Context: an optimization exercise on an open-source flow, tuned for small area. The choices shown serve that exercise and are no tape-out recipe.
In this exercise RTL edits were held to simulation tests only and were not proved equivalent to the original.
Some runs may be left out. An edit can pass the tests and still lose a function that they never use.
Power figures rest on the tool's default switching activity, not on a simulated workload.

===== flow/design.v =====
`timescale 1ns/1ps
module ctrl_s_axi
#(parameter
    C_S_AXI_ADDR_WIDTH = 6,
    C_S_AXI_DATA_WIDTH = 32
)(
    input  wire                          ACLK,
    input  wire                          ARESET,
    input  wire                          ACLK_EN,
    input  wire [C_S_AXI_ADDR_WIDTH-1:0] AWADDR,
    input  wire                          AWVALID,
    output wire                          AWREADY,
    input  wire [C_S_AXI_DATA_WIDTH-1:0] WDATA,
    input  wire [C_S_AXI_DATA_WIDTH/8-1:0] WSTRB,
    input  wire                          WVALID,
    output wire                          WREADY,
    output wire [1:0]                    BRESP,
    output wire                          BVALID,
    input  wire                          BREADY,
    input  wire [C_S_AXI_ADDR_WIDTH-1:0] ARADDR,
    input  wire                          ARVALID,
    output wire                          ARREADY,
    output wire [C_S_AXI_DATA_WIDTH-1:0] RDATA,
    output wire [1:0]                    RRESP,
    output wire                          RVALID,
    input  wire                          RREADY,
    output wire [0:0]                    en,
    output wire [2:0]                    sel,
    output wire [16:0]                   size
);
localparam
    ADDR_EN_DATA_0   = 6'h10,
    ADDR_EN_CTRL     = 6'h14,
    ADDR_SEL_DATA_0  = 6'h18,
    ADDR_SEL_CTRL    = 6'h1c,
    ADDR_SIZE_DATA_0 = 6'h20,
    ADDR_SIZE_CTRL   = 6'h24,
    WRIDLE           = 2'd0,
    WRDATA           = 2'd1,
    WRRESP           = 2'd2,
    WRRESET          = 2'd3,
    RDIDLE           = 2'd0,
    RDDATA           = 2'd1,
    RDRESET          = 2'd2,
    ADDR_BITS                = 6;
    reg  [1:0]                    wstate;
    reg  [1:0]                    wnext;
    reg  [ADDR_BITS-1:0]          waddr;
    wire [C_S_AXI_DATA_WIDTH-1:0] wmask;
    wire                          aw_hs;
    wire                          w_hs;
    reg  [1:0]                    rstate;
    reg  [1:0]                    rnext;
    reg  [C_S_AXI_DATA_WIDTH-1:0] rdata;
    wire                          ar_hs;
    wire [ADDR_BITS-1:0]          raddr;
    reg  [0:0]                    int_en;
    reg  [2:0]                    int_sel;
    reg  [16:0]                   int_size;
assign AWREADY = (wstate == WRIDLE);
assign WREADY  = (wstate == WRDATA);
assign BRESP   = 2'b00;   
assign BVALID  = (wstate == WRRESP);
assign wmask   = { {8{WSTRB[3]}}, {8{WSTRB[2]}}, {8{WSTRB[1]}}, {8{WSTRB[0]}} };
assign aw_hs   = AWVALID & AWREADY;
assign w_hs    = WVALID & WREADY;
always @(posedge ACLK) begin
    if (ARESET)
        wstate <= WRRESET;
    else if (ACLK_EN)
        wstate <= wnext;
end
always @(*) begin
    case (wstate)
        WRIDLE:
            if (AWVALID)
                wnext = WRDATA;
            else
                wnext = WRIDLE;
        WRDATA:
            if (WVALID)
                wnext = WRRESP;
            else
                wnext = WRDATA;
        WRRESP:
            if (BREADY)
                wnext = WRIDLE;
            else
                wnext = WRRESP;
        default:
            wnext = WRIDLE;
    endcase
end
always @(posedge ACLK) begin
    if (ACLK_EN) begin
        if (aw_hs)
            waddr <= AWADDR[ADDR_BITS-1:0];
    end
end
assign ARREADY = (rstate == RDIDLE);
assign RDATA   = rdata;
assign RRESP   = 2'b00;   
assign RVALID  = (rstate == RDDATA);
assign ar_hs   = ARVALID & ARREADY;
assign raddr   = ARADDR[ADDR_BITS-1:0];
always @(posedge ACLK) begin
    if (ARESET)
        rstate <= RDRESET;
    else if (ACLK_EN)
        rstate <= rnext;
end
always @(*) begin
    case (rstate)
        RDIDLE:
            if (ARVALID)
                rnext = RDDATA;
            else
                rnext = RDIDLE;
        RDDATA:
            if (RREADY & RVALID)
                rnext = RDIDLE;
            else
                rnext = RDDATA;
        default:
            rnext = RDIDLE;
    endcase
end
always @(posedge ACLK) begin
    if (ACLK_EN) begin
        if (ar_hs) begin
            rdata <= 'b0;
            case (raddr)
                ADDR_EN_DATA_0: begin
                    rdata <= int_en[0:0];
                end
                ADDR_SEL_DATA_0: begin
                    rdata <= int_sel[2:0];
                end
                ADDR_SIZE_DATA_0: begin
                    rdata <= int_size[16:0];
                end
            endcase
        end
    end
end
assign en   = int_en;
assign sel  = int_sel;
assign size = int_size;
always @(posedge ACLK) begin
    if (ARESET)
        int_en[0:0] <= 0;
    else if (ACLK_EN) begin
        if (w_hs && waddr == ADDR_EN_DATA_0)
            int_en[0:0] <= (WDATA[31:0] & wmask) | (int_en[0:0] & ~wmask);
    end
end
always @(posedge ACLK) begin
    if (ARESET)
        int_sel[2:0] <= 0;
    else if (ACLK_EN) begin
        if (w_hs && waddr == ADDR_SEL_DATA_0)
            int_sel[2:0] <= (WDATA[31:0] & wmask) | (int_sel[2:0] & ~wmask);
    end
end
always @(posedge ACLK) begin
    if (ARESET)
        int_size[16:0] <= 0;
    else if (ACLK_EN) begin
        if (w_hs && waddr == ADDR_SIZE_DATA_0)
            int_size[16:0] <= (WDATA[31:0] & wmask) | (int_size[16:0] & ~wmask);
    end
end
endmodule
`timescale 1 ns / 1 ps
module probe_core (clk,rst_n,en,sel,size,data_num,s0_axis_tdata,s0_axis_tvalid,s0_axis_tlast,s0_axis_tkeep,s0_axis_tstrb,s0_axis_tready,s1_axis_tdata,s1_axis_tvalid,s1_axis_tlast,s1_axis_tkeep,s1_axis_tstrb,s1_axis_tready,s2_axis_tdata,s2_axis_tvalid,s2_axis_tlast,s2_axis_tkeep,s2_axis_tstrb,s2_axis_tready,s3_axis_tdata,s3_axis_tvalid,s3_axis_tlast,s3_axis_tkeep,s3_axis_tstrb,s3_axis_tready,s4_axis_tdata,s4_axis_tvalid,s4_axis_tlast,s4_axis_tkeep,s4_axis_tstrb,s4_axis_tready,s5_axis_tdata,s5_axis_tvalid,s5_axis_tlast,s5_axis_tkeep,s5_axis_tstrb,s5_axis_tready,s6_axis_tdata,s6_axis_tvalid,s6_axis_tlast,s6_axis_tkeep,s6_axis_tstrb,s6_axis_tready,s7_axis_tdata,s7_axis_tvalid,s7_axis_tlast,s7_axis_tkeep,s7_axis_tstrb,s7_axis_tready,probe_axis_tdata,probe_axis_tvalid,probe_axis_tlast,probe_axis_tkeep,probe_axis_tstrb,probe_axis_tready,m0_axis_tdata,m0_axis_tvalid,m0_axis_tlast,m0_axis_tkeep,m0_axis_tstrb,m0_axis_tready,m1_axis_tdata,m1_axis_tvalid,m1_axis_tlast,m1_axis_tkeep,m1_axis_tstrb,m1_axis_tready,m2_axis_tdata,m2_axis_tvalid,m2_axis_tlast,m2_axis_tkeep,m2_axis_tstrb,m2_axis_tready,m3_axis_tdata,m3_axis_tvalid,m3_axis_tlast,m3_axis_tkeep,m3_axis_tstrb,m3_axis_tready,m4_axis_tdata,m4_axis_tvalid,m4_axis_tlast,m4_axis_tkeep,m4_axis_tstrb,m4_axis_tready,m5_axis_tdata,m5_axis_tvalid,m5_axis_tlast,m5_axis_tkeep,m5_axis_tstrb,m5_axis_tready,m6_axis_tdata,m6_axis_tvalid,m6_axis_tlast,m6_axis_tkeep,m6_axis_tstrb,m6_axis_tready,m7_axis_tdata,m7_axis_tvalid,m7_axis_tlast,m7_axis_tkeep,m7_axis_tstrb,m7_axis_tready);
parameter width=32;
parameter num=8;
parameter timeout=1000;
input clk;    
input rst_n;  
input en;                    
input [2:0] sel;             
input [16:0] size;           
output reg [16:0] data_num;  
input [width-1:0] s0_axis_tdata;    
input s0_axis_tvalid;
input s0_axis_tlast;
input [width/8-1:0] s0_axis_tkeep;
input [width/8-1:0] s0_axis_tstrb;
output reg s0_axis_tready;
input [width-1:0] s1_axis_tdata;    
input s1_axis_tvalid;
input s1_axis_tlast;
input [width/8-1:0] s1_axis_tkeep;
input [width/8-1:0] s1_axis_tstrb;
output reg s1_axis_tready;
input [width-1:0] s2_axis_tdata;    
input s2_axis_tvalid;
input s2_axis_tlast;
input [width/8-1:0] s2_axis_tkeep;
input [width/8-1:0] s2_axis_tstrb;
output reg s2_axis_tready;
input [width-1:0] s3_axis_tdata;    
input s3_axis_tvalid;
input s3_axis_tlast;
input [width/8-1:0] s3_axis_tkeep;
input [width/8-1:0] s3_axis_tstrb;
output reg s3_axis_tready;
input [width-1:0] s4_axis_tdata;    
input s4_axis_tvalid;
input s4_axis_tlast;
input [width/8-1:0] s4_axis_tkeep;
input [width/8-1:0] s4_axis_tstrb;
output reg s4_axis_tready;
input [width-1:0] s5_axis_tdata;    
input s5_axis_tvalid;
input s5_axis_tlast;
input [width/8-1:0] s5_axis_tkeep;
input [width/8-1:0] s5_axis_tstrb;
output reg s5_axis_tready;
input [width-1:0] s6_axis_tdata;    
input s6_axis_tvalid;
input s6_axis_tlast;
input [width/8-1:0] s6_axis_tkeep;
input [width/8-1:0] s6_axis_tstrb;
output reg s6_axis_tready;
input [width-1:0] s7_axis_tdata;    
input s7_axis_tvalid;
input s7_axis_tlast;
input [width/8-1:0] s7_axis_tkeep;
input [width/8-1:0] s7_axis_tstrb;
output reg s7_axis_tready;
output reg [width-1:0] probe_axis_tdata;   
output reg probe_axis_tvalid;
output reg probe_axis_tlast;
output reg [width/8-1:0] probe_axis_tkeep;
output reg [width/8-1:0] probe_axis_tstrb;
input probe_axis_tready;
output reg [width-1:0] m0_axis_tdata;      
output reg m0_axis_tvalid;
output reg m0_axis_tlast;
output reg [width/8-1:0] m0_axis_tkeep;
output reg [width/8-1:0] m0_axis_tstrb;
input m0_axis_tready;
output reg [width-1:0] m1_axis_tdata;      
output reg m1_axis_tvalid;
output reg m1_axis_tlast;
output reg [width/8-1:0] m1_axis_tkeep;
output reg [width/8-1:0] m1_axis_tstrb;
input m1_axis_tready;
output reg [width-1:0] m2_axis_tdata;      
output reg m2_axis_tvalid;
output reg m2_axis_tlast;
output reg [width/8-1:0] m2_axis_tkeep;
output reg [width/8-1:0] m2_axis_tstrb;
input m2_axis_tready;
output reg [width-1:0] m3_axis_tdata;      
output reg m3_axis_tvalid;
output reg m3_axis_tlast;
output reg [width/8-1:0] m3_axis_tkeep;
output reg [width/8-1:0] m3_axis_tstrb;
input m3_axis_tready;
output reg [width-1:0] m4_axis_tdata;      
output reg m4_axis_tvalid;
output reg m4_axis_tlast;
output reg [width/8-1:0] m4_axis_tkeep;
output reg [width/8-1:0] m4_axis_tstrb;
input m4_axis_tready;
output reg [width-1:0] m5_axis_tdata;      
output reg m5_axis_tvalid;
output reg m5_axis_tlast;
output reg [width/8-1:0] m5_axis_tkeep;
output reg [width/8-1:0] m5_axis_tstrb;
input m5_axis_tready;
output reg [width-1:0] m6_axis_tdata;      
output reg m6_axis_tvalid;
output reg m6_axis_tlast;
output reg [width/8-1:0] m6_axis_tkeep;
output reg [width/8-1:0] m6_axis_tstrb;
input m6_axis_tready;
output reg [width-1:0] m7_axis_tdata;      
output reg m7_axis_tvalid;
output reg m7_axis_tlast;
output reg [width/8-1:0] m7_axis_tkeep;
output reg [width/8-1:0] m7_axis_tstrb;
input m7_axis_tready;
always@(posedge clk or negedge rst_n)
begin
  if(!rst_n)
    begin
      s0_axis_tready<=0;
      m0_axis_tdata<=0;
      m0_axis_tvalid<=0;
      m0_axis_tlast<=0;
      m0_axis_tkeep<=0;
      m0_axis_tstrb<=0;
      s1_axis_tready<=0;
      m1_axis_tdata<=0;
      m1_axis_tvalid<=0;
      m1_axis_tlast<=0;
      m1_axis_tkeep<=0;
      m1_axis_tstrb<=0;
      s2_axis_tready<=0;
      m2_axis_tdata<=0;
      m2_axis_tvalid<=0;
      m2_axis_tlast<=0;
      m2_axis_tkeep<=0;
      m2_axis_tstrb<=0;
      s3_axis_tready<=0;
      m3_axis_tdata<=0;
      m3_axis_tvalid<=0;
      m3_axis_tlast<=0;
      m3_axis_tkeep<=0;
      m3_axis_tstrb<=0;
      s4_axis_tready<=0;
      m4_axis_tdata<=0;
      m4_axis_tvalid<=0;
      m4_axis_tlast<=0;
      m4_axis_tkeep<=0;
      m4_axis_tstrb<=0;
      s5_axis_tready<=0;
      m5_axis_tdata<=0;
      m5_axis_tvalid<=0;
      m5_axis_tlast<=0;
      m5_axis_tkeep<=0;
      m5_axis_tstrb<=0;
      s6_axis_tready<=0;
      m6_axis_tdata<=0;
      m6_axis_tvalid<=0;
      m6_axis_tlast<=0;
      m6_axis_tkeep<=0;
      m6_axis_tstrb<=0;
      s7_axis_tready<=0;
      m7_axis_tdata<=0;
      m7_axis_tvalid<=0;
      m7_axis_tlast<=0;
      m7_axis_tkeep<=0;
      m7_axis_tstrb<=0;
    end
  else
    begin
      s0_axis_tready<=m0_axis_tready;
      m0_axis_tdata<=s0_axis_tdata;
      m0_axis_tvalid<=s0_axis_tvalid;
      m0_axis_tlast<=s0_axis_tlast;
      m0_axis_tkeep<=s0_axis_tkeep;
      m0_axis_tstrb<=s0_axis_tstrb;
      s1_axis_tready<=m1_axis_tready;
      m1_axis_tdata<=s1_axis_tdata;
      m1_axis_tvalid<=s1_axis_tvalid;
      m1_axis_tlast<=s1_axis_tlast;
      m1_axis_tkeep<=s1_axis_tkeep;
      m1_axis_tstrb<=s1_axis_tstrb;
      s2_axis_tready<=m2_axis_tready;
      m2_axis_tdata<=s2_axis_tdata;
      m2_axis_tvalid<=s2_axis_tvalid;
      m2_axis_tlast<=s2_axis_tlast;
      m2_axis_tkeep<=s2_axis_tkeep;
      m2_axis_tstrb<=s2_axis_tstrb;
      s3_axis_tready<=m3_axis_tready;
      m3_axis_tdata<=s3_axis_tdata;
      m3_axis_tvalid<=s3_axis_tvalid;
      m3_axis_tlast<=s3_axis_tlast;
      m3_axis_tkeep<=s3_axis_tkeep;
      m3_axis_tstrb<=s3_axis_tstrb;
      s4_axis_tready<=m4_axis_tready;
      m4_axis_tdata<=s4_axis_tdata;
      m4_axis_tvalid<=s4_axis_tvalid;
      m4_axis_tlast<=s4_axis_tlast;
      m4_axis_tkeep<=s4_axis_tkeep;
      m4_axis_tstrb<=s4_axis_tstrb;
      s5_axis_tready<=m5_axis_tready;
      m5_axis_tdata<=s5_axis_tdata;
      m5_axis_tvalid<=s5_axis_tvalid;
      m5_axis_tlast<=s5_axis_tlast;
      m5_axis_tkeep<=s5_axis_tkeep;
      m5_axis_tstrb<=s5_axis_tstrb;
      s6_axis_tready<=m6_axis_tready;
      m6_axis_tdata<=s6_axis_tdata;
      m6_axis_tvalid<=s6_axis_tvalid;
      m6_axis_tlast<=s6_axis_tlast;
      m6_axis_tkeep<=s6_axis_tkeep;
      m6_axis_tstrb<=s6_axis_tstrb;
      s7_axis_tready<=m7_axis_tready;
      m7_axis_tdata<=s7_axis_tdata;
      m7_axis_tvalid<=s7_axis_tvalid;
      m7_axis_tlast<=s7_axis_tlast;
      m7_axis_tkeep<=s7_axis_tkeep;
      m7_axis_tstrb<=s7_axis_tstrb;
    end
end
reg en_reg;
always@(posedge clk or negedge rst_n)
begin
  if(!rst_n)
    en_reg<=0;
  else
    en_reg<=en;
end
reg [width-1:0] target_tdata;
reg target_tvalid;
reg target_tlast;
reg [width/8-1:0] target_tkeep;
reg [width/8-1:0] target_tstrb;
reg target_tready;
always@(*)
begin
  if(!rst_n)
    begin
      target_tdata=0;
      target_tvalid=0;
      target_tlast=0;
      target_tkeep=0;
      target_tstrb=0;
      target_tready=0;
    end
  else
    begin
      case(sel)
        3'd0 : begin
                 target_tdata=s0_axis_tdata;
                 target_tvalid=s0_axis_tvalid;
                 target_tlast=s0_axis_tlast;
                 target_tkeep=s0_axis_tkeep;
                 target_tstrb=s0_axis_tstrb;
                 target_tready=s0_axis_tready;
               end
        3'd1 : begin
                 target_tdata=s1_axis_tdata;
                 target_tvalid=s1_axis_tvalid;
                 target_tlast=s1_axis_tlast;
                 target_tkeep=s1_axis_tkeep;
                 target_tstrb=s1_axis_tstrb;
                 target_tready=s1_axis_tready;
               end
        3'd2 : begin
                 target_tdata=s2_axis_tdata;
                 target_tvalid=s2_axis_tvalid;
                 target_tlast=s2_axis_tlast;
                 target_tkeep=s2_axis_tkeep;
                 target_tstrb=s2_axis_tstrb;
                 target_tready=s2_axis_tready;
               end
        3'd3 : begin
                 target_tdata=s3_axis_tdata;
                 target_tvalid=s3_axis_tvalid;
                 target_tlast=s3_axis_tlast;
                 target_tkeep=s3_axis_tkeep;
                 target_tstrb=s3_axis_tstrb;
                 target_tready=s3_axis_tready;
               end
        3'd4 : begin
                 target_tdata=s4_axis_tdata;
                 target_tvalid=s4_axis_tvalid;
                 target_tlast=s4_axis_tlast;
                 target_tkeep=s4_axis_tkeep;
                 target_tstrb=s4_axis_tstrb;
                 target_tready=s4_axis_tready;
               end
        3'd5 : begin
                 target_tdata=s5_axis_tdata;
                 target_tvalid=s5_axis_tvalid;
                 target_tlast=s5_axis_tlast;
                 target_tkeep=s5_axis_tkeep;
                 target_tstrb=s5_axis_tstrb;
                 target_tready=s5_axis_tready;
               end
        3'd6 : begin
                 target_tdata=s6_axis_tdata;
                 target_tvalid=s6_axis_tvalid;
                 target_tlast=s6_axis_tlast;
                 target_tkeep=s6_axis_tkeep;
                 target_tstrb=s6_axis_tstrb;
                 target_tready=s6_axis_tready;
               end
        3'd7 : begin
                 target_tdata=s7_axis_tdata;
                 target_tvalid=s7_axis_tvalid;
                 target_tlast=s7_axis_tlast;
                 target_tkeep=s7_axis_tkeep;
                 target_tstrb=s7_axis_tstrb;
                 target_tready=s7_axis_tready;
               end
      endcase
    end
end
reg [15:0] wait_time;
reg [16:0] data_cnt;
reg [2:0] state;
localparam STATE_init=3'b001;      
localparam STATE_transfer=3'b010;  
localparam STATE_done=3'b100;      
always@(posedge clk or negedge rst_n)
begin
  if(!rst_n)
    begin
      state<=STATE_init;
      wait_time<=0;
      data_num<=0;
      data_cnt<=0;
      probe_axis_tdata<=0;
      probe_axis_tvalid<=0;
      probe_axis_tlast<=0;
      probe_axis_tkeep<=0;
      probe_axis_tstrb<=0;
    end
  else
    begin
      case(state)
        STATE_init : begin
                       if(!en_reg&&en)
                         begin
                           state<=STATE_transfer;
                           wait_time<=0;
                           data_num<=0;
                           data_cnt<=0;
                           probe_axis_tdata<=0;
                           probe_axis_tvalid<=0;
                           probe_axis_tlast<=0;
                           probe_axis_tkeep<=0;
                           probe_axis_tstrb<=0;
                         end
                       else
                         begin
                           state<=STATE_init;
                           wait_time<=0;
                           data_num<=data_num;
                           data_cnt<=0;
                           probe_axis_tdata<=0;
                           probe_axis_tvalid<=0;
                           probe_axis_tlast<=0;
                           probe_axis_tkeep<=0;
                           probe_axis_tstrb<=0;
                         end
                     end
        STATE_transfer : begin
                           if(probe_axis_tready&&target_tready)
                             begin
                               if(probe_axis_tvalid)  
                                 data_num<=data_num+1;
                               else
                                 data_num<=data_num;
                               if(target_tvalid)  
                                 begin
                                   wait_time<=0;
                                   data_cnt<=data_cnt+1;
                                   probe_axis_tdata<=target_tdata;
                                   probe_axis_tvalid<=target_tvalid;
                                   probe_axis_tkeep<=target_tkeep;
                                   probe_axis_tstrb<=target_tstrb;
                                   if(data_cnt==size-1)  
                                     begin
                                       state<=STATE_done;
                                       probe_axis_tlast<=1;
                                     end
                                   else
                                     begin
                                       state<=state;
                                       probe_axis_tlast<=0;
                                     end
                                 end
                               else  
                                 begin
                                   if(wait_time==timeout)
                                     begin
                                       state<=STATE_done;
                                       wait_time<=wait_time;
                                       data_cnt<=data_cnt;
                                       probe_axis_tdata<=0;
                                       probe_axis_tvalid<=1;
                                       probe_axis_tlast<=1;
                                       probe_axis_tkeep<=(1<<(width/8))-1;
                                       probe_axis_tstrb<=(1<<(width/8))-1;
                                     end
                                   else
                                     begin
                                       state<=state;
                                       wait_time<=wait_time+1;
                                       data_cnt<=data_cnt;
                                       probe_axis_tdata<=0;
                                       probe_axis_tvalid<=0;
                                       probe_axis_tlast<=0;
                                       probe_axis_tkeep<=0;
                                       probe_axis_tstrb<=0;
                                     end
                                 end
                             end
                           else
                             begin
                               state<=state;
                               wait_time<=wait_time;
                               data_num<=data_num;
                               data_cnt<=data_cnt;
                               probe_axis_tdata<=probe_axis_tdata;
                               probe_axis_tvalid<=probe_axis_tvalid;
                               probe_axis_tlast<=probe_axis_tlast;
                               probe_axis_tkeep<=probe_axis_tkeep;
                               probe_axis_tstrb<=probe_axis_tstrb;
                             end
                         end
        STATE_done : begin
                       if(probe_axis_tready)
                         begin
                           state<=STATE_init;
                           wait_time<=0;
                           data_cnt<=0;
                           probe_axis_tdata<=0;
                           probe_axis_tvalid<=0;
                           probe_axis_tlast<=0;
                           probe_axis_tkeep<=0;
                           probe_axis_tstrb<=0;
                           if(wait_time==0)  
                             data_num<=data_num+1;
                           else  
                             data_num<=data_num;
                         end
                       else
                         begin
                           state<=state;
                           wait_time<=wait_time;
                           data_num<=data_num;
                           data_cnt<=data_cnt;
                           probe_axis_tdata<=probe_axis_tdata;
                           probe_axis_tvalid<=probe_axis_tvalid;
                           probe_axis_tlast<=probe_axis_tlast;
                           probe_axis_tkeep<=probe_axis_tkeep;
                           probe_axis_tstrb<=probe_axis_tstrb;
                         end
                     end
        default : begin
                    state<=STATE_init;
                    wait_time<=0;
                    data_num<=0;
                    data_cnt<=0;
                    probe_axis_tdata<=0;
                    probe_axis_tvalid<=0;
                    probe_axis_tlast<=0;
                    probe_axis_tkeep<=0;
                    probe_axis_tstrb<=0;
                  end
      endcase
    end
end
endmodule
`timescale 1 ns / 1 ps
module dma_probe (ap_clk,ap_rst_n,s_axi_control_AWVALID,s_axi_control_AWREADY,s_axi_control_AWADDR,s_axi_control_WVALID,s_axi_control_WREADY,s_axi_control_WDATA,s_axi_control_WSTRB,s_axi_control_ARVALID,s_axi_control_ARREADY,s_axi_control_ARADDR,s_axi_control_RVALID,s_axi_control_RREADY,s_axi_control_RDATA,s_axi_control_RRESP,s_axi_control_BVALID,s_axi_control_BREADY,s_axi_control_BRESP,data_num,s0_axis_tdata,s0_axis_tvalid,s0_axis_tlast,s0_axis_tkeep,s0_axis_tready,s1_axis_tdata,s1_axis_tvalid,s1_axis_tlast,s1_axis_tkeep,s1_axis_tready,s2_axis_tdata,s2_axis_tvalid,s2_axis_tlast,s2_axis_tkeep,s2_axis_tready,s3_axis_tdata,s3_axis_tvalid,s3_axis_tlast,s3_axis_tkeep,s3_axis_tready,s4_axis_tdata,s4_axis_tvalid,s4_axis_tlast,s4_axis_tkeep,s4_axis_tready,s5_axis_tdata,s5_axis_tvalid,s5_axis_tlast,s5_axis_tkeep,s5_axis_tready,s6_axis_tdata,s6_axis_tvalid,s6_axis_tlast,s6_axis_tkeep,s6_axis_tready,s7_axis_tdata,s7_axis_tvalid,s7_axis_tlast,s7_axis_tkeep,s7_axis_tready,probe_axis_tdata,probe_axis_tvalid,probe_axis_tlast,probe_axis_tkeep,probe_axis_tready,m0_axis_tdata,m0_axis_tvalid,m0_axis_tlast,m0_axis_tkeep,m0_axis_tready,m1_axis_tdata,m1_axis_tvalid,m1_axis_tlast,m1_axis_tkeep,m1_axis_tready,m2_axis_tdata,m2_axis_tvalid,m2_axis_tlast,m2_axis_tkeep,m2_axis_tready,m3_axis_tdata,m3_axis_tvalid,m3_axis_tlast,m3_axis_tkeep,m3_axis_tready,m4_axis_tdata,m4_axis_tvalid,m4_axis_tlast,m4_axis_tkeep,m4_axis_tready,m5_axis_tdata,m5_axis_tvalid,m5_axis_tlast,m5_axis_tkeep,m5_axis_tready,m6_axis_tdata,m6_axis_tvalid,m6_axis_tlast,m6_axis_tkeep,m6_axis_tready,m7_axis_tdata,m7_axis_tvalid,m7_axis_tlast,m7_axis_tkeep,m7_axis_tready);
parameter width=32;
parameter num=8;
parameter timeout=1000;
localparam C_S_AXI_CONTROL_ADDR_WIDTH=6;
localparam C_S_AXI_CONTROL_DATA_WIDTH=32;
localparam C_S_AXI_CONTROL_WSTRB_WIDTH=(32/8);
input ap_clk;
input ap_rst_n;
input s_axi_control_AWVALID;
output s_axi_control_AWREADY;
input [C_S_AXI_CONTROL_ADDR_WIDTH-1:0] s_axi_control_AWADDR;
input s_axi_control_WVALID;
output s_axi_control_WREADY;
input [C_S_AXI_CONTROL_DATA_WIDTH-1:0] s_axi_control_WDATA;
input [C_S_AXI_CONTROL_WSTRB_WIDTH-1:0] s_axi_control_WSTRB;
input s_axi_control_ARVALID;
output s_axi_control_ARREADY;
input [C_S_AXI_CONTROL_ADDR_WIDTH-1:0] s_axi_control_ARADDR;
output s_axi_control_RVALID;
input s_axi_control_RREADY;
output [C_S_AXI_CONTROL_DATA_WIDTH-1:0] s_axi_control_RDATA;
output [1:0] s_axi_control_RRESP;
output s_axi_control_BVALID;
input s_axi_control_BREADY;
output [1:0] s_axi_control_BRESP;
output [16:0] data_num;             
input [width-1:0] s0_axis_tdata;    
input s0_axis_tvalid;
input s0_axis_tlast;
input [width/8-1:0] s0_axis_tkeep;
output s0_axis_tready;
input [width-1:0] s1_axis_tdata;    
input s1_axis_tvalid;
input s1_axis_tlast;
input [width/8-1:0] s1_axis_tkeep;
output s1_axis_tready;
input [width-1:0] s2_axis_tdata;    
input s2_axis_tvalid;
input s2_axis_tlast;
input [width/8-1:0] s2_axis_tkeep;
output s2_axis_tready;
input [width-1:0] s3_axis_tdata;    
input s3_axis_tvalid;
input s3_axis_tlast;
input [width/8-1:0] s3_axis_tkeep;
output s3_axis_tready;
input [width-1:0] s4_axis_tdata;    
input s4_axis_tvalid;
input s4_axis_tlast;
input [width/8-1:0] s4_axis_tkeep;
output s4_axis_tready;
input [width-1:0] s5_axis_tdata;    
input s5_axis_tvalid;
input s5_axis_tlast;
input [width/8-1:0] s5_axis_tkeep;
output s5_axis_tready;
input [width-1:0] s6_axis_tdata;    
input s6_axis_tvalid;
input s6_axis_tlast;
input [width/8-1:0] s6_axis_tkeep;
output s6_axis_tready;
input [width-1:0] s7_axis_tdata;    
input s7_axis_tvalid;
input s7_axis_tlast;
input [width/8-1:0] s7_axis_tkeep;
output s7_axis_tready;
output [width-1:0] probe_axis_tdata;   
output probe_axis_tvalid;
output probe_axis_tlast;
output [width/8-1:0] probe_axis_tkeep;
input probe_axis_tready;
output [width-1:0] m0_axis_tdata;      
output m0_axis_tvalid;
output m0_axis_tlast;
output [width/8-1:0] m0_axis_tkeep;
input m0_axis_tready;
output [width-1:0] m1_axis_tdata;      
output m1_axis_tvalid;
output m1_axis_tlast;
output [width/8-1:0] m1_axis_tkeep;
input m1_axis_tready;
output [width-1:0] m2_axis_tdata;      
output m2_axis_tvalid;
output m2_axis_tlast;
output [width/8-1:0] m2_axis_tkeep;
input m2_axis_tready;
output [width-1:0] m3_axis_tdata;      
output m3_axis_tvalid;
output m3_axis_tlast;
output [width/8-1:0] m3_axis_tkeep;
input m3_axis_tready;
output [width-1:0] m4_axis_tdata;      
output m4_axis_tvalid;
output m4_axis_tlast;
output [width/8-1:0] m4_axis_tkeep;
input m4_axis_tready;
output [width-1:0] m5_axis_tdata;      
output m5_axis_tvalid;
output m5_axis_tlast;
output [width/8-1:0] m5_axis_tkeep;
input m5_axis_tready;
output [width-1:0] m6_axis_tdata;      
output m6_axis_tvalid;
output m6_axis_tlast;
output [width/8-1:0] m6_axis_tkeep;
input m6_axis_tready;
output [width-1:0] m7_axis_tdata;      
output m7_axis_tvalid;
output m7_axis_tlast;
output [width/8-1:0] m7_axis_tkeep;
input m7_axis_tready;
wire en;
wire [2:0] sel;
wire [16:0] size;
ctrl_s_axi #(
    .C_S_AXI_ADDR_WIDTH(C_S_AXI_CONTROL_ADDR_WIDTH),
    .C_S_AXI_DATA_WIDTH(C_S_AXI_CONTROL_DATA_WIDTH))
U_ctrl_s_axi(
    .AWVALID(s_axi_control_AWVALID),
    .AWREADY(s_axi_control_AWREADY),
    .AWADDR(s_axi_control_AWADDR),
    .WVALID(s_axi_control_WVALID),
    .WREADY(s_axi_control_WREADY),
    .WDATA(s_axi_control_WDATA),
    .WSTRB(s_axi_control_WSTRB),
    .ARVALID(s_axi_control_ARVALID),
    .ARREADY(s_axi_control_ARREADY),
    .ARADDR(s_axi_control_ARADDR),
    .RVALID(s_axi_control_RVALID),
    .RREADY(s_axi_control_RREADY),
    .RDATA(s_axi_control_RDATA),
    .RRESP(s_axi_control_RRESP),
    .BVALID(s_axi_control_BVALID),
    .BREADY(s_axi_control_BREADY),
    .BRESP(s_axi_control_BRESP),
    .ACLK(ap_clk),
    .ARESET(!ap_rst_n),
    .ACLK_EN(1'b1),
    .en(en),
    .sel(sel),
    .size(size)
);
probe_core #(
    .width(width),
    .num(num),
    .timeout(timeout))
U_core(
    .clk(ap_clk),
    .rst_n(ap_rst_n),
    .en(en),
    .sel(sel),
    .size(size),
    .data_num(data_num),
    .s0_axis_tdata(s0_axis_tdata),
    .s0_axis_tvalid(s0_axis_tvalid),
    .s0_axis_tlast(s0_axis_tlast),
    .s0_axis_tkeep(s0_axis_tkeep),
    .s0_axis_tstrb(0),
    .s0_axis_tready(s0_axis_tready),
    .s1_axis_tdata(s1_axis_tdata),
    .s1_axis_tvalid(s1_axis_tvalid),
    .s1_axis_tlast(s1_axis_tlast),
    .s1_axis_tkeep(s1_axis_tkeep),
    .s1_axis_tstrb(0),
    .s1_axis_tready(s1_axis_tready),
    .s2_axis_tdata(s2_axis_tdata),
    .s2_axis_tvalid(s2_axis_tvalid),
    .s2_axis_tlast(s2_axis_tlast),
    .s2_axis_tkeep(s2_axis_tkeep),
    .s2_axis_tstrb(0),
    .s2_axis_tready(s2_axis_tready),
    .s3_axis_tdata(s3_axis_tdata),
    .s3_axis_tvalid(s3_axis_tvalid),
    .s3_axis_tlast(s3_axis_tlast),
    .s3_axis_tkeep(s3_axis_tkeep),
    .s3_axis_tstrb(0),
    .s3_axis_tready(s3_axis_tready),
    .s4_axis_tdata(s4_axis_tdata),
    .s4_axis_tvalid(s4_axis_tvalid),
    .s4_axis_tlast(s4_axis_tlast),
    .s4_axis_tkeep(s4_axis_tkeep),
    .s4_axis_tstrb(0),
    .s4_axis_tready(s4_axis_tready),
    .s5_axis_tdata(s5_axis_tdata),
    .s5_axis_tvalid(s5_axis_tvalid),
    .s5_axis_tlast(s5_axis_tlast),
    .s5_axis_tkeep(s5_axis_tkeep),
    .s5_axis_tstrb(0),
    .s5_axis_tready(s5_axis_tready),
    .s6_axis_tdata(s6_axis_tdata),
    .s6_axis_tvalid(s6_axis_tvalid),
    .s6_axis_tlast(s6_axis_tlast),
    .s6_axis_tkeep(s6_axis_tkeep),
    .s6_axis_tstrb(0),
    .s6_axis_tready(s6_axis_tready),
    .s7_axis_tdata(s7_axis_tdata),
    .s7_axis_tvalid(s7_axis_tvalid),
    .s7_axis_tlast(s7_axis_tlast),
    .s7_axis_tkeep(s7_axis_tkeep),
    .s7_axis_tstrb(0),
    .s7_axis_tready(s7_axis_tready),
    .probe_axis_tdata(probe_axis_tdata),
    .probe_axis_tvalid(probe_axis_tvalid),
    .probe_axis_tlast(probe_axis_tlast),
    .probe_axis_tkeep(probe_axis_tkeep),
    .probe_axis_tstrb(),
    .probe_axis_tready(probe_axis_tready),
    .m0_axis_tdata(m0_axis_tdata),
    .m0_axis_tvalid(m0_axis_tvalid),
    .m0_axis_tlast(m0_axis_tlast),
    .m0_axis_tkeep(m0_axis_tkeep),
    .m0_axis_tstrb(),
    .m0_axis_tready(m0_axis_tready),
    .m1_axis_tdata(m1_axis_tdata),
    .m1_axis_tvalid(m1_axis_tvalid),
    .m1_axis_tlast(m1_axis_tlast),
    .m1_axis_tkeep(m1_axis_tkeep),
    .m1_axis_tstrb(),
    .m1_axis_tready(m1_axis_tready),
    .m2_axis_tdata(m2_axis_tdata),
    .m2_axis_tvalid(m2_axis_tvalid),
    .m2_axis_tlast(m2_axis_tlast),
    .m2_axis_tkeep(m2_axis_tkeep),
    .m2_axis_tstrb(),
    .m2_axis_tready(m2_axis_tready),
    .m3_axis_tdata(m3_axis_tdata),
    .m3_axis_tvalid(m3_axis_tvalid),
    .m3_axis_tlast(m3_axis_tlast),
    .m3_axis_tkeep(m3_axis_tkeep),
    .m3_axis_tstrb(),
    .m3_axis_tready(m3_axis_tready),
    .m4_axis_tdata(m4_axis_tdata),
    .m4_axis_tvalid(m4_axis_tvalid),
    .m4_axis_tlast(m4_axis_tlast),
    .m4_axis_tkeep(m4_axis_tkeep),
    .m4_axis_tstrb(),
    .m4_axis_tready(m4_axis_tready),
    .m5_axis_tdata(m5_axis_tdata),
    .m5_axis_tvalid(m5_axis_tvalid),
    .m5_axis_tlast(m5_axis_tlast),
    .m5_axis_tkeep(m5_axis_tkeep),
    .m5_axis_tstrb(),
    .m5_axis_tready(m5_axis_tready),
    .m6_axis_tdata(m6_axis_tdata),
    .m6_axis_tvalid(m6_axis_tvalid),
    .m6_axis_tlast(m6_axis_tlast),
    .m6_axis_tkeep(m6_axis_tkeep),
    .m6_axis_tstrb(),
    .m6_axis_tready(m6_axis_tready),
    .m7_axis_tdata(m7_axis_tdata),
    .m7_axis_tvalid(m7_axis_tvalid),
    .m7_axis_tlast(m7_axis_tlast),
    .m7_axis_tkeep(m7_axis_tkeep),
    .m7_axis_tstrb(),
    .m7_axis_tready(m7_axis_tready)
);
endmodule

===== flow/run.sh =====
#!/bin/bash
# synth_recipe.tcl (not shown) runs the flow's synth.tcl, then flattens the netlist and writes it again
# the make line also repeats each setting of config.mk as NAME=value (left out here)
make -C /OpenROAD-flow-scripts/flow DESIGN_CONFIG=/design/flow/config.mk WORK_HOME=/design/flow/orfs CLKGATE_MAP_FILE= SYNTH_SCRIPT=/design/flow/synth_recipe.tcl finish

===== flow/config.mk =====
export PLATFORM = sky130hd
export DESIGN_NAME = dma_probe
export DESIGN_NICKNAME = dma_probe
export VERILOG_FILES = /design/flow/design.v
export SDC_FILE = /design/flow/constraint.sdc
export NUM_CORES = 4
export LEC_CHECK = 0
export CAP_MARGIN = 20
export CORE_AREA = 5 5 245 245
export DIE_AREA = 0 0 250 250
export SLEW_MARGIN = 20

===== flow/constraint.sdc =====
create_clock -name core_clock -period 5.0 [get_ports {ap_clk}]
set_input_delay 1.0000 -clock core_clock [delete_from_list [all_inputs] [get_ports {ap_clk}]]
set_output_delay 1.0000 -clock core_clock [all_outputs]
set_load 0.01 [all_outputs]

==> key figures, run 1 <==
Placed design
  – DP HPWL: between 60000 and 70000 um
  – Cell count after placement: 2817
  – Global placer's final weighted congestion: 0.9958
  – Setup slack after placement: just over 0.7 ns
  – Placed inst area: 25360 um2

Outcome
  – Status: complete, no violations

Synth
  – Post-Syn Instances: between 1000 and 1500
  – Post-synth ARST share: between 80 and 90%
  – Post-Synthesis Cell Area: 17130 um2
  – Synthesized flop and latch total: 452
  – Syn Area/Cell: about 13 um2
  – Yosys Warn Count: 10

Cells and area
  – Layout area overhead: 58.42%
  – Multi-input logic area: around 5400 um2
  – Post-Layout Inst Area: 27130 um2
  – Commonest non-fill, non-tap cells in the layout: 739 x clkdlybuf4s50_1, 403 x dfrtp_1, 119 x nand2_1

Worst setup path
  – CP Max Fanout: 30
  – RR Endpoint: U_core.data_cnt[16]
  – Crit path DAT: between 4 and 5 ns
  – Buffers and inverters on the worst path: 1
  – R2R setup slack: 1.24 ns
  – CP endpoint kind: flop
  – Max incr delay on CP: 0.79 ns

Timing
  – Unrepaired setup endpoints after global routing: false
  – Min Tclk post-route: approximately 3.8 ns
  – Max-slew violation count: 0
  – Final TNS setup: 0 ns
  – Worst hold slack: 0.3388 ns
  – Fmax: 265.6 MHz
  – Final period util: between 70% and 80%

Global route
  – Routing usage on met3: 8.608%
  – Largest net degree at the start of global routing: approximately 160
  – Overflow after GRT: 0
  – Gr busiest metal: met2

Drt
  – 1st-pass router iterations: 5
  – Initial DRC count: ~840
  – Wire per inst: between 20 and 30 um
  – Max layer used: met5
  – DR vias: around 15000

Clock tree
  – Clock root buffer: clkbuf_16
  – # Post-CTS Setup Buffers: 0
  – CTS Buf Count: a little over 50
  – Cts hold-fix bufs: 0
  – Sink Count: 452
  – H-tree lvl count: 2

Floorplanning
  – Initial Util: between 20 and 30%
  – Die Area: roughly 63000 um2

Power
  – Power per standard cell area: 318.3 nW/um2

Flow run
  – Max Cap Viol: 0
-- run 1: logic make-up after synthesis --
group | count (synthesis) | synth area share, %
simple gates | 379 | 11.29
other cells | 1 | 0.02190
fa+ha+maj | 5 | 0.3653
flops | 452 | 65.99
compound gates | 322 | 12.54
buf+inv | 112 | 3.105
xor+xnor | 21 | 1.074
mux | 69 | 5.603
-- run 1: cell usage after synthesis (7+ instances only) --
cell / n / area (um2)
a21oi_1: 93 / 465.5
nor2b_1: 13 / 81.33
nand4_1: 11 / 68.82
inv_1: 23 / 86.33
a22oi_1: 8 / 60.06
nor2_1: 66 / 247.7
o22ai_1: 17 / 106.4
a211oi_1: 9 / 67.56
mux4_2: 20 / 450.4
xnor2_1: 10 / 87.58
or4_1: 12 / 90.09
a31oi_1: 7 / 43.79
and2_1: 18 / 112.6
nand2_1: 119 / 446.7
nor3_1: 15 / 75.07
clkbuf_1: 46 / 172.7
edfxtp_1: 23 / 690.7
mux2_2: 15 / 168.9
or3_1: 25 / 156.4
a221oi_1: 19 / 166.4
and3_1: 11 / 68.82
buf_4: 20 / 150.1
o21a_1: 19 / 142.6
mux2i_1: 34 / 340.3
dfxtp_1: 25 / 500.5
buf_2: 15 / 75.07
nand3_1: 51 / 255.2
o21ai_1: 28 / 140.1
xor2_1: 11 / 96.34
o31ai_1: 14 / 105.1
o21ai_0: 39 / 195.2
o41ai_1: 21 / 183.9
dfrtp_1: 403 / 10080
-- run 1: layout make-up --
| class | count | area share, % |
|---|---|---|
| multi-input cells | 815 | 19.81 |
| diodes | 23 | 0.2121 |
| well taps | 765 | 3.528 |
| flip-flops and latches | 452 | 41.69 |
| repair buffers | 762 | 28.13 |
| clock buffers | 67 | 5.299 |
| clock inverters | 25 | 1.019 |
| inverters | 23 | 0.3182 |
-- run 1: worst max-delay path by stage --
stage / start / endpoint / slack [ns]
after global routing: flop / U_core.data_cnt[16] / 0.97
after detailed placement: s5_axis_tvalid / U_core.data_cnt[16] / 0.72
after global placement: s5_axis_tvalid / U_core.data_cnt[16] / 0.80
after CTS: flop / U_core.data_cnt[16] / 1.15
final: flop / U_core.data_cnt[16] / 1.24
after floorplan: s4_axis_tvalid / U_core.data_cnt[13] / 2.43
-- run 1: where the power goes --
part	switching [uW]	internal, uW	total [uW]	leakage (uW)
Combinational	402	512	914	0.00470
Sequential	49.3	3820	3870	0.00533
Clock	1570	2280	3860	0.000850
Total	2020	6610	8640	0.0109
### Signal wires by layer, run 1

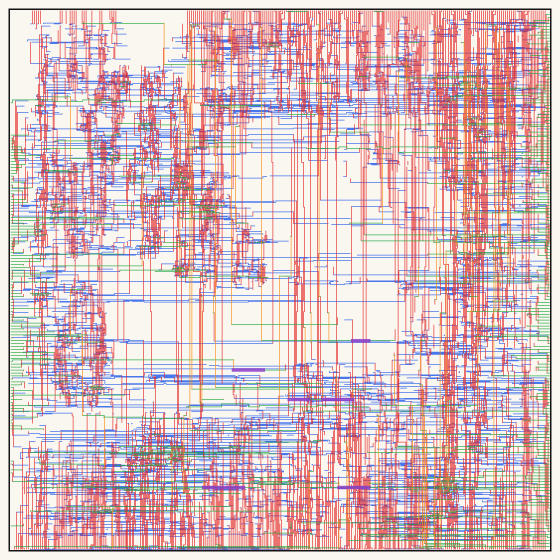
Key: met2 = red [wire length 40.0 mm]; met3 = green [wire length 7410 um]; met1 = blue [wire length 31.3 mm]; met5 = purple [wire length 76.4 um]; met4 = orange [wire length 3780 um]
GR Util All Layers: 25.35%
WL final: 82620 um

### Top view of the die, run 1

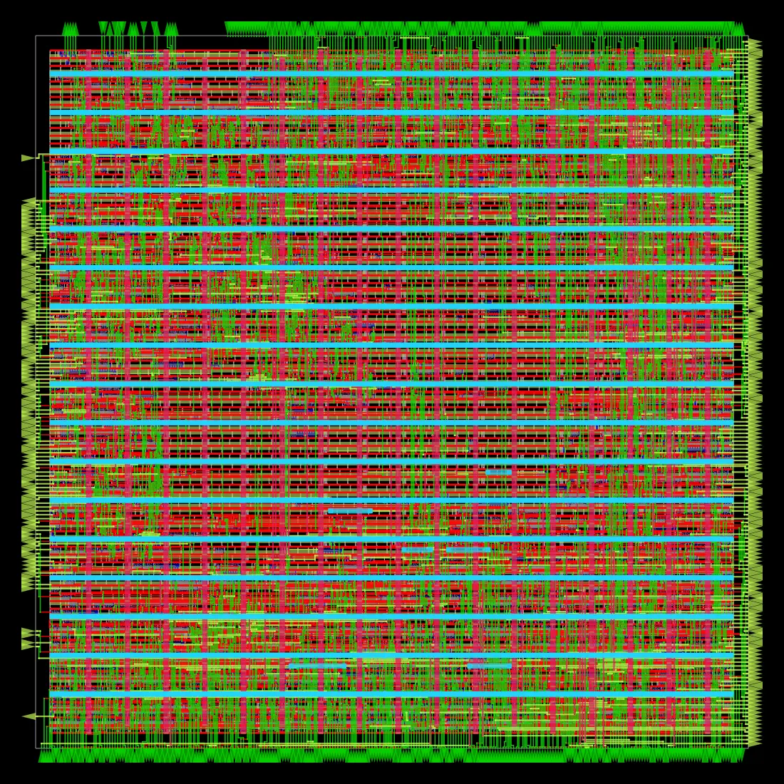
num rows: 88
Layout Cells excl Fill: 2932
Chip Height: 250 um
die width: 250 um

### Clock network drawn from the DEF, run 1

Scale bar: 100 um.
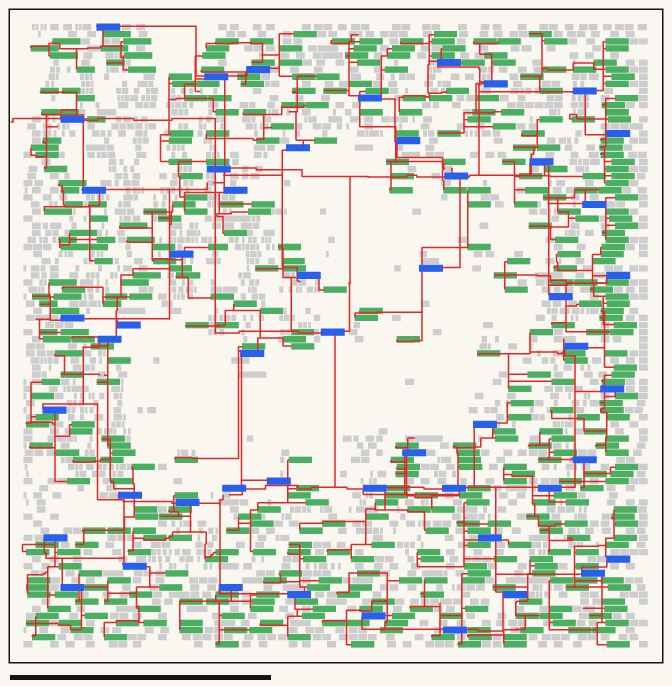
Key: flip-flops = green [count 452]; cells driving clock nets = blue [count 51]; clock wires = red [length 6260 um]
There are 52 routed clock nets.

### Port wiring, run 1

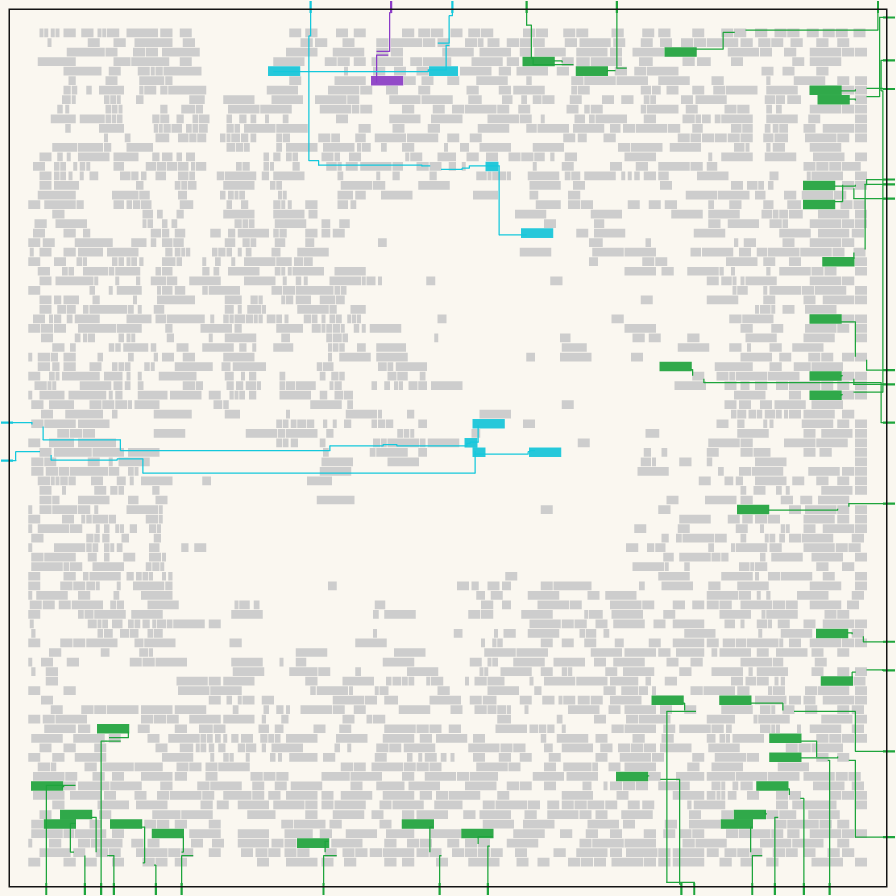
Key: m6_axis_tready = purple [bits 1, direction input, edge top, end cells 1, buffers 1, wire 26.8 um]; m1_axis_tdata = green [bits 32, direction output, edge 15 bottom, 14 right, 3 top, end cells 32, buffers 32, wire 990 um]; s5_axis_tkeep = cyan [bits 4, direction input, edge 2 left, 2 top, end cells 8, buffers 4, wire 502 um]
# port buffers: 740
I/O Pins: 776

### Selected gate families, run 1

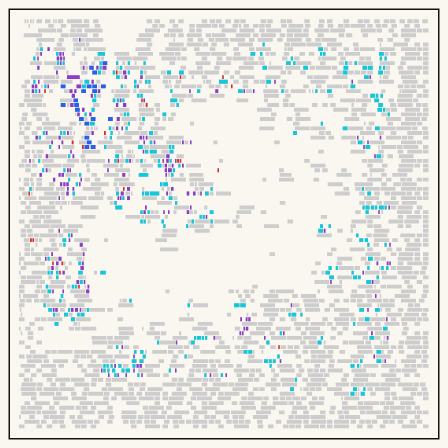

--- run 2 (changed files replaced; the others as in run 1) ---
removed: flow/run.sh
==> flow/design.v <==
`timescale 1ns/1ps
module ctrl_s_axi (
    input  wire        ACLK,
    input  wire        ARESET,
    input  wire [5:0]  AWADDR,
    input  wire        AWVALID,
    output wire        AWREADY,
    input  wire [31:0] WDATA,
    input  wire [3:0]  WSTRB,
    input  wire        WVALID,
    output wire        WREADY,
    output wire [1:0]  BRESP,
    output wire        BVALID,
    input  wire        BREADY,
    input  wire [5:0]  ARADDR,
    input  wire        ARVALID,
    output wire        ARREADY,
    output wire [31:0] RDATA,
    output wire [1:0]  RRESP,
    output wire        RVALID,
    input  wire        RREADY,
    output wire        en,
    output wire [2:0]  sel,
    output wire [16:0] size
);
reg aw_rdy, w_rdy, b_vld;
reg [1:0] wsel;
assign AWREADY = aw_rdy;
assign WREADY  = w_rdy;
assign BVALID  = b_vld;
assign BRESP   = 2'b00;
always @(posedge ACLK) begin
    if (ARESET) begin
        aw_rdy <= 1'b0;
        w_rdy  <= 1'b0;
        b_vld  <= 1'b0;
    end else begin
        aw_rdy <= (aw_rdy & ~AWVALID) | (b_vld & BREADY) | (~aw_rdy & ~w_rdy & ~b_vld);
        w_rdy  <= (aw_rdy & AWVALID) | (w_rdy & ~WVALID);
        b_vld  <= (w_rdy & WVALID) | (b_vld & ~BREADY);
    end
end
wire aw_en   = (AWADDR == 6'h10);
wire aw_sel  = (AWADDR == 6'h18);
wire aw_size = (AWADDR == 6'h20);
always @(posedge ACLK) begin
    if (aw_rdy)
        wsel <= {aw_sel | aw_size, aw_en | aw_sel};
end
wire w_hs = w_rdy & WVALID;
reg        int_en;
reg [2:0]  int_sel;
reg [16:0] int_size;
assign en   = int_en;
assign sel  = int_sel;
assign size = int_size;
always @(posedge ACLK) begin
    if (ARESET)
        int_en <= 1'b0;
    else if (w_hs && wsel == 2'b01 && WSTRB[0])
        int_en <= WDATA[0];
end
always @(posedge ACLK) begin
    if (ARESET)
        int_sel <= 3'd0;
    else if (w_hs && wsel == 2'b11 && WSTRB[0])
        int_sel <= WDATA[2:0];
end
always @(posedge ACLK) begin
    if (ARESET)
        int_size <= 17'd0;
    else if (w_hs && wsel == 2'b10) begin
        if (WSTRB[0]) int_size[7:0]  <= WDATA[7:0];
        if (WSTRB[1]) int_size[15:8] <= WDATA[15:8];
        if (WSTRB[2]) int_size[16]   <= WDATA[16];
    end
end
reg ar_rdy, r_vld;
reg [16:0] rdata;
assign ARREADY = ar_rdy;
assign RVALID  = r_vld;
assign RRESP   = 2'b00;
assign RDATA   = {15'd0, rdata};
always @(posedge ACLK) begin
    if (ARESET) begin
        ar_rdy <= 1'b0;
        r_vld  <= 1'b0;
    end else begin
        ar_rdy <= (ar_rdy & ~ARVALID) | (r_vld & RREADY) | (~ar_rdy & ~r_vld);
        r_vld  <= (ar_rdy & ARVALID) | (r_vld & ~RREADY);
    end
end
wire ar_en   = (ARADDR == 6'h10);
wire ar_sel  = (ARADDR == 6'h18);
wire ar_size = (ARADDR == 6'h20);
always @(posedge ACLK) begin
    if (ar_rdy)
        rdata <= ({17{ar_en}}   & {16'd0, int_en})
               | ({17{ar_sel}}  & {14'd0, int_sel})
               | ({17{ar_size}} & int_size);
end
endmodule
`timescale 1 ns / 1 ps
module probe_core (
    input  wire         clk,
    input  wire         rst_n,
    input  wire         en,
    input  wire [2:0]   sel,
    input  wire [16:0]  size,
    output reg  [16:0]  data_num,
    input  wire [255:0] s_tdata,
    input  wire [7:0]   s_tvalid,
    input  wire [31:0]  s_tkeep,
    input  wire [7:0]   s_tready,       
    output reg  [31:0]  probe_axis_tdata,
    output reg          probe_axis_tvalid,
    output reg          probe_axis_tlast,
    output reg  [3:0]   probe_axis_tkeep,
    input  wire         probe_axis_tready
);
wire [7:0] sel_oh = 8'd1 << sel;
wire [7:0] vsel   = sel_oh & s_tvalid;    
wire t_ready = |(sel_oh & s_tready);
wire t_valid = |vsel;
reg [31:0] t_data;
reg [3:0]  t_nkeep;    
integer i;
always @(*) begin
    t_data  = 32'd0;
    t_nkeep = 4'd0;
    for (i = 0; i < 8; i = i + 1) begin
        t_data  = t_data  | ({32{vsel[i]}} & s_tdata[32*i +: 32]);
        t_nkeep = t_nkeep | ({4{vsel[i]}}  & ~s_tkeep[4*i +: 4]);
    end
end
reg en_q;
reg xfer, done;           
reg [9:0]  wait_time;     
reg [16:0] data_cnt;      
wire start = ~xfer & ~done & en & ~en_q;
wire step  = xfer & probe_axis_tready & t_ready;
wire tmo   = &{wait_time[9:5], wait_time[3]};
wire [17:0] cnt_inc = {1'b0, data_cnt} + 18'd1;
wire hit   = (cnt_inc == {1'b0, size});
wire fin   = step & (t_valid ? hit : tmo);
wire last_real = ~wait_time[3];
always @(posedge clk or negedge rst_n) begin
    if (!rst_n)
        en_q <= 1'b0;
    else
        en_q <= en;
end
always @(posedge clk or negedge rst_n) begin
    if (!rst_n) begin
        xfer <= 1'b0;
        done <= 1'b0;
        probe_axis_tvalid <= 1'b0;
        data_num <= 17'd0;
    end else begin
        if (start) begin
            xfer <= 1'b1;
            data_num <= 17'd0;
        end else if (step) begin
            if (fin) begin
                xfer <= 1'b0;
                done <= 1'b1;
            end
            probe_axis_tvalid <= t_valid | tmo;
            if (probe_axis_tvalid)
                data_num <= data_num + 17'd1;
        end else if (done & probe_axis_tready) begin
            done <= 1'b0;
            probe_axis_tvalid <= 1'b0;
            if (last_real)
                data_num <= data_num + 17'd1;
        end
    end
end
always @(posedge clk) begin
    if (start) begin
        wait_time <= 10'd0;
        data_cnt  <= 17'd0;
    end else if (step) begin
        if (t_valid) begin
            wait_time <= 10'd0;
            data_cnt  <= cnt_inc[16:0];
        end else begin
            wait_time <= wait_time + 10'd1;
        end
    end
end
always @(posedge clk) begin
    if (step) begin
        probe_axis_tdata <= t_data;
        probe_axis_tkeep <= ~t_nkeep;
        probe_axis_tlast <= ~t_valid | hit;
    end
end
endmodule
`timescale 1 ns / 1 ps
module dma_probe (ap_clk,ap_rst_n,s_axi_control_AWVALID,s_axi_control_AWREADY,s_axi_control_AWADDR,s_axi_control_WVALID,s_axi_control_WREADY,s_axi_control_WDATA,s_axi_control_WSTRB,s_axi_control_ARVALID,s_axi_control_ARREADY,s_axi_control_ARADDR,s_axi_control_RVALID,s_axi_control_RREADY,s_axi_control_RDATA,s_axi_control_RRESP,s_axi_control_BVALID,s_axi_control_BREADY,s_axi_control_BRESP,data_num,s0_axis_tdata,s0_axis_tvalid,s0_axis_tlast,s0_axis_tkeep,s0_axis_tready,s1_axis_tdata,s1_axis_tvalid,s1_axis_tlast,s1_axis_tkeep,s1_axis_tready,s2_axis_tdata,s2_axis_tvalid,s2_axis_tlast,s2_axis_tkeep,s2_axis_tready,s3_axis_tdata,s3_axis_tvalid,s3_axis_tlast,s3_axis_tkeep,s3_axis_tready,s4_axis_tdata,s4_axis_tvalid,s4_axis_tlast,s4_axis_tkeep,s4_axis_tready,s5_axis_tdata,s5_axis_tvalid,s5_axis_tlast,s5_axis_tkeep,s5_axis_tready,s6_axis_tdata,s6_axis_tvalid,s6_axis_tlast,s6_axis_tkeep,s6_axis_tready,s7_axis_tdata,s7_axis_tvalid,s7_axis_tlast,s7_axis_tkeep,s7_axis_tready,probe_axis_tdata,probe_axis_tvalid,probe_axis_tlast,probe_axis_tkeep,probe_axis_tready,m0_axis_tdata,m0_axis_tvalid,m0_axis_tlast,m0_axis_tkeep,m0_axis_tready,m1_axis_tdata,m1_axis_tvalid,m1_axis_tlast,m1_axis_tkeep,m1_axis_tready,m2_axis_tdata,m2_axis_tvalid,m2_axis_tlast,m2_axis_tkeep,m2_axis_tready,m3_axis_tdata,m3_axis_tvalid,m3_axis_tlast,m3_axis_tkeep,m3_axis_tready,m4_axis_tdata,m4_axis_tvalid,m4_axis_tlast,m4_axis_tkeep,m4_axis_tready,m5_axis_tdata,m5_axis_tvalid,m5_axis_tlast,m5_axis_tkeep,m5_axis_tready,m6_axis_tdata,m6_axis_tvalid,m6_axis_tlast,m6_axis_tkeep,m6_axis_tready,m7_axis_tdata,m7_axis_tvalid,m7_axis_tlast,m7_axis_tkeep,m7_axis_tready);
parameter width=32;
parameter num=8;
parameter timeout=1000;
localparam C_S_AXI_CONTROL_ADDR_WIDTH=6;
localparam C_S_AXI_CONTROL_DATA_WIDTH=32;
localparam C_S_AXI_CONTROL_WSTRB_WIDTH=(32/8);
input ap_clk;
input ap_rst_n;
input s_axi_control_AWVALID;
output s_axi_control_AWREADY;
input [C_S_AXI_CONTROL_ADDR_WIDTH-1:0] s_axi_control_AWADDR;
input s_axi_control_WVALID;
output s_axi_control_WREADY;
input [C_S_AXI_CONTROL_DATA_WIDTH-1:0] s_axi_control_WDATA;
input [C_S_AXI_CONTROL_WSTRB_WIDTH-1:0] s_axi_control_WSTRB;
input s_axi_control_ARVALID;
output s_axi_control_ARREADY;
input [C_S_AXI_CONTROL_ADDR_WIDTH-1:0] s_axi_control_ARADDR;
output s_axi_control_RVALID;
input s_axi_control_RREADY;
output [C_S_AXI_CONTROL_DATA_WIDTH-1:0] s_axi_control_RDATA;
output [1:0] s_axi_control_RRESP;
output s_axi_control_BVALID;
input s_axi_control_BREADY;
output [1:0] s_axi_control_BRESP;
output [16:0] data_num;             
input [width-1:0] s0_axis_tdata;    
input s0_axis_tvalid;
input s0_axis_tlast;
input [width/8-1:0] s0_axis_tkeep;
output s0_axis_tready;
input [width-1:0] s1_axis_tdata;    
input s1_axis_tvalid;
input s1_axis_tlast;
input [width/8-1:0] s1_axis_tkeep;
output s1_axis_tready;
input [width-1:0] s2_axis_tdata;    
input s2_axis_tvalid;
input s2_axis_tlast;
input [width/8-1:0] s2_axis_tkeep;
output s2_axis_tready;
input [width-1:0] s3_axis_tdata;    
input s3_axis_tvalid;
input s3_axis_tlast;
input [width/8-1:0] s3_axis_tkeep;
output s3_axis_tready;
input [width-1:0] s4_axis_tdata;    
input s4_axis_tvalid;
input s4_axis_tlast;
input [width/8-1:0] s4_axis_tkeep;
output s4_axis_tready;
input [width-1:0] s5_axis_tdata;    
input s5_axis_tvalid;
input s5_axis_tlast;
input [width/8-1:0] s5_axis_tkeep;
output s5_axis_tready;
input [width-1:0] s6_axis_tdata;    
input s6_axis_tvalid;
input s6_axis_tlast;
input [width/8-1:0] s6_axis_tkeep;
output s6_axis_tready;
input [width-1:0] s7_axis_tdata;    
input s7_axis_tvalid;
input s7_axis_tlast;
input [width/8-1:0] s7_axis_tkeep;
output s7_axis_tready;
output [width-1:0] probe_axis_tdata;   
output probe_axis_tvalid;
output probe_axis_tlast;
output [width/8-1:0] probe_axis_tkeep;
input probe_axis_tready;
output [width-1:0] m0_axis_tdata;      
output m0_axis_tvalid;
output m0_axis_tlast;
output [width/8-1:0] m0_axis_tkeep;
input m0_axis_tready;
output [width-1:0] m1_axis_tdata;      
output m1_axis_tvalid;
output m1_axis_tlast;
output [width/8-1:0] m1_axis_tkeep;
input m1_axis_tready;
output [width-1:0] m2_axis_tdata;      
output m2_axis_tvalid;
output m2_axis_tlast;
output [width/8-1:0] m2_axis_tkeep;
input m2_axis_tready;
output [width-1:0] m3_axis_tdata;      
output m3_axis_tvalid;
output m3_axis_tlast;
output [width/8-1:0] m3_axis_tkeep;
input m3_axis_tready;
output [width-1:0] m4_axis_tdata;      
output m4_axis_tvalid;
output m4_axis_tlast;
output [width/8-1:0] m4_axis_tkeep;
input m4_axis_tready;
output [width-1:0] m5_axis_tdata;      
output m5_axis_tvalid;
output m5_axis_tlast;
output [width/8-1:0] m5_axis_tkeep;
input m5_axis_tready;
output [width-1:0] m6_axis_tdata;      
output m6_axis_tvalid;
output m6_axis_tlast;
output [width/8-1:0] m6_axis_tkeep;
input m6_axis_tready;
output [width-1:0] m7_axis_tdata;      
output m7_axis_tvalid;
output m7_axis_tlast;
output [width/8-1:0] m7_axis_tkeep;
input m7_axis_tready;
wire [8*width-1:0] s_tdata  = {s7_axis_tdata,s6_axis_tdata,s5_axis_tdata,s4_axis_tdata,s3_axis_tdata,s2_axis_tdata,s1_axis_tdata,s0_axis_tdata};
wire [num-1:0]     s_tvalid = {s7_axis_tvalid,s6_axis_tvalid,s5_axis_tvalid,s4_axis_tvalid,s3_axis_tvalid,s2_axis_tvalid,s1_axis_tvalid,s0_axis_tvalid};
wire [num-1:0]     s_tlast  = {s7_axis_tlast,s6_axis_tlast,s5_axis_tlast,s4_axis_tlast,s3_axis_tlast,s2_axis_tlast,s1_axis_tlast,s0_axis_tlast};
wire [8*width/8-1:0] s_tkeep = {s7_axis_tkeep,s6_axis_tkeep,s5_axis_tkeep,s4_axis_tkeep,s3_axis_tkeep,s2_axis_tkeep,s1_axis_tkeep,s0_axis_tkeep};
wire [num-1:0]     m_tready = {m7_axis_tready,m6_axis_tready,m5_axis_tready,m4_axis_tready,m3_axis_tready,m2_axis_tready,m1_axis_tready,m0_axis_tready};
reg [num-1:0]      s_tready_r;
reg [num-1:0]      m_tvalid_r;
reg [8*width-1:0]  m_tdata_r;
reg [num-1:0]      m_tlast_r;
reg [8*width/8-1:0] m_tkeep_r;
always @(posedge ap_clk or negedge ap_rst_n)
  if (!ap_rst_n) begin
    s_tready_r <= 0;
    m_tvalid_r <= 0;
  end else begin
    s_tready_r <= m_tready;
    m_tvalid_r <= s_tvalid;
  end
always @(posedge ap_clk) begin
  m_tdata_r <= s_tdata;
  m_tlast_r <= s_tlast;
  m_tkeep_r <= s_tkeep;
end
assign {s7_axis_tready,s6_axis_tready,s5_axis_tready,s4_axis_tready,s3_axis_tready,s2_axis_tready,s1_axis_tready,s0_axis_tready} = s_tready_r;
assign {m7_axis_tvalid,m6_axis_tvalid,m5_axis_tvalid,m4_axis_tvalid,m3_axis_tvalid,m2_axis_tvalid,m1_axis_tvalid,m0_axis_tvalid} = m_tvalid_r;
assign {m7_axis_tdata,m6_axis_tdata,m5_axis_tdata,m4_axis_tdata,m3_axis_tdata,m2_axis_tdata,m1_axis_tdata,m0_axis_tdata} = m_tdata_r;
assign {m7_axis_tlast,m6_axis_tlast,m5_axis_tlast,m4_axis_tlast,m3_axis_tlast,m2_axis_tlast,m1_axis_tlast,m0_axis_tlast} = m_tlast_r;
assign {m7_axis_tkeep,m6_axis_tkeep,m5_axis_tkeep,m4_axis_tkeep,m3_axis_tkeep,m2_axis_tkeep,m1_axis_tkeep,m0_axis_tkeep} = m_tkeep_r;
wire en;
wire [2:0] sel;
wire [16:0] size;
ctrl_s_axi U_ctrl_s_axi (
  .ACLK(ap_clk),
  .ARESET(!ap_rst_n),
  .AWADDR(s_axi_control_AWADDR),
  .AWVALID(s_axi_control_AWVALID),
  .AWREADY(s_axi_control_AWREADY),
  .WDATA(s_axi_control_WDATA),
  .WSTRB(s_axi_control_WSTRB),
  .WVALID(s_axi_control_WVALID),
  .WREADY(s_axi_control_WREADY),
  .BRESP(s_axi_control_BRESP),
  .BVALID(s_axi_control_BVALID),
  .BREADY(s_axi_control_BREADY),
  .ARADDR(s_axi_control_ARADDR),
  .ARVALID(s_axi_control_ARVALID),
  .ARREADY(s_axi_control_ARREADY),
  .RDATA(s_axi_control_RDATA),
  .RRESP(s_axi_control_RRESP),
  .RVALID(s_axi_control_RVALID),
  .RREADY(s_axi_control_RREADY),
  .en(en),
  .sel(sel),
  .size(size)
);
probe_core U_core (
  .clk(ap_clk),
  .rst_n(ap_rst_n),
  .en(en),
  .sel(sel),
  .size(size),
  .data_num(data_num),
  .s_tdata(s_tdata),
  .s_tvalid(s_tvalid),
  .s_tkeep(s_tkeep),
  .s_tready(s_tready_r),
  .probe_axis_tdata(probe_axis_tdata),
  .probe_axis_tvalid(probe_axis_tvalid),
  .probe_axis_tlast(probe_axis_tlast),
  .probe_axis_tkeep(probe_axis_tkeep),
  .probe_axis_tready(probe_axis_tready)
);
endmodule
==> flow/flow/run.sh <==
#!/bin/bash
# Standard ORFS layout (standard.sh, unchanged synthesis), except that the
# port buffers that global placement inserts on every input and output use the
# smallest buffer, sky130_fd_sc_hd__buf_1, instead of the resizer's default choice.
set -euo pipefail
export BUFFER_PORTS_ARGS="-buffer_cell sky130_fd_sc_hd__buf_1"
bash standard.sh synth > synth.log 2>&1
bash standard.sh finish > layout.log 2>&1
==> flow/standard.sh <==
#!/bin/bash
# synth_recipe.tcl (not shown) runs the flow's synth.tcl, then flattens the netlist and writes it again
# the make line also repeats each setting of config.mk as NAME=value (left out here)
make -C /OpenROAD-flow-scripts/flow DESIGN_CONFIG=/design/flow/config.mk WORK_HOME=/design/flow/orfs CLKGATE_MAP_FILE= SYNTH_SCRIPT=/design/flow/synth_recipe.tcl "${@:-finish}"
### Selected gate families, run 2

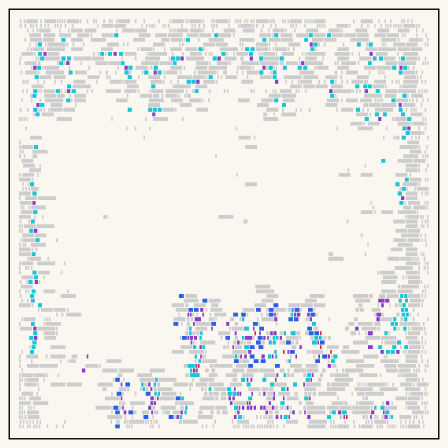
Key: inverting AOI/OAI gates = cyan [cells 214, where all over the die]; XOR/XNOR gates = blue [cells 50]; inverters = red [cells 7, where lower right]; NAND gates = purple [cells 150]
multi-input gate share of total cell area: 20.57%
commonest non-fill, non-tap cell in the layout: buf_1
Layout Cells excl Fill: 2696

### Top view of the die, run 2

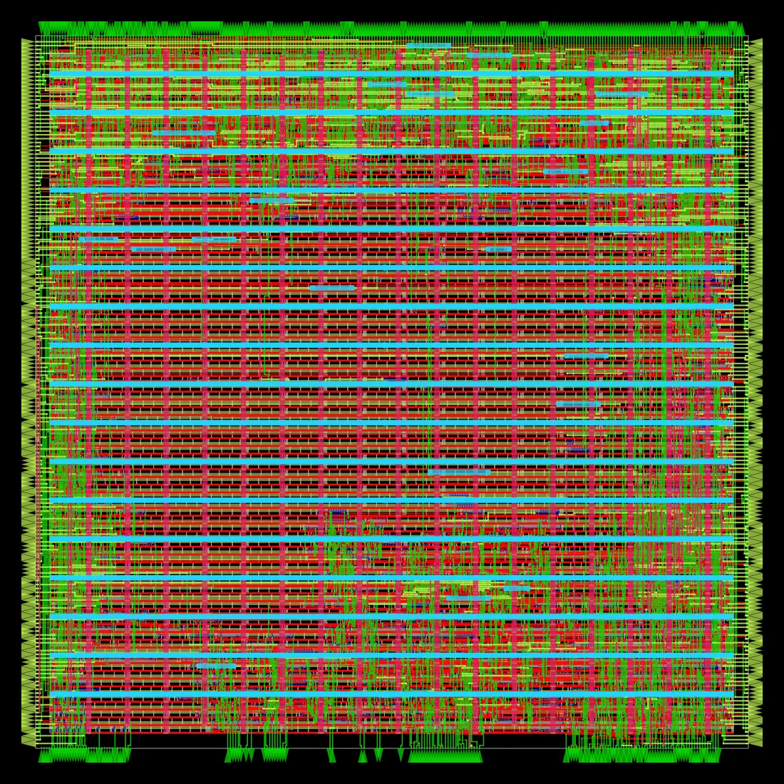
WL final: 72290 um
Die Area: 62500 um2

==> run 2 against run 1 <==
  * Clock-buffer cell count unchanged
  * First-iteration DRC count is 33% higher
  * Synthesized area down 19%
  * Sequential share of layout area increased by 8.1 points
  * Fmax is 10% higher
  * Hold slack better by 0.070 ns
  * Critical endpoint is now U_core.data_cnt[9]
==> key figures, run 2 <==
Clock tree
  – H-tree lvl count: 2 (unchanged)
  – Maximum clock insertion buffer count: 3
  – Clock slew at the register clock pins of the worst setup and hold paths: around 0.06 ns
  – Clock latency (worst-skew pair): ~0.58 ns
  – Post-cts repair resize count: 0
  – Sink Count: 442 (-2.2%)
  – Clock root buffer: clkbuf_16
  – Cts hold-fix bufs: 0 (unchanged)
  – TritonCTS clock tree: done
  – # Post-CTS Setup Buffers: 0 (unchanged)
  – CTS Buf Count: 48 (-5.9%)

Power
  – Main power group: registers
  – Clock power frac: 46.1% (+1.5 points)
  – VDD IR max: ~0.00025 V
  – Net Switching: 2024 uW (about the same)
  – Comb group: 609 uW (-33%)
  – Combinational Power Share: 7.3% (-3.3 points)
  – Internal: 6298 uW (-4.8%)
  – Overall power: 8322 uW
  – Seq power: 3880 uW (about the same)
  – LEAKAGE: just under 0.007 uW
  – Power per standard cell area: 431.6 nW/um2 (+36%)
  – Reg power frac: 46.6% (+1.8 points)
  – Sw Ratio: 24.32% (+0.89 points)
  – Clock net power: 3840 uW (about the same)

Synth
  – Largest cells by area after synthesis: dfxtp_1 51%, edfxtp_1 12%, a22oi_1 6.9%
  – Post-synth ARST share: 8.371% (-81 points)
  – Part of the Yosys area used for sequential elements: approximately 69%
  – Commonest cells post-synth: 349 x dfxtp_1, 128 x a22oi_1, 59 x nor2_1, 56 x edfxtp_1, 54 x nand2_1
  – Syn Area/Cell: 12.41 um2 (-1.4%)
  – Top cell type by total area after synthesis: dfxtp_1
  – Post-Syn Instances: 1114 (-18%)
  – Post-Synthesis Cell Area: 13830 um2 (-19%)
  – Synth top area share: 50.52% (-8.4 points)
  – Most frequent cell after synthesis: dfxtp_1
  – Synthesized flop and latch total: 442 (-2.2%)
  – Yosys Warn Count: 3 (-7)

Timing
  – Fmax: 292.7 MHz (+10%)
  – Final TNS setup: 0 ns (unchanged)
  – Max-slew violation count: 0 (unchanged)
  – Final period util: 68.33% (-7.0 points)
  – Setup ws final: 1.584 ns
  – Unrepaired setup endpoints after global routing: false
  – Slew headroom: 30.07%
  – Min Tclk post-route: 3.416 ns (-0.3484 ns)

Drt
  – DR vias/cell: around 4.8
  – DR vias: 12812 (-13%)
  – Wire per inst: 26.81 um (-4.8%)
  – Initial DRC count: 1114 (+33%)
  – 1st-pass router iterations: 5 (unchanged)

Cells and area
  – Layout area overhead: 39.44%
  – Max reg flops: between 200 and 300
  – Post-Layout Inst Area: 19280 um2 (-29%)
  – Biggest regs: m_tdata_r (256), U_core.probe_axis_tdata (32), m_tkeep_r (32)
  – Layout cell share with drive strength beyond 1: between 6 and 7%
  – Filler instances: 5869
  – Commonest non-fill, non-tap cells in the layout: 739 x buf_1, 349 x dfxtp_1, 128 x a22oi_1
  – Final nets: between 2000 and 2500
  – Largest Register: m_tdata_r

Worst hold path
  – Min-Delay Path Class: flop to flop

Floorplanning
  – Die width: 250 um (unchanged)
  – I/O Pins: 776 (unchanged)
  – Chip Height: 250 um (unchanged)
  – Num rows: 88 (unchanged)
  – Core area: ~57000 um2
  – Initial Util: 24.11% (-5.7 points)

Global route
  – Overflow after GRT: 0 (unchanged)
  – Via count of the first global-routing pass: ~13000
  – GR Util All Layers: 21.58% (-3.8 points)
  – Largest net degree at the start of global routing: 42 (-73%)
  – First-pass GRT wire length: 97510 um
  – Initial antenna violation count: between 50 and 60

Placed design
  – Global placer's final weighted congestion: 1.021 (+2.5%)
  – DP HPWL: 58940 um (-10%)
  – Setup slack after placement: 1.582 ns (+0.8589 ns)
  – Cell count after placement: 2581 (-8.4%)
  – # port buffers: 740 (unchanged)
  – Placed inst area: 17480 um2 (-31%)

Worst setup path
  – CP Max Fanout: 20 (-33%)
  – Startpoint types: flop
  – CP endpoint kind: flop
  – Crit path DAT: 3.87 ns (-0.40 ns)
  – Worst Path Required: between 5 and 6 ns

Outcome
  – Status: complete, no violations

Flow run
  – Max Cap Viol: 0 (unchanged)
### Port wiring, run 2

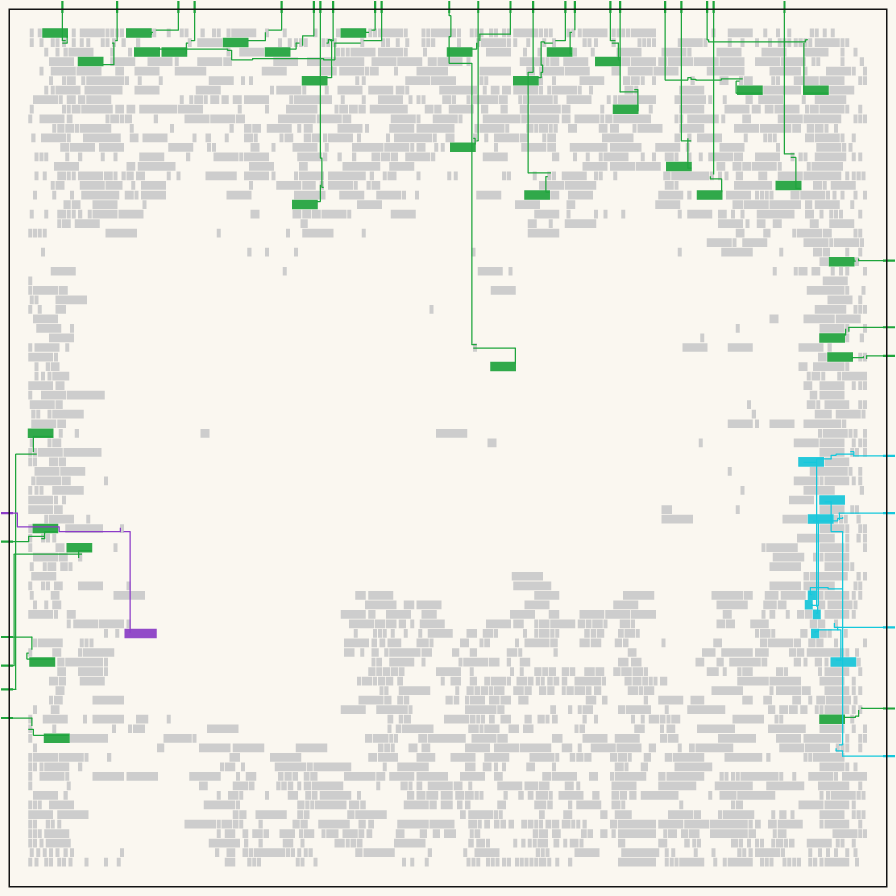
Key: m6_axis_tready = purple [bits 1, direction input, edge left, end cells 1, buffers 1, wire 68.1 um]; s5_axis_tkeep = cyan [bits 4, direction input, edge right, end cells 8, buffers 4, wire 261 um]; m1_axis_tdata = green [bits 32, direction output, edge 23 top, 5 left, 4 right, end cells 32, buffers 32, wire 1110 um]

[run 2: cell count changes after synthesis, moves of 19 or more]
cell      delta
a21oi_1     -76
xnor2_1     +24
dfrtp_1    -366
dfxtp_1    +324
mux4_2      -19
nand2_1     -65
o41ai_1     -21
a22oi_1    +120
nand4_1     +32
o21ai_0     -29
edfxtp_1    +33
mux2i_1     -26
o21ai_1     -21
o21a_1      -19
[run 2: final timing paths]
| check | start | end | slack [ns] | cells after the start |
|---|---|---|---|---|
| hold reg to reg | U_ctrl_s_axi.int_en | U_core.en_q | 0.41 | 0 |
| setup / recovery | U_ctrl_s_axi.int_sel[0] | U_core.data_cnt[9] | 1.58 | 7 |
| min in group asynchronous | ap_rst_n | U_core.data_num[16] | 0.46 | 1 |
| hold / removal | U_ctrl_s_axi.int_en | U_core.en_q | 0.41 | 0 |
| max in group asynchronous | ap_rst_n | m_tvalid_r[2] | 3.65 | 2 |
| setup reg to reg | U_ctrl_s_axi.int_sel[0] | U_core.data_cnt[9] | 1.58 | 7 |
[run 2: metrics by stage]
| step | hold WS (ns) | utilization [%] |
|---|---|---|
| after floorplan | 0.3498 | - |
| after global placement | 0.4174 | 30.47 |
| after detailed placement | 0.4049 | 30.47 |
| after CTS | 0.4142 | 33.50 |
| after global routing | 0.4264 | 33.53 |
| final | 0.4089 | 33.61 |
[run 2: cell type report]
type | instances | area, um2 | share of cell area, %
Antenna cell | 26 | 65.06 | 0.3374
Clock buffer | 67 | 1460 | 7.573
Clock inverter | 22 | 276.5 | 1.434
Inverter | 7 | 26.28 | 0.1363
Multi-Input combinational cell | 606 | 3966 | 20.57
Sequential cell | 442 | 9594 | 49.76
Tap cell | 765 | 957.2 | 4.964
Timing Repair Buffer | 761 | 2937 | 15.23
[run 2: critical path, stage by stage, from the launching register on]
cell and delay, ns:
dfxtp_1 1.01, or4bb_1 0.57, nand4_1 0.26, nor2_1 0.16, nor2b_1 0.83, nand4_1 0.22
xor2_1 0.18, nor2_1 0.05
[run 2: metal layers]
layer  global-route usage (%)  wire, um  up-vias
met4                    7.656      2589       40
met2                    33.65     32340      891
met1                    25.96     27660     6157
li1                         -         -     5545
met3                    10.65      9436      179
met5                        0       268        -
[run 2: logic make-up after synthesis]
logic type | synth area share, %
flops | 69.38
buf+inv | 2.932
mux | 0.8234
simple gates | 12.15
other cells | 0.02712
fa+ha+maj | 0.2715
compound gates | 11.25
xor+xnor | 3.167
### Sequential cells grouped by signal name, run 2

Scale bar: 100 um. Other sequential cells in the stronger grey, the rest of the logic in the fainter grey.
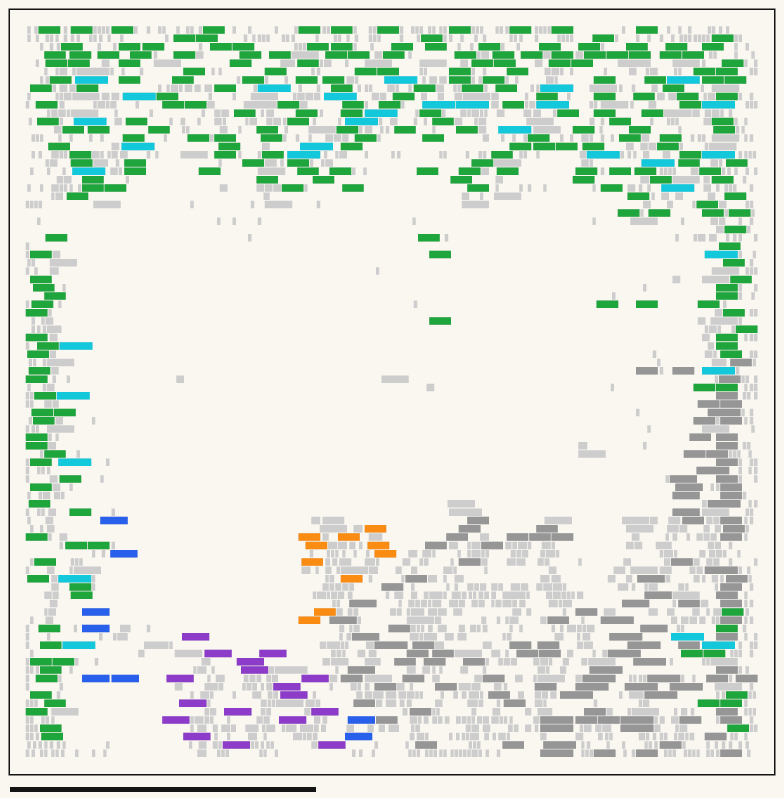

==> run 3, diff against run 2 <==
==> flow/run.sh (new file) <==
#!/bin/bash
# synth_recipe.tcl (not shown) runs the flow's synth.tcl, then flattens the netlist and writes it again
# the make line also repeats each setting of config.mk as NAME=value (left out here)
make -C /OpenROAD-flow-scripts/flow DESIGN_CONFIG=/design/flow/config.mk WORK_HOME=/design/flow/orfs CLKGATE_MAP_FILE= SYNTH_SCRIPT=/design/flow/synth_recipe.tcl finish
removed: flow/flow/run.sh
removed: flow/standard.sh
### Sequential cells grouped by signal name, run 3

Scale bar: 100 um. Other sequential cells in the stronger grey, the rest of the logic in the fainter grey.
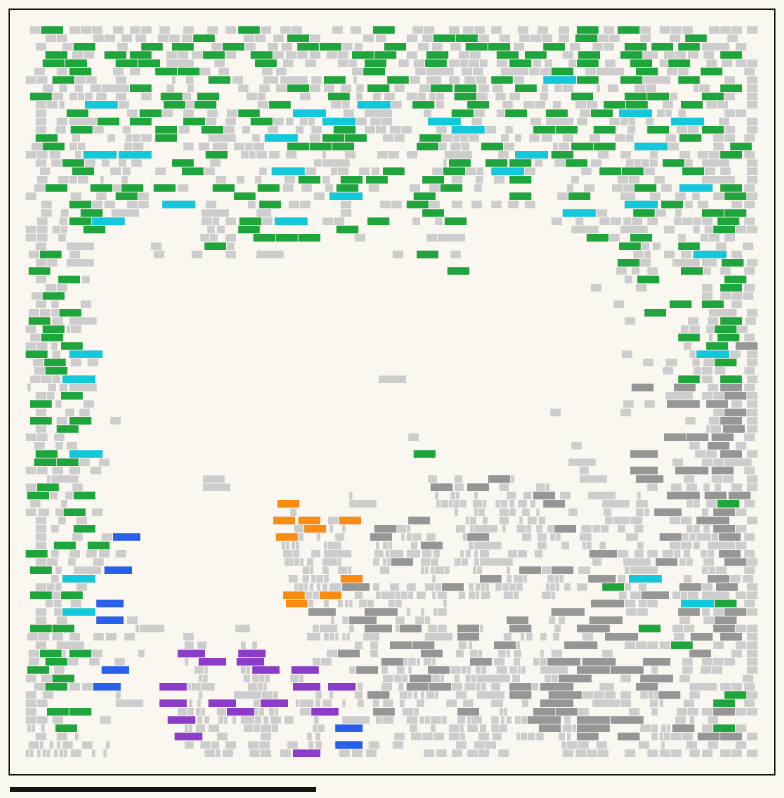
Key: s_tready_r = blue [placed flops 8, where lower left]; U_core.probe_axis_tdata = cyan [placed flops 32]; U_core.data_num = purple [placed flops 17]; m_tdata_r = green [placed flops 256]; U_core.wait_time = orange [placed flops 10]
FF/Latch Area: 9594 um2
Final Util: 41.52%
fraction of area in registers: 40.29%

### Top view of the die, run 3

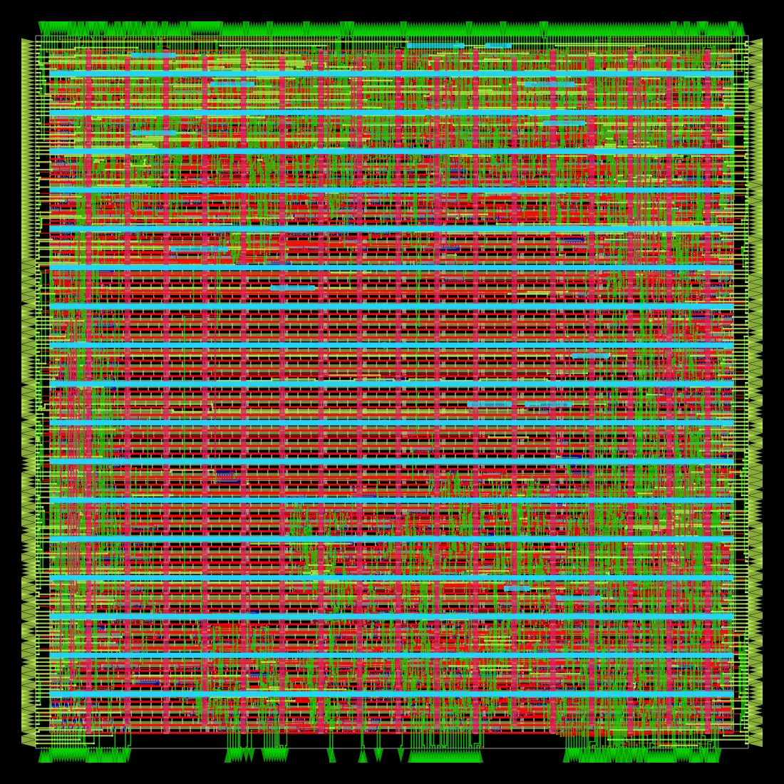
Layout Cells excl Fill: 2700
WL final: 74350 um
Post-Layout Inst Area: 23820 um2

==> run 3 against run 2 <==
  * Via count fell by 1.6%
  * Clock skew rose by 0.0046 ns
  * Combinational power rose by 62%
  * Still clean on timing, DRC and antenna
  * Wire length rose by 2.9%
==> key figures, run 3 <==
Outcome
  – Status: complete, no violations

Cells and area
  – Final nets: 2236 (-0.045%)
  – Layout area overhead: 72.22%
  – Largest Register: m_tdata_r
  – Filler instances: 5409 (-7.8%)
  – Commonest non-fill, non-tap cell in the layout: clkdlybuf4s50_1

Floorplanning
  – Die Area: 62500 um2 (unchanged)
  – Die width: 250 um (unchanged)
  – Chip Height: 250 um (unchanged)
  – Core area: 57370 um2 (unchanged)
  – Num rows: 88 (unchanged)

Placed design
  – Global placer's final weighted congestion: 0.9627 (-5.7%)

Synth
  – Top cell type by total area after synthesis: dfxtp_1
  – Post-Syn Instances: 1114 (unchanged)
  – Part of the Yosys area used for sequential elements: 69.38% (unchanged)
  – Yosys Warn Count: 3 (unchanged)
  – Synthesized flop and latch total: 442 (unchanged)
  – Most frequent cell after synthesis: dfxtp_1
  – Commonest cells post-synth: 349 x dfxtp_1, 128 x a22oi_1, 59 x nor2_1, 56 x edfxtp_1, 54 x nand2_1
  – Synth top area share: 50.52% (unchanged)

Clock tree
  – Clock latency (worst-skew pair): 0.59 ns (about the same)
  – Sink Count: 442 (unchanged)
  – TritonCTS clock tree: done
  – Post-cts repair resize count: 0 (unchanged)
  – H-tree lvl count: 2 (unchanged)

Worst setup path
  – CP endpoint kind: flop
  – Startpoint types: flop
  – R2R setup slack: 1.83 ns (+0.25 ns)
  – Crit-path slowest cell: dfxtp_1
  – CP Max Fanout: 22 (+10%)
  – Worst Path Required: 5.45 ns (about the same)
  – Max incr delay on CP: 0.97 ns (-0.04 ns)

Flow run
  – Max Cap Viol: 0 (unchanged)

Timing
  – Fmax: 315.6 MHz (+7.8%)
  – Min Tclk post-route: 3.168 ns (-0.2479 ns)
  – Final TNS setup: 0 ns (unchanged)
  – Max-slew violation count: 0 (unchanged)

Power
  – VDD IR max: 0.0002552 V (+0.53%)
  – Sw Ratio: 23.65% (-0.67 points)
  – Reg power frac: 45.3% (-1.3 points)
  – Combinational Power Share: 11.6% (+4.3 points)

Global route
  – Routing usage on met3: 10.13% (-0.52 points)
  – Overflow after GRT: 0 (unchanged)

Drt
  – Initial DRC count: 877 (-21%)
  – Wire per inst: 27.54 um (+2.7%)

Worst hold path
  – Min-Delay Path Class: flop to flop
### Selected gate families, run 3

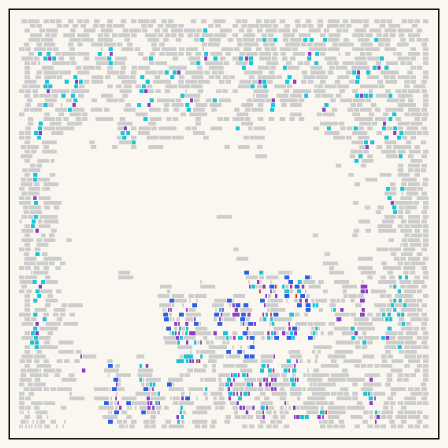
Key: inverting AOI/OAI gates = cyan [cells 214, where all over the die]; XOR/XNOR gates = blue [cells 50]; NAND gates = purple [cells 150]; inverters = red [cells 7]

-- run 3: cell counts after synthesis --
No cell type changed its count.
-- run 3: power groups by stage --
stage	Combinational (uW)	Clock, uW	Sequential [uW]
global route	1030	3900	3890
detailed placement	990	0	3950
CTS	996	3770	3880
floorplan	146	0	4020
finish	988	3690	3870
global placement	988	0	3950
-- run 3: layout make-up --
class	count	area [um2]	share of cell area, %
Sequential cell	442	9594	40.29
Timing Repair Buffer	759	7545	31.68
Multi-Input combinational cell	606	3966	16.65
Clock buffer	74	1451	6.094
Tap cell	765	957.2	4.019
Clock inverter	18	202.7	0.8511
Antenna cell	29	72.57	0.3047
Inverter	7	26.28	0.1103
-- run 3: cells by family (layout without fill, tap and decap cells) --
kind of cell	count (synthesis)	count (layout)	synth area share, %
adder cells (fa/ha/maj)	3	3	0.2715
buffers and inverters	84	858	2.932
AND/OR/NAND/NOR	305	305	12.15
other	1	48	0.02712
multiplexers	10	10	0.8234
flip-flops	442	442	69.38
AO/OA/AOI/OAI	219	219	11.25
XOR/XNOR	50	50	3.167
-- run 3: critical path: cells and delay by family, from the launching register on --
| kind | cells | cell delay, ns |
|---|---|---|
| buf+inv | 2 | 0.64 |
| compound gates | 2 | 0.50 |
| mux | 1 | 0.50 |
| simple gates | 2 | 0.40 |
| flops | 1 | 0.97 |
-- run 3: through the flow --
| step | area, um2 | worst slack [ns] | power [uW] |
|---|---|---|---|
| after global placement | 22090 | 1.469 | 4934 |
| after detailed placement | 22090 | 1.461 | 4940 |
| after CTS | 23740 | 1.776 | 8643 |
| after global routing | 23750 | 1.614 | 8827 |
| after floorplan | 13900 | 2.343 | 4164 |
| final | 23820 | 1.832 | 8555 |
-- run 3: final timing paths --
path | from | endpoint | cells after the start
max | U_ctrl_s_axi.int_sel[0] | U_core.wait_time[6] | 7
min | U_ctrl_s_axi.int_en | U_core.en_q | 0
max reg2reg | U_ctrl_s_axi.int_sel[0] | U_core.wait_time[6] | 7
min reg2reg | U_ctrl_s_axi.int_en | U_core.en_q | 0
max in group asynchronous | ap_rst_n | m_tvalid_r[2] | 2
min in group asynchronous | ap_rst_n | s_tready_r[6] | 1
-- run 3: per-layer routing --
layer | routed length, um | vias to the layer above
met5 | 188 | -
met4 | 2638 | 28
met3 | 8811 | 151
met2 | 33980 | 782
met1 | 28740 | 6088
li1 | - | 5552
### Clock network drawn from the DEF, run 3

Scale bar: 100 um.
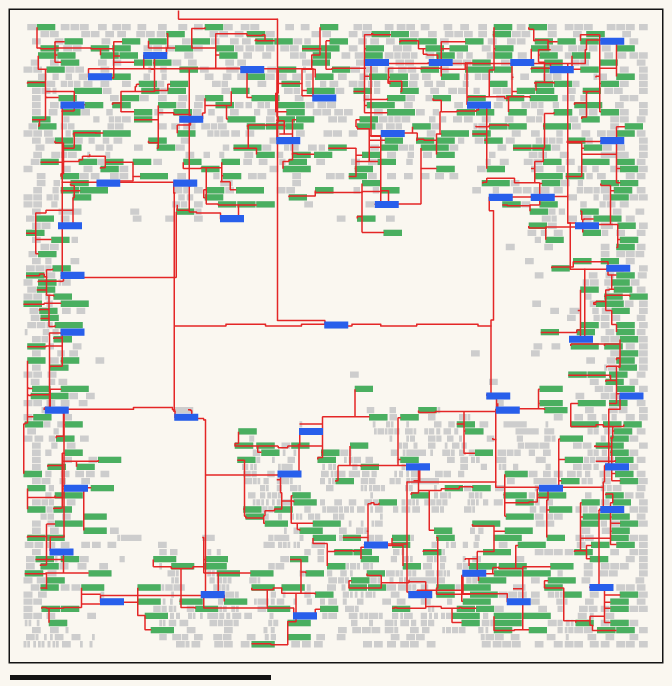

==> run 4, diff against run 3 <==
--- a/flow/design.v
+++ b/flow/design.v
@@ -135,15 +135,15 @@
 end
 reg en_q;
 reg xfer, done;           
-reg [9:0]  wait_time;     
-reg [16:0] data_cnt;      
+reg [9:0]  wait_lfsr;
+wire [9:0] wait_next = {wait_lfsr[8:0], ~(wait_lfsr[9] ^ wait_lfsr[6])};
+wire [16:0] last_num = size - 17'd1 - {16'd0, probe_axis_tvalid};
 wire start = ~xfer & ~done & en & ~en_q;
 wire step  = xfer & probe_axis_tready & t_ready;
-wire tmo   = &{wait_time[9:5], wait_time[3]};
-wire [17:0] cnt_inc = {1'b0, data_cnt} + 18'd1;
-wire hit   = (cnt_inc == {1'b0, size});
+wire tmo   = (wait_lfsr == 10'h164);
+wire hit   = (|size) & (data_num == last_num);
 wire fin   = step & (t_valid ? hit : tmo);
-wire last_real = ~wait_time[3];
+wire last_real = ~wait_lfsr[6];
 always @(posedge clk or negedge rst_n) begin
     if (!rst_n)
         en_q <= 1'b0;
@@ -177,17 +177,10 @@
     end
 end
 always @(posedge clk) begin
-    if (start) begin
-        wait_time <= 10'd0;
-        data_cnt  <= 17'd0;
-    end else if (step) begin
-        if (t_valid) begin
-            wait_time <= 10'd0;
-            data_cnt  <= cnt_inc[16:0];
-        end else begin
-            wait_time <= wait_time + 10'd1;
-        end
-    end
+    if (start | (step & t_valid))
+        wait_lfsr <= 10'd0;
+    else if (step)
+        wait_lfsr <= wait_next;
 end
 always @(posedge clk) begin
     if (step) begin
==> flow/flow/run.sh (new file) <==
#!/bin/bash
set -euo pipefail
export BUFFER_PORTS_ARGS="-buffer_cell sky130_fd_sc_hd__buf_1"
export CTS_ARGS="-sink_clustering_enable -repair_clock_nets -dont_use_dummy_load -sink_clustering_size 20 -sink_clustering_max_diameter 60 -buf_list sky130_fd_sc_hd__clkbuf_8"
bash standard.sh synth > synth.log 2>&1
bash standard.sh finish > layout.log 2>&1
==> flow/standard.sh (new file) <==
#!/bin/bash
# synth_recipe.tcl (not shown) runs the flow's synth.tcl, then flattens the netlist and writes it again
# the make line also repeats each setting of config.mk as NAME=value (left out here)
make -C /OpenROAD-flow-scripts/flow DESIGN_CONFIG=/design/flow/config.mk WORK_HOME=/design/flow/orfs CLKGATE_MAP_FILE= SYNTH_SCRIPT=/design/flow/synth_recipe.tcl "${@:-finish}"
removed: flow/run.sh
### Clock network drawn from the DEF, run 4

Scale bar: 100 um.
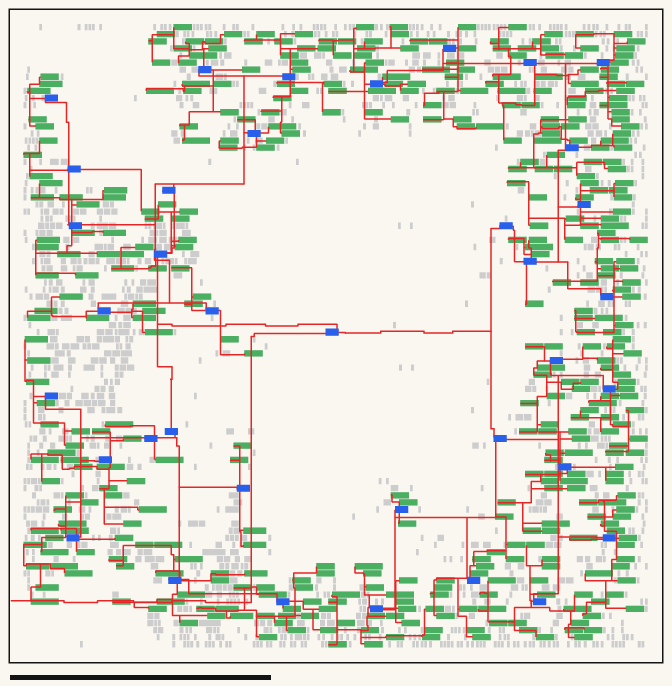
Key: cells driving clock nets = blue [count 37]; flip-flops = green [count 425]; clock wires = red [length 5150 um]
There are 38 routed clock nets.

### Port wiring, run 4

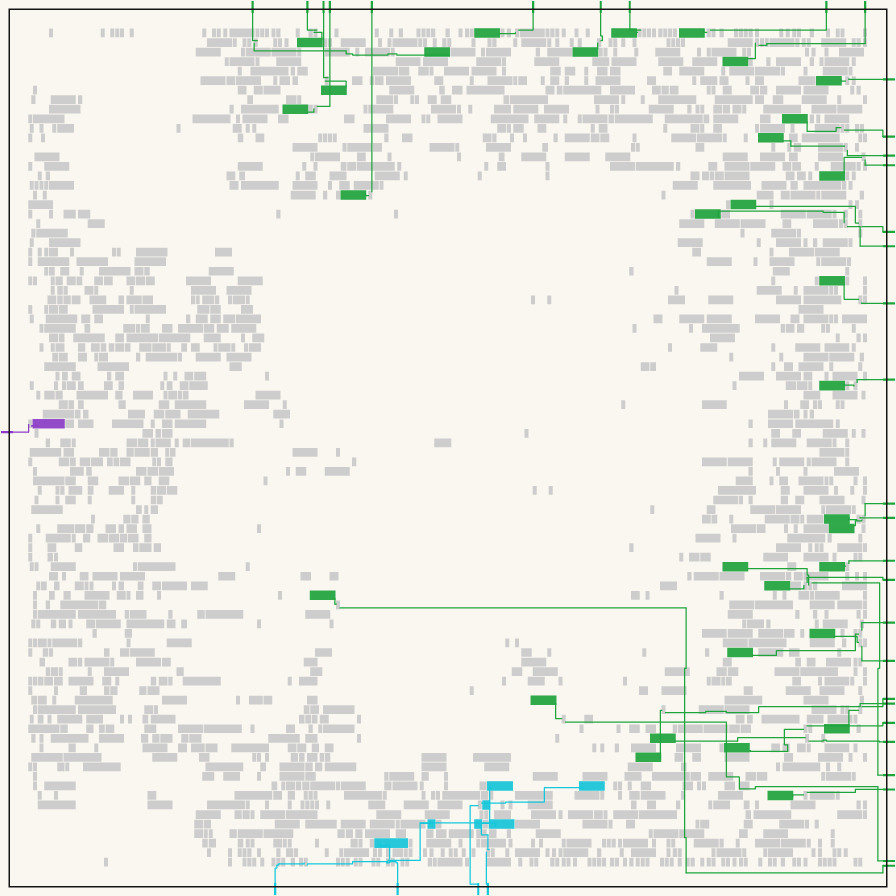
Key: m6_axis_tready = purple [bits 1, direction input, edge left, end cells 1, buffers 1, wire 9.20 um]; m1_axis_tdata = green [bits 32, direction output, edge 22 right, 10 top, end cells 32, buffers 32, wire 1370 um]; s5_axis_tkeep = cyan [bits 4, direction input, edge bottom, end cells 8, buffers 4, wire 197 um]

### Selected gate families, run 4

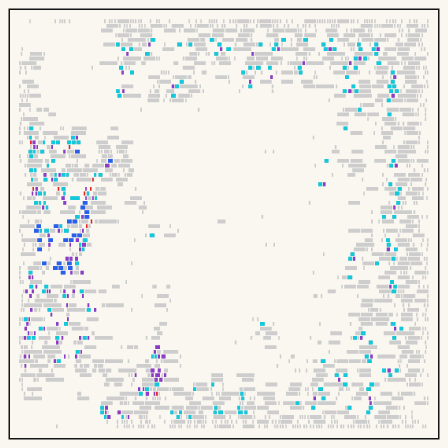
Key: inverting AOI/OAI gates = cyan [cells 190, where all over the die]; NAND gates = purple [cells 123, where all over the die]; inverters = red [cells 10, where middle left]; XOR/XNOR gates = blue [cells 25, where middle left]
multi-input gate share of total cell area: 20.74%
Layout Cells excl Fill: 2538

==> run 4 against run 3 <==
  * Cell area fell by 27%
  * Register-to-register slack improved by 0.05 ns
  * Critical endpoint is now U_core.xfer
  * Still clean
  * Flip-flop and latch count down 17
==> key figures, run 4 <==
Worst setup path
  – Crit-path slowest cell: dfxtp_1
  – CP endpoint kind: flop
  – Buffers and inverters on the worst path: 1 (-1)
  – Startpoint types: flop
  – CP top delay family: compound AO/OA/AOI/OAI gates
  – Max incr delay on CP: 0.93 ns (-0.04 ns)
  – Worst Path Required: 5.49 ns (+0.04 ns)
  – CP Max Fanout: 48 (+120%)

Power
  – Seq power: 3720 uW (-4%)
  – Reg power frac: 61.4% (+16 points)
  – Comb group: 566 uW (-43%)
  – Sw Ratio: 26.16% (+2.5 points)
  – Clock net power: 1780 uW (-52%)
  – Combinational Power Share: 9.3% (-2.3 points)
  – VDD IR max: 0.0002161 V (-15%)
  – Main power group: registers
  – Overall power: 6068 uW (-29%)

Cells and area
  – Commonest non-fill, non-tap cell in the layout: buf_1
  – Post-Layout Inst Area: 17300 um2 (-27%)
  – Filler instances: 6116 (+13%)
  – Layout area overhead: 31.74%
  – Largest Register: m_tdata_r
  – Final nets: 2124 (-5.0%)
  – FF/Latch Area: 9254 um2 (-3.5%)
  – Final Util: 30.16% (-11 points)
  – Multi-input logic area: 3588 um2 (-9.5%)

Clock tree
  – TritonCTS clock tree: done
  – Clock latency (worst-skew pair): 0.64 ns (+0.05 ns)
  – Sink Count: 425 (-3.8%)
  – Cts hold-fix bufs: 0
  – Post-cts repair resize count: 0 (unchanged)
  – Clock root buffer: clkbuf_8

Flow run
  – Max Cap Viol: 0 (unchanged)

Worst hold path
  – Min-Delay Path Class: flop to flop

Outcome
  – Status: complete, no violations

Placed design
  – Global placer's final weighted congestion: 0.9869 (+2.5%)

Drt
  – Initial DRC count: 869 (-0.91%)
  – WL final: 75590 um (+1.7%)
  – Wire per inst: 29.78 um (+8.2%)
  – DRC Markers: 0
  – DR vias/cell: roughly 4.8

Floorplanning
  – Core area: 57370 um2 (unchanged)
  – Num rows: 88 (unchanged)
  – Die width: 250 um (unchanged)
  – Die Area: 62500 um2 (unchanged)
  – Chip Height: 250 um (unchanged)
  – Initial Util: 22.89%

Timing
  – Final TNS setup: 0 ns (unchanged)
  – Fmax: 320.4 MHz (+1.5%)
  – Min Tclk post-route: 3.121 ns (-0.04764 ns)
  – Max-slew violation count: 0 (unchanged)

Synth
  – Yosys Warn Count: 3 (unchanged)
  – Post-synth EDFFs: 56
  – Commonest cells post-synth: 332 x dfxtp_1, 82 x a22oi_1, 57 x nand3_1, 56 x edfxtp_1, 50 x clkbuf_1
  – Synth top area share: 50.61% (+0.085 points)
  – Synthesized flop and latch total: 425 (-3.8%)
  – Part of the Yosys area used for sequential elements: 70.46% (+1.1 points)
  – Post-Syn Instances: 1017 (-8.7%)
==> run 4: layout make-up <==
| type | count | share of cell area (%) |
|---|---|---|
| diodes | 22 | 0.3182 |
| clock buffers | 37 | 2.944 |
| inverters | 10 | 0.2170 |
| multi-input cells | 523 | 20.74 |
| flip-flops and latches | 425 | 53.49 |
| well taps | 765 | 5.533 |
| repair buffers | 756 | 16.76 |
==> run 4: worst reg2reg max path: stages, from the launching register on <==
cell and delay (ns):
dfxtp_1 0.93, a22o_1 0.28, a21oi_1 0.12, a21oi_4 0.28, buf_4 0.69, a21boi_0 0.37, o21ai_1 0.13, a21o_1 0.21
==> run 4: path summary, 6_finish.rpt <==
check,start,end,slack (ns),cells after the start
worst max-delay path,U_ctrl_s_axi.int_sel[0],U_core.xfer,1.88,7
max in group asynchronous,ap_rst_n,m_tvalid_r[0],3.92,2
worst max register to register,U_ctrl_s_axi.int_sel[0],U_core.xfer,1.88,7
worst min register to register,U_ctrl_s_axi.int_en,U_core.en_q,0.44,0
min in group asynchronous,ap_rst_n,U_core.data_num[10],0.53,2
worst min-delay path,U_ctrl_s_axi.int_en,U_core.en_q,0.44,0
==> run 4: stage by stage <==
stage / setup WS (ns) / hold WS [ns]
finish: 1.879 / 0.4431
global route: 1.525 / 0.4301
CTS: 1.784 / 0.3979
detailed placement: 1.707 / 0.4593
global placement: 1.764 / 0.4589
floorplan: 2.430 / 0.3577
==> run 4: logic make-up (layout without fill, tap and decap cells) <==
group / after synthesis / count (layout) / share of synthesized area, %
flip-flops: 425 / 425 / 70.46
AND/OR/NAND/NOR: 230 / 230 / 9.785
AO/OA/AOI/OAI: 222 / 222 / 12.80
buffers and inverters: 87 / 803 / 3.106
XOR/XNOR: 25 / 25 / 1.667
multiplexers: 24 / 24 / 1.867
adder cells (fa/ha/maj): 3 / 3 / 0.2859
other: 1 / 41 / 0.02855
==> run 4: routing by layer <==
layer / routed length (um) / share of wire [%] / vias to the layer above / track usage [%]
li1: - / - / 5172 / -
met5: 241 / 0.32 / - / 0
met4: 2149 / 2.8 / 38 / 6.035
met1: 29360 / 39 / 5918 / 28.49
met2: 34010 / 45 / 786 / 35.93
met3: 9827 / 13 / 160 / 10.28
### Sequential cells grouped by signal name, run 4

Scale bar: 100 um. Other sequential cells in the stronger grey, the rest of the logic in the fainter grey.
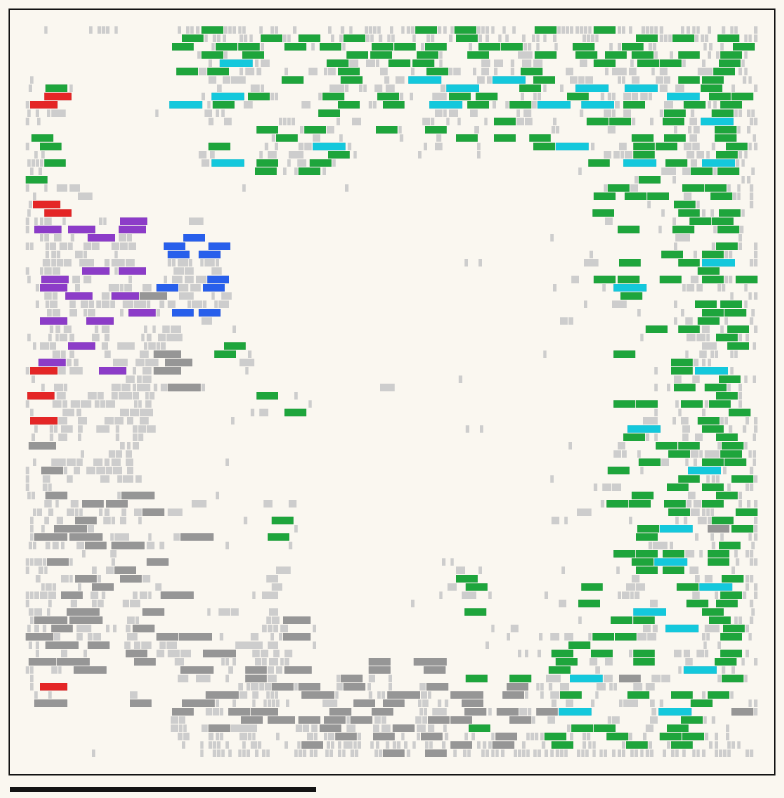

==> run 5, diff against run 4 <==
==> flow/flow/run.sh (replaced) <==
#!/bin/bash
set -euo pipefail
export BUFFER_PORTS_ARGS="-buffer_cell sky130_fd_sc_hd__buf_1"
export CTS_ARGS="-sink_clustering_enable -repair_clock_nets -dont_use_dummy_load -sink_clustering_size 28 -sink_clustering_max_diameter 80 -buf_list sky130_fd_sc_hd__clkbuf_16"
bash standard.sh synth > synth.log 2>&1
bash standard.sh finish > layout.log 2>&1
### Sequential cells grouped by signal name, run 5

Scale bar: 100 um. Other sequential cells in the stronger grey, the rest of the logic in the fainter grey.
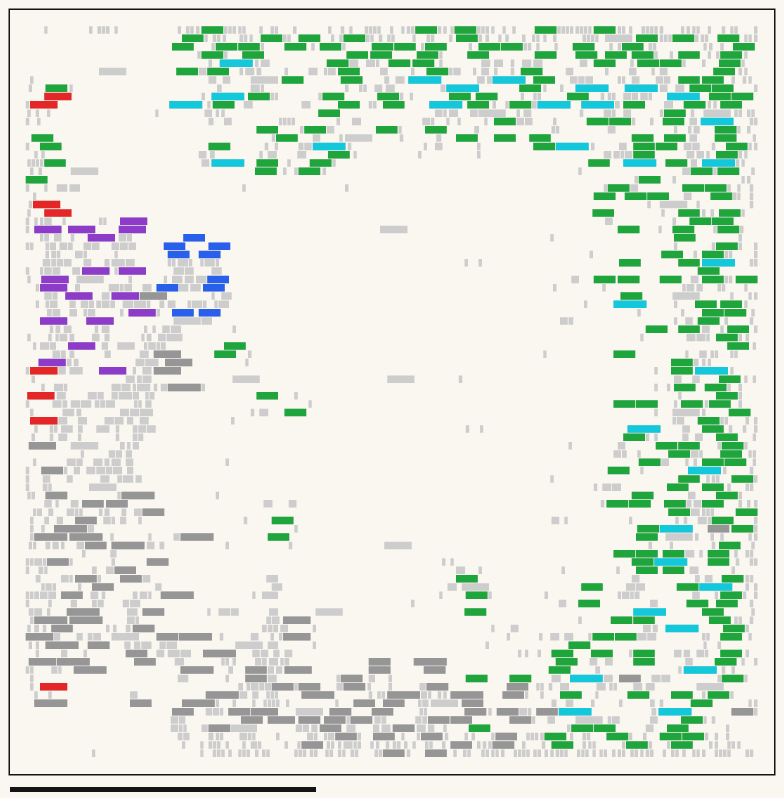
Key: s_tready_r = red [placed flops 8]; U_core.data_num = purple [placed flops 17]; U_core.probe_axis_tdata = cyan [placed flops 32, where all over the die]; m_tdata_r = green [placed flops 256]; U_core.wait_lfsr = blue [placed flops 10]
Another 102 sequential cells are not coloured.
Seq power: 3720 uW
FF/Latch Area: 9254 um2
fraction of area in registers: 53.07%
Final Util: 30.40%

### Port wiring, run 5

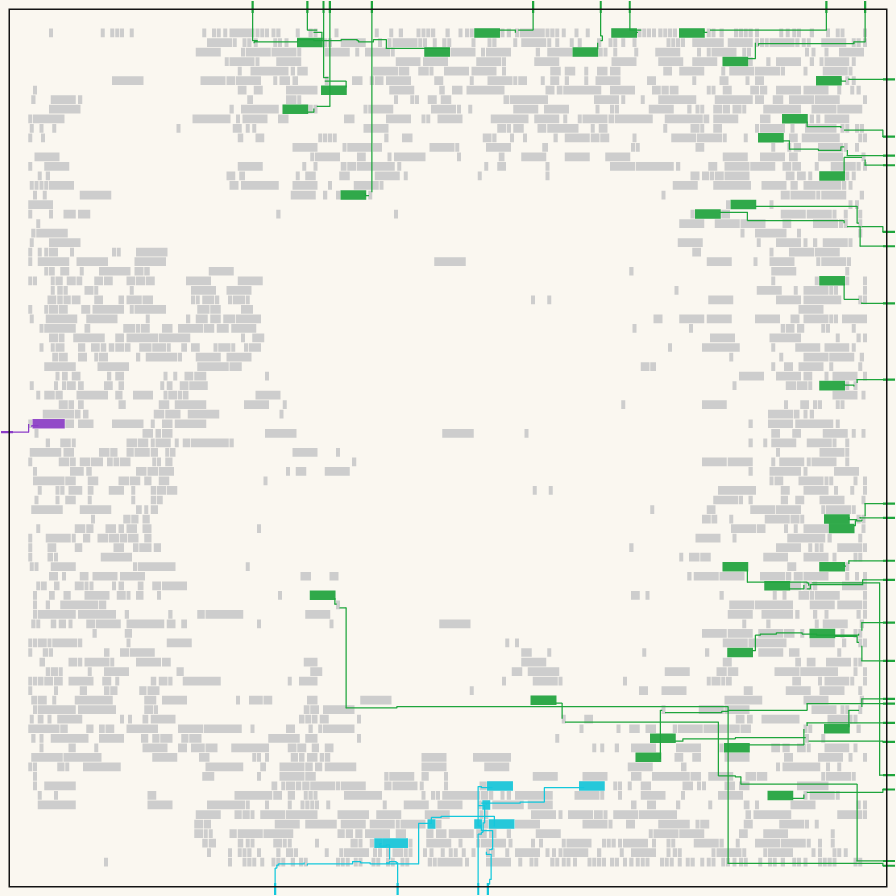
Key: m1_axis_tdata = green [bits 32, direction output, edge 22 right, 10 top, end cells 32, buffers 32, wire 1360 um]; s5_axis_tkeep = cyan [bits 4, direction input, edge bottom, end cells 8, buffers 4, wire 204 um]; m6_axis_tready = purple [bits 1, direction input, edge left, end cells 1, buffers 1, wire 9.20 um]

### Clock network drawn from the DEF, run 5

Scale bar: 100 um.
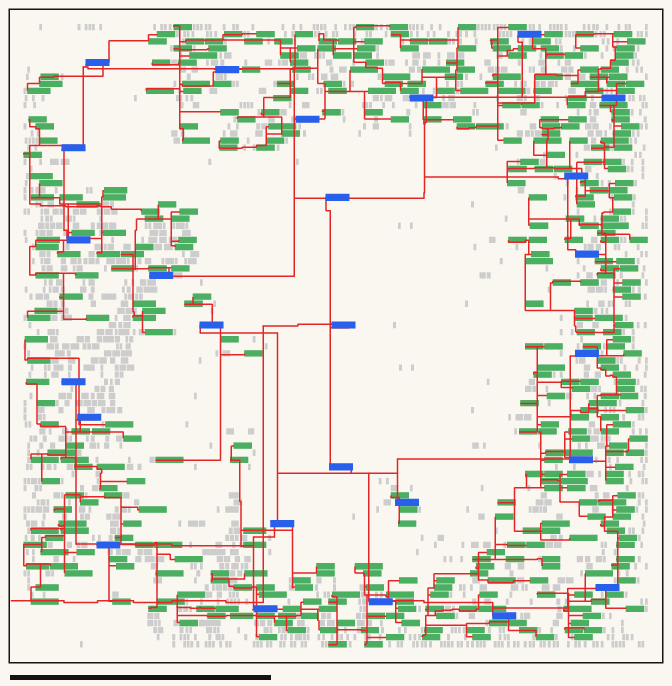
Key: clock wires = red [length 5190 um]; flip-flops = green [count 425]; cells driving clock nets = blue [count 26]
There are 27 routed clock nets. Position of the flops: all over the die.
clock latency (worst-skew pair): 0.60 ns
Fin Clk Skew: 0.07320 ns
Clock net power: 2060 uW
Clock power frac: 32.5%

==> run 5 against run 4 <==
  * Synthesized area stayed put
  * Critical endpoint unchanged
  * Combinational power hardly changed
  * Final cell count is 0.51% lower
  * Flip-flop and latch count stayed put
  * Fmax is 1.6% lower
  * Clock-buffer cell count is 11 lower
  * Via count is 0.70% lower
  * Cell area is 0.79% higher
  * Clock power is 16% higher
  * Clock skew is 0.016 ns lower
  * Synthesized cell count stayed put
  * Sequential power hardly changed
==> key figures, run 5 <==
Outcome
  – Status: complete, no violations

Clock tree
  – Clock root buffer: clkbuf_16
  – CTS Buf Count: 26
  – Cts hold-fix bufs: 0 (unchanged)
  – Maximum clock insertion buffer count: 3
  – Post-cts repair resize count: 0 (unchanged)
  – TritonCTS clock tree: done
  – Clock slew at the register clock pins of the worst setup and hold paths: between 0.1 and 0.15 ns
  – Sink Count: 425 (unchanged)

Synth
  – Top cell type by total area after synthesis: dfxtp_1
  – Commonest cells post-synth: 332 x dfxtp_1, 82 x a22oi_1, 57 x nand3_1, 56 x edfxtp_1, 50 x clkbuf_1
  – Synthesized flop and latch total: 425 (unchanged)
  – Main flop type after synthesis: dfxtp_1
  – Yosys Warn Count: 3 (unchanged)
  – Post-synth ARST share: 8.706%
  – Synth top area share: 50.61% (unchanged)
  – Post-synth EDFFs: 56 (unchanged)
  – Post-Synthesis Cell Area: roughly 13000 um2
  – Post-Syn Instances: 1017 (unchanged)
  – Part of the Yosys area used for sequential elements: 70.46% (unchanged)
  – Most frequent cell after synthesis: dfxtp_1

Placed design
  – DP HPWL: 63160 um
  – Global placer's final weighted congestion: 0.9869 (unchanged)

Floorplanning
  – Num rows: 88 (unchanged)
  – Die Area: 62500 um2 (unchanged)
  – Initial Util: 22.89% (unchanged)
  – Core area: 57370 um2 (unchanged)
  – I/O Pins: between 700 and 800
  – Chip Height: 250 um (unchanged)
  – Die width: 250 um (unchanged)

Worst setup path
  – Crit-path slowest cell: dfxtp_1
  – CP Max Fanout: 48 (unchanged)
  – CP endpoint kind: flop
  – CP top delay family: compound AO/OA/AOI/OAI gates
  – Cell chain of the critical path: a22o_1 -> a21oi_1 -> a21oi_4 -> buf_4 -> a21boi_0 -> o21ai_1 -> a21o_1
  – Max incr delay on CP: 0.95 ns (+0.02 ns)
  – Crit path DAT: approximately 3.6 ns
  – Buffers and inverters on the worst path: 1 (unchanged)
  – Worst Path Required: 5.45 ns (-0.04 ns)
  – Startpoint types: flop

Cells and area
  – Biggest regs: m_tdata_r (256), U_core.probe_axis_tdata (32), m_tkeep_r (32)
  – Commonest non-fill, non-tap cell in the layout: buf_1
  – Layout cell share with drive strength beyond 1: around 3.7%
  – Largest Register: m_tdata_r
  – Final nets: 2113 (-0.52%)
  – Max reg flops: 256
  – Layout Cells excl Fill: 2525 (-0.51%)
  – Layout area overhead: 32.77%
  – Commonest non-fill, non-tap cells in the layout: 739 x buf_1, 332 x dfxtp_1, 82 x a22oi_1

Power
  – VDD IR max: 0.0002710 V (+25%)
  – Overall power: 6350 uW (+4.7%)
  – LEAKAGE: between 0.006 and 0.007 uW

Timing
  – Unrepaired setup endpoints after global routing: false
  – Fmax: 315.2 MHz (-1.6%)
  – Max-slew violation count: 0 (unchanged)
  – Min Tclk post-route: 3.172 ns (+0.05168 ns)
  – Final period util: 63.45%
  – Final Hold Fails: 0
  – Final TNS setup: 0 ns (unchanged)

Drt
  – Post-DRT Antenna Nets: 0
  – DR vias/cell: 4.748 (-0.19%)
  – DRC Markers: 0 (unchanged)
  – DR vias: ~12000
  – Initial DRC count: 804 (-7.5%)
  – 1st-pass router iterations: 5
  – Wire per inst: 30.00 um (+0.74%)
  – WL final: 75760 um (+0.23%)

Flow run
  – Max Cap Viol: 0 (unchanged)

Global route
  – Via count of the first global-routing pass: around 12000
  – Initial antenna violation count: 70

Worst hold path
  – Min-Delay Path Class: primary input to flop
## run 5: metal layers
metal	part of all wire [%]	vias up	global-route usage [%]
li1	-	5161	-
met1	39	5882	28.32
met2	45	747	35.76
met3	13	155	10.26
met4	2.8	44	5.847
met5	0.39	-	0
## run 5: cell families after synthesis
family	after synthesis	synth area share (%)
AO/OA/AOI/OAI	222	12.80
XOR/XNOR	25	1.667
adder cells (fa/ha/maj)	3	0.2859
buffers and inverters	87	3.106
flip-flops	425	70.46
multiplexers	24	1.867
other	1	0.02855
AND/OR/NAND/NOR	230	9.785
## run 5: worst paths after layout
kind	start	endpoint	slack, ns	cells after the start
worst min-delay path	m7_axis_tready	s_tready_r[7]	0.48	1
max in group asynchronous	ap_rst_n	s_tready_r[0]	3.88	2
min in group asynchronous	ap_rst_n	s_tready_r[7]	0.53	2
worst min register to register	U_ctrl_s_axi.int_en	U_core.en_q	0.51	0
worst max register to register	U_ctrl_s_axi.int_sel[0]	U_core.xfer	1.83	7
worst max-delay path	U_ctrl_s_axi.int_sel[0]	U_core.xfer	1.83	7
## run 5: area by class of cell
| class | instances | area (um2) |
|---|---|---|
| Timing Repair Buffer | 756 | 2899 |
| Multi-Input combinational cell | 523 | 3588 |
| Antenna cell | 20 | 50.05 |
| Fill cell | 6094 | 39930 |
| Clock buffer | 26 | 650.6 |
| Sequential cell | 425 | 9254 |
| Tap cell | 765 | 957.2 |
| Inverter | 10 | 37.54 |
## run 5: worst reg2reg max path, delay by kind of cell (launching register included)
kind / cells / cell delay, ns
compound gates: 6 / 1.38
buf+inv: 1 / 0.68
flops: 1 / 0.95
## run 5: power breakdown
part | switching, uW | internal, uW | total [uW] | leakage [uW]
Combinational | 388 | 178 | 566 | 0.00204
Clock | 1140 | 918 | 2060 | 0.000321
Sequential | 84.7 | 3640 | 3720 | 0.00379
Total | 1620 | 4740 | 6350 | 0.00615
## run 5: through the flow
stage | setup slack (ns) | utilization [%] | cell area (um2) | hold slack [ns]
2_1_floorplan | 2.430 | - | 13200 | 0.3577
3_3_place_gp | 1.764 | 29.17 | 16740 | 0.4589
3_5_place_dp | 1.707 | 29.17 | 16740 | 0.4593
4_1_cts | 1.720 | 30.31 | 17390 | 0.4361
5_1_grt | 1.538 | 30.35 | 17410 | 0.4460
6_report | 1.828 | 30.40 | 17440 | 0.4831
### Top view of the die, run 5

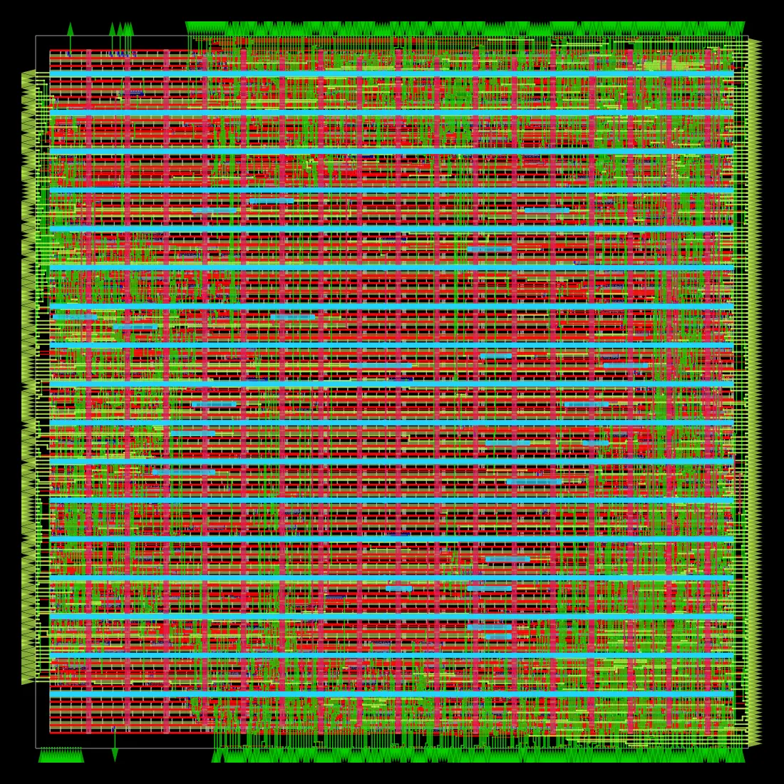

==> run 6, diff against run 5 <==
==> flow/flow/run.sh (replaced) <==
#!/bin/bash
# Standard ORFS layout (standard.sh, unchanged synthesis), except that the
# port buffers that global placement inserts on every input and output use the
# smallest buffer, sky130_fd_sc_hd__buf_1, instead of the resizer's default choice.
set -euo pipefail
export BUFFER_PORTS_ARGS="-buffer_cell sky130_fd_sc_hd__buf_1"
bash standard.sh synth > synth.log 2>&1
bash standard.sh finish > layout.log 2>&1
### Top view of the die, run 6

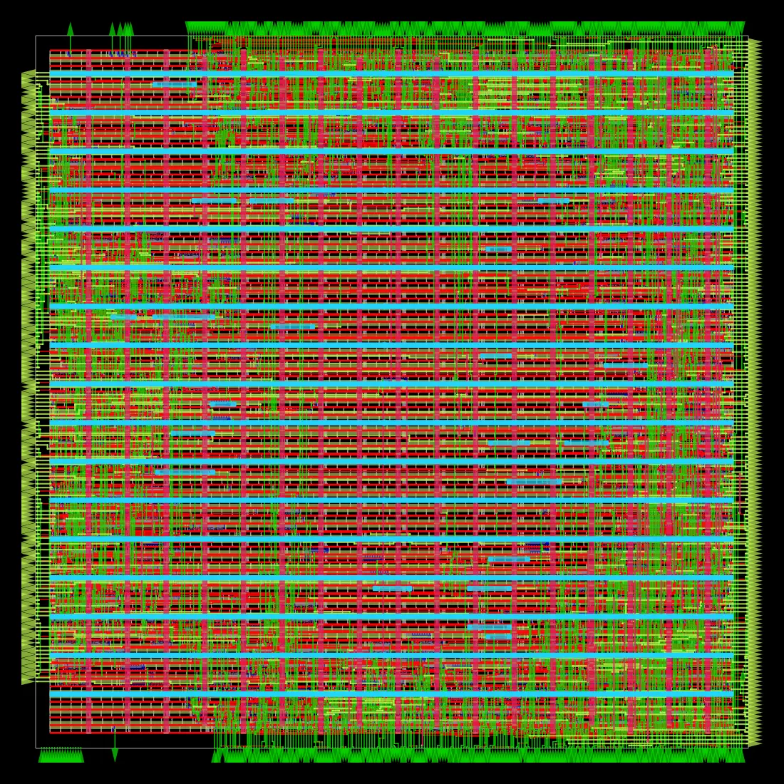
WL final: 76230 um
Post-Layout Inst Area: 18400 um2
Layout Cells excl Fill: 2589

### Selected gate families, run 6

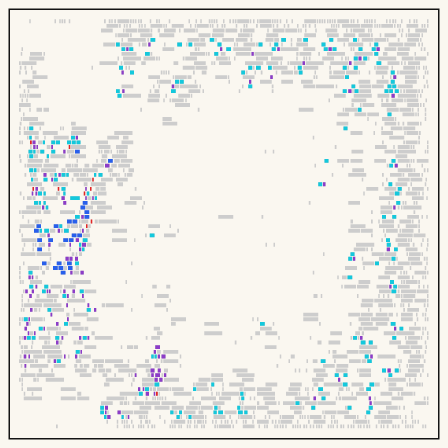
Key: XOR/XNOR gates = blue [cells 25, where middle left]; inverters = red [cells 10, where middle left]; NAND gates = purple [cells 123, where all over the die]; inverting AOI/OAI gates = cyan [cells 190, where all over the die]

### Sequential cells grouped by signal name, run 6

Scale bar: 100 um. Other sequential cells in the stronger grey, the rest of the logic in the fainter grey.
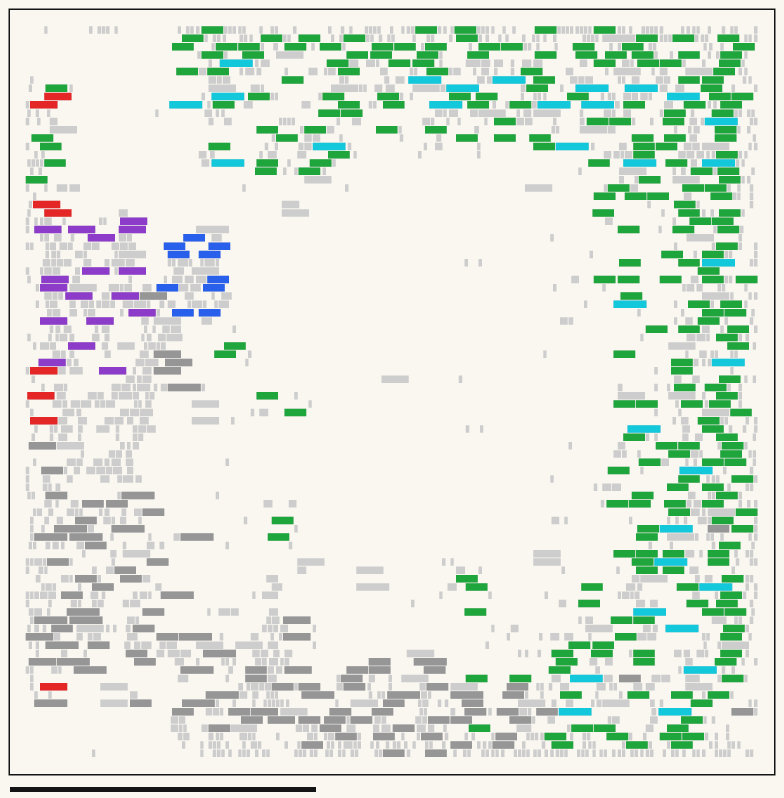
Key: U_core.probe_axis_tdata = cyan [placed flops 32, where all over the die]; s_tready_r = red [placed flops 8]; m_tdata_r = green [placed flops 256]; U_core.wait_lfsr = blue [placed flops 10]; U_core.data_num = purple [placed flops 17]
Another 102 sequential cells are not coloured.
Final Util: 32.07%
Seq power: 3730 uW
fraction of area in registers: 50.30%

==> run 6 against run 5 <==
  * Setup slack better by 0.055 ns
  * Clock-buffer cell count grew 39
  * Cell area up 5.5%
  * Flip-flop and latch count unchanged
  * Sequential share of layout area down 2.8 points
  * First-iteration DRC count grew 14%
  * Synthesized cell count stayed put
  * Via count up 1.8%
  * Register-to-register slack better by 0.05 ns
==> key figures, run 6 <==
Timing
  – Unrepaired setup endpoints after global routing: false
  – Max-slew violation count: 0 (unchanged)
  – Final TNS setup: 0 ns (unchanged)
  – Fin Clk Skew: 0.02630 ns (-0.04690 ns)
  – Final Hold Fails: 0 (unchanged)
  – Final period util: 62.35% (-1.1 points)

Worst setup path
  – Crit path DAT: 3.57 ns (-0.05 ns)
  – Reg-to-reg startpoint: U_ctrl_s_axi.int_sel[0]
  – Crit path to: U_core.xfer
  – Startpoint types: flop
  – CP Max Fanout: 48 (unchanged)
  – CP endpoint kind: flop
  – R2R depth: 7 (unchanged)
  – Worst Path Required: 5.46 ns (about the same)
  – Worst setup path start: U_ctrl_s_axi.int_sel[0]

Synth
  – Multiplexer area fraction after synthesis: 1.867% (unchanged)
  – Commonest cells post-synth: 332 x dfxtp_1, 82 x a22oi_1, 57 x nand3_1, 56 x edfxtp_1, 50 x clkbuf_1
  – Post-synthesis adder-cell area fraction: 0.2858% (unchanged)
  – Part of the Yosys area used for sequential elements: 70.46% (unchanged)
  – Post-synthesis xor/xnor area fraction: 1.667% (unchanged)
  – Post-synth ARST share: 8.706% (unchanged)
  – Most frequent cell after synthesis: dfxtp_1
  – Post-Syn Instances: 1017 (unchanged)
  – Main flop type after synthesis: dfxtp_1
  – Top cell type by total area after synthesis: dfxtp_1
  – Post-synthesis compound-gate area fraction: 12.80% (unchanged)
  – Synth top area share: 50.61% (unchanged)
  – Post-Synthesis Cell Area: 13130 um2 (unchanged)
  – Simple-gate area share of the yosys netlist: 9.785% (unchanged)
  – Synthesized flop and latch total: 425 (unchanged)

Cells and area
  – Final nets: 2134 (+0.99%)
  – Layout area overhead: 40.09%
  – Largest Register: m_tdata_r
  – Layout cell share with drive strength beyond 1: 6.441% (+2.8 points)

Power
  – VDD IR max: 0.0002299 V (-15%)
  – LEAKAGE: 0.006614 uW (+7.6%)

Clock tree
  – Post-cts repair resize count: 0 (unchanged)
  – Clock latency (worst-skew pair): 0.58 ns (-0.02 ns)
  – Clock root buffer: clkbuf_16
  – Sink Count: 425 (unchanged)
  – Cts hold-fix bufs: 0 (unchanged)
  – TritonCTS clock tree: done
  – Maximum clock insertion buffer count: 3 (unchanged)

Floorplanning
  – Num rows: 88 (unchanged)
  – Die width: 250 um (unchanged)
  – Die Area: 62500 um2 (unchanged)
  – Core area: 57370 um2 (unchanged)
  – Chip Height: 250 um (unchanged)

Drt
  – DR vias: 12204 (+1.8%)
  – DR vias/cell: 4.714 (-0.72%)
  – 1st-pass router iterations: 7 (+2)
  – DRC Markers: 0 (unchanged)

Global route
  – Initial antenna violation count: 71 (+1.4%)
  – Via count of the first global-routing pass: 11956 (+1.7%)

Placed design
  – Global placer's final weighted congestion: 0.9869 (unchanged)
  – DP HPWL: 63160 um (unchanged)
  – Placed inst area: 16740 um2 (unchanged)

Flow run
  – Max Cap Viol: 0 (unchanged)

Outcome
  – Status: complete, no violations

Worst hold path
  – Min-Delay Path Class: flop to flop
  – Hold Crit Depth: 0 (-1)
[run 6: cell counts after synthesis]
Identical to the previous run, type by type.
[run 6: logic make-up after synthesis]
kind of cell | count (synthesis)
DFF | 425
buffers and inverters | 87
muxes | 24
other | 1
and+or+nand+nor | 230
adders and majority gates | 3
xor gates and xnor gates | 25
AOI/OAI and AO/OA | 222
[run 6: critical path: stages, from the launching register on]
cell and delay, ns:
dfxtp_1 0.92, nor3b_2 0.30, a21oi_1 0.10, a21oi_4 0.28, buf_4 0.68, a21boi_0 0.37
o21ai_1 0.13, a21o_1 0.21
[run 6: cell type report]
cell class | instances | area share, %
sequential | 425 | 50.30
multi-input combinational | 523 | 19.50
clock buffer | 65 | 7.556
timing repair buffer | 756 | 15.76
antenna | 23 | 0.3128
tap | 765 | 5.203
clock inverter | 22 | 1.163
inverter | 10 | 0.2040
[run 6: worst min-delay path by stage]
stage                        startpoint            end
finish              U_ctrl_s_axi.int_en    U_core.en_q
global route        U_ctrl_s_axi.int_en    U_core.en_q
CTS                      m4_axis_tready  s_tready_r[4]
detailed placement  U_ctrl_s_axi.int_en    U_core.en_q
global placement    U_ctrl_s_axi.int_en    U_core.en_q
floorplan           U_ctrl_s_axi.int_en    U_core.en_q
[run 6: power breakdown]
group	switching [uW]	total, uW	internal [uW]
logic	388	566	178
registers	85.6	3730	3640
clock network	1460	3570	2110
[run 6: layer usage]
| layer | vias up | part of all wire, % | GRT usage, % |
|---|---|---|---|
| met5 | - | 0.36 | 0 |
| met4 | 44 | 3.0 | 6.471 |
| met3 | 163 | 14 | 11.02 |
| met2 | 777 | 45 | 35.70 |
| met1 | 5969 | 38 | 28.43 |
| li1 | 5251 | - | - |
[run 6: through the flow]
stage | setup WS [ns] | util (%) | power [uW] | hold WS, ns | instances
6_report | 1.883 | 32.07 | 7866 | 0.4566 | 2589
3_3_place_gp | 1.764 | 29.17 | 4356 | 0.4589 | 2479
4_1_cts | 1.773 | 31.97 | 7926 | 0.4648 | 2566
2_1_floorplan | 2.430 | - | 3976 | 0.3577 | 1035
5_1_grt | 1.540 | 32.01 | 8119 | 0.4875 | 2575
3_5_place_dp | 1.707 | 29.17 | 4368 | 0.4593 | 2479
### Port wiring, run 6

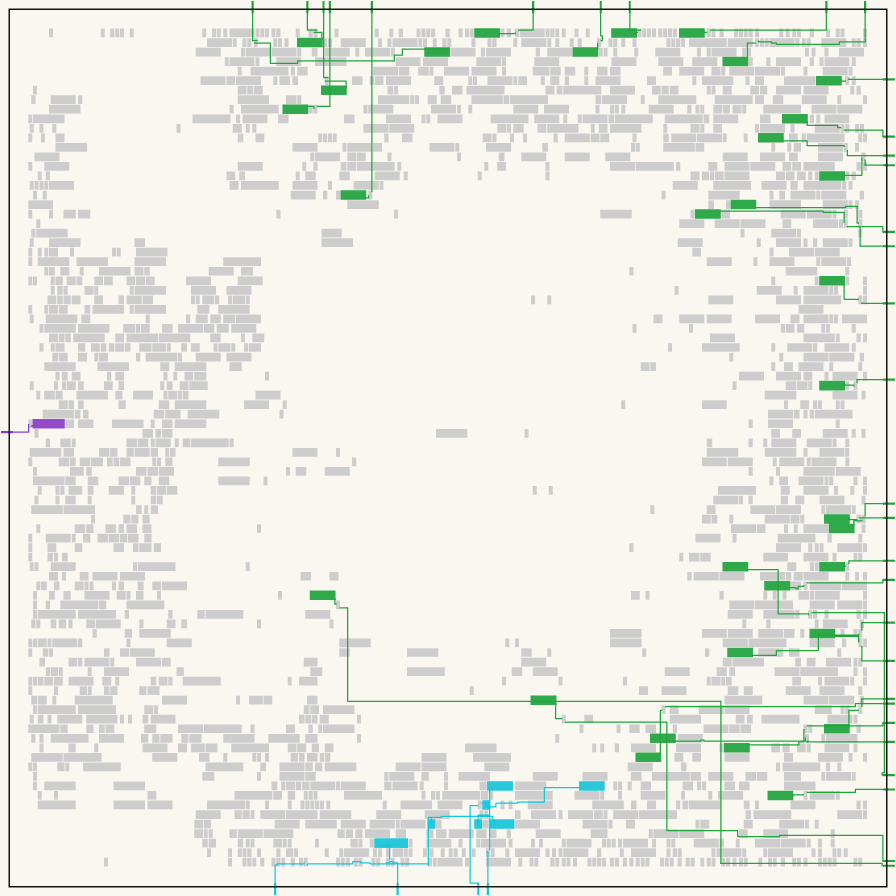

==> run 7, diff against run 6 <==
==> flow/flow/run.sh (replaced) <==
#!/bin/bash
set -euo pipefail
export BUFFER_PORTS_ARGS="-buffer_cell sky130_fd_sc_hd__buf_1"
export CTS_ARGS="-sink_clustering_enable -repair_clock_nets -dont_use_dummy_load -sink_clustering_size 16 -sink_clustering_max_diameter 50 -buf_list sky130_fd_sc_hd__clkbuf_8"
bash standard.sh synth > synth.log 2>&1
bash standard.sh finish > layout.log 2>&1
### Port wiring, run 7

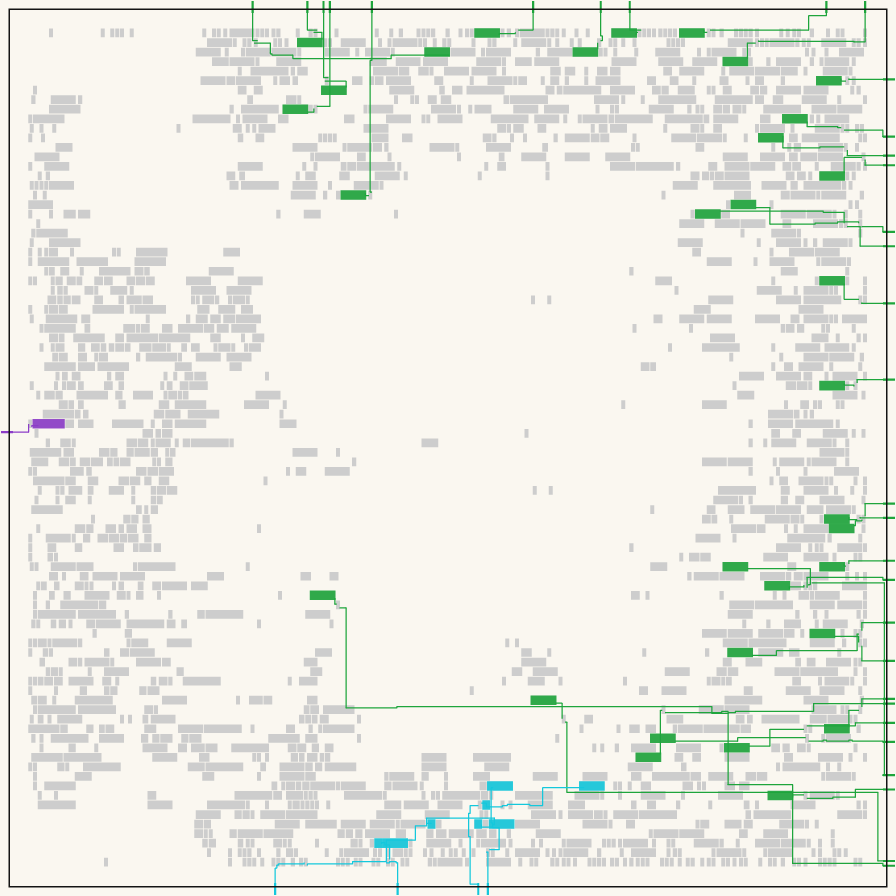
Key: s5_axis_tkeep = cyan [bits 4, direction input, edge bottom, end cells 8, buffers 4, wire 204 um]; m1_axis_tdata = green [bits 32, direction output, edge 22 right, 10 top, end cells 32, buffers 32, wire 1370 um]; m6_axis_tready = purple [bits 1, direction input, edge left, end cells 1, buffers 1, wire 9.20 um]

### Clock network drawn from the DEF, run 7

Scale bar: 100 um.
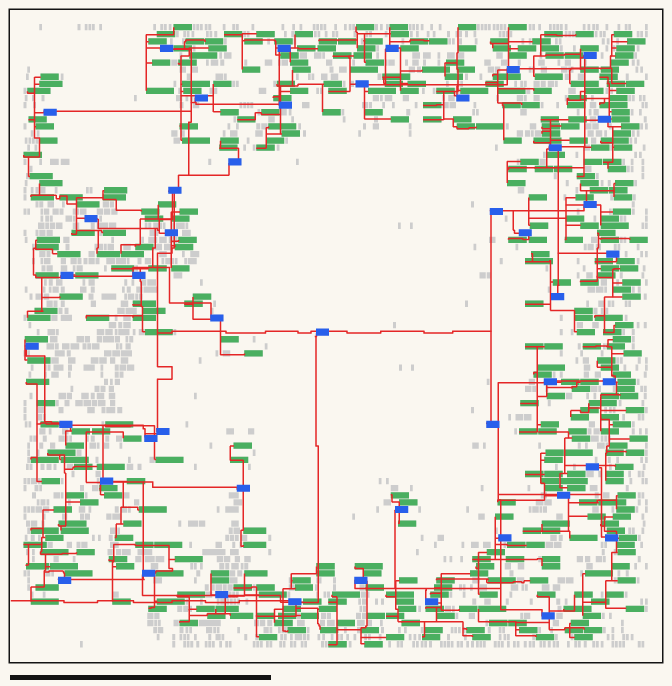
Key: cells driving clock nets = blue [count 46]; clock wires = red [length 5250 um]; flip-flops = green [count 425]
Position of the flops: all over the die.

### Selected gate families, run 7

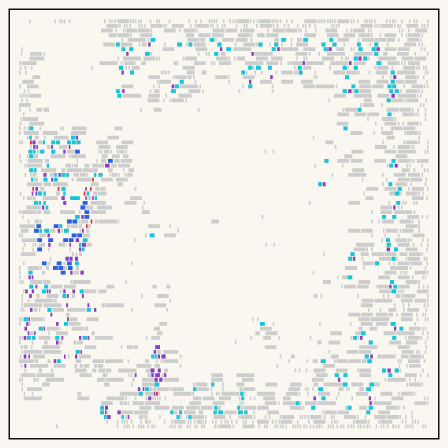
Key: XOR/XNOR gates = blue [cells 25, where middle left]; NAND gates = purple [cells 123, where all over the die]; inverting AOI/OAI gates = cyan [cells 190, where all over the die]; inverters = red [cells 10, where middle left]

==> run 7 against run 6 <==
  * Sequential share of layout area increased by 2.8 points
  * Combinational power about the same
  * Power fell by 21%
  * Critical path type unchanged
  * Highest routed layer unchanged
  * Critical path depth stayed put
  * Clock skew grew 0.057 ns
==> key figures, run 7 <==
Cells and area
  – Layout area overhead: 32.66%
  – Layout cell share with drive strength beyond 1: 4.773% (-1.7 points)
  – Commonest non-fill, non-tap cells in the layout: 739 x buf_1, 332 x dfxtp_1, 82 x a22oi_1
  – Max reg flops: 256
  – Biggest regs: m_tdata_r (256), U_core.probe_axis_tdata (32), m_tkeep_r (32)
  – Commonest non-fill, non-tap cell in the layout: buf_1
  – Largest Register: m_tdata_r
  – Final nets: 2133 (-0.047%)

Synth
  – Commonest cells post-synth: 332 x dfxtp_1, 82 x a22oi_1, 57 x nand3_1, 56 x edfxtp_1, 50 x clkbuf_1
  – Post-Synthesis Cell Area: 13130 um2 (unchanged)
  – Post-synth ARST share: 8.706% (unchanged)
  – Top cell type by total area after synthesis: dfxtp_1
  – Post-Syn Instances: 1017 (unchanged)
  – Largest cells by area after synthesis: dfxtp_1 51%, edfxtp_1 13%, dfrtp_1 7.1%
  – Post-synth EDFFs: between 50 and 60
  – Most frequent cell after synthesis: dfxtp_1
  – Yosys Warn Count: 3
  – Main flop type after synthesis: dfxtp_1
  – Synth cell types: 57
  – Part of the Yosys area used for sequential elements: 70.46% (unchanged)
  – Syn Area/Cell: 12.91 um2
  – Synth top area share: 50.61% (unchanged)
  – Synthesized flop and latch total: 425 (unchanged)

Placed design
  – DP HPWL: 63160 um (unchanged)
  – Global placer's final weighted congestion: 0.9869 (unchanged)
  – # port buffers: 740

Timing
  – Final Hold Fails: 0 (unchanged)
  – Min Tclk post-route: 3.125 ns
  – Fin Clk Skew: 0.08361 ns (+0.05731 ns)
  – Fmax: 320.0 MHz
  – Final period util: 62.50% (+0.15 points)
  – Worst-Margin Slew: about 0.92 ns
  – Final setup fails: 0
  – Unrepaired setup endpoints after global routing: false
  – Final TNS setup: 0 ns (unchanged)
  – Worst hold slack: 0.4186 ns (-0.03802 ns)
  – Max-slew violation count: 0 (unchanged)
  – Slew headroom: about two fifths

Worst setup path
  – Startpoint types: flop
  – Worst Path Required: 5.51 ns (+0.05 ns)
  – WS Path Type: flop to flop
  – Crit path DAT: 3.63 ns (+0.06 ns)
  – CP endpoint kind: flop
  – CP Max Fanout: 48 (unchanged)

Floorplanning
  – Die width: 250 um (unchanged)
  – Chip Height: 250 um (unchanged)
  – Initial Util: a little under a quarter
  – Num rows: 88 (unchanged)
  – Core area: 57370 um2 (unchanged)
  – Die Area: 62500 um2 (unchanged)

Clock tree
  – TritonCTS clock tree: done
  – Clock slew at the register clock pins of the worst setup and hold paths: about 0.070 ns
  – Sink Count: 425 (unchanged)
  – # Post-CTS Setup Buffers: 0
  – Cts hold-fix bufs: 0 (unchanged)
  – Maximum clock insertion buffer count: 3 (unchanged)
  – Clock root buffer: clkbuf_8
  – Clock latency (worst-skew pair): 0.64 ns (+0.06 ns)
  – Post-cts repair resize count: 0 (unchanged)
  – H-tree lvl count: 2

Drt
  – Max layer used: met5
  – DR vias/cell: 4.751 (+0.79%)
  – Met3 routed WL: 10120 um (-3.2%)
  – DRC Markers: 0 (unchanged)
  – DR vias: 12096 (-0.88%)
  – Wire per inst: 29.71 um
  – WL final: 75650 um (-0.76%)
  – Initial DRC count: around 800
  – DR WL met2: 33800 um (-0.59%)
  – M1 WL: 29100 um (-0.30%)
  – 1st-pass router iterations: 5 (-2)
  – Post-DRT Antenna Nets: 0

Power
  – LEAKAGE: 0.006159 uW (-6.9%)
  – VDD IR max: 0.0001887 V (-18%)
  – Power per standard cell area: between 300 and 400 nW/um2

Outcome
  – Status: complete, no violations

Flow run
  – Max Cap Viol: 0 (unchanged)

Worst hold path
  – Min-Delay Path Class: flop to flop

Global route
  – Initial antenna violation count: 69 (-2.8%)
  – Largest net degree at the start of global routing: 64
  – Overflow after GRT: 0
  – Via count of the first global-routing pass: 11864 (-0.77%)
  – Routing usage on met3: 10.82% (-0.20 points)
  – Met2 GRT Util: 35.77% (+0.070 points)
  – Gr busiest metal: met2
  – First-pass GRT wire length: 99990 um
  – Routing usage on met1: 28.20% (-0.23 points)
  – GR Util All Layers: a little under a quarter
==> run 7: where the power goes <==
part | total [uW] | leakage (uW) | internal (uW) | switching [uW]
Clock | 1960 | 0.000331 | 814 | 1150
Combinational | 567 | 0.00204 | 178 | 389
Sequential | 3720 | 0.00379 | 3640 | 84.2
Total | 6250 | 0.00616 | 4630 | 1620
==> run 7: path summary, 6_finish.rpt <==
kind | start | endpoint | slack (ns) | depth (start not counted)
min reg2reg | U_ctrl_s_axi.int_en | U_core.en_q | 0.42 | 0
min in group asynchronous | ap_rst_n | m_tvalid_r[4] | 0.53 | 2
max in group asynchronous | ap_rst_n | s_tready_r[4] | 3.92 | 2
min | U_ctrl_s_axi.int_en | U_core.en_q | 0.42 | 0
max | U_ctrl_s_axi.int_sel[0] | U_core.xfer | 1.88 | 7
max reg2reg | U_ctrl_s_axi.int_sel[0] | U_core.xfer | 1.88 | 7
==> run 7: metrics by stage <==
stage               util, %  area [um2]  std cells  total power (uW)  setup WS, ns
global route          30.32       17390       2534              6491         1.523
detailed placement    29.17       16740       2479              4368         1.707
CTS                   30.28       17370       2525              6320         1.814
global placement      29.17       16740       2479              4356         1.764
floorplan                 -       13200       1035              3976         2.430
finish                30.37       17420       2546              6253         1.875
==> run 7: cells by family (layout without fill, tap and decap cells) <==
group | Yosys count | after routing | synth area share (%)
other | 1 | 40 | 0.02855
AOI/OAI and AO/OA | 222 | 222 | 12.80
DFF | 425 | 425 | 70.46
and+or+nand+nor | 230 | 230 | 9.785
buffers and inverters | 87 | 812 | 3.106
adders and majority gates | 3 | 3 | 0.2859
xor gates and xnor gates | 25 | 25 | 1.667
muxes | 24 | 24 | 1.867
==> run 7: cell type report <==
type                    instances  area (um2)
diodes                         21       52.55
repair buffers                756        2899
well taps                     765       957.2
multi-input cells             523        3588
inverters                      10       37.54
clock buffers                  46       633.1
fillers                      6107       39940
flip-flops and latches        425        9254
==> run 7: worst max-delay path, stage by stage, from the launching register on <==
cell	delay, ns
dfxtp_1	0.93
a22o_1	0.28
a21oi_1	0.12
a21oi_4	0.28
buf_4	0.70
a21boi_0	0.38
o21ai_1	0.14
a21o_1	0.21
==> run 8, diff against run 7 <==
--- a/flow/config.mk
+++ b/flow/config.mk
@@ -6,6 +6,6 @@
 export NUM_CORES = 4
 export LEC_CHECK = 0
 export CAP_MARGIN = 20
-export CORE_AREA = 5 5 245 245
-export DIE_AREA = 0 0 250 250
+export CORE_AREA = 5 5 175 175
+export DIE_AREA = 0 0 180 180
 export SLEW_MARGIN = 20
==> run 8 against run 7 <==
  * The run now fails in I/O pin placement (3_2_place_iop)
  * Synthesized cell count unchanged
  * Synthesized area unchanged
==> key figures, run 8 <==
Synth
  – Commonest cells post-synth: 332 x dfxtp_1, 82 x a22oi_1, 57 x nand3_1, 56 x edfxtp_1, 50 x clkbuf_1
  – Synthesized flop and latch total: 425 (unchanged)
  – Largest cells by area after synthesis: dfxtp_1 51%, edfxtp_1 13%, dfrtp_1 7.1%
  – Post-Synthesis Cell Area: 13130 um2 (unchanged)
  – Most frequent cell after synthesis: dfxtp_1
  – Syn Area/Cell: 12.91 um2 (unchanged)
  – Synth cell types: 57 (unchanged)
  – Post-synth ARST share: 8.706% (unchanged)
  – Post-Syn Instances: 1017 (unchanged)
  – Top cell type by total area after synthesis: dfxtp_1
  – Main flop type after synthesis: dfxtp_1
  – Post-synth EDFFs: 56 (unchanged)
  – Yosys Warn Count: 3 (unchanged)
  – Part of the Yosys area used for sequential elements: 70.46% (unchanged)
  – Synth top area share: 50.61% (unchanged)

Floorplanning
  – Chip Height: 180 um (-28%)
  – Num rows: 62 (-30%)
  – Initial Util: 45.88% (+23 points)
  – Die width: 180 um (-28%)

Outcome
  – Err: [ERROR PPL-0024] Number of IO pins (776) exceeds maximum number of available positions (644). Increase the die perimeter from 720.00um to 1055.36um.
  – Failed at: I/O pin placement (3_2_place_iop)
  – Status: aborted with a tool error
## run 8: cell counts after synthesis
No cell type changed its count.
## run 8: cells by family after synthesis
kind of cell               count (synthesis)  synth area share [%]
buffers and inverters                     87                 3.106
other                                      1               0.02855
and+or+nand+nor                          230                 9.785
xor gates and xnor gates                  25                 1.667
AOI/OAI and AO/OA                        222                 12.80
DFF                                      425                 70.46
adders and majority gates                  3                0.2859
muxes                                     24                 1.867
==> run 9, diff against run 8 <==
--- a/flow/config.mk
+++ b/flow/config.mk
@@ -6,6 +6,6 @@
 export NUM_CORES = 4
 export LEC_CHECK = 0
 export CAP_MARGIN = 20
-export CORE_AREA = 5 5 175 175
-export DIE_AREA = 0 0 180 180
+export CORE_AREA = 5 5 155 155
+export DIE_AREA = 0 0 160 160
 export SLEW_MARGIN = 20
==> run 9 against run 8 <==
  * The run again fails in I/O pin placement (3_2_place_iop)
  * Synthesized area stayed put
  * Synthesized cell count is the same
==> key figures, run 9 <==
Synth
  – Part of the Yosys area used for sequential elements: 70.46% (unchanged)
  – Post-synth ARST share: 8.706% (unchanged)
  – Yosys Warn Count: 3 (unchanged)
  – Synth top area share: 50.61% (unchanged)
  – Post-Syn Instances: 1017 (unchanged)
  – Most frequent cell after synthesis: dfxtp_1
  – Post-Synthesis Cell Area: 13130 um2 (unchanged)
  – Main flop type after synthesis: dfxtp_1
  – Synth cell types: 57 (unchanged)
  – Top cell type by total area after synthesis: dfxtp_1
  – Syn Area/Cell: 12.91 um2 (unchanged)
  – Post-synth EDFFs: 56 (unchanged)
  – Synthesized flop and latch total: 425 (unchanged)
  – Commonest cells post-synth: 332 x dfxtp_1, 82 x a22oi_1, 57 x nand3_1, 56 x edfxtp_1, 50 x clkbuf_1
  – Largest cells by area after synthesis: dfxtp_1 51%, edfxtp_1 13%, dfrtp_1 7.1%

Outcome
  – Status: aborted with a tool error
  – Err: [ERROR PPL-0024] Number of IO pins (776) exceeds maximum number of available positions (572). Increase the die perimeter from 640.00um to 1055.36um.
  – Failed at: I/O pin placement (3_2_place_iop)

Floorplanning
  – Die width: 160 um (-11%)
  – Initial Util: 59.81% (+14 points)
  – Num rows: 54 (-13%)
  – Chip Height: 160 um (-11%)
-- run 9: cell counts after synthesis --
No cell type changed its count.
-- run 9: kinds of logic after synthesis --
group	synth area share, %
AO/OA/AOI/OAI	12.80
XOR/XNOR	1.667
adder cells (fa/ha/maj)	0.2859
buffers and inverters	3.106
flip-flops	70.46
multiplexers	1.867
other	0.02855
AND/OR/NAND/NOR	9.785
==> run 10, diff against run 9 <==
--- a/flow/config.mk
+++ b/flow/config.mk
@@ -6,6 +6,6 @@
 export NUM_CORES = 4
 export LEC_CHECK = 0
 export CAP_MARGIN = 20
-export CORE_AREA = 5 5 155 155
-export DIE_AREA = 0 0 160 160
+export CORE_AREA = 5 5 220 220
+export DIE_AREA = 0 0 225 225
 export SLEW_MARGIN = 20
### Port wiring, run 10

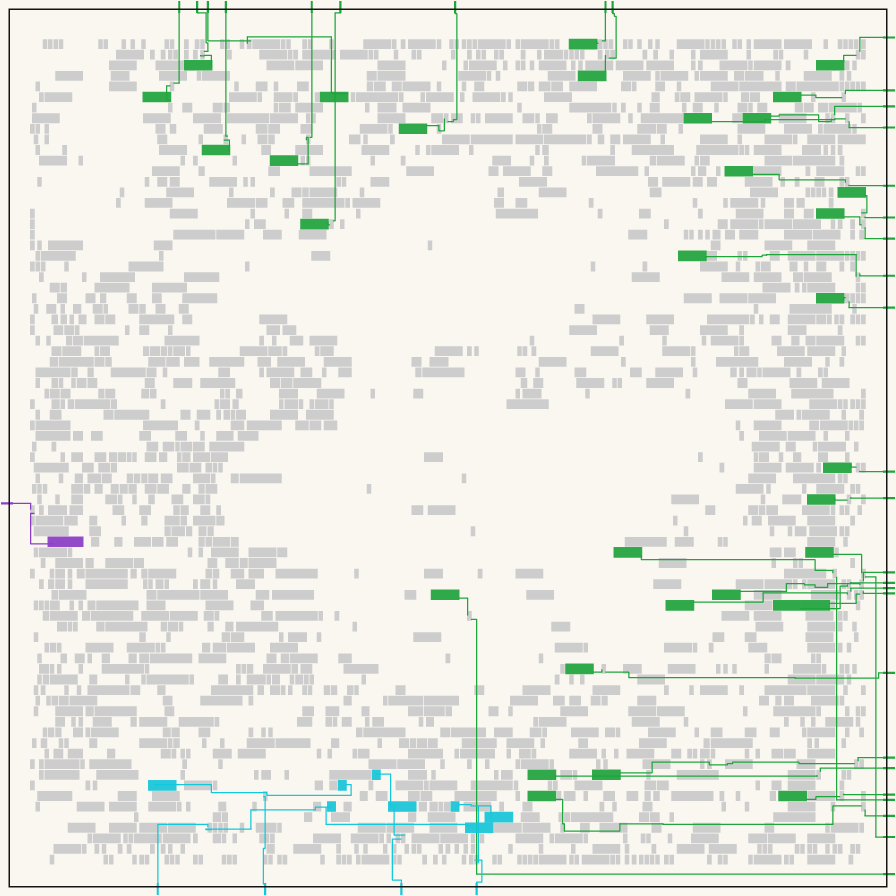
Key: s5_axis_tkeep = cyan [bits 4, direction input, edge bottom, end cells 8, buffers 4, wire 267 um]; m6_axis_tready = purple [bits 1, direction input, edge left, end cells 1, buffers 1, wire 21.1 um]; m1_axis_tdata = green [bits 32, direction output, edge 23 right, 9 top, end cells 32, buffers 32, wire 1450 um]

### Clock network drawn from the DEF, run 10

Scale bar: 50 um.
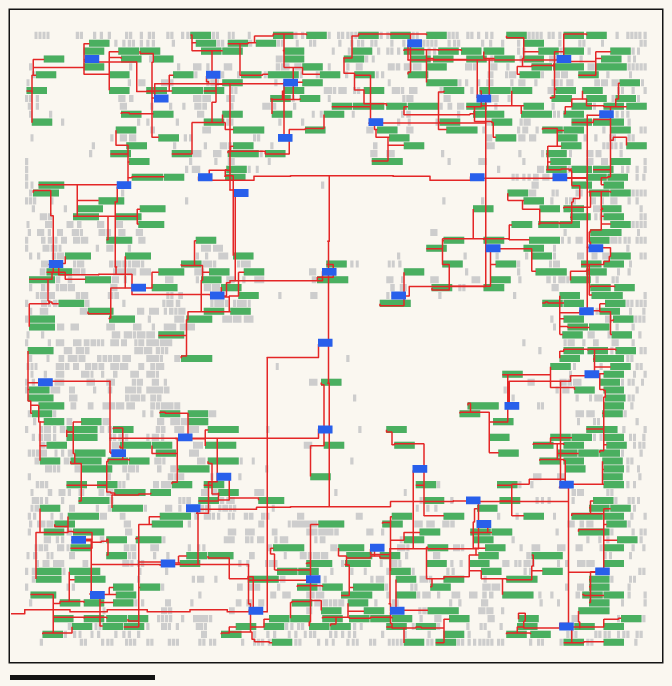
Key: cells driving clock nets = blue [count 45]; clock wires = red [length 5140 um]; flip-flops = green [count 425]
Position of the flops: all over the die. There are 46 routed clock nets.

==> run 10 against run 9 <==
  * Synthesized area is the same
  * The run now finishes clean
  * Synthesized cell count is the same
==> key figures, run 10 <==
Outcome
  – Status: complete, no violations

Synth
  – Synthesized flop and latch total: 425 (unchanged)
  – Syn Area/Cell: 12.91 um2 (unchanged)
  – Post-Syn Instances: 1017 (unchanged)
  – Post-Synthesis Cell Area: 13130 um2 (unchanged)
  – Part of the Yosys area used for sequential elements: 70.46% (unchanged)
  – Synth cell types: 57 (unchanged)
  – Synth top area share: 50.61% (unchanged)
  – Yosys Warn Count: 3 (unchanged)
  – Post-synth ARST share: 8.706% (unchanged)
  – Post-synth EDFFs: 56 (unchanged)
  – Largest cells by area after synthesis: dfxtp_1 51%, edfxtp_1 13%, dfrtp_1 7.1%
  – Top cell type by total area after synthesis: dfxtp_1
  – Commonest cells post-synth: 332 x dfxtp_1, 82 x a22oi_1, 57 x nand3_1, 56 x edfxtp_1, 50 x clkbuf_1
  – Most frequent cell after synthesis: dfxtp_1
  – Main flop type after synthesis: dfxtp_1

Clock tree
  – Maximum clock insertion buffer count: 3
  – # Post-CTS Setup Buffers: 0

Floorplanning
  – Chip Height: 225 um (+41%)
  – Initial Util: 28.81% (-31 points)
  – Num rows: 78 (+44%)
  – Die width: 225 um (+41%)

Drt
  – DR vias: around 12000
  – 1st-pass router iterations: 5
  – Post-DRT Antenna Nets: 0

Timing
  – Final Hold Fails: 0
  – Setup ws final: between 1.5 and 2 ns
  – Unrepaired setup endpoints after global routing: false
  – Max-slew violation count: 0
  – Worst-Margin Slew: ~1.1 ns
  – Final setup fails: 0
  – Fmax: 309.3 MHz

Worst setup path
  – WS Path Type: flop to flop
  – Reg-to-reg startpoint: U_ctrl_s_axi.int_sel[0]
  – CP endpoint kind: flop
  – R2R setup slack: roughly 1.8 ns
  – R2R depth: 7
  – Crit path DAT: ~3.7 ns
  – Worst Path Required: between 5 and 6 ns

Power
  – Sw Ratio: 25.83%
  – Power per standard cell area: 361.3 nW/um2
  – Overall power: approximately 6200 uW
  – Internal: about 4600 uW

Cells and area
  – Layout area overhead: 31.11%
  – Layout Cells excl Fill: roughly 2400
  – Max reg flops: approximately 260

Global route
  – First-pass GRT wire length: approximately 96000 um
  – Initial antenna violation count: a little over 80

Placed design
  – Placed inst area: between 15000 and 20000 um2
  – Global placer's final weighted congestion: around 0.94
  – Setup slack after placement: ~1.7 ns
### Sequential cells grouped by signal name, run 10

Scale bar: 50 um. Other sequential cells in the stronger grey, the rest of the logic in the fainter grey.
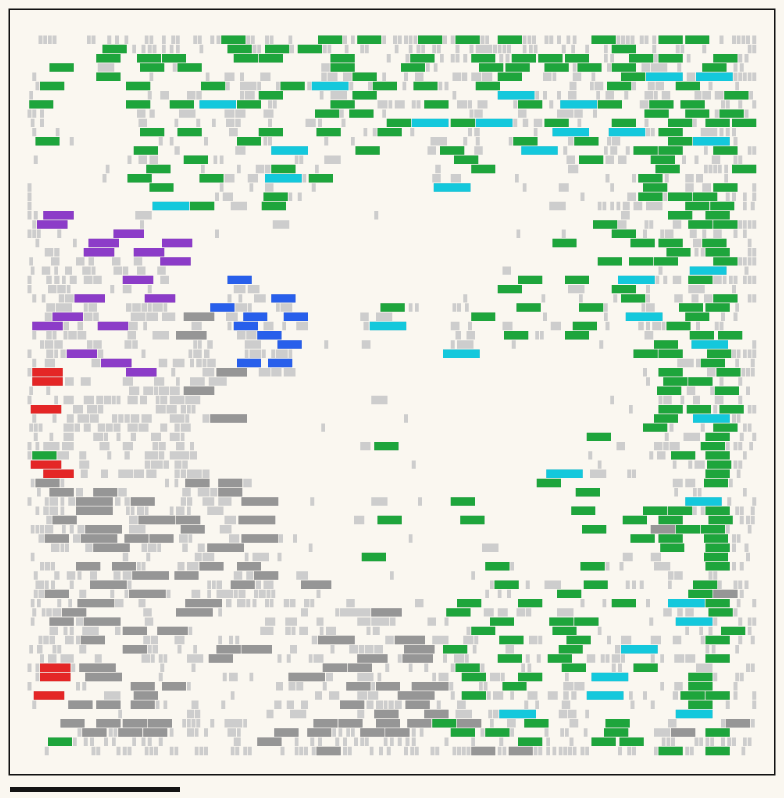
Key: U_core.probe_axis_tdata = cyan [placed flops 32]; U_core.wait_lfsr = blue [placed flops 10]; s_tready_r = red [placed flops 8]; U_core.data_num = purple [placed flops 17]; m_tdata_r = green [placed flops 256, where all over the die]
Another 102 sequential cells are not coloured.

[run 10: cell counts after synthesis]
No cell type changed its count.
[run 10: critical path, cell delays in order (launching register included)]
cell and delay [ns]:
dfxtp_1 0.87, a22o_1 0.30, a21oi_1 0.11, a21oi_4 0.22, buf_4 0.71, inv_1 0.14, o21ai_1 0.59, nor2_1 0.10
[run 10: layout make-up]
cell class / count / area, um2
Antenna cell: 34 / 85.08
Clock buffer: 45 / 619.3
Fill cell: 4638 / 28360
Inverter: 10 / 37.54
Multi-Input combinational cell: 523 / 3580
Sequential cell: 425 / 9254
Tap cell: 600 / 750.7
Timing Repair Buffer: 755 / 2892
[run 10: layer usage]
layer / track usage, % / wire length (um)
met3: 18.11 / 11180
met4: 11.22 / 2783
met2: 41.65 / 33510
met1: 30.17 / 26190
met5: 0 / 372
[run 10: how the worst max path moves through the flow]
stage,cells past startpoint,from,slack (ns),endpoint
after CTS,7,U_ctrl_s_axi.int_sel[0],1.65,U_core.wait_lfsr[2]
after global placement,7,U_ctrl_s_axi.int_sel[0],1.77,U_core.wait_lfsr[4]
final,7,U_ctrl_s_axi.int_sel[0],1.77,U_core.wait_lfsr[2]
after floorplan,4,s_axi_control_ARADDR[1],2.43,U_ctrl_s_axi.rdata[8]
after global routing,7,U_ctrl_s_axi.int_sel[0],1.43,U_core.wait_lfsr[2]
after detailed placement,7,U_ctrl_s_axi.int_sel[0],1.70,U_core.wait_lfsr[4]
[run 10: power by group through the flow]
stage / sequential, uW / clock (uW) / combinational [uW]
finish: 3730 / 1930 / 561
global route: 3740 / 2120 / 602
CTS: 3730 / 1990 / 565
detailed placement: 3800 / 0 / 563
global placement: 3800 / 0 / 558
floorplan: 3860 / 0 / 111
[run 10: cells by family after synthesis]
logic type / count (synthesis) / share of synthesized area [%]
muxes: 24 / 1.867
and+or+nand+nor: 230 / 9.785
buffers and inverters: 87 / 3.106
DFF: 425 / 70.46
AOI/OAI and AO/OA: 222 / 12.80
other: 1 / 0.02855
adders and majority gates: 3 / 0.2859
xor gates and xnor gates: 25 / 1.667
### Top view of the die, run 10

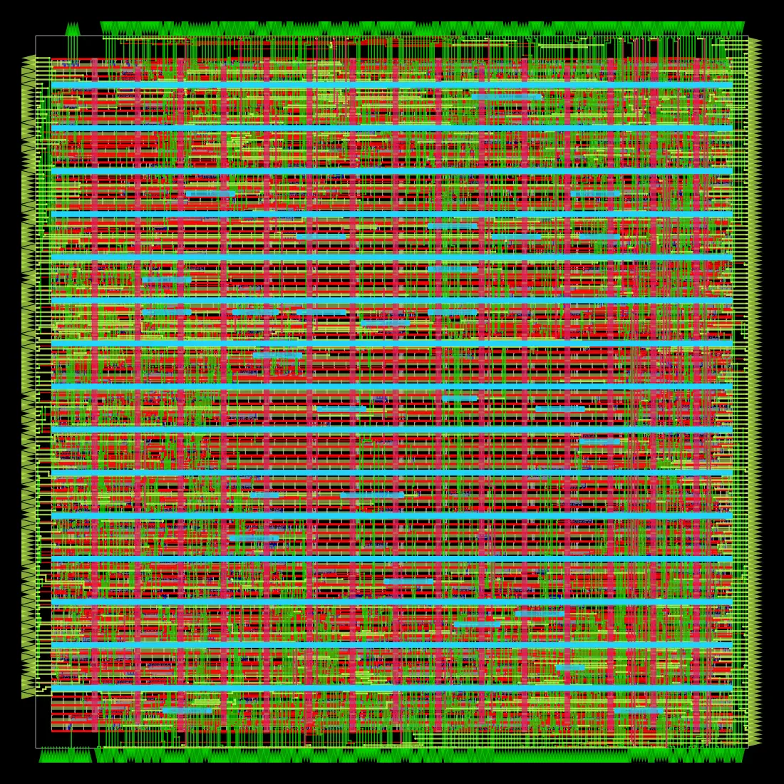

==> run 11, diff against run 10 <==
--- a/flow/flow/run.sh
+++ b/flow/flow/run.sh
@@ -1,4 +1,9 @@
 #!/bin/bash
+# The standard layout (standard.sh, standard synthesis unchanged) with two changes:
+#  - global placement buffers every input and output port with the smallest buffer,
+#    sky130_fd_sc_hd__buf_1, rather than the resizer's default pick;
+#  - clock tree synthesis uses clkbuf_8 leaf clusters of at most 16 sinks within 50 um
+#    and no dummy loads. The tree is still balanced for the registers it drives.
 set -euo pipefail
 export BUFFER_PORTS_ARGS="-buffer_cell sky130_fd_sc_hd__buf_1"
 export CTS_ARGS="-sink_clustering_enable -repair_clock_nets -dont_use_dummy_load -sink_clustering_size 16 -sink_clustering_max_diameter 50 -buf_list sky130_fd_sc_hd__clkbuf_8"
==> flow/config.mk (replaced) <==
export PLATFORM = sky130hd
export DESIGN_NAME = dma_probe
export DESIGN_NICKNAME = dma_probe
export VERILOG_FILES = /design/flow/design.v
export SDC_FILE = /design/flow/constraint.sdc
export NUM_CORES = 4
export LEC_CHECK = 0
export CAP_MARGIN = 0
export CORE_AREA = 5 5 245 245
export DIE_AREA = 0 0 250 250
export SLEW_MARGIN = 0
### Top view of the die, run 11

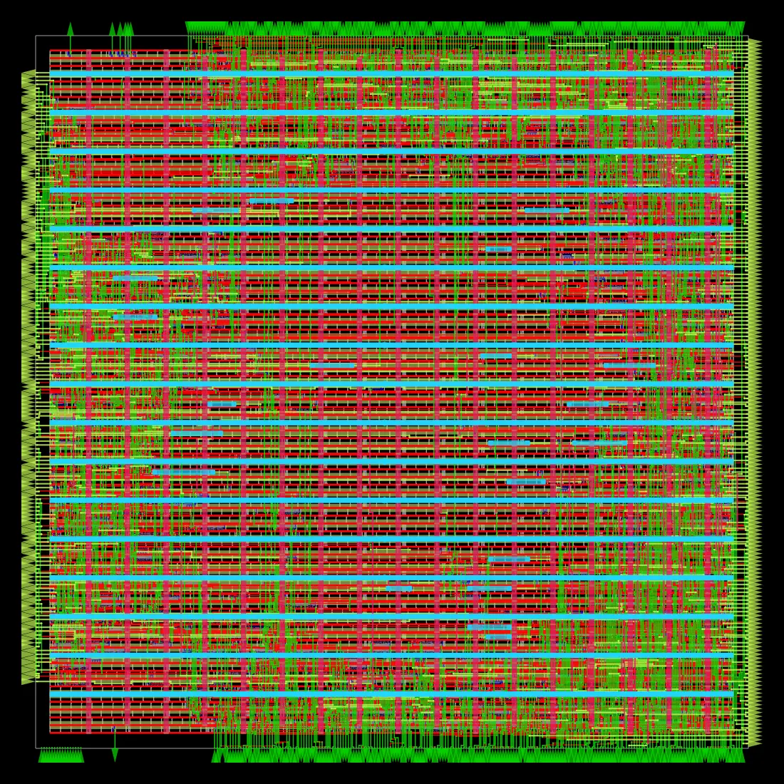
Post-Layout Inst Area: 17420 um2
Layout Cells excl Fill: 2546

==> run 11 against run 10 <==
  * Still clean
  * Sequential share of layout area is 0.63 points lower
  * Utilization is 7.4 points lower
  * Fmax is 3.5% higher
  * Die area grew 23%
  * Power grew 0.51%
  * Final cell count is 6.4% higher
  * Highest routed layer unchanged
==> key figures, run 11 <==
Timing
  – Final TNS setup: 0 ns
  – Setup ws final: 1.875 ns (+0.1085 ns)
  – Fmax: 320.0 MHz (+3.5%)
  – Unrepaired setup endpoints after global routing: false
  – Max-slew violation count: 0 (unchanged)
  – Final Hold Fails: 0 (unchanged)
  – Worst-Margin Slew: 0.9233 ns (-0.1391 ns)
  – Final setup fails: 0 (unchanged)

Worst hold path
  – Min-Delay Path Class: flop to flop

Synth
  – Most frequent cell after synthesis: dfxtp_1
  – Syn Area/Cell: 12.91 um2 (unchanged)
  – Largest cells by area after synthesis: dfxtp_1 51%, edfxtp_1 13%, dfrtp_1 7.1%
  – Top cell type by total area after synthesis: dfxtp_1
  – Yosys Warn Count: 3 (unchanged)
  – Synth cell types: 57 (unchanged)
  – Part of the Yosys area used for sequential elements: 70.46% (unchanged)
  – Post-synth ARST share: 8.706% (unchanged)
  – Post-synth EDFFs: 56 (unchanged)
  – Post-Synthesis Cell Area: 13130 um2 (unchanged)
  – Post-Syn Instances: 1017 (unchanged)
  – Synthesized flop and latch total: 425 (unchanged)
  – Synth top area share: 50.61% (unchanged)
  – Main flop type after synthesis: dfxtp_1
  – Commonest cells post-synth: 332 x dfxtp_1, 82 x a22oi_1, 57 x nand3_1, 56 x edfxtp_1, 50 x clkbuf_1

Cells and area
  – Multi-input logic area: 3588 um2 (+0.24%)
  – Fraction of area in registers: 53.12% (-0.63 points)
  – Clock network area share: 3.634% (+0.037 points)
  – Sequential cells: 425 (unchanged)
  – Non-clk buf share: 16.64% (-0.15 points)
  – Commonest non-fill, non-tap cell in the layout: buf_1
  – Multi-input gate share of total cell area: 20.60% (-0.19 points)
  – Multi-input logic cell count: 523 (unchanged)
  – Final Util: 30.37%
  – ANT cells: 21 (-38%)
  – Nonclk buf count: 756 (+0.13%)
  – FF/Latch Area: 9254 um2 (unchanged)
  – Layout area overhead: 32.66%
  – Max reg flops: 256 (unchanged)
  – Count of non-CTS inverters in the layout: 10 (unchanged)
  – Largest class: registers
  – Clock buf count: 46 (+2.2%)

Drt
  – DRC Markers: 0
  – 1st-pass router iterations: 5 (unchanged)
  – DR vias: 12096 (+0.27%)
  – Post-DRT Antenna Nets: 0 (unchanged)

Placed design
  – # port buffers: 740
  – Setup slack after placement: 1.707 ns (+0.003390 ns)
  – DP HPWL: approximately 63000 um
  – Global placer's final weighted congestion: 0.9869 (+5.4%)

Power
  – Power per standard cell area: 358.9 nW/um2 (-0.66%)

Clock tree
  – CTS Buf Count: 46
  – Maximum clock insertion buffer count: 3 (unchanged)
  – # Post-CTS Setup Buffers: 0 (unchanged)
  – Cts hold-fix bufs: 0
  – H-tree lvl count: 2

Floorplanning
  – Num rows: 88 (+13%)
  – Die width: 250 um (+11%)
  – Chip Height: 250 um (+11%)
  – Initial Util: 22.89% (-5.9 points)
  – Tapcells: 765 (+28%)

Worst setup path
  – CP endpoint kind: flop
  – Worst Path Required: 5.51 ns (+0.06 ns)
  – WS Path Type: flop to flop
  – Crit path DAT: 3.63 ns (-0.05 ns)

Global route
  – Initial antenna violation count: 69 (-15%)
  – First-pass GRT wire length: 99990 um (+4.4%)

Outcome
  – Status: complete, no violations
### Sequential cells grouped by signal name, run 11

Scale bar: 100 um. Other sequential cells in the stronger grey, the rest of the logic in the fainter grey.
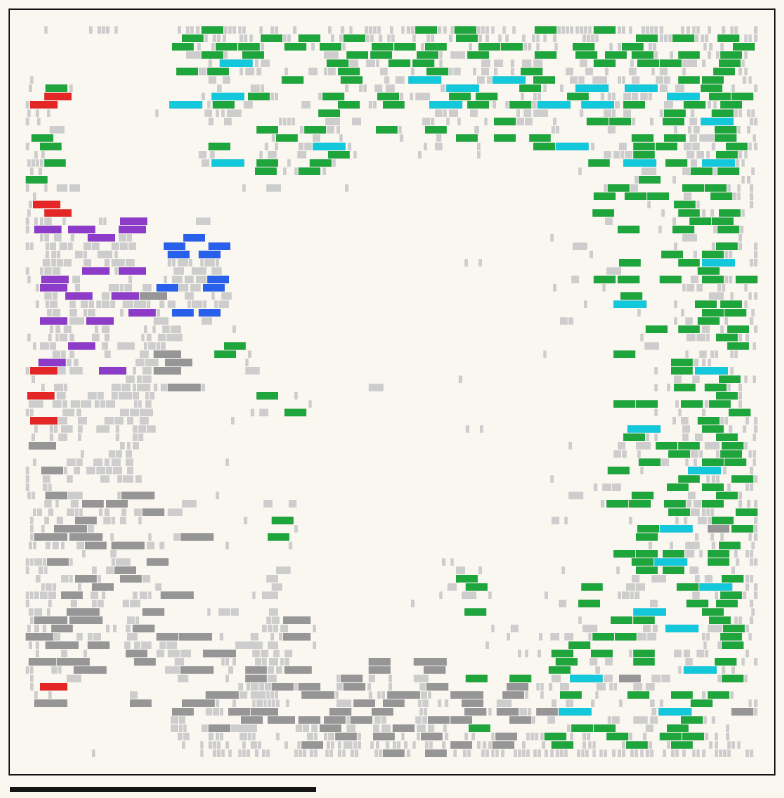
Key: m_tdata_r = green [placed flops 256]; U_core.wait_lfsr = blue [placed flops 10]; s_tready_r = red [placed flops 8]; U_core.probe_axis_tdata = cyan [placed flops 32, where all over the die]; U_core.data_num = purple [placed flops 17]
Another 102 sequential cells are not coloured.

==> run 11: cell counts after synthesis <==
Identical to the previous run, type by type.
==> run 11: worst max-delay path, cell delays in order (launching register included) <==
cell and delay [ns]:
dfxtp_1 0.93, a22o_1 0.28, a21oi_1 0.12, a21oi_4 0.28, buf_4 0.70, a21boi_0 0.38, o21ai_1 0.14, a21o_1 0.21
==> run 11: path summary, 6_finish.rpt <==
| kind | cells after the start | endpoint | startpoint | slack (ns) |
|---|---|---|---|---|
| min in group asynchronous | 2 | m_tvalid_r[4] | ap_rst_n | 0.53 |
| max in group asynchronous | 2 | s_tready_r[4] | ap_rst_n | 3.92 |
| worst max-delay path | 7 | U_core.xfer | U_ctrl_s_axi.int_sel[0] | 1.88 |
| worst max register to register | 7 | U_core.xfer | U_ctrl_s_axi.int_sel[0] | 1.88 |
| worst min-delay path | 0 | U_core.en_q | U_ctrl_s_axi.int_en | 0.42 |
| worst min register to register | 0 | U_core.en_q | U_ctrl_s_axi.int_en | 0.42 |
==> run 11: metrics by stage <==
step / total power [uW] / cells / cell area, um2 / hold WS, ns
after floorplan: 3976 / 1035 / 13200 / 0.3577
after global placement: 4356 / 2479 / 16740 / 0.4589
after detailed placement: 4368 / 2479 / 16740 / 0.4593
after CTS: 6320 / 2525 / 17370 / 0.3944
after global routing: 6491 / 2534 / 17390 / 0.4102
final: 6253 / 2546 / 17420 / 0.4186
==> run 11: logic make-up after synthesis <==
kind of cell             share of synthesized area (%)
adder cells (fa/ha/maj)                         0.2859
AO/OA/AOI/OAI                                    12.80
flip-flops                                       70.46
multiplexers                                     1.867
other                                          0.02855
AND/OR/NAND/NOR                                  9.785
buffers and inverters                            3.106
XOR/XNOR                                         1.667
==> run 11: power breakdown <==
part / total (uW) / switching (uW) / leakage, uW / internal (uW)
logic: 567 / 389 / 0.00204 / 178
clock network: 1960 / 1150 / 0.000331 / 814
registers: 3720 / 84.2 / 0.00379 / 3640
total: 6250 / 1620 / 0.00616 / 4630
==> run 11: routing by layer <==
| metal | vias up | GRT usage [%] | wire length [um] |
|---|---|---|---|
| li1 | 5195 | - | - |
| met1 | 5895 | 28.20 | 29100 |
| met2 | 798 | 35.77 | 33800 |
| met3 | 166 | 10.82 | 10120 |
| met4 | 42 | 6.222 | 2355 |
| met5 | - | 0 | 272 |
==> run 12, diff against run 11 <==
--- a/flow/config.mk
+++ b/flow/config.mk
@@ -5,7 +5,8 @@
 export SDC_FILE = /design/flow/constraint.sdc
 export NUM_CORES = 4
 export LEC_CHECK = 0
-export CAP_MARGIN = 0
+export CAP_MARGIN = 20
 export CORE_AREA = 5 5 245 245
 export DIE_AREA = 0 0 250 250
-export SLEW_MARGIN = 0
+export GPL_TIMING_DRIVEN = 0
+export SLEW_MARGIN = 20
### Sequential cells grouped by signal name, run 12

Scale bar: 100 um. Other sequential cells in the stronger grey, the rest of the logic in the fainter grey.
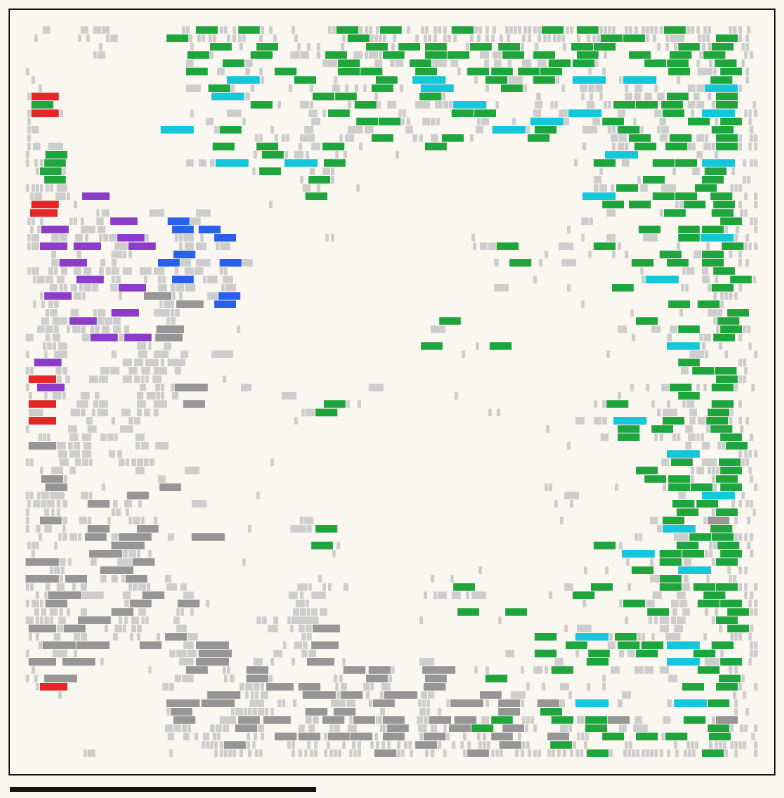
Key: U_core.data_num = purple [placed flops 17]; s_tready_r = red [placed flops 8]; U_core.probe_axis_tdata = cyan [placed flops 32, where all over the die]; U_core.wait_lfsr = blue [placed flops 10]; m_tdata_r = green [placed flops 256]
fraction of area in registers: 52.08%
Seq power: 3740 uW
Final Util: 30.97%

### Clock network drawn from the DEF, run 12

Scale bar: 100 um.
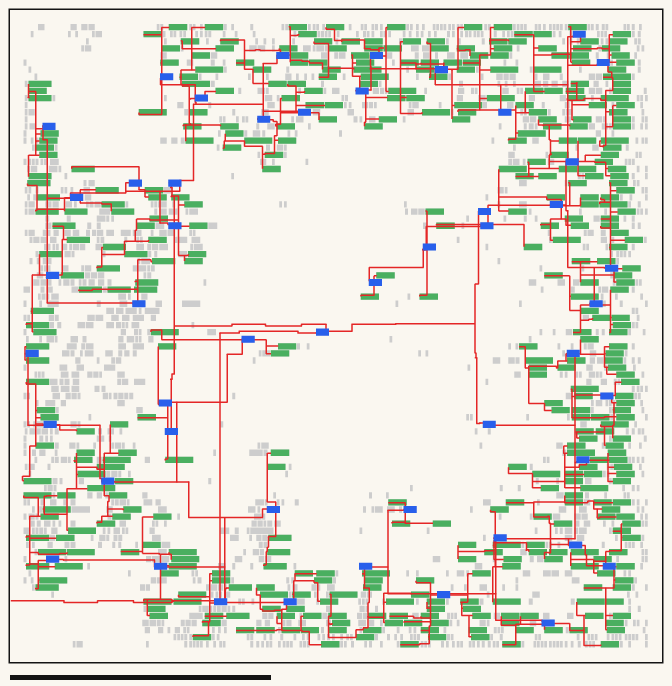
Key: flip-flops = green [count 425]; cells driving clock nets = blue [count 49]; clock wires = red [length 5370 um]
Position of the flops: all over the die.
Clock power frac: 32.1%
Fin Clk Skew: 0.08519 ns
clock latency (worst-skew pair): 0.66 ns
Clock net power: 2040 uW

### Selected gate families, run 12

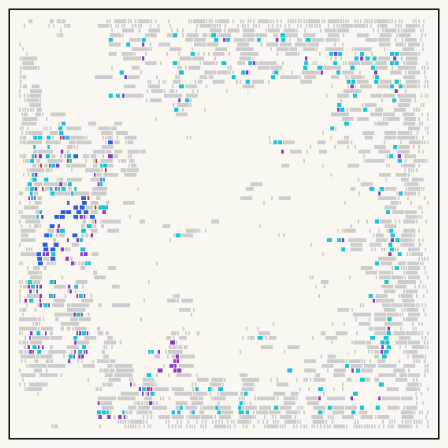
Key: NAND gates = purple [cells 123, where all over the die]; XOR/XNOR gates = blue [cells 25, where middle left]; inverters = red [cells 10, where middle left]; inverting AOI/OAI gates = cyan [cells 190, where all over the die]
multi-input gate share of total cell area: 20.10%
Layout Cells excl Fill: 2620

==> run 12 against run 11 <==
  * Largest cell class unchanged
  * Clock power rose by 4%
  * Sequential power is essentially flat
  * Flip-flop and latch count is the same
  * First-iteration DRC count increased by 18%
  * Die area unchanged
  * Highest routed layer unchanged
  * Synthesized area stayed put
  * Fmax down 14%
  * Power grew 1.4%
  * Critical endpoint is now U_core.probe_axis_tdata[2]
  * Synthesized cell count unchanged
==> key figures, run 12 <==
Clock tree
  – Post-cts repair resize count: 0
  – Cts hold-fix bufs: 0 (unchanged)
  – Clock root buffer: clkbuf_8
  – TritonCTS clock tree: done
  – # Post-CTS Setup Buffers: 0 (unchanged)
  – H-tree lvl count: 2 (unchanged)
  – Maximum clock insertion buffer count: 3 (unchanged)
  – CTS Buf Count: 49 (+6.5%)
  – Clock slew at the register clock pins of the worst setup and hold paths: roughly 0.070 ns

Outcome
  – Status: complete, no violations

Synth
  – Synth top area share: 50.61% (unchanged)
  – Syn Area/Cell: 12.91 um2 (unchanged)
  – Main flop type after synthesis: dfxtp_1
  – Synthesized flop and latch total: 425 (unchanged)
  – Yosys Warn Count: 3 (unchanged)
  – Post-Syn Instances: 1017 (unchanged)
  – Part of the Yosys area used for sequential elements: 70.46% (unchanged)
  – Post-synth EDFFs: 56 (unchanged)
  – Commonest cells post-synth: 332 x dfxtp_1, 82 x a22oi_1, 57 x nand3_1, 56 x edfxtp_1, 50 x clkbuf_1
  – Post-synth ARST share: 8.706% (unchanged)
  – Largest cells by area after synthesis: dfxtp_1 51%, edfxtp_1 13%, dfrtp_1 7.1%
  – Top cell type by total area after synthesis: dfxtp_1
  – Most frequent cell after synthesis: dfxtp_1
  – Synth cell types: 57 (unchanged)
  – Post-Synthesis Cell Area: 13130 um2 (unchanged)

Cells and area
  – FF/Latch Area: 9254 um2 (unchanged)
  – Biggest regs: m_tdata_r (256), U_core.probe_axis_tdata (32), m_tkeep_r (32)
  – Max reg flops: 256 (unchanged)
  – Multi-input logic area: 3572 um2 (-0.45%)
  – Layout area overhead: 35.30%
  – Layout cell share with drive strength beyond 1: between 5 and 6%
  – Post-Layout Inst Area: 17770 um2 (+2.0%)
  – Commonest non-fill, non-tap cells in the layout: 739 x buf_1, 332 x dfxtp_1, 82 x a22oi_1
  – Final nets: 2200
  – Commonest non-fill, non-tap cell in the layout: buf_1
  – Largest Register: m_tdata_r

Placed design
  – # port buffers: 738 (-0.27%)
  – DP HPWL: 67270 um (+6.5%)
  – Placed inst area: 17020 um2 (+1.7%)
  – Global placer's final weighted congestion: 0.9983 (+1.2%)
  – Setup slack after placement: 0.7415 ns (-0.9657 ns)

Worst setup path
  – Cell with the most instances on the worst path: clkbuf_1
  – Worst Path Required: 5.44 ns (-0.07 ns)
  – Cell chain of the critical path: buf_1 -> and4b_1 -> clkbuf_1 -> clkbuf_1 -> clkbuf_1 -> a22oi_1 -> nand3_1
  – Crit-path slowest cell: clkbuf_1
  – CP endpoint kind: flop
  – CP Max Fanout: 10
  – Worst setup path start: s3_axis_tvalid
  – WS Path Type: primary input to flop
  – Reg-to-reg startpoint: U_ctrl_s_axi.int_sel[2]
  – R2R depth: 7 (unchanged)
  – Crit path to: U_core.probe_axis_tdata[2]
  – Max incr delay on CP: 0.84 ns (-0.09 ns)
  – Crit path DAT: 4.08 ns (+0.45 ns)
  – Startpoint types: primary input
  – R2R setup slack: 1.43 ns (-0.45 ns)
  – RR Endpoint: U_core.probe_axis_tdata[2]

Worst hold path
  – Min-Delay Path Class: primary input to asynchronous set/reset pin

Drt
  – DR vias/cell: around 4.8
  – Wire per inst: about 30 um
  – Post-DRT Antenna Nets: 0 (unchanged)
  – DR vias: 12447 (+2.9%)
  – Initial DRC count: 950
  – DRC Markers: 0 (unchanged)
  – 1st-pass router iterations: 5 (unchanged)

Power
  – Power per standard cell area: 356.9 nW/um2 (-0.57%)
  – VDD IR max: 0.0001870 V
  – LEAKAGE: approximately 0.0063 uW
  – Sw Ratio: 26.00% (+0.058 points)
  – Combinational Power Share: 9.0% (about the same)
  – Internal: 4693 uW (+1.3%)
  – Net Switching: 1649 uW (+1.6%)
  – Reg power frac: 58.9% (-0.6 points)

Global route
  – Routing usage on met3: 11.73% (+0.92 points)
  – Via count of the first global-routing pass: 12448
  – Largest net degree at the start of global routing: 31
  – First-pass GRT wire length: 105200 um (+5.3%)
  – Routing usage on met1: 28.81% (+0.61 points)
  – Initial antenna violation count: 75 (+8.7%)
  – GR Util All Layers: between 20% and 30%
  – Gr busiest metal: met2
  – Met2 GRT Util: 37.41% (+1.6 points)

Timing
  – Max-slew violation count: 0 (unchanged)
  – Setup ws final: 1.356 ns (-0.5188 ns)
  – Final setup fails: 0 (unchanged)
  – Worst-Margin Slew: 1.042 ns (+0.1190 ns)
  – Slew headroom: 30.52%
  – Final Hold Fails: 0 (unchanged)
  – Min Tclk post-route: between 3 and 4 ns
  – Final period util: between 70% and 80%
  – Fmax: 274.5 MHz (-14%)
  – Unrepaired setup endpoints after global routing: false

Floorplanning
  – I/O Pins: between 700 and 800
  – Chip Height: 250 um (unchanged)
  – Core area: 57370 um2
  – Initial Util: 22.89% (unchanged)
  – Die Area: between 60000 and 70000 um2
  – Die width: 250 um (unchanged)
  – Num rows: 88 (unchanged)

Flow run
  – Max Cap Viol: 0
[run 12: area by class of cell]
| type | count | share of cell area [%] |
|---|---|---|
| clock buffer | 49 | 3.796 |
| buffer | 77 | 2.105 |
| timing repair buffer | 743 | 15.92 |
| tap | 765 | 5.387 |
| multi-input combinational | 523 | 20.10 |
| inverter | 10 | 0.2113 |
| sequential | 425 | 52.08 |
| antenna | 28 | 0.3943 |
[run 12: per-stage QoR]
| step | setup TNS [ns] | total power [uW] | hold slack, ns | instances |
|---|---|---|---|---|
| final | 0 | 6341 | 0.3103 | 2620 |
| after global routing | 0 | 6590 | 0.2740 | 2610 |
| after floorplan | 0 | 3976 | 0.3577 | 1035 |
| after global placement | -0.6815 | 4367 | 0.4619 | 2538 |
| after CTS | 0 | 6405 | 0.2463 | 2592 |
| after detailed placement | 0 | 4381 | 0.4713 | 2543 |
[run 12: layer usage]
layer / vias to the layer above / wire length [um]
li1: 5345 / -
met1: 6087 / 29960
met2: 775 / 35590
met3: 188 / 10200
met4: 52 / 3067
met5: - / 350
[run 12: logic make-up after synthesis]
logic type               after synthesis  share of synthesized area (%)
XOR/XNOR                              25                          1.667
other                                  1                        0.02855
buffers and inverters                 87                          3.106
AND/OR/NAND/NOR                      230                          9.785
multiplexers                          24                          1.867
AO/OA/AOI/OAI                        222                          12.80
adder cells (fa/ha/maj)                3                         0.2859
flip-flops                           425                          70.46
[run 12: worst min path at each step]
| stage | from | slack (ns) | endpoint |
|---|---|---|---|
| floorplan | U_ctrl_s_axi.int_en | 0.36 | U_core.en_q |
| global placement | U_ctrl_s_axi.int_en | 0.46 | U_core.en_q |
| detailed placement | U_ctrl_s_axi.int_en | 0.47 | U_core.en_q |
| CTS | ap_rst_n | 0.25 | m_tvalid_r[4] |
| global route | ap_rst_n | 0.27 | m_tvalid_r[4] |
| finish | ap_rst_n | 0.31 | m_tvalid_r[4] |
[run 12: power groups by stage]
stage / clock network [uW] / registers (uW) / logic (uW)
final: 2040 / 3740 / 568
after global routing: 2220 / 3750 / 614
after CTS: 2100 / 3730 / 573
after detailed placement: 0 / 3810 / 572
after global placement: 0 / 3810 / 558
after floorplan: 0 / 3860 / 111
[run 12: critical path: cells and delay by family]
kind	cells	cell delay [ns]
and+or+nand+nor	2	0.51
buffers and inverters	4	2.22
AOI/OAI and AO/OA	1	0.32
### Top view of the die, run 12

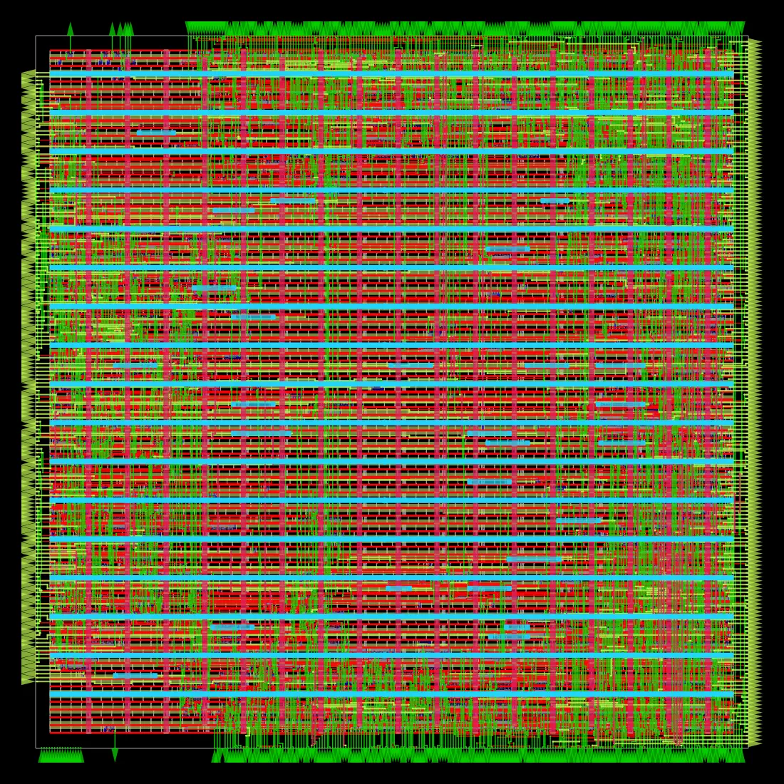

==> run 13, diff against run 12 <==
--- a/flow/config.mk
+++ b/flow/config.mk
@@ -8,5 +8,5 @@
 export CAP_MARGIN = 20
 export CORE_AREA = 5 5 245 245
 export DIE_AREA = 0 0 250 250
-export GPL_TIMING_DRIVEN = 0
+export PLACE_DENSITY = 0.9
 export SLEW_MARGIN = 20
### Top view of the die, run 13

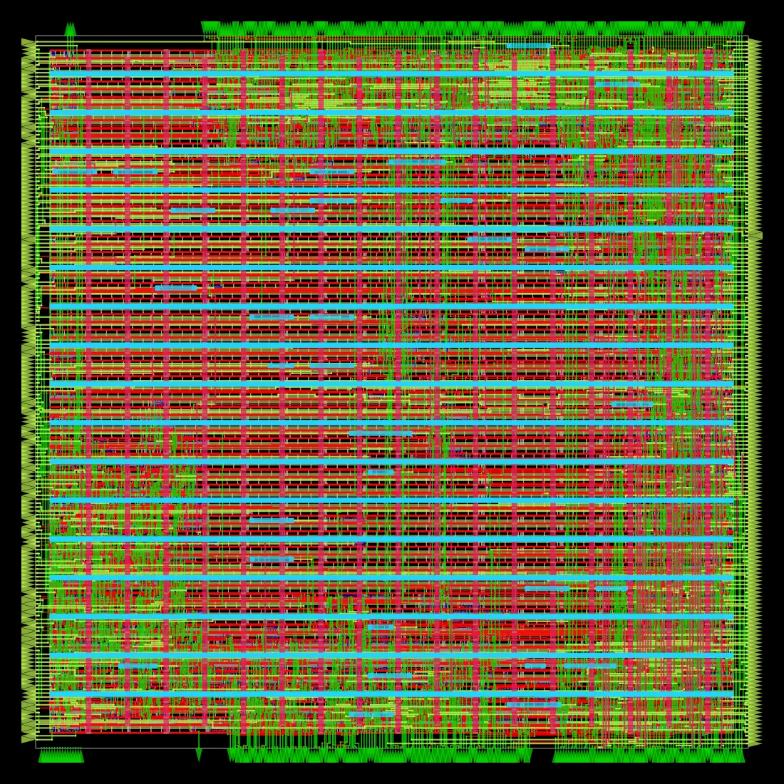
WL final: 82850 um
Final Util: 30.45%
Post-Layout Inst Area: 17470 um2

### Selected gate families, run 13

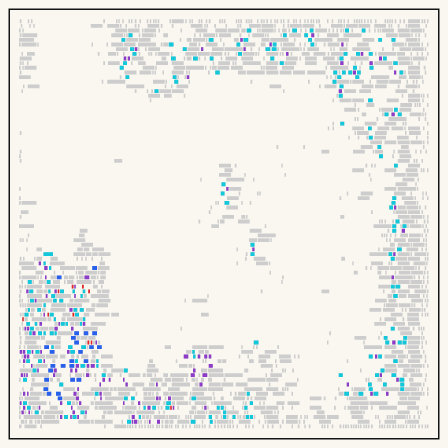
Key: XOR/XNOR gates = blue [cells 25, where lower left]; inverting AOI/OAI gates = cyan [cells 190, where all over the die]; NAND gates = purple [cells 123, where all over the die]; inverters = red [cells 10]
Layout Cells excl Fill: 2578
multi-input gate share of total cell area: 20.49%

### Port wiring, run 13

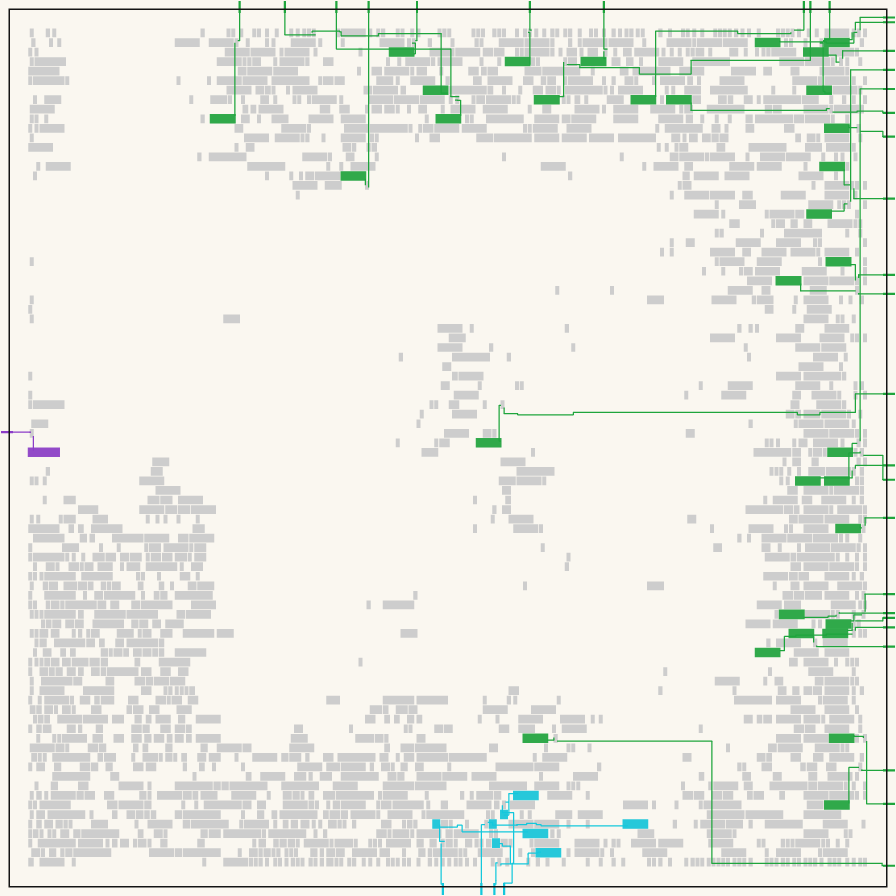
Key: m1_axis_tdata = green [bits 32, direction output, edge 22 right, 10 top, end cells 32, buffers 32, wire 1290 um]; s5_axis_tkeep = cyan [bits 4, direction input, edge bottom, end cells 8, buffers 4, wire 177 um]; m6_axis_tready = purple [bits 1, direction input, edge left, end cells 1, buffers 1, wire 9.50 um]

==> run 13 against run 12 <==
  * Clock skew increased by 0.030 ns
  * Critical endpoint is now U_core.xfer
  * Synthesized cell count unchanged
  * Final cell count decreased by 1.6%
  * Clock power decreased by 7%
  * Non-clock buffer count decreased by 62
  * Still clean on timing, DRC and antenna
  * Utilization decreased by 0.52 points
  * Highest routed layer unchanged
  * Clock-buffer cell count decreased by 6
  * Sequential share of layout area increased by 0.89 points
  * Largest cell class unchanged
  * Fmax increased by 7.0%
==> key figures, run 13 <==
Synth
  – Syn Area/Cell: 12.91 um2 (unchanged)
  – Synth top area share: 50.61% (unchanged)
  – Main flop type after synthesis: dfxtp_1
  – Most frequent cell after synthesis: dfxtp_1
  – Synthesized flop and latch total: 425 (unchanged)
  – Post-synth EDFFs: 56 (unchanged)
  – Post-Synthesis Cell Area: 13130 um2 (unchanged)
  – Top cell type by total area after synthesis: dfxtp_1
  – Post-synth ARST share: 8.706% (unchanged)
  – Part of the Yosys area used for sequential elements: 70.46% (unchanged)

Cells and area
  – Final nets: 2132 (-3.1%)
  – Layout cell share with drive strength beyond 1: 4.719% (-0.54 points)
  – Largest Register: m_tdata_r
  – Max reg flops: 256 (unchanged)
  – Layout area overhead: 33.02%
  – Commonest non-fill, non-tap cells in the layout: 739 x buf_1, 332 x dfxtp_1, 82 x a22oi_1
  – Commonest non-fill, non-tap cell in the layout: buf_1
  – Biggest regs: m_tdata_r (256), U_core.probe_axis_tdata (32), m_tkeep_r (32)

Drt
  – Wire per inst: 32.14 um (+6.3%)
  – DRC Markers: 0 (unchanged)
  – DR vias/cell: 4.789 (+0.81%)
  – Post-DRT Antenna Nets: 0 (unchanged)
  – Initial DRC count: 1101 (+16%)
  – 1st-pass router iterations: 5 (unchanged)
  – DR vias: 12347 (-0.80%)

Worst setup path
  – WS Path Type: flop to flop
  – CP endpoint kind: flop
  – Worst setup path start: U_core.probe_axis_tvalid
  – Cell chain of the critical path: inv_1 -> ha_1 -> inv_1 -> ha_1 -> nor3b_2 -> a41oi_1 -> nor4_1 -> nand4_1 -> a2111oi_0 -> o21ai_1 -> a21o_1
  – Worst Path Required: 5.49 ns (+0.05 ns)
  – Startpoint types: flop
  – Crit-path slowest cell: a2111oi_0
  – CP Max Fanout: 8 (-2)

Timing
  – Worst-Margin Slew: 1.037 ns (-0.005110 ns)
  – Max-slew violation count: 0 (unchanged)
  – Final setup fails: 0 (unchanged)
  – Min Tclk post-route: 3.405 ns (-0.2388 ns)
  – Slew headroom: 29.07% (-1.4 points)
  – Final period util: 68.10% (-4.8 points)
  – Final TNS setup: 0 ns (unchanged)
  – Unrepaired setup endpoints after global routing: false
  – Fin Clk Skew: 0.1154 ns (+0.03017 ns)

Clock tree
  – Clock slew at the register clock pins of the worst setup and hold paths: 0.09 ns (+0.02 ns)
  – Cts hold-fix bufs: 0 (unchanged)
  – Clock root buffer: clkbuf_8
  – H-tree lvl count: 2 (unchanged)
  – # Post-CTS Setup Buffers: 0 (unchanged)
  – Post-cts repair resize count: 0 (unchanged)
  – Maximum clock insertion buffer count: 3 (unchanged)
  – Clock latency (worst-skew pair): 0.65 ns (about the same)

Global route
  – GR Util All Layers: 25.01% (+0.98 points)
  – First-pass GRT wire length: 106400 um (+1.1%)

Floorplanning
  – Die width: 250 um (unchanged)
  – Chip Height: 250 um (unchanged)
  – Die Area: 62500 um2 (unchanged)
  – Initial Util: 22.89% (unchanged)

Power
  – Power per standard cell area: 354.1 nW/um2 (-0.78%)
  – LEAKAGE: 0.006144 uW (-2.7%)

Placed design
  – DP HPWL: 70960 um (+5.5%)
  – # port buffers: 740 (+0.27%)

Worst hold path
  – Min-delay src: s4_axis_tlast

Outcome
  – Status: complete, no violations

Flow run
  – Max Cap Viol: 0 (unchanged)
==> run 13: report_power, final <==
part | switching, uW | internal (uW) | total [uW]
Clock | 1120 | 763 | 1890
Combinational | 391 | 176 | 567
Sequential | 92.1 | 3640 | 3730
==> run 13: layer usage <==
metal | global-route usage (%) | vias up | wire length, um
met2 | 36.52 | 915 | 34980
met5 | 0 | - | 404
li1 | - | 5242 | -
met4 | 11.66 | 62 | 4170
met3 | 17.74 | 211 | 14600
met1 | 27.62 | 5917 | 28690
==> run 13: kinds of logic after synthesis <==
group / count (synthesis) / share of synthesized area (%)
flops: 425 / 70.46
compound gates: 222 / 12.80
xor+xnor: 25 / 1.667
other cells: 1 / 0.02855
fa+ha+maj: 3 / 0.2859
simple gates: 230 / 9.785
buf+inv: 87 / 3.106
mux: 24 / 1.867
==> run 13: final timing paths <==
check                                end  slack [ns]  cells past startpoint
min reg2reg                  U_core.en_q        0.47                      0
max in group asynchronous  s_tready_r[0]        3.87                      2
min                         m_tlast_r[4]        0.45                      1
min in group asynchronous  m_tvalid_r[7]        0.55                      2
max                          U_core.xfer        1.60                     11
max reg2reg                  U_core.xfer        1.60                     11
==> run 13: cell type report <==
class	count	area [um2]	area share (%)
Antenna cell	54	135.1	0.7735
Clock buffer	43	591.8	3.388
Inverter	10	37.54	0.2149
Multi-Input combinational cell	523	3580	20.49
Sequential cell	425	9254	52.97
Tap cell	765	957.2	5.479
Timing Repair Buffer	758	2914	16.68
==> run 13: worst max-delay path, delay by kind of cell, from the launching register on <==
kind                     cells  cell delay, ns
buffers and inverters        2            0.15
AND/OR/NAND/NOR              3            0.81
adder cells (fa/ha/maj)      2            0.46
AO/OA/AOI/OAI                4            1.47
flip-flops                   1            0.41
==> run 13: stage by stage <==
| stage | hold WS (ns) | total power [uW] | cells | instance area [um2] | setup slack [ns] |
|---|---|---|---|---|---|
| finish | 0.4518 | 6186 | 2578 | 17470 | 1.595 |
| global route | 0.4037 | 6409 | 2548 | 17390 | 1.317 |
| CTS | 0.3756 | 6232 | 2524 | 17330 | 1.543 |
| detailed placement | 0.4414 | 4373 | 2481 | 16740 | 1.587 |
| global placement | 0.4423 | 4356 | 2481 | 16740 | 1.665 |
| floorplan | 0.3577 | 3976 | 1035 | 13200 | 2.430 |
==> run 14, diff against run 13 <==
--- a/flow/config.mk
+++ b/flow/config.mk
@@ -8,5 +8,4 @@
 export CAP_MARGIN = 20
 export CORE_AREA = 5 5 245 245
 export DIE_AREA = 0 0 250 250
-export PLACE_DENSITY = 0.9
 export SLEW_MARGIN = 20
==> run 14 against run 13 <==
  * Still clean on timing, DRC and antenna
  * Flip-flop and latch count stayed put
  * Cell area is 0.27% lower
  * Non-clock buffer count is 2 lower
  * Sequential power hardly changed
  * First-iteration DRC count is 27% lower
  * Hold slack worse by 0.033 ns
  * Synthesized cell count stayed put
  * Global-route usage is 2.2 points lower
  * Critical path type unchanged
==> key figures, run 14 <==
Outcome
  – Status: complete, no violations

Power
  – Net Switching: 1622 uW (+0.89%)
  – Combinational Power Share: 9.1% (about the same)
  – VDD IR max: 0.0001887 V
  – Power per standard cell area: 358.9 nW/um2 (+1.4%)
  – Reg power frac: 59.5% (-0.8 points)
  – Sw Ratio: 25.94% (-0.052 points)
  – Clock power frac: 31.4% (+0.9 points)
  – Overall power: 6253 uW (+1.1%)
  – Internal: 4631 uW (+1.2%)
  – LEAKAGE: 0.006159 uW (+0.25%)

Clock tree
  – Clock slew at the register clock pins of the worst setup and hold paths: 0.07 ns (-0.02 ns)
  – H-tree lvl count: 2 (unchanged)
  – Clock root buffer: clkbuf_8
  – CTS Buf Count: 46
  – # Post-CTS Setup Buffers: 0 (unchanged)
  – Post-cts repair resize count: 0 (unchanged)
  – Clock latency (worst-skew pair): 0.64 ns (about the same)
  – Maximum clock insertion buffer count: 3 (unchanged)
  – Cts hold-fix bufs: 0 (unchanged)

Worst setup path
  – Crit-path slowest cell: dfxtp_1
  – CP Max Fanout: 48 (+40)
  – Worst Path Required: 5.51 ns (+0.02 ns)
  – Crit path DAT: 3.63 ns
  – WS Path Type: flop to flop
  – R2R setup slack: 1.88 ns (+0.28 ns)
  – CP endpoint kind: flop
  – Cell chain of the critical path: a22o_1 -> a21oi_1 -> a21oi_4 -> buf_4 -> a21boi_0 -> o21ai_1 -> a21o_1
  – Max incr delay on CP: between 0.9 and 1 ns
  – Startpoint types: flop

Drt
  – WL final: 75650 um (-8.7%)
  – Post-DRT Antenna Nets: 0 (unchanged)
  – Wire per inst: 29.71 um (-7.5%)
  – DR vias/cell: 4.751 (-0.80%)
  – Initial DRC count: 803 (-27%)
  – 1st-pass router iterations: 5 (unchanged)
  – DRC Markers: 0 (unchanged)
  – DR vias: 12096 (-2.0%)

Cells and area
  – Commonest non-fill, non-tap cells in the layout: 739 x buf_1, 332 x dfxtp_1, 82 x a22oi_1
  – Biggest regs: m_tdata_r (256), U_core.probe_axis_tdata (32), m_tkeep_r (32)
  – Final nets: 2133 (+0.047%)
  – Layout cell share with drive strength beyond 1: 4.773% (+0.054 points)
  – Layout area overhead: 32.66%
  – Max reg flops: 256 (unchanged)
  – Post-Layout Inst Area: 17420 um2 (-0.27%)
  – Commonest non-fill, non-tap cell in the layout: buf_1
  – Largest Register: m_tdata_r

Floorplanning
  – I/O Pins: slightly below 800
  – Initial Util: 22.89% (unchanged)
  – Die Area: 62500 um2 (unchanged)
  – Die width: 250 um (unchanged)
  – Core area: approximately 57000 um2
  – Chip Height: 250 um (unchanged)

Timing
  – Final TNS setup: 0 ns (unchanged)
  – Final Hold Fails: 0
  – Min Tclk post-route: 3.125 ns (-0.2801 ns)
  – Slew headroom: 38.19% (+9.1 points)
  – Unrepaired setup endpoints after global routing: false
  – Worst-Margin Slew: 0.9233 ns (-0.1138 ns)
  – Final setup fails: 0 (unchanged)
  – Fmax: around 320 MHz
  – Final period util: 62.50% (-5.6 points)
  – Fin Clk Skew: 0.08361 ns (-0.03175 ns)
  – Max-slew violation count: 0 (unchanged)
  – Worst hold slack: 0.4186 ns (-0.03318 ns)

Worst hold path
  – Min-Delay Path Class: flop to flop

Placed design
  – Placed inst area: 16740 um2 (about the same)
  – # port buffers: 740 (unchanged)
  – Global placer's final weighted congestion: between 0.9 and 1
  – DP HPWL: 63160 um (-11%)

Synth
  – Post-Syn Instances: 1017
  – Post-synth EDFFs: 56 (unchanged)
  – Largest cells by area after synthesis: dfxtp_1 51%, edfxtp_1 13%, dfrtp_1 7.1%
  – Synth top area share: 50.61% (unchanged)
  – Main flop type after synthesis: dfxtp_1
  – Commonest cells post-synth: 332 x dfxtp_1, 82 x a22oi_1, 57 x nand3_1, 56 x edfxtp_1, 50 x clkbuf_1
  – Synth cell types: 57
  – Post-synth ARST share: 8.706% (unchanged)
  – Most frequent cell after synthesis: dfxtp_1
  – Syn Area/Cell: 12.91 um2 (unchanged)
  – Part of the Yosys area used for sequential elements: 70.46% (unchanged)
  – Post-Synthesis Cell Area: 13130 um2 (unchanged)
  – Synthesized flop and latch total: 425 (unchanged)
  – Top cell type by total area after synthesis: dfxtp_1

Global route
  – Overflow after GRT: 0
  – Largest net degree at the start of global routing: 64
  – Initial antenna violation count: a little under 70
  – Via count of the first global-routing pass: between 10000 and 15000
  – First-pass GRT wire length: 99990 um (-6.1%)
  – GR Util All Layers: 22.77% (-2.2 points)

Flow run
  – Max Cap Viol: 0 (unchanged)
run 14: cell families (layout without fill, tap and decap cells):
family / Yosys count / in the layout / synth area share [%]
flip-flops: 425 / 425 / 70.46
buffers and inverters: 87 / 812 / 3.106
multiplexers: 24 / 24 / 1.867
AND/OR/NAND/NOR: 230 / 230 / 9.785
AO/OA/AOI/OAI: 222 / 222 / 12.80
adder cells (fa/ha/maj): 3 / 3 / 0.2859
XOR/XNOR: 25 / 25 / 1.667
other: 1 / 40 / 0.02855
run 14: metrics by stage:
step	util, %	setup slack [ns]	std cells
after floorplan	-	2.430	1035
after global placement	29.17	1.764	2479
final	30.37	1.875	2546
after CTS	30.28	1.814	2525
after global routing	30.32	1.523	2534
after detailed placement	29.17	1.707	2479
run 14: critical path: cells and delay by family, from the launching register on:
| kind | cells | cell delay (ns) |
|---|---|---|
| AO/OA/AOI/OAI | 6 | 1.41 |
| buffers and inverters | 1 | 0.70 |
| flip-flops | 1 | 0.93 |
run 14: final cells by class:
class / count / area, um2
Tap cell: 765 / 957.2
Multi-Input combinational cell: 523 / 3588
Antenna cell: 21 / 52.55
Timing Repair Buffer: 756 / 2899
Clock buffer: 46 / 633.1
Inverter: 10 / 37.54
Fill cell: 6107 / 39940
Sequential cell: 425 / 9254
run 14: power by group through the flow:
stage | Combinational (uW) | Sequential (uW) | Clock [uW]
after floorplan | 111 | 3860 | 0
after global placement | 560 | 3800 | 0
after detailed placement | 570 | 3800 | 0
after CTS | 572 | 3720 | 2020
after global routing | 607 | 3740 | 2150
final | 567 | 3720 | 1960
run 14: per-layer routing:
layer	vias to the layer above	part of all wire, %	track usage (%)
met5	-	0.36	0
met4	42	3.1	6.222
met1	5895	38	28.20
met2	798	45	35.77
met3	166	13	10.82
li1	5195	-	-
run 14: path summary, 6_finish.rpt:
kind,startpoint,endpoint,cells after the start
max,U_ctrl_s_axi.int_sel[0],U_core.xfer,7
min,U_ctrl_s_axi.int_en,U_core.en_q,0
max reg2reg,U_ctrl_s_axi.int_sel[0],U_core.xfer,7
min reg2reg,U_ctrl_s_axi.int_en,U_core.en_q,0
max in group asynchronous,ap_rst_n,s_tready_r[4],2
min in group asynchronous,ap_rst_n,m_tvalid_r[4],2
==> run 15, diff against run 14 <==
--- a/flow/flow/run.sh
+++ b/flow/flow/run.sh
@@ -6,6 +6,6 @@
 #    and no dummy loads. The tree is still balanced for the registers it drives.
 set -euo pipefail
 export BUFFER_PORTS_ARGS="-buffer_cell sky130_fd_sc_hd__buf_1"
-export CTS_ARGS="-sink_clustering_enable -repair_clock_nets -dont_use_dummy_load -sink_clustering_size 16 -sink_clustering_max_diameter 50 -buf_list sky130_fd_sc_hd__clkbuf_8"
+export CTS_ARGS="-sink_clustering_enable -repair_clock_nets -dont_use_dummy_load -sink_clustering_size 10 -sink_clustering_max_diameter 40 -buf_list {sky130_fd_sc_hd__clkbuf_4 sky130_fd_sc_hd__clkbuf_8}"
 bash standard.sh synth > synth.log 2>&1
 bash standard.sh finish > layout.log 2>&1
### Clock network drawn from the DEF, run 15

Scale bar: 100 um.
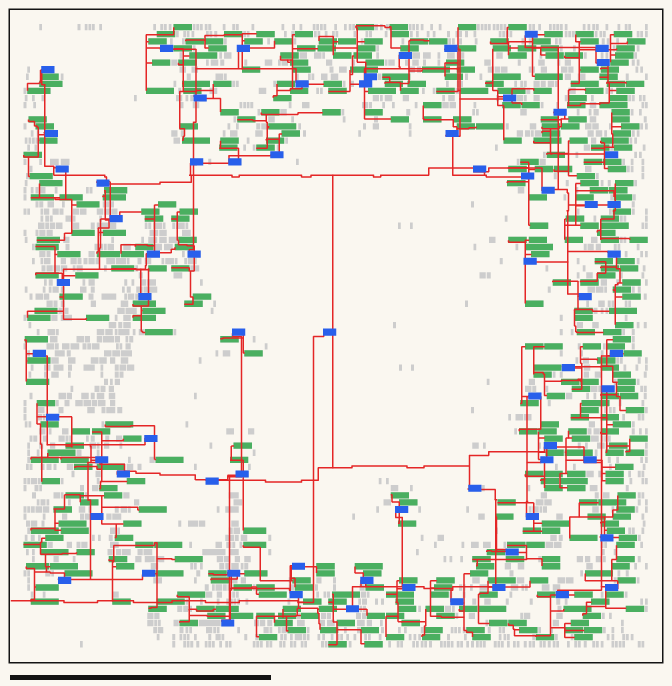
Key: clock wires = red [length 5550 um]; cells driving clock nets = blue [count 70]; flip-flops = green [count 425]
There are 71 routed clock nets.

### Top view of the die, run 15

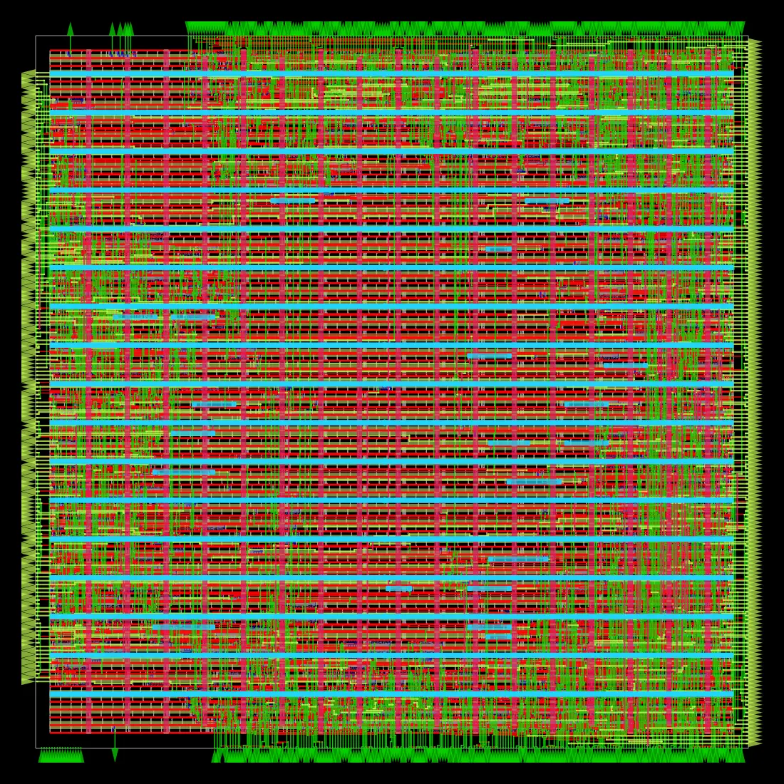
WL final: 75890 um
Final Util: 30.94%

==> run 15 against run 14 <==
  * Global-route usage increased by 0.27 points
  * Sequential share of layout area decreased by 0.98 points
  * Via count increased by 1.3%
  * Clock power increased by 26%
  * First-iteration DRC count increased by 5.2%
  * Register-to-register slack got worse by 0.08 ns
  * Synthesized cell count unchanged
  * Setup slack got worse by 0.076 ns
  * Synthesized area unchanged
  * Critical path type unchanged
==> key figures, run 15 <==
Synth
  – Synthesized flop and latch total: 425 (unchanged)
  – Yosys Warn Count: 3
  – Top cell type by total area after synthesis: dfxtp_1
  – Post-Syn Instances: 1017 (unchanged)
  – Post-Synthesis Cell Area: 13130 um2 (unchanged)
  – Synth cell types: 57 (unchanged)
  – Part of the Yosys area used for sequential elements: 70.46% (unchanged)
  – Main flop type after synthesis: dfxtp_1
  – Post-synth EDFFs: 56 (unchanged)
  – Syn Area/Cell: 12.91 um2 (unchanged)
  – Synth top area share: 50.61% (unchanged)
  – Most frequent cell after synthesis: dfxtp_1
  – Commonest cells post-synth: 332 x dfxtp_1, 82 x a22oi_1, 57 x nand3_1, 56 x edfxtp_1, 50 x clkbuf_1
  – Post-synth ARST share: 8.706% (unchanged)
  – Largest cells by area after synthesis: dfxtp_1 51%, edfxtp_1 13%, dfrtp_1 7.1%

Worst setup path
  – R2R setup slack: 1.80 ns (-0.08 ns)
  – CP top delay family: compound AO/OA/AOI/OAI gates
  – Cell chain of the critical path: inv_1 -> ha_1 -> inv_1 -> ha_1 -> nor3b_2 -> a41oi_1 -> nor4_1 -> nand4_1 -> a2111oi_0 -> o21ai_1 -> a21o_1
  – Startpoint types: flop
  – Crit-path slowest cell: a2111oi_0
  – Buffers and inverters on the worst path: 2 (+1)
  – CP Max Fanout: 8 (-83%)
  – Crit path DAT: 3.68 ns (+0.05 ns)
  – Worst Path Required: 5.48 ns (-0.03 ns)
  – WS Path Type: flop to flop
  – CP endpoint kind: flop
  – Max incr delay on CP: 0.70 ns (-0.23 ns)

Power
  – Power per standard cell area: 381.4 nW/um2 (+6.3%)
  – LEAKAGE: 0.006332 uW (+2.8%)
  – VDD IR max: 0.0001739 V (-7.8%)

Floorplanning
  – I/O Pins: 776 (unchanged)
  – Chip Height: 250 um (unchanged)
  – Die Area: 62500 um2 (unchanged)
  – Die width: 250 um (unchanged)
  – Core area: 57370 um2 (unchanged)
  – Initial Util: 22.89% (unchanged)

Clock tree
  – H-tree lvl count: 3 (+1)
  – CTS Buf Count: 70 (+52%)
  – # Post-CTS Setup Buffers: 0 (unchanged)
  – Clock root buffer: clkbuf_8
  – Clock slew at the register clock pins of the worst setup and hold paths: 0.07 ns (about the same)
  – Clock latency (worst-skew pair): 0.65 ns (about the same)
  – Cts hold-fix bufs: 0 (unchanged)
  – Maximum clock insertion buffer count: 3 (unchanged)
  – Post-cts repair resize count: 0 (unchanged)

Cells and area
  – Commonest non-fill, non-tap cell in the layout: buf_1
  – Largest Register: m_tdata_r
  – Final nets: 2157 (+1.1%)
  – Biggest regs: m_tdata_r (256), U_core.probe_axis_tdata (32), m_tkeep_r (32)
  – Max reg flops: 256 (unchanged)
  – Layout Cells excl Fill: 2569 (+0.90%)
  – Layout area overhead: 35.16%
  – Layout cell share with drive strength beyond 1: 6.054% (+1.3 points)
  – Commonest non-fill, non-tap cells in the layout: 739 x buf_1, 332 x dfxtp_1, 82 x a22oi_1

Timing
  – Final Hold Fails: 0 (unchanged)
  – Unrepaired setup endpoints after global routing: false
  – Slew headroom: 36.83% (-1.4 points)
  – Final period util: 64.01% (+1.5 points)
  – Worst-Margin Slew: 0.9435 ns (+0.02020 ns)
  – Min Tclk post-route: 3.201 ns (+0.07573 ns)
  – Fmax: 312.4 MHz (-2.4%)
  – Final TNS setup: 0 ns (unchanged)
  – Final setup fails: 0 (unchanged)
  – Fin Clk Skew: 0.07581 ns (-0.007805 ns)
  – Max-slew violation count: 0 (unchanged)

Drt
  – DRC Markers: 0 (unchanged)
  – 1st-pass router iterations: 5 (unchanged)
  – Initial DRC count: 845 (+5.2%)
  – Wire per inst: 29.54 um (-0.58%)
  – DR vias/cell: 4.769 (+0.37%)
  – Post-DRT Antenna Nets: 0 (unchanged)
  – DR vias: 12251 (+1.3%)

Global route
  – First-pass GRT wire length: 100700 um (+0.74%)
  – Via count of the first global-routing pass: 12127 (+2.2%)
  – Initial antenna violation count: 71 (+2.9%)
  – GR Util All Layers: 23.04% (+0.27 points)
  – Overflow after GRT: 0 (unchanged)
  – Largest net degree at the start of global routing: 64 (unchanged)

Placed design
  – DP HPWL: 63160 um (unchanged)
  – # port buffers: 740 (unchanged)
  – Cell count after placement: 2479 (unchanged)
  – Global placer's final weighted congestion: 0.9869 (unchanged)

Outcome
  – Status: complete, no violations

Flow run
  – Max Cap Viol: 0 (unchanged)

Worst hold path
  – Min-Delay Path Class: primary input to flop
### Selected gate families, run 15

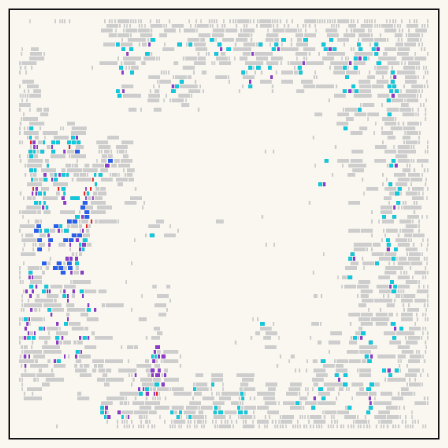
Key: inverting AOI/OAI gates = cyan [cells 190, where all over the die]; inverters = red [cells 10, where middle left]; XOR/XNOR gates = blue [cells 25, where middle left]; NAND gates = purple [cells 123, where all over the die]

==> run 15: worst register-to-register path, delay by kind of cell (launching register included) <==
family,cells,cell delay [ns]
adder cells (fa/ha/maj),2,0.45
buffers and inverters,2,0.14
AO/OA/AOI/OAI,4,1.31
flip-flops,1,0.41
AND/OR/NAND/NOR,3,0.79
==> run 15: stage by stage <==
step                hold WS (ns)  instance area (um2)  worst slack, ns  power [uW]
finish                    0.4535                17750            1.799        6770
CTS                       0.3683                17700            1.772        6848
detailed placement        0.4593                16740            1.707        4368
floorplan                 0.3577                13200            2.430        3976
global route              0.3824                17720            1.501        7040
global placement          0.4589                16740            1.764        4356
==> run 15: path summary, 6_finish.rpt <==
kind                                          start            end  depth (start not counted)
setup reg to reg           U_core.probe_axis_tvalid    U_core.xfer                         11
max in group asynchronous                  ap_rst_n  s_tready_r[0]                          2
hold reg to reg                 U_ctrl_s_axi.int_en    U_core.en_q                          0
hold / removal                        s1_axis_tlast   m_tlast_r[1]                          1
setup / recovery           U_core.probe_axis_tvalid    U_core.xfer                         11
min in group asynchronous                  ap_rst_n  m_tvalid_r[4]                          2
==> run 15: logic make-up (layout without fill, tap and decap cells) <==
family | count (synthesis) | after routing | share of synthesized area (%)
adder cells (fa/ha/maj) | 3 | 3 | 0.2859
flip-flops | 425 | 425 | 70.46
multiplexers | 24 | 24 | 1.867
XOR/XNOR | 25 | 25 | 1.667
other | 1 | 39 | 0.02855
buffers and inverters | 87 | 836 | 3.106
AND/OR/NAND/NOR | 230 | 230 | 9.785
AO/OA/AOI/OAI | 222 | 222 | 12.80
==> run 15: area by class of cell <==
cell class,instances,area [um2]
Antenna cell,20,50.05
Clock buffer,70,963.4
Fill cell,6092,39620
Inverter,10,37.54
Multi-Input combinational cell,523,3588
Sequential cell,425,9254
Tap cell,765,957.2
Timing Repair Buffer,756,2899
==> run 15: routing by layer <==
metal	global-route usage (%)	wire length (um)	vias to the layer above
met1	28.22	29090	5941
met5	0	277	-
met4	6.658	2684	40
met2	35.98	33760	839
met3	11.48	10080	192
li1	-	-	5239
==> run 15: power breakdown <==
| group | internal (uW) | switching [uW] | total [uW] |
|---|---|---|---|
| combinational | 178 | 388 | 566 |
| clock | 1230 | 1250 | 2470 |
| sequential | 3640 | 84.3 | 3730 |
### Sequential cells grouped by signal name, run 15

Scale bar: 100 um. Other sequential cells in the stronger grey, the rest of the logic in the fainter grey.
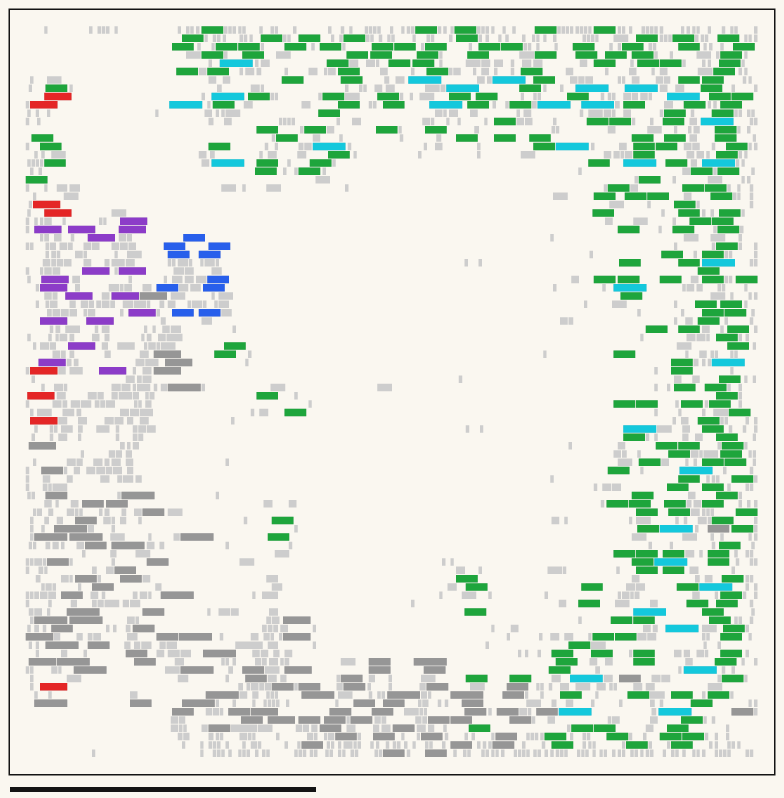

==> run 16, diff against run 15 <==
--- a/flow/flow/run.sh
+++ b/flow/flow/run.sh
@@ -6,6 +6,6 @@
 #    and no dummy loads. The tree is still balanced for the registers it drives.
 set -euo pipefail
 export BUFFER_PORTS_ARGS="-buffer_cell sky130_fd_sc_hd__buf_1"
-export CTS_ARGS="-sink_clustering_enable -repair_clock_nets -dont_use_dummy_load -sink_clustering_size 10 -sink_clustering_max_diameter 40 -buf_list {sky130_fd_sc_hd__clkbuf_4 sky130_fd_sc_hd__clkbuf_8}"
+export CTS_ARGS="-sink_clustering_enable -repair_clock_nets -dont_use_dummy_load -sink_clustering_size 22 -sink_clustering_max_diameter 100 -buf_list sky130_fd_sc_hd__clkbuf_16"
 bash standard.sh synth > synth.log 2>&1
 bash standard.sh finish > layout.log 2>&1
### Sequential cells grouped by signal name, run 16

Scale bar: 100 um. Other sequential cells in the stronger grey, the rest of the logic in the fainter grey.
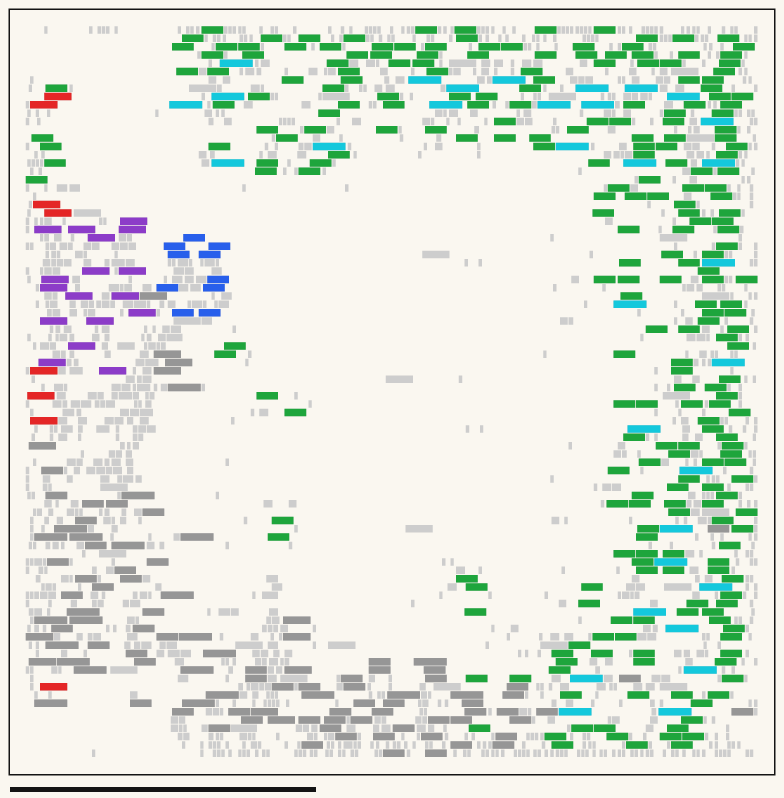
Key: s_tready_r = red [placed flops 8]; m_tdata_r = green [placed flops 256]; U_core.probe_axis_tdata = cyan [placed flops 32, where all over the die]; U_core.data_num = purple [placed flops 17]; U_core.wait_lfsr = blue [placed flops 10]
fraction of area in registers: 53.25%
Final Util: 30.30%
Seq power: 3720 uW

### Port wiring, run 16

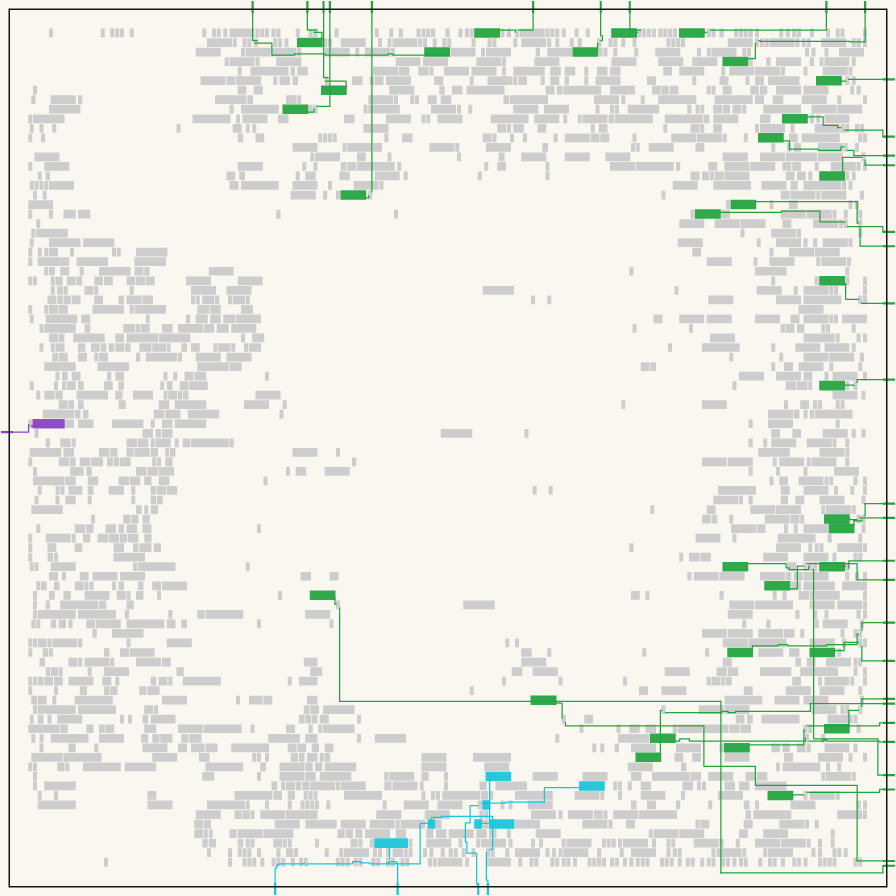
Key: s5_axis_tkeep = cyan [bits 4, direction input, edge bottom, end cells 8, buffers 4, wire 203 um]; m6_axis_tready = purple [bits 1, direction input, edge left, end cells 1, buffers 1, wire 9.20 um]; m1_axis_tdata = green [bits 32, direction output, edge 22 right, 10 top, end cells 32, buffers 32, wire 1380 um]

==> run 16 against run 15 <==
  * Hold slack got worse by 0.044 ns
  * Still clean
  * Sequential power is essentially flat
  * Final cell count decreased by 1.9%
  * Non-clock buffer count did not move
  * Largest power group unchanged
  * Wire length decreased by 0.57%
  * Synthesized cell count unchanged
  * Fmax rose by 2.6%
  * Clock-buffer cell count down 46
==> key figures, run 16 <==
Synth
  – Largest family of logic cells by synthesized area: compound AO/OA/AOI/OAI gates
  – Multiplexer area fraction after synthesis: 1.867% (unchanged)
  – Part of the Yosys area used for sequential elements: 70.46% (unchanged)
  – Most frequent cell after synthesis: dfxtp_1
  – Synthesized flop and latch total: 425 (unchanged)
  – Synth top area share: 50.61% (unchanged)
  – Post-synthesis compound-gate area fraction: 12.80% (unchanged)
  – Simple-gate area share of the yosys netlist: 9.785% (unchanged)

Timing
  – Unrepaired setup endpoints after global routing: false
  – Setup ws final: 1.881 ns (+0.08174 ns)
  – Fmax: 320.6 MHz (+2.6%)
  – Final period util: 62.38% (-1.6 points)
  – Fin Clk Skew: 0.04413 ns (-0.03168 ns)
  – Min Tclk post-route: 3.119 ns (-0.08174 ns)
  – Final Hold Fails: 0 (unchanged)

Drt
  – Post-DRT Antenna Nets: 0 (unchanged)
  – WL final: 75450 um (-0.57%)
  – Wire per inst: 29.94 um (+1.4%)
  – 1st-pass router iterations: 5 (unchanged)

Worst setup path
  – Worst Path Required: 5.47 ns (about the same)
  – Reg-to-reg startpoint: U_core.probe_axis_tvalid
  – Worst setup path start: U_core.probe_axis_tvalid
  – CP Max Fanout: 8 (unchanged)
  – RR Endpoint: U_core.xfer
  – Startpoint types: flop

Cells and area
  – Commonest non-fill, non-tap cells in the layout: 739 x buf_1, 332 x dfxtp_1, 82 x a22oi_1
  – Filler instances: 6104 (+0.20%)
  – Biggest regs: m_tdata_r (256), U_core.probe_axis_tdata (32), m_tkeep_r (32)
  – Multi-input logic area: 3588 um2 (unchanged)
  – Final nets: 2111 (-2.1%)
  – Layout Cells excl Fill: 2520 (-1.9%)
  – Layout area overhead: 32.34%

Placed design
  – Cell count after placement: 2479 (unchanged)
  – Setup slack after placement: 1.707 ns (unchanged)
  – # port buffers: 740 (unchanged)

Clock tree
  – Clock slew at the register clock pins of the worst setup and hold paths: 0.09 ns (+0.02 ns)
  – Cts hold-fix bufs: 0 (unchanged)
  – H-tree lvl count: 1 (-2)
  – # Post-CTS Setup Buffers: 0 (unchanged)

Outcome
  – Status: complete, no violations

Worst hold path
  – Min-Delay Path Class: flop to flop
  – Worst Hold Path EP: U_core.en_q

Global route
  – First-pass GRT wire length: 99590 um (-1.1%)
  – Largest net degree at the start of global routing: 64 (unchanged)
  – Routing usage on met1: 28.23% (about the same)
  – Routing usage on met3: 10.22% (-1.3 points)
  – Met2 GRT Util: 35.35% (-0.62 points)

Floorplanning
  – I/O Pins: 776 (unchanged)
  – Chip Height: 250 um (unchanged)
  – Core area: 57370 um2 (unchanged)

Power
  – Power per standard cell area: 360.2 nW/um2 (-5.6%)
  – VDD IR max: 0.0002454 V (+41%)

Flow run
  – Max Cap Viol: 0 (unchanged)
### Clock network drawn from the DEF, run 16

Scale bar: 100 um.
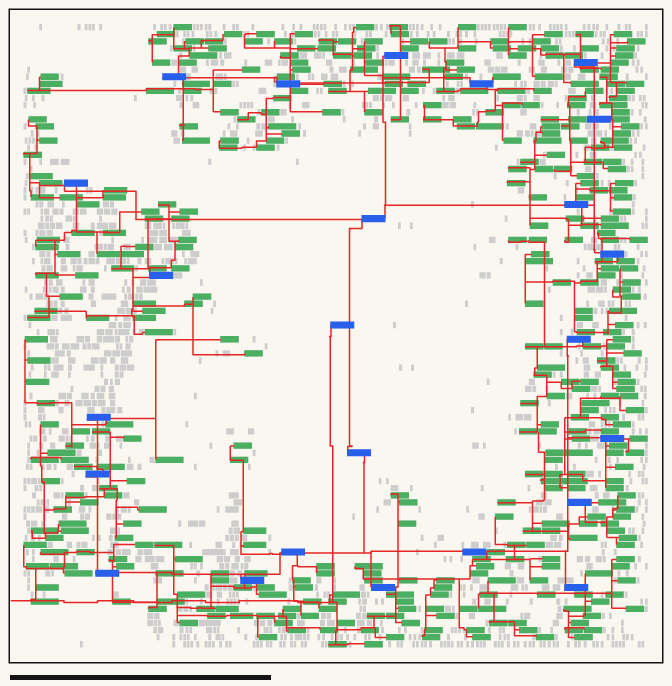
Key: clock wires = red [length 4960 um]; flip-flops = green [count 425]; cells driving clock nets = blue [count 24]
Position of the flops: all over the die. There are 25 routed clock nets.

## run 16: critical path: stages (launching register included)
cell       delay [ns]
dfrtp_1          0.43
inv_1            0.07
ha_1             0.24
inv_1            0.07
ha_1             0.21
nor3b_2          0.45
a41oi_1          0.23
nor4_1           0.23
nand4_1          0.11
a2111oi_0        0.62
o21ai_1          0.14
a21o_1           0.21
## run 16: stage by stage
step	total power (uW)	util, %	hold WS (ns)	area [um2]
detailed placement	4368	29.17	0.4593	16740
floorplan	3976	-	0.3577	13200
finish	6259	30.30	0.4099	17380
global route	6472	30.27	0.4408	17360
global placement	4356	29.17	0.4589	16740
CTS	6314	30.22	0.4404	17340
## run 16: cells by family after synthesis
group | Yosys count
flip-flops | 425
XOR/XNOR | 25
adder cells (fa/ha/maj) | 3
buffers and inverters | 87
AO/OA/AOI/OAI | 222
other | 1
multiplexers | 24
AND/OR/NAND/NOR | 230
## run 16: area by class of cell
class                           count  area share, %
Sequential cell                   425          53.25
Timing Repair Buffer              756          16.68
Tap cell                          765          5.508
Antenna cell                       17         0.2448
Clock buffer                       24          3.456
Multi-Input combinational cell    523          20.65
Inverter                           10         0.2160
## run 16: worst max path at each step
stage	endpoint	depth (start not counted)
global route	U_core.xfer	11
CTS	U_core.xfer	7
global placement	U_core.wait_lfsr[1]	7
floorplan	U_ctrl_s_axi.rdata[8]	4
finish	U_core.xfer	11
detailed placement	U_core.wait_lfsr[4]	7
## run 16: routing by layer
layer  wire [um]  share of wire (%)
met1       29470                 39
met2       33500                 44
met3        9603                 13
met4        2595                3.4
met5         292               0.39
## run 16: report_power, final
part	internal [uW]	switching (uW)	total (uW)
sequential	3640	84.8	3720
combinational	178	388	567
clock	854	1120	1970
### Selected gate families, run 16

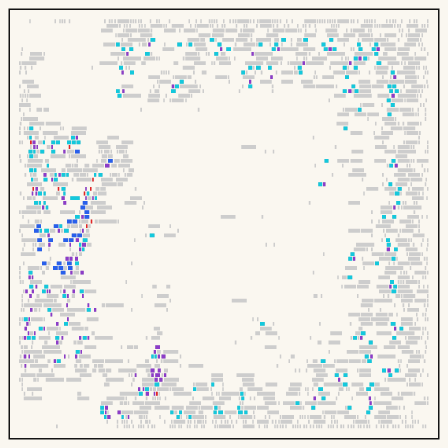

==> run 17, diff against run 16 <==
--- a/flow/flow/run.sh
+++ b/flow/flow/run.sh
@@ -6,6 +6,6 @@
 #    and no dummy loads. The tree is still balanced for the registers it drives.
 set -euo pipefail
 export BUFFER_PORTS_ARGS="-buffer_cell sky130_fd_sc_hd__buf_1"
-export CTS_ARGS="-sink_clustering_enable -repair_clock_nets -dont_use_dummy_load -sink_clustering_size 22 -sink_clustering_max_diameter 100 -buf_list sky130_fd_sc_hd__clkbuf_16"
+export CTS_ARGS="-sink_clustering_enable -repair_clock_nets -dont_use_dummy_load -sink_clustering_size 16 -sink_clustering_max_diameter 80 -buf_list sky130_fd_sc_hd__clkbuf_8"
 bash standard.sh synth > synth.log 2>&1
 bash standard.sh finish > layout.log 2>&1
### Selected gate families, run 17

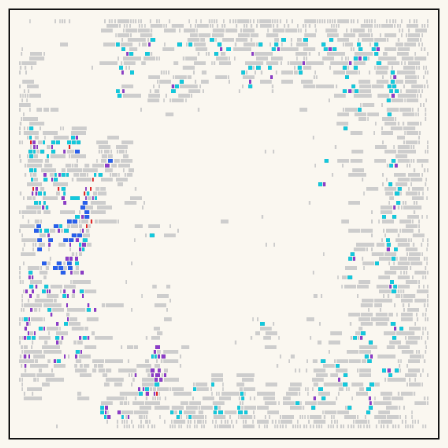
Key: inverters = red [cells 10, where middle left]; XOR/XNOR gates = blue [cells 25, where middle left]; NAND gates = purple [cells 123, where all over the die]; inverting AOI/OAI gates = cyan [cells 190, where all over the die]
Layout Cells excl Fill: 2536
multi-input gate share of total cell area: 20.75%

### Clock network drawn from the DEF, run 17

Scale bar: 100 um.
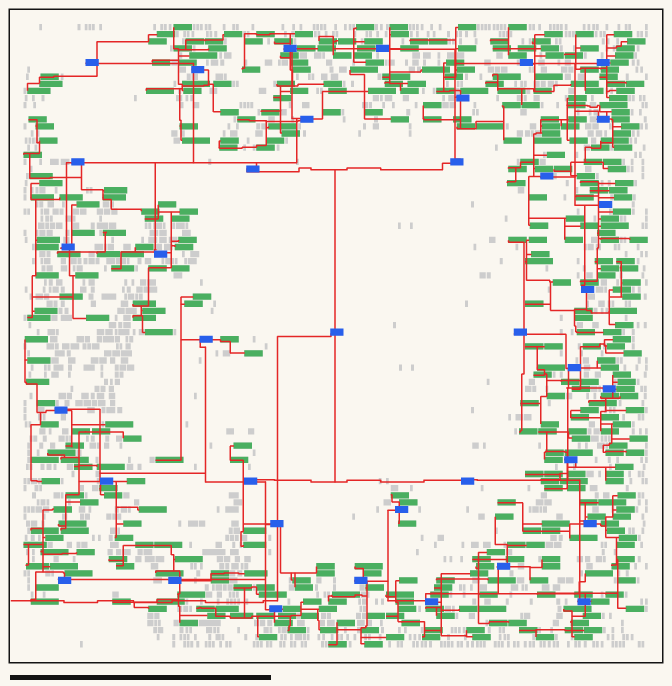
Key: cells driving clock nets = blue [count 37]; flip-flops = green [count 425]; clock wires = red [length 5380 um]
There are 38 routed clock nets. Position of the flops: all over the die.

==> run 17 against run 16 <==
  * Global-route usage up 0.25 points
  * Setup slack worse by 0.018 ns
  * Synthesized area unchanged
  * Power down 2.8%
  * Sequential power about the same
  * Clock power down 9%
  * Non-clock buffer count unchanged
  * Hold slack better by 0.040 ns
  * Largest cell class unchanged
==> key figures, run 17 <==
Outcome
  – Status: complete, no violations

Global route
  – Overflow after GRT: 0
  – GR Util All Layers: between 20% and 30%
  – First-pass GRT wire length: 100000 um (+0.42%)
  – Largest net degree at the start of global routing: 64 (unchanged)

Synth
  – Synth cell types: between 50 and 60
  – Synthesized flop and latch total: 425 (unchanged)
  – Synth top area share: 50.61% (unchanged)
  – Post-synth ARST share: 8.706%
  – Part of the Yosys area used for sequential elements: 70.46% (unchanged)
  – Post-synthesis xor/xnor area fraction: under 10%
  – Post-synth EDFFs: 56
  – Multiplexer area fraction after synthesis: 1.867% (unchanged)
  – Simple-gate area share of the yosys netlist: 9.785% (unchanged)
  – Post-Syn Instances: approximately 1000
  – Post-synthesis compound-gate area fraction: 12.80% (unchanged)
  – Post-synthesis adder-cell area fraction: 0.2858%
  – Largest cells by area after synthesis: dfxtp_1 51%, edfxtp_1 13%, dfrtp_1 7.1%
  – Largest family of logic cells by synthesized area: compound AO/OA/AOI/OAI gates
  – Yosys Warn Count: 3
  – Most frequent cell after synthesis: dfxtp_1

Worst setup path
  – CP endpoint kind: flop
  – WS Path Type: flop to flop
  – Startpoint types: flop
  – Max incr delay on CP: 0.95 ns (+0.33 ns)
  – Cell chain of the critical path: a22o_1 -> a21oi_1 -> a21oi_4 -> buf_4 -> a21boi_0 -> o21ai_1 -> a21o_1
  – CP Max Fanout: 48 (+40)
  – Crit-path slowest cell: dfxtp_1
  – Crit path DAT: between 3 and 4 ns
  – Worst Path Required: 5.48 ns (about the same)

Timing
  – Final period util: 62.73% (+0.36 points)
  – Fmax: 318.8 MHz (-0.57%)
  – Slew headroom: roughly 36%
  – Max-slew violation count: 0
  – Final Hold Fails: 0 (unchanged)
  – Final TNS setup: 0 ns
  – Setup ws final: 1.863 ns (-0.01776 ns)
  – Min Tclk post-route: 3.137 ns (+0.01776 ns)
  – Unrepaired setup endpoints after global routing: false
  – Fin Clk Skew: 0.06984 ns (+0.02571 ns)

Cells and area
  – Multi-input logic area: 3588 um2 (unchanged)
  – Final nets: 2124 (+0.62%)
  – Commonest non-fill, non-tap cells in the layout: 739 x buf_1, 332 x dfxtp_1, 82 x a22oi_1
  – Commonest non-fill, non-tap cell in the layout: buf_1
  – Layout area overhead: 31.70%
  – Max reg flops: 256
  – Biggest regs: m_tdata_r (256), U_core.probe_axis_tdata (32), m_tkeep_r (32)
  – Layout cell share with drive strength beyond 1: under 10%
  – Filler instances: 6110 (+0.098%)

Drt
  – Met3 routed WL: 9503 um (-1.0%)
  – DR WL met2: 33520 um (about the same)
  – DR vias/cell: about 4.8
  – Max layer used: met5
  – 1st-pass router iterations: 5 (unchanged)
  – DRC Markers: 0
  – Post-DRT Antenna Nets: 0 (unchanged)
  – M1 WL: 29790 um (+1.1%)
  – Wire per inst: 29.91 um (-0.11%)

Placed design
  – Setup slack after placement: 1.707 ns (unchanged)
  – Global placer's final weighted congestion: about 0.99
  – # port buffers: 740 (unchanged)

Floorplanning
  – Die width: between 200 and 300 um
  – I/O Pins: 776 (unchanged)
  – Num rows: slightly below 90
  – Chip Height: 250 um (unchanged)
  – Core area: 57370 um2 (unchanged)

Clock tree
  – H-tree lvl count: 2 (+1)
  – Clock latency (worst-skew pair): between 0.6 and 0.7 ns
  – CTS Buf Count: 37
  – # Post-CTS Setup Buffers: 0 (unchanged)
  – Clock root buffer: clkbuf_8
  – Cts hold-fix bufs: 0 (unchanged)
  – Clock slew at the register clock pins of the worst setup and hold paths: 0.10 ns (about the same)

Power
  – VDD IR max: 0.0002124 V (-13%)
  – Power per standard cell area: 351.9 nW/um2 (-2.3%)

Flow run
  – Max Cap Viol: 0 (unchanged)

Worst hold path
  – Min-Delay Path Class: flop to flop
### Top view of the die, run 17

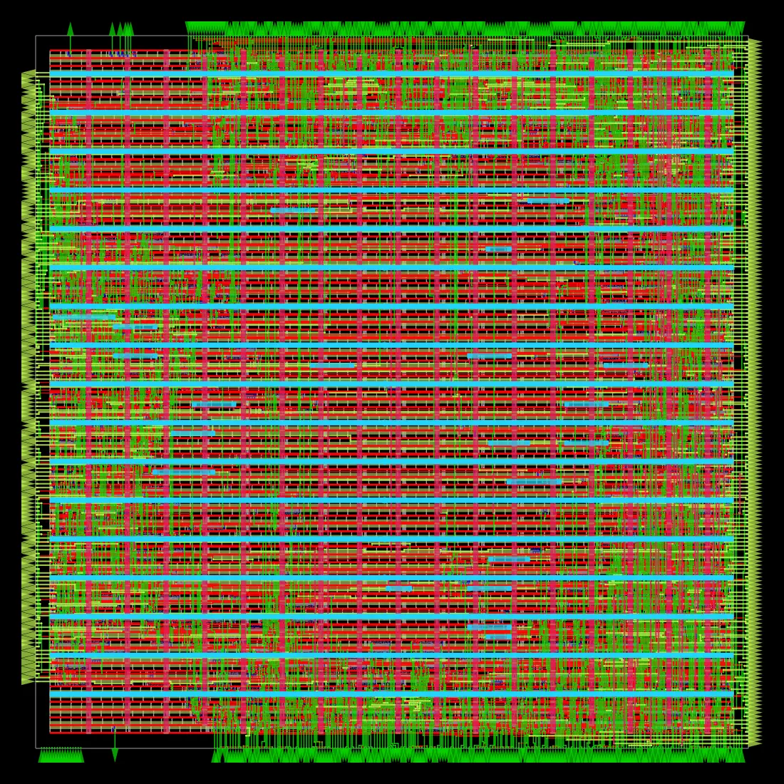
Final Util: 30.15%
WL final: 75850 um

-- run 17: report_power, final --
| group | switching, uW | internal (uW) | total (uW) | leakage (uW) |
|---|---|---|---|---|
| Sequential | 84.2 | 3640 | 3720 | 0.00379 |
| Clock | 1130 | 665 | 1800 | 0.000266 |
| Combinational | 389 | 178 | 567 | 0.00204 |
| Total | 1610 | 4480 | 6090 | 0.00609 |
-- run 17: layer usage --
layer,GRT usage [%],up-vias
met5,0,-
met2,35.45,771
met1,28.34,5908
met3,10.90,176
met4,6.814,42
li1,-,5173
-- run 17: cell type report --
type | instances | share of cell area [%]
sequential | 425 | 53.51
multi-input combinational | 523 | 20.75
timing repair buffer | 756 | 16.76
tap | 765 | 5.534
clock buffer | 37 | 2.944
antenna | 20 | 0.2894
inverter | 10 | 0.2170
-- run 17: cells by family (layout without fill, tap and decap cells) --
family                     after synthesis  in the layout
DFF                                    425            425
and+or+nand+nor                        230            230
AOI/OAI and AO/OA                      222            222
buffers and inverters                   87            803
xor gates and xnor gates                25             25
muxes                                   24             24
adders and majority gates                3              3
other                                    1             39
-- run 17: final timing paths --
kind | from | to | slack [ns] | cells after the start
worst max-delay path | U_ctrl_s_axi.int_sel[0] | U_core.xfer | 1.86 | 7
worst min-delay path | U_ctrl_s_axi.int_en | U_core.en_q | 0.45 | 0
worst max register to register | U_ctrl_s_axi.int_sel[0] | U_core.xfer | 1.86 | 7
worst min register to register | U_ctrl_s_axi.int_en | U_core.en_q | 0.45 | 0
max in group asynchronous | ap_rst_n | s_tready_r[0] | 3.90 | 2
min in group asynchronous | ap_rst_n | s_tready_r[6] | 0.56 | 2
-- run 17: through the flow --
step           area (um2)  hold slack [ns]  util (%)  std cells  power (uW)
2_1_floorplan       13200           0.3577         -       1035        3976
3_3_place_gp        16740           0.4589     29.17       2479        4356
3_5_place_dp        16740           0.4593     29.17       2479        4368
4_1_cts             17250           0.3980     30.06       2516        6156
5_1_grt             17270           0.4299     30.11       2526        6321
6_report            17300           0.4503     30.15       2536        6087
-- run 17: critical path, delay by kind of cell, from the launching register on --
| family | cells | cell delay (ns) |
|---|---|---|
| AO/OA/AOI/OAI | 6 | 1.39 |
| flip-flops | 1 | 0.95 |
| buffers and inverters | 1 | 0.67 |
### Port wiring, run 17

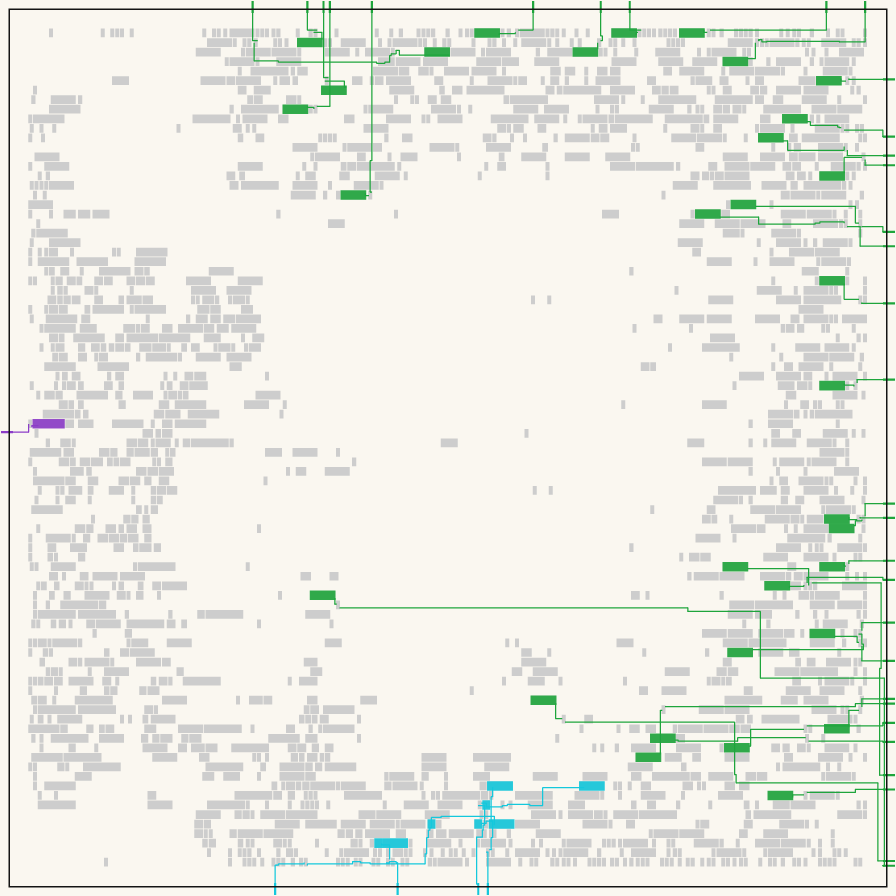

==> run 18, diff against run 17 <==
--- a/flow/config.mk
+++ b/flow/config.mk
@@ -8,4 +8,5 @@
 export CAP_MARGIN = 20
 export CORE_AREA = 5 5 245 245
 export DIE_AREA = 0 0 250 250
+export PLACE_DENSITY = 0.9
 export SLEW_MARGIN = 20
### Port wiring, run 18

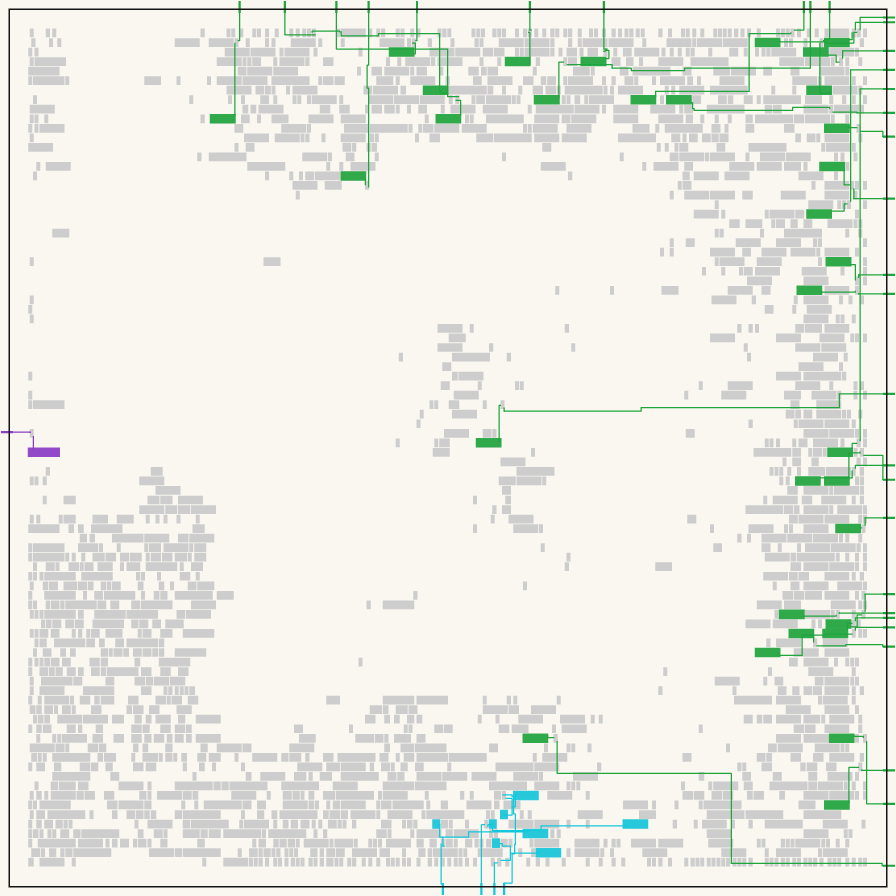
Key: m6_axis_tready = purple [bits 1, direction input, edge left, end cells 1, buffers 1, wire 9.50 um]; m1_axis_tdata = green [bits 32, direction output, edge 22 right, 10 top, end cells 32, buffers 32, wire 1280 um]; s5_axis_tkeep = cyan [bits 4, direction input, edge bottom, end cells 8, buffers 4, wire 182 um]

### Sequential cells grouped by signal name, run 18

Scale bar: 100 um. Other sequential cells in the stronger grey, the rest of the logic in the fainter grey.
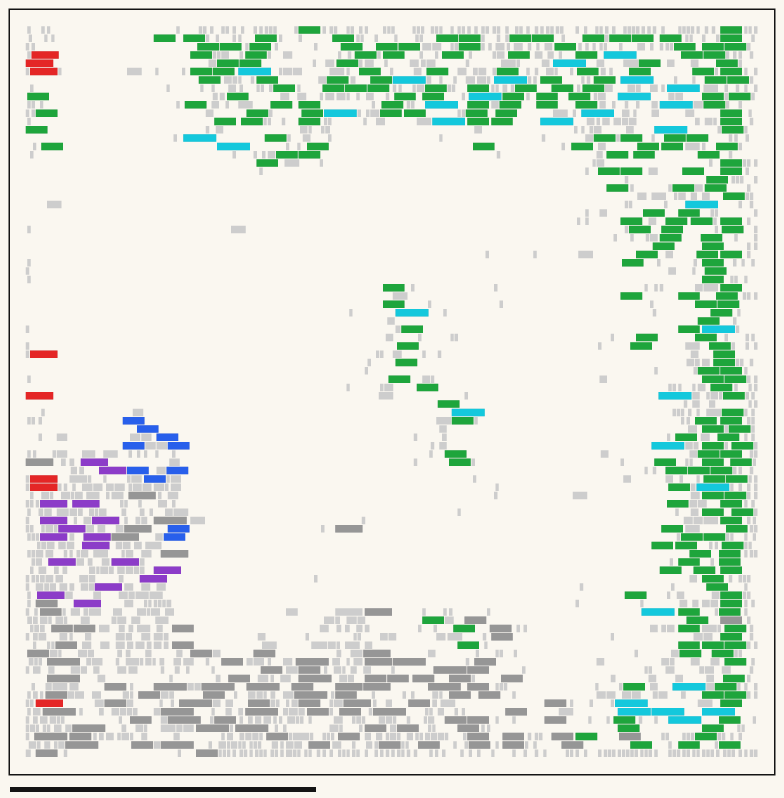
Key: m_tdata_r = green [placed flops 256]; U_core.data_num = purple [placed flops 17]; U_core.wait_lfsr = blue [placed flops 10, where middle left]; s_tready_r = red [placed flops 8]; U_core.probe_axis_tdata = cyan [placed flops 32]
Another 102 sequential cells are not coloured.

==> run 18 against run 17 <==
  * Sequential share of layout area shrank 0.22 points
  * Highest routed layer unchanged
  * Global-route usage rose by 2.2 points
  * Cell area is 0.41% higher
  * Flip-flop and latch count unchanged
  * Sequential power about the same
  * Critical path depth is 4 higher
  * Critical endpoint unchanged
  * Clock skew increased by 0.0093 ns
  * Critical path type unchanged
  * Non-clock buffer count grew 2
  * Via count up 1.7%
==> key figures, run 18 <==
Worst setup path
  – RR Endpoint: U_core.xfer
  – Cell chain of the critical path: inv_1 -> ha_1 -> inv_1 -> ha_1 -> nor3b_2 -> a41oi_1 -> nor4_1 -> nand4_1 -> a2111oi_0 -> o21ai_1 -> a21o_1
  – R2R setup slack: 1.66 ns (-0.20 ns)
  – WS Path Type: flop to flop
  – CP endpoint kind: flop
  – Reg-to-reg startpoint: U_core.probe_axis_tvalid
  – Crit-path slowest cell: a2111oi_0
  – Startpoint types: flop
  – CP Max Fanout: 8 (-83%)
  – Crit path DAT: 3.83 ns (+0.22 ns)
  – Worst Path Required: 5.49 ns (about the same)
  – Max incr delay on CP: 0.91 ns (-0.04 ns)
  – R2R depth: 11 (+4)

Timing
  – Worst hold slack: 0.4559 ns (+0.005536 ns)
  – Min Tclk post-route: 3.336 ns (+0.1991 ns)
  – Slew headroom: 29.51% (-6.6 points)
  – Final Hold Fails: 0 (unchanged)
  – Fin Clk Skew: 0.07915 ns (+0.009309 ns)
  – Unrepaired setup endpoints after global routing: false
  – Final TNS setup: 0 ns (unchanged)
  – Setup ws final: 1.664 ns (-0.1991 ns)
  – Fmax: 299.8 MHz (-6.0%)
  – Max-slew violation count: 0 (unchanged)

Floorplanning
  – Die width: 250 um (unchanged)
  – Chip Height: 250 um (unchanged)
  – Core area: 57370 um2 (unchanged)
  – I/O Pins: 776 (unchanged)

Drt
  – DR vias/cell: 4.780 (+0.42%)
  – DRC Markers: 0 (unchanged)
  – Wire per inst: 32.29 um (+8.0%)
  – 1st-pass router iterations: 5 (unchanged)
  – WL final: 82930 um (+9.3%)

Placed design
  – Placed inst area: 16740 um2 (about the same)
  – # port buffers: 740 (unchanged)
  – Setup slack after placement: 1.587 ns (-0.1203 ns)

Synth
  – Most frequent cell after synthesis: dfxtp_1
  – Post-synthesis adder-cell area fraction: 0.2858% (unchanged)
  – Post-synthesis xor/xnor area fraction: 1.667% (unchanged)
  – Part of the Yosys area used for sequential elements: 70.46% (unchanged)
  – Largest family of logic cells by synthesized area: compound AO/OA/AOI/OAI gates
  – Post-synthesis compound-gate area fraction: 12.80% (unchanged)
  – Post-Syn Instances: 1017 (unchanged)
  – Yosys Warn Count: 3 (unchanged)
  – Post-synth ARST share: 8.706% (unchanged)
  – Synth top area share: 50.61% (unchanged)
  – Synth cell types: 57 (unchanged)
  – Simple-gate area share of the yosys netlist: 9.785% (unchanged)
  – Largest cells by area after synthesis: dfxtp_1 51%, edfxtp_1 13%, dfrtp_1 7.1%
  – Synthesized flop and latch total: 425 (unchanged)
  – Post-synth EDFFs: 56 (unchanged)

Cells and area
  – Layout cell share with drive strength beyond 1: 4.338% (+0.055 points)
  – Max reg flops: 256 (unchanged)
  – Commonest non-fill, non-tap cell in the layout: buf_1
  – Post-Layout Inst Area: 17370 um2 (+0.41%)
  – Multi-input logic area: 3580 um2 (-0.24%)
  – Biggest regs: m_tdata_r (256), U_core.probe_axis_tdata (32), m_tkeep_r (32)
  – Final nets: 2125 (+0.047%)
  – Commonest non-fill, non-tap cells in the layout: 739 x buf_1, 332 x dfxtp_1, 82 x a22oi_1
  – Filler instances: 6058 (-0.85%)
  – Layout area overhead: 32.23%

Global route
  – Overflow after GRT: 0 (unchanged)
  – First-pass GRT wire length: 106400 um (+6.4%)
  – GR Util All Layers: 25.04% (+2.2 points)

Power
  – Power per standard cell area: 348.8 nW/um2 (-0.90%)
  – VDD IR max: 0.0001988 V (-6.4%)
  – Overall power: 6057 uW (-0.50%)

Clock tree
  – Clock slew at the register clock pins of the worst setup and hold paths: 0.11 ns (about the same)
  – Clock root buffer: clkbuf_8
  – Clock latency (worst-skew pair): 0.62 ns (about the same)
  – CTS Buf Count: 36 (-2.7%)
  – # Post-CTS Setup Buffers: 0 (unchanged)

Worst hold path
  – Hold Crit Depth: 1 (+1)
  – Worst Hold Path EP: m_tlast_r[4]
  – Min-Delay Path Class: primary input to flop
  – Min-delay src: s4_axis_tlast

Outcome
  – Status: complete, no violations
### Selected gate families, run 18

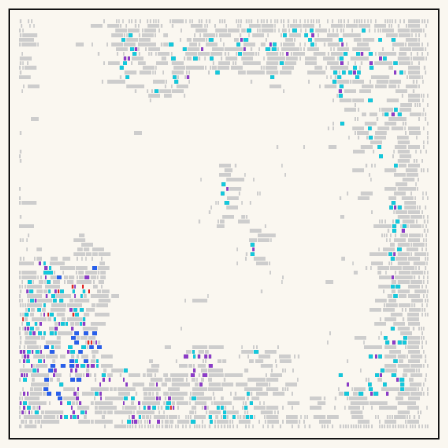
Key: inverting AOI/OAI gates = cyan [cells 190, where all over the die]; inverters = red [cells 10]; NAND gates = purple [cells 123, where all over the die]; XOR/XNOR gates = blue [cells 25, where lower left]

==> run 18: changes by cell type in the layout (fill, tap and decap cells not counted), sizes merged <==
cell and change:
diode +31, buf +2, clkbuf -1
==> run 18: routing by layer <==
metal  track usage (%)  vias to the layer above  part of all wire (%)
li1                  -                     5220                     -
met1             27.66                     5916                    35
met2             37.04                      855                    43
met3             17.96                      215                    17
met4             10.40                       68                   4.4
met5                 0                        -                  0.54
==> run 18: cells by family (layout without fill, tap and decap cells) <==
family | after synthesis | after routing
xor gates and xnor gates | 25 | 25
adders and majority gates | 3 | 3
muxes | 24 | 24
AOI/OAI and AO/OA | 222 | 222
and+or+nand+nor | 230 | 230
DFF | 425 | 425
buffers and inverters | 87 | 804
other | 1 | 70
==> run 18: worst max-delay path: cells and delay by family, from the launching register on <==
family | cells | cell delay (ns)
adders and majority gates | 2 | 0.46
AOI/OAI and AO/OA | 4 | 1.46
buffers and inverters | 2 | 0.15
DFF | 1 | 0.40
and+or+nand+nor | 3 | 0.81
==> run 18: area by class of cell <==
class                           instances  area share [%]
Antenna cell                           51          0.7349
Clock buffer                           36           2.853
Inverter                               10          0.2162
Multi-Input combinational cell        523           20.61
Sequential cell                       425           53.29
Tap cell                              765           5.512
Timing Repair Buffer                  758           16.78
==> run 18: where the power goes <==
group / internal (uW) / switching (uW) / total [uW] / leakage, uW
Sequential: 3640 / 92.1 / 3730 / 0.00379
Combinational: 176 / 392 / 568 / 0.00204
Clock: 646 / 1110 / 1760 / 0.000259
Total: 4460 / 1600 / 6060 / 0.00609
==> run 18: worst max path at each step <==
stage	end	slack (ns)	startpoint
6_report	U_core.xfer	1.66	U_core.probe_axis_tvalid
5_1_grt	U_core.xfer	1.38	U_core.probe_axis_tvalid
4_1_cts	U_core.data_num[1]	1.59	U_ctrl_s_axi.int_sel[1]
3_5_place_dp	U_core.data_num[1]	1.59	U_ctrl_s_axi.int_sel[1]
3_3_place_gp	U_core.data_num[1]	1.66	U_ctrl_s_axi.int_sel[1]
2_1_floorplan	U_ctrl_s_axi.rdata[8]	2.43	s_axi_control_ARADDR[1]
==> run 18: metrics by stage <==
step | utilization, % | instances
global route | 30.15 | 2539
finish | 30.27 | 2568
CTS | 30.05 | 2517
floorplan | - | 1035
detailed placement | 29.19 | 2481
global placement | 29.19 | 2481

separate check: timing with driven ports:
Ports are ideal in the flow. The routed layouts listed here were re-timed in OpenROAD. Step 1: set_driving_cell puts a clkbuf_16 on ap_clk and a buf_2 on each other input, an assumption about the parent block. Step 2 moves the port delays by t, midway between the first and last clock arrival at a register: inputs arrive t later, outputs are due t later. That takes back most of the time a late clock gives input paths. Slacks: ideal ports / drivers / drivers and shift; pairs: ideal ports / drivers.
run | t (ns) | slack for setup (ns) | worst setup path after step 2 | pins driven straight from the clock port
run 1 | 0.639 | 1.235 / 1.235 / 0.770 | input to register | 1
run 2 | 0.619 | 1.584 / 1.584 / 1.398 | input to register | 1
run 3 | 0.629 | 1.832 / 1.798 / 1.403 | input to register | 1
run 4 | 0.634 | 1.879 / 1.879 / 1.831 | input to register | 1
run 5 | 0.624 | 1.828 / 1.828 / 1.812 | input to register | 1
run 6 | 0.623 | 1.882 / 1.882 / 1.750 | input to register | 1
run 7 | 0.645 | 1.875 / 1.875 / 1.816 | input to register | 1
run 10 | 0.650 | 1.767 / 1.767 / 1.767 | register to register | 1
run 11 | 0.645 | 1.875 / 1.875 / 1.816 | input to register | 1
run 12 | 0.665 | 1.356 / 1.385 / 0.720 | input to register | 1
run 13 | 0.640 | 1.595 / 1.595 / 1.595 | register to register | 1
run 14 | 0.645 | 1.875 / 1.875 / 1.816 | input to register | 1
run 15 | 0.655 | 1.799 / 1.799 / 1.764 | input to register | 1
run 16 | 0.607 | 1.881 / 1.881 / 1.821 | input to register | 1
run 17 | 0.631 | 1.863 / 1.863 / 1.792 | input to register | 1
run 18 | 0.630 | 1.664 / 1.664 / 1.664 | register to register | 1
After both steps every run listed still meets setup and hold. For run 12, which loses most, drivers alone change the setup slack by +0.029 ns; drivers and shift together by -0.636 ns.
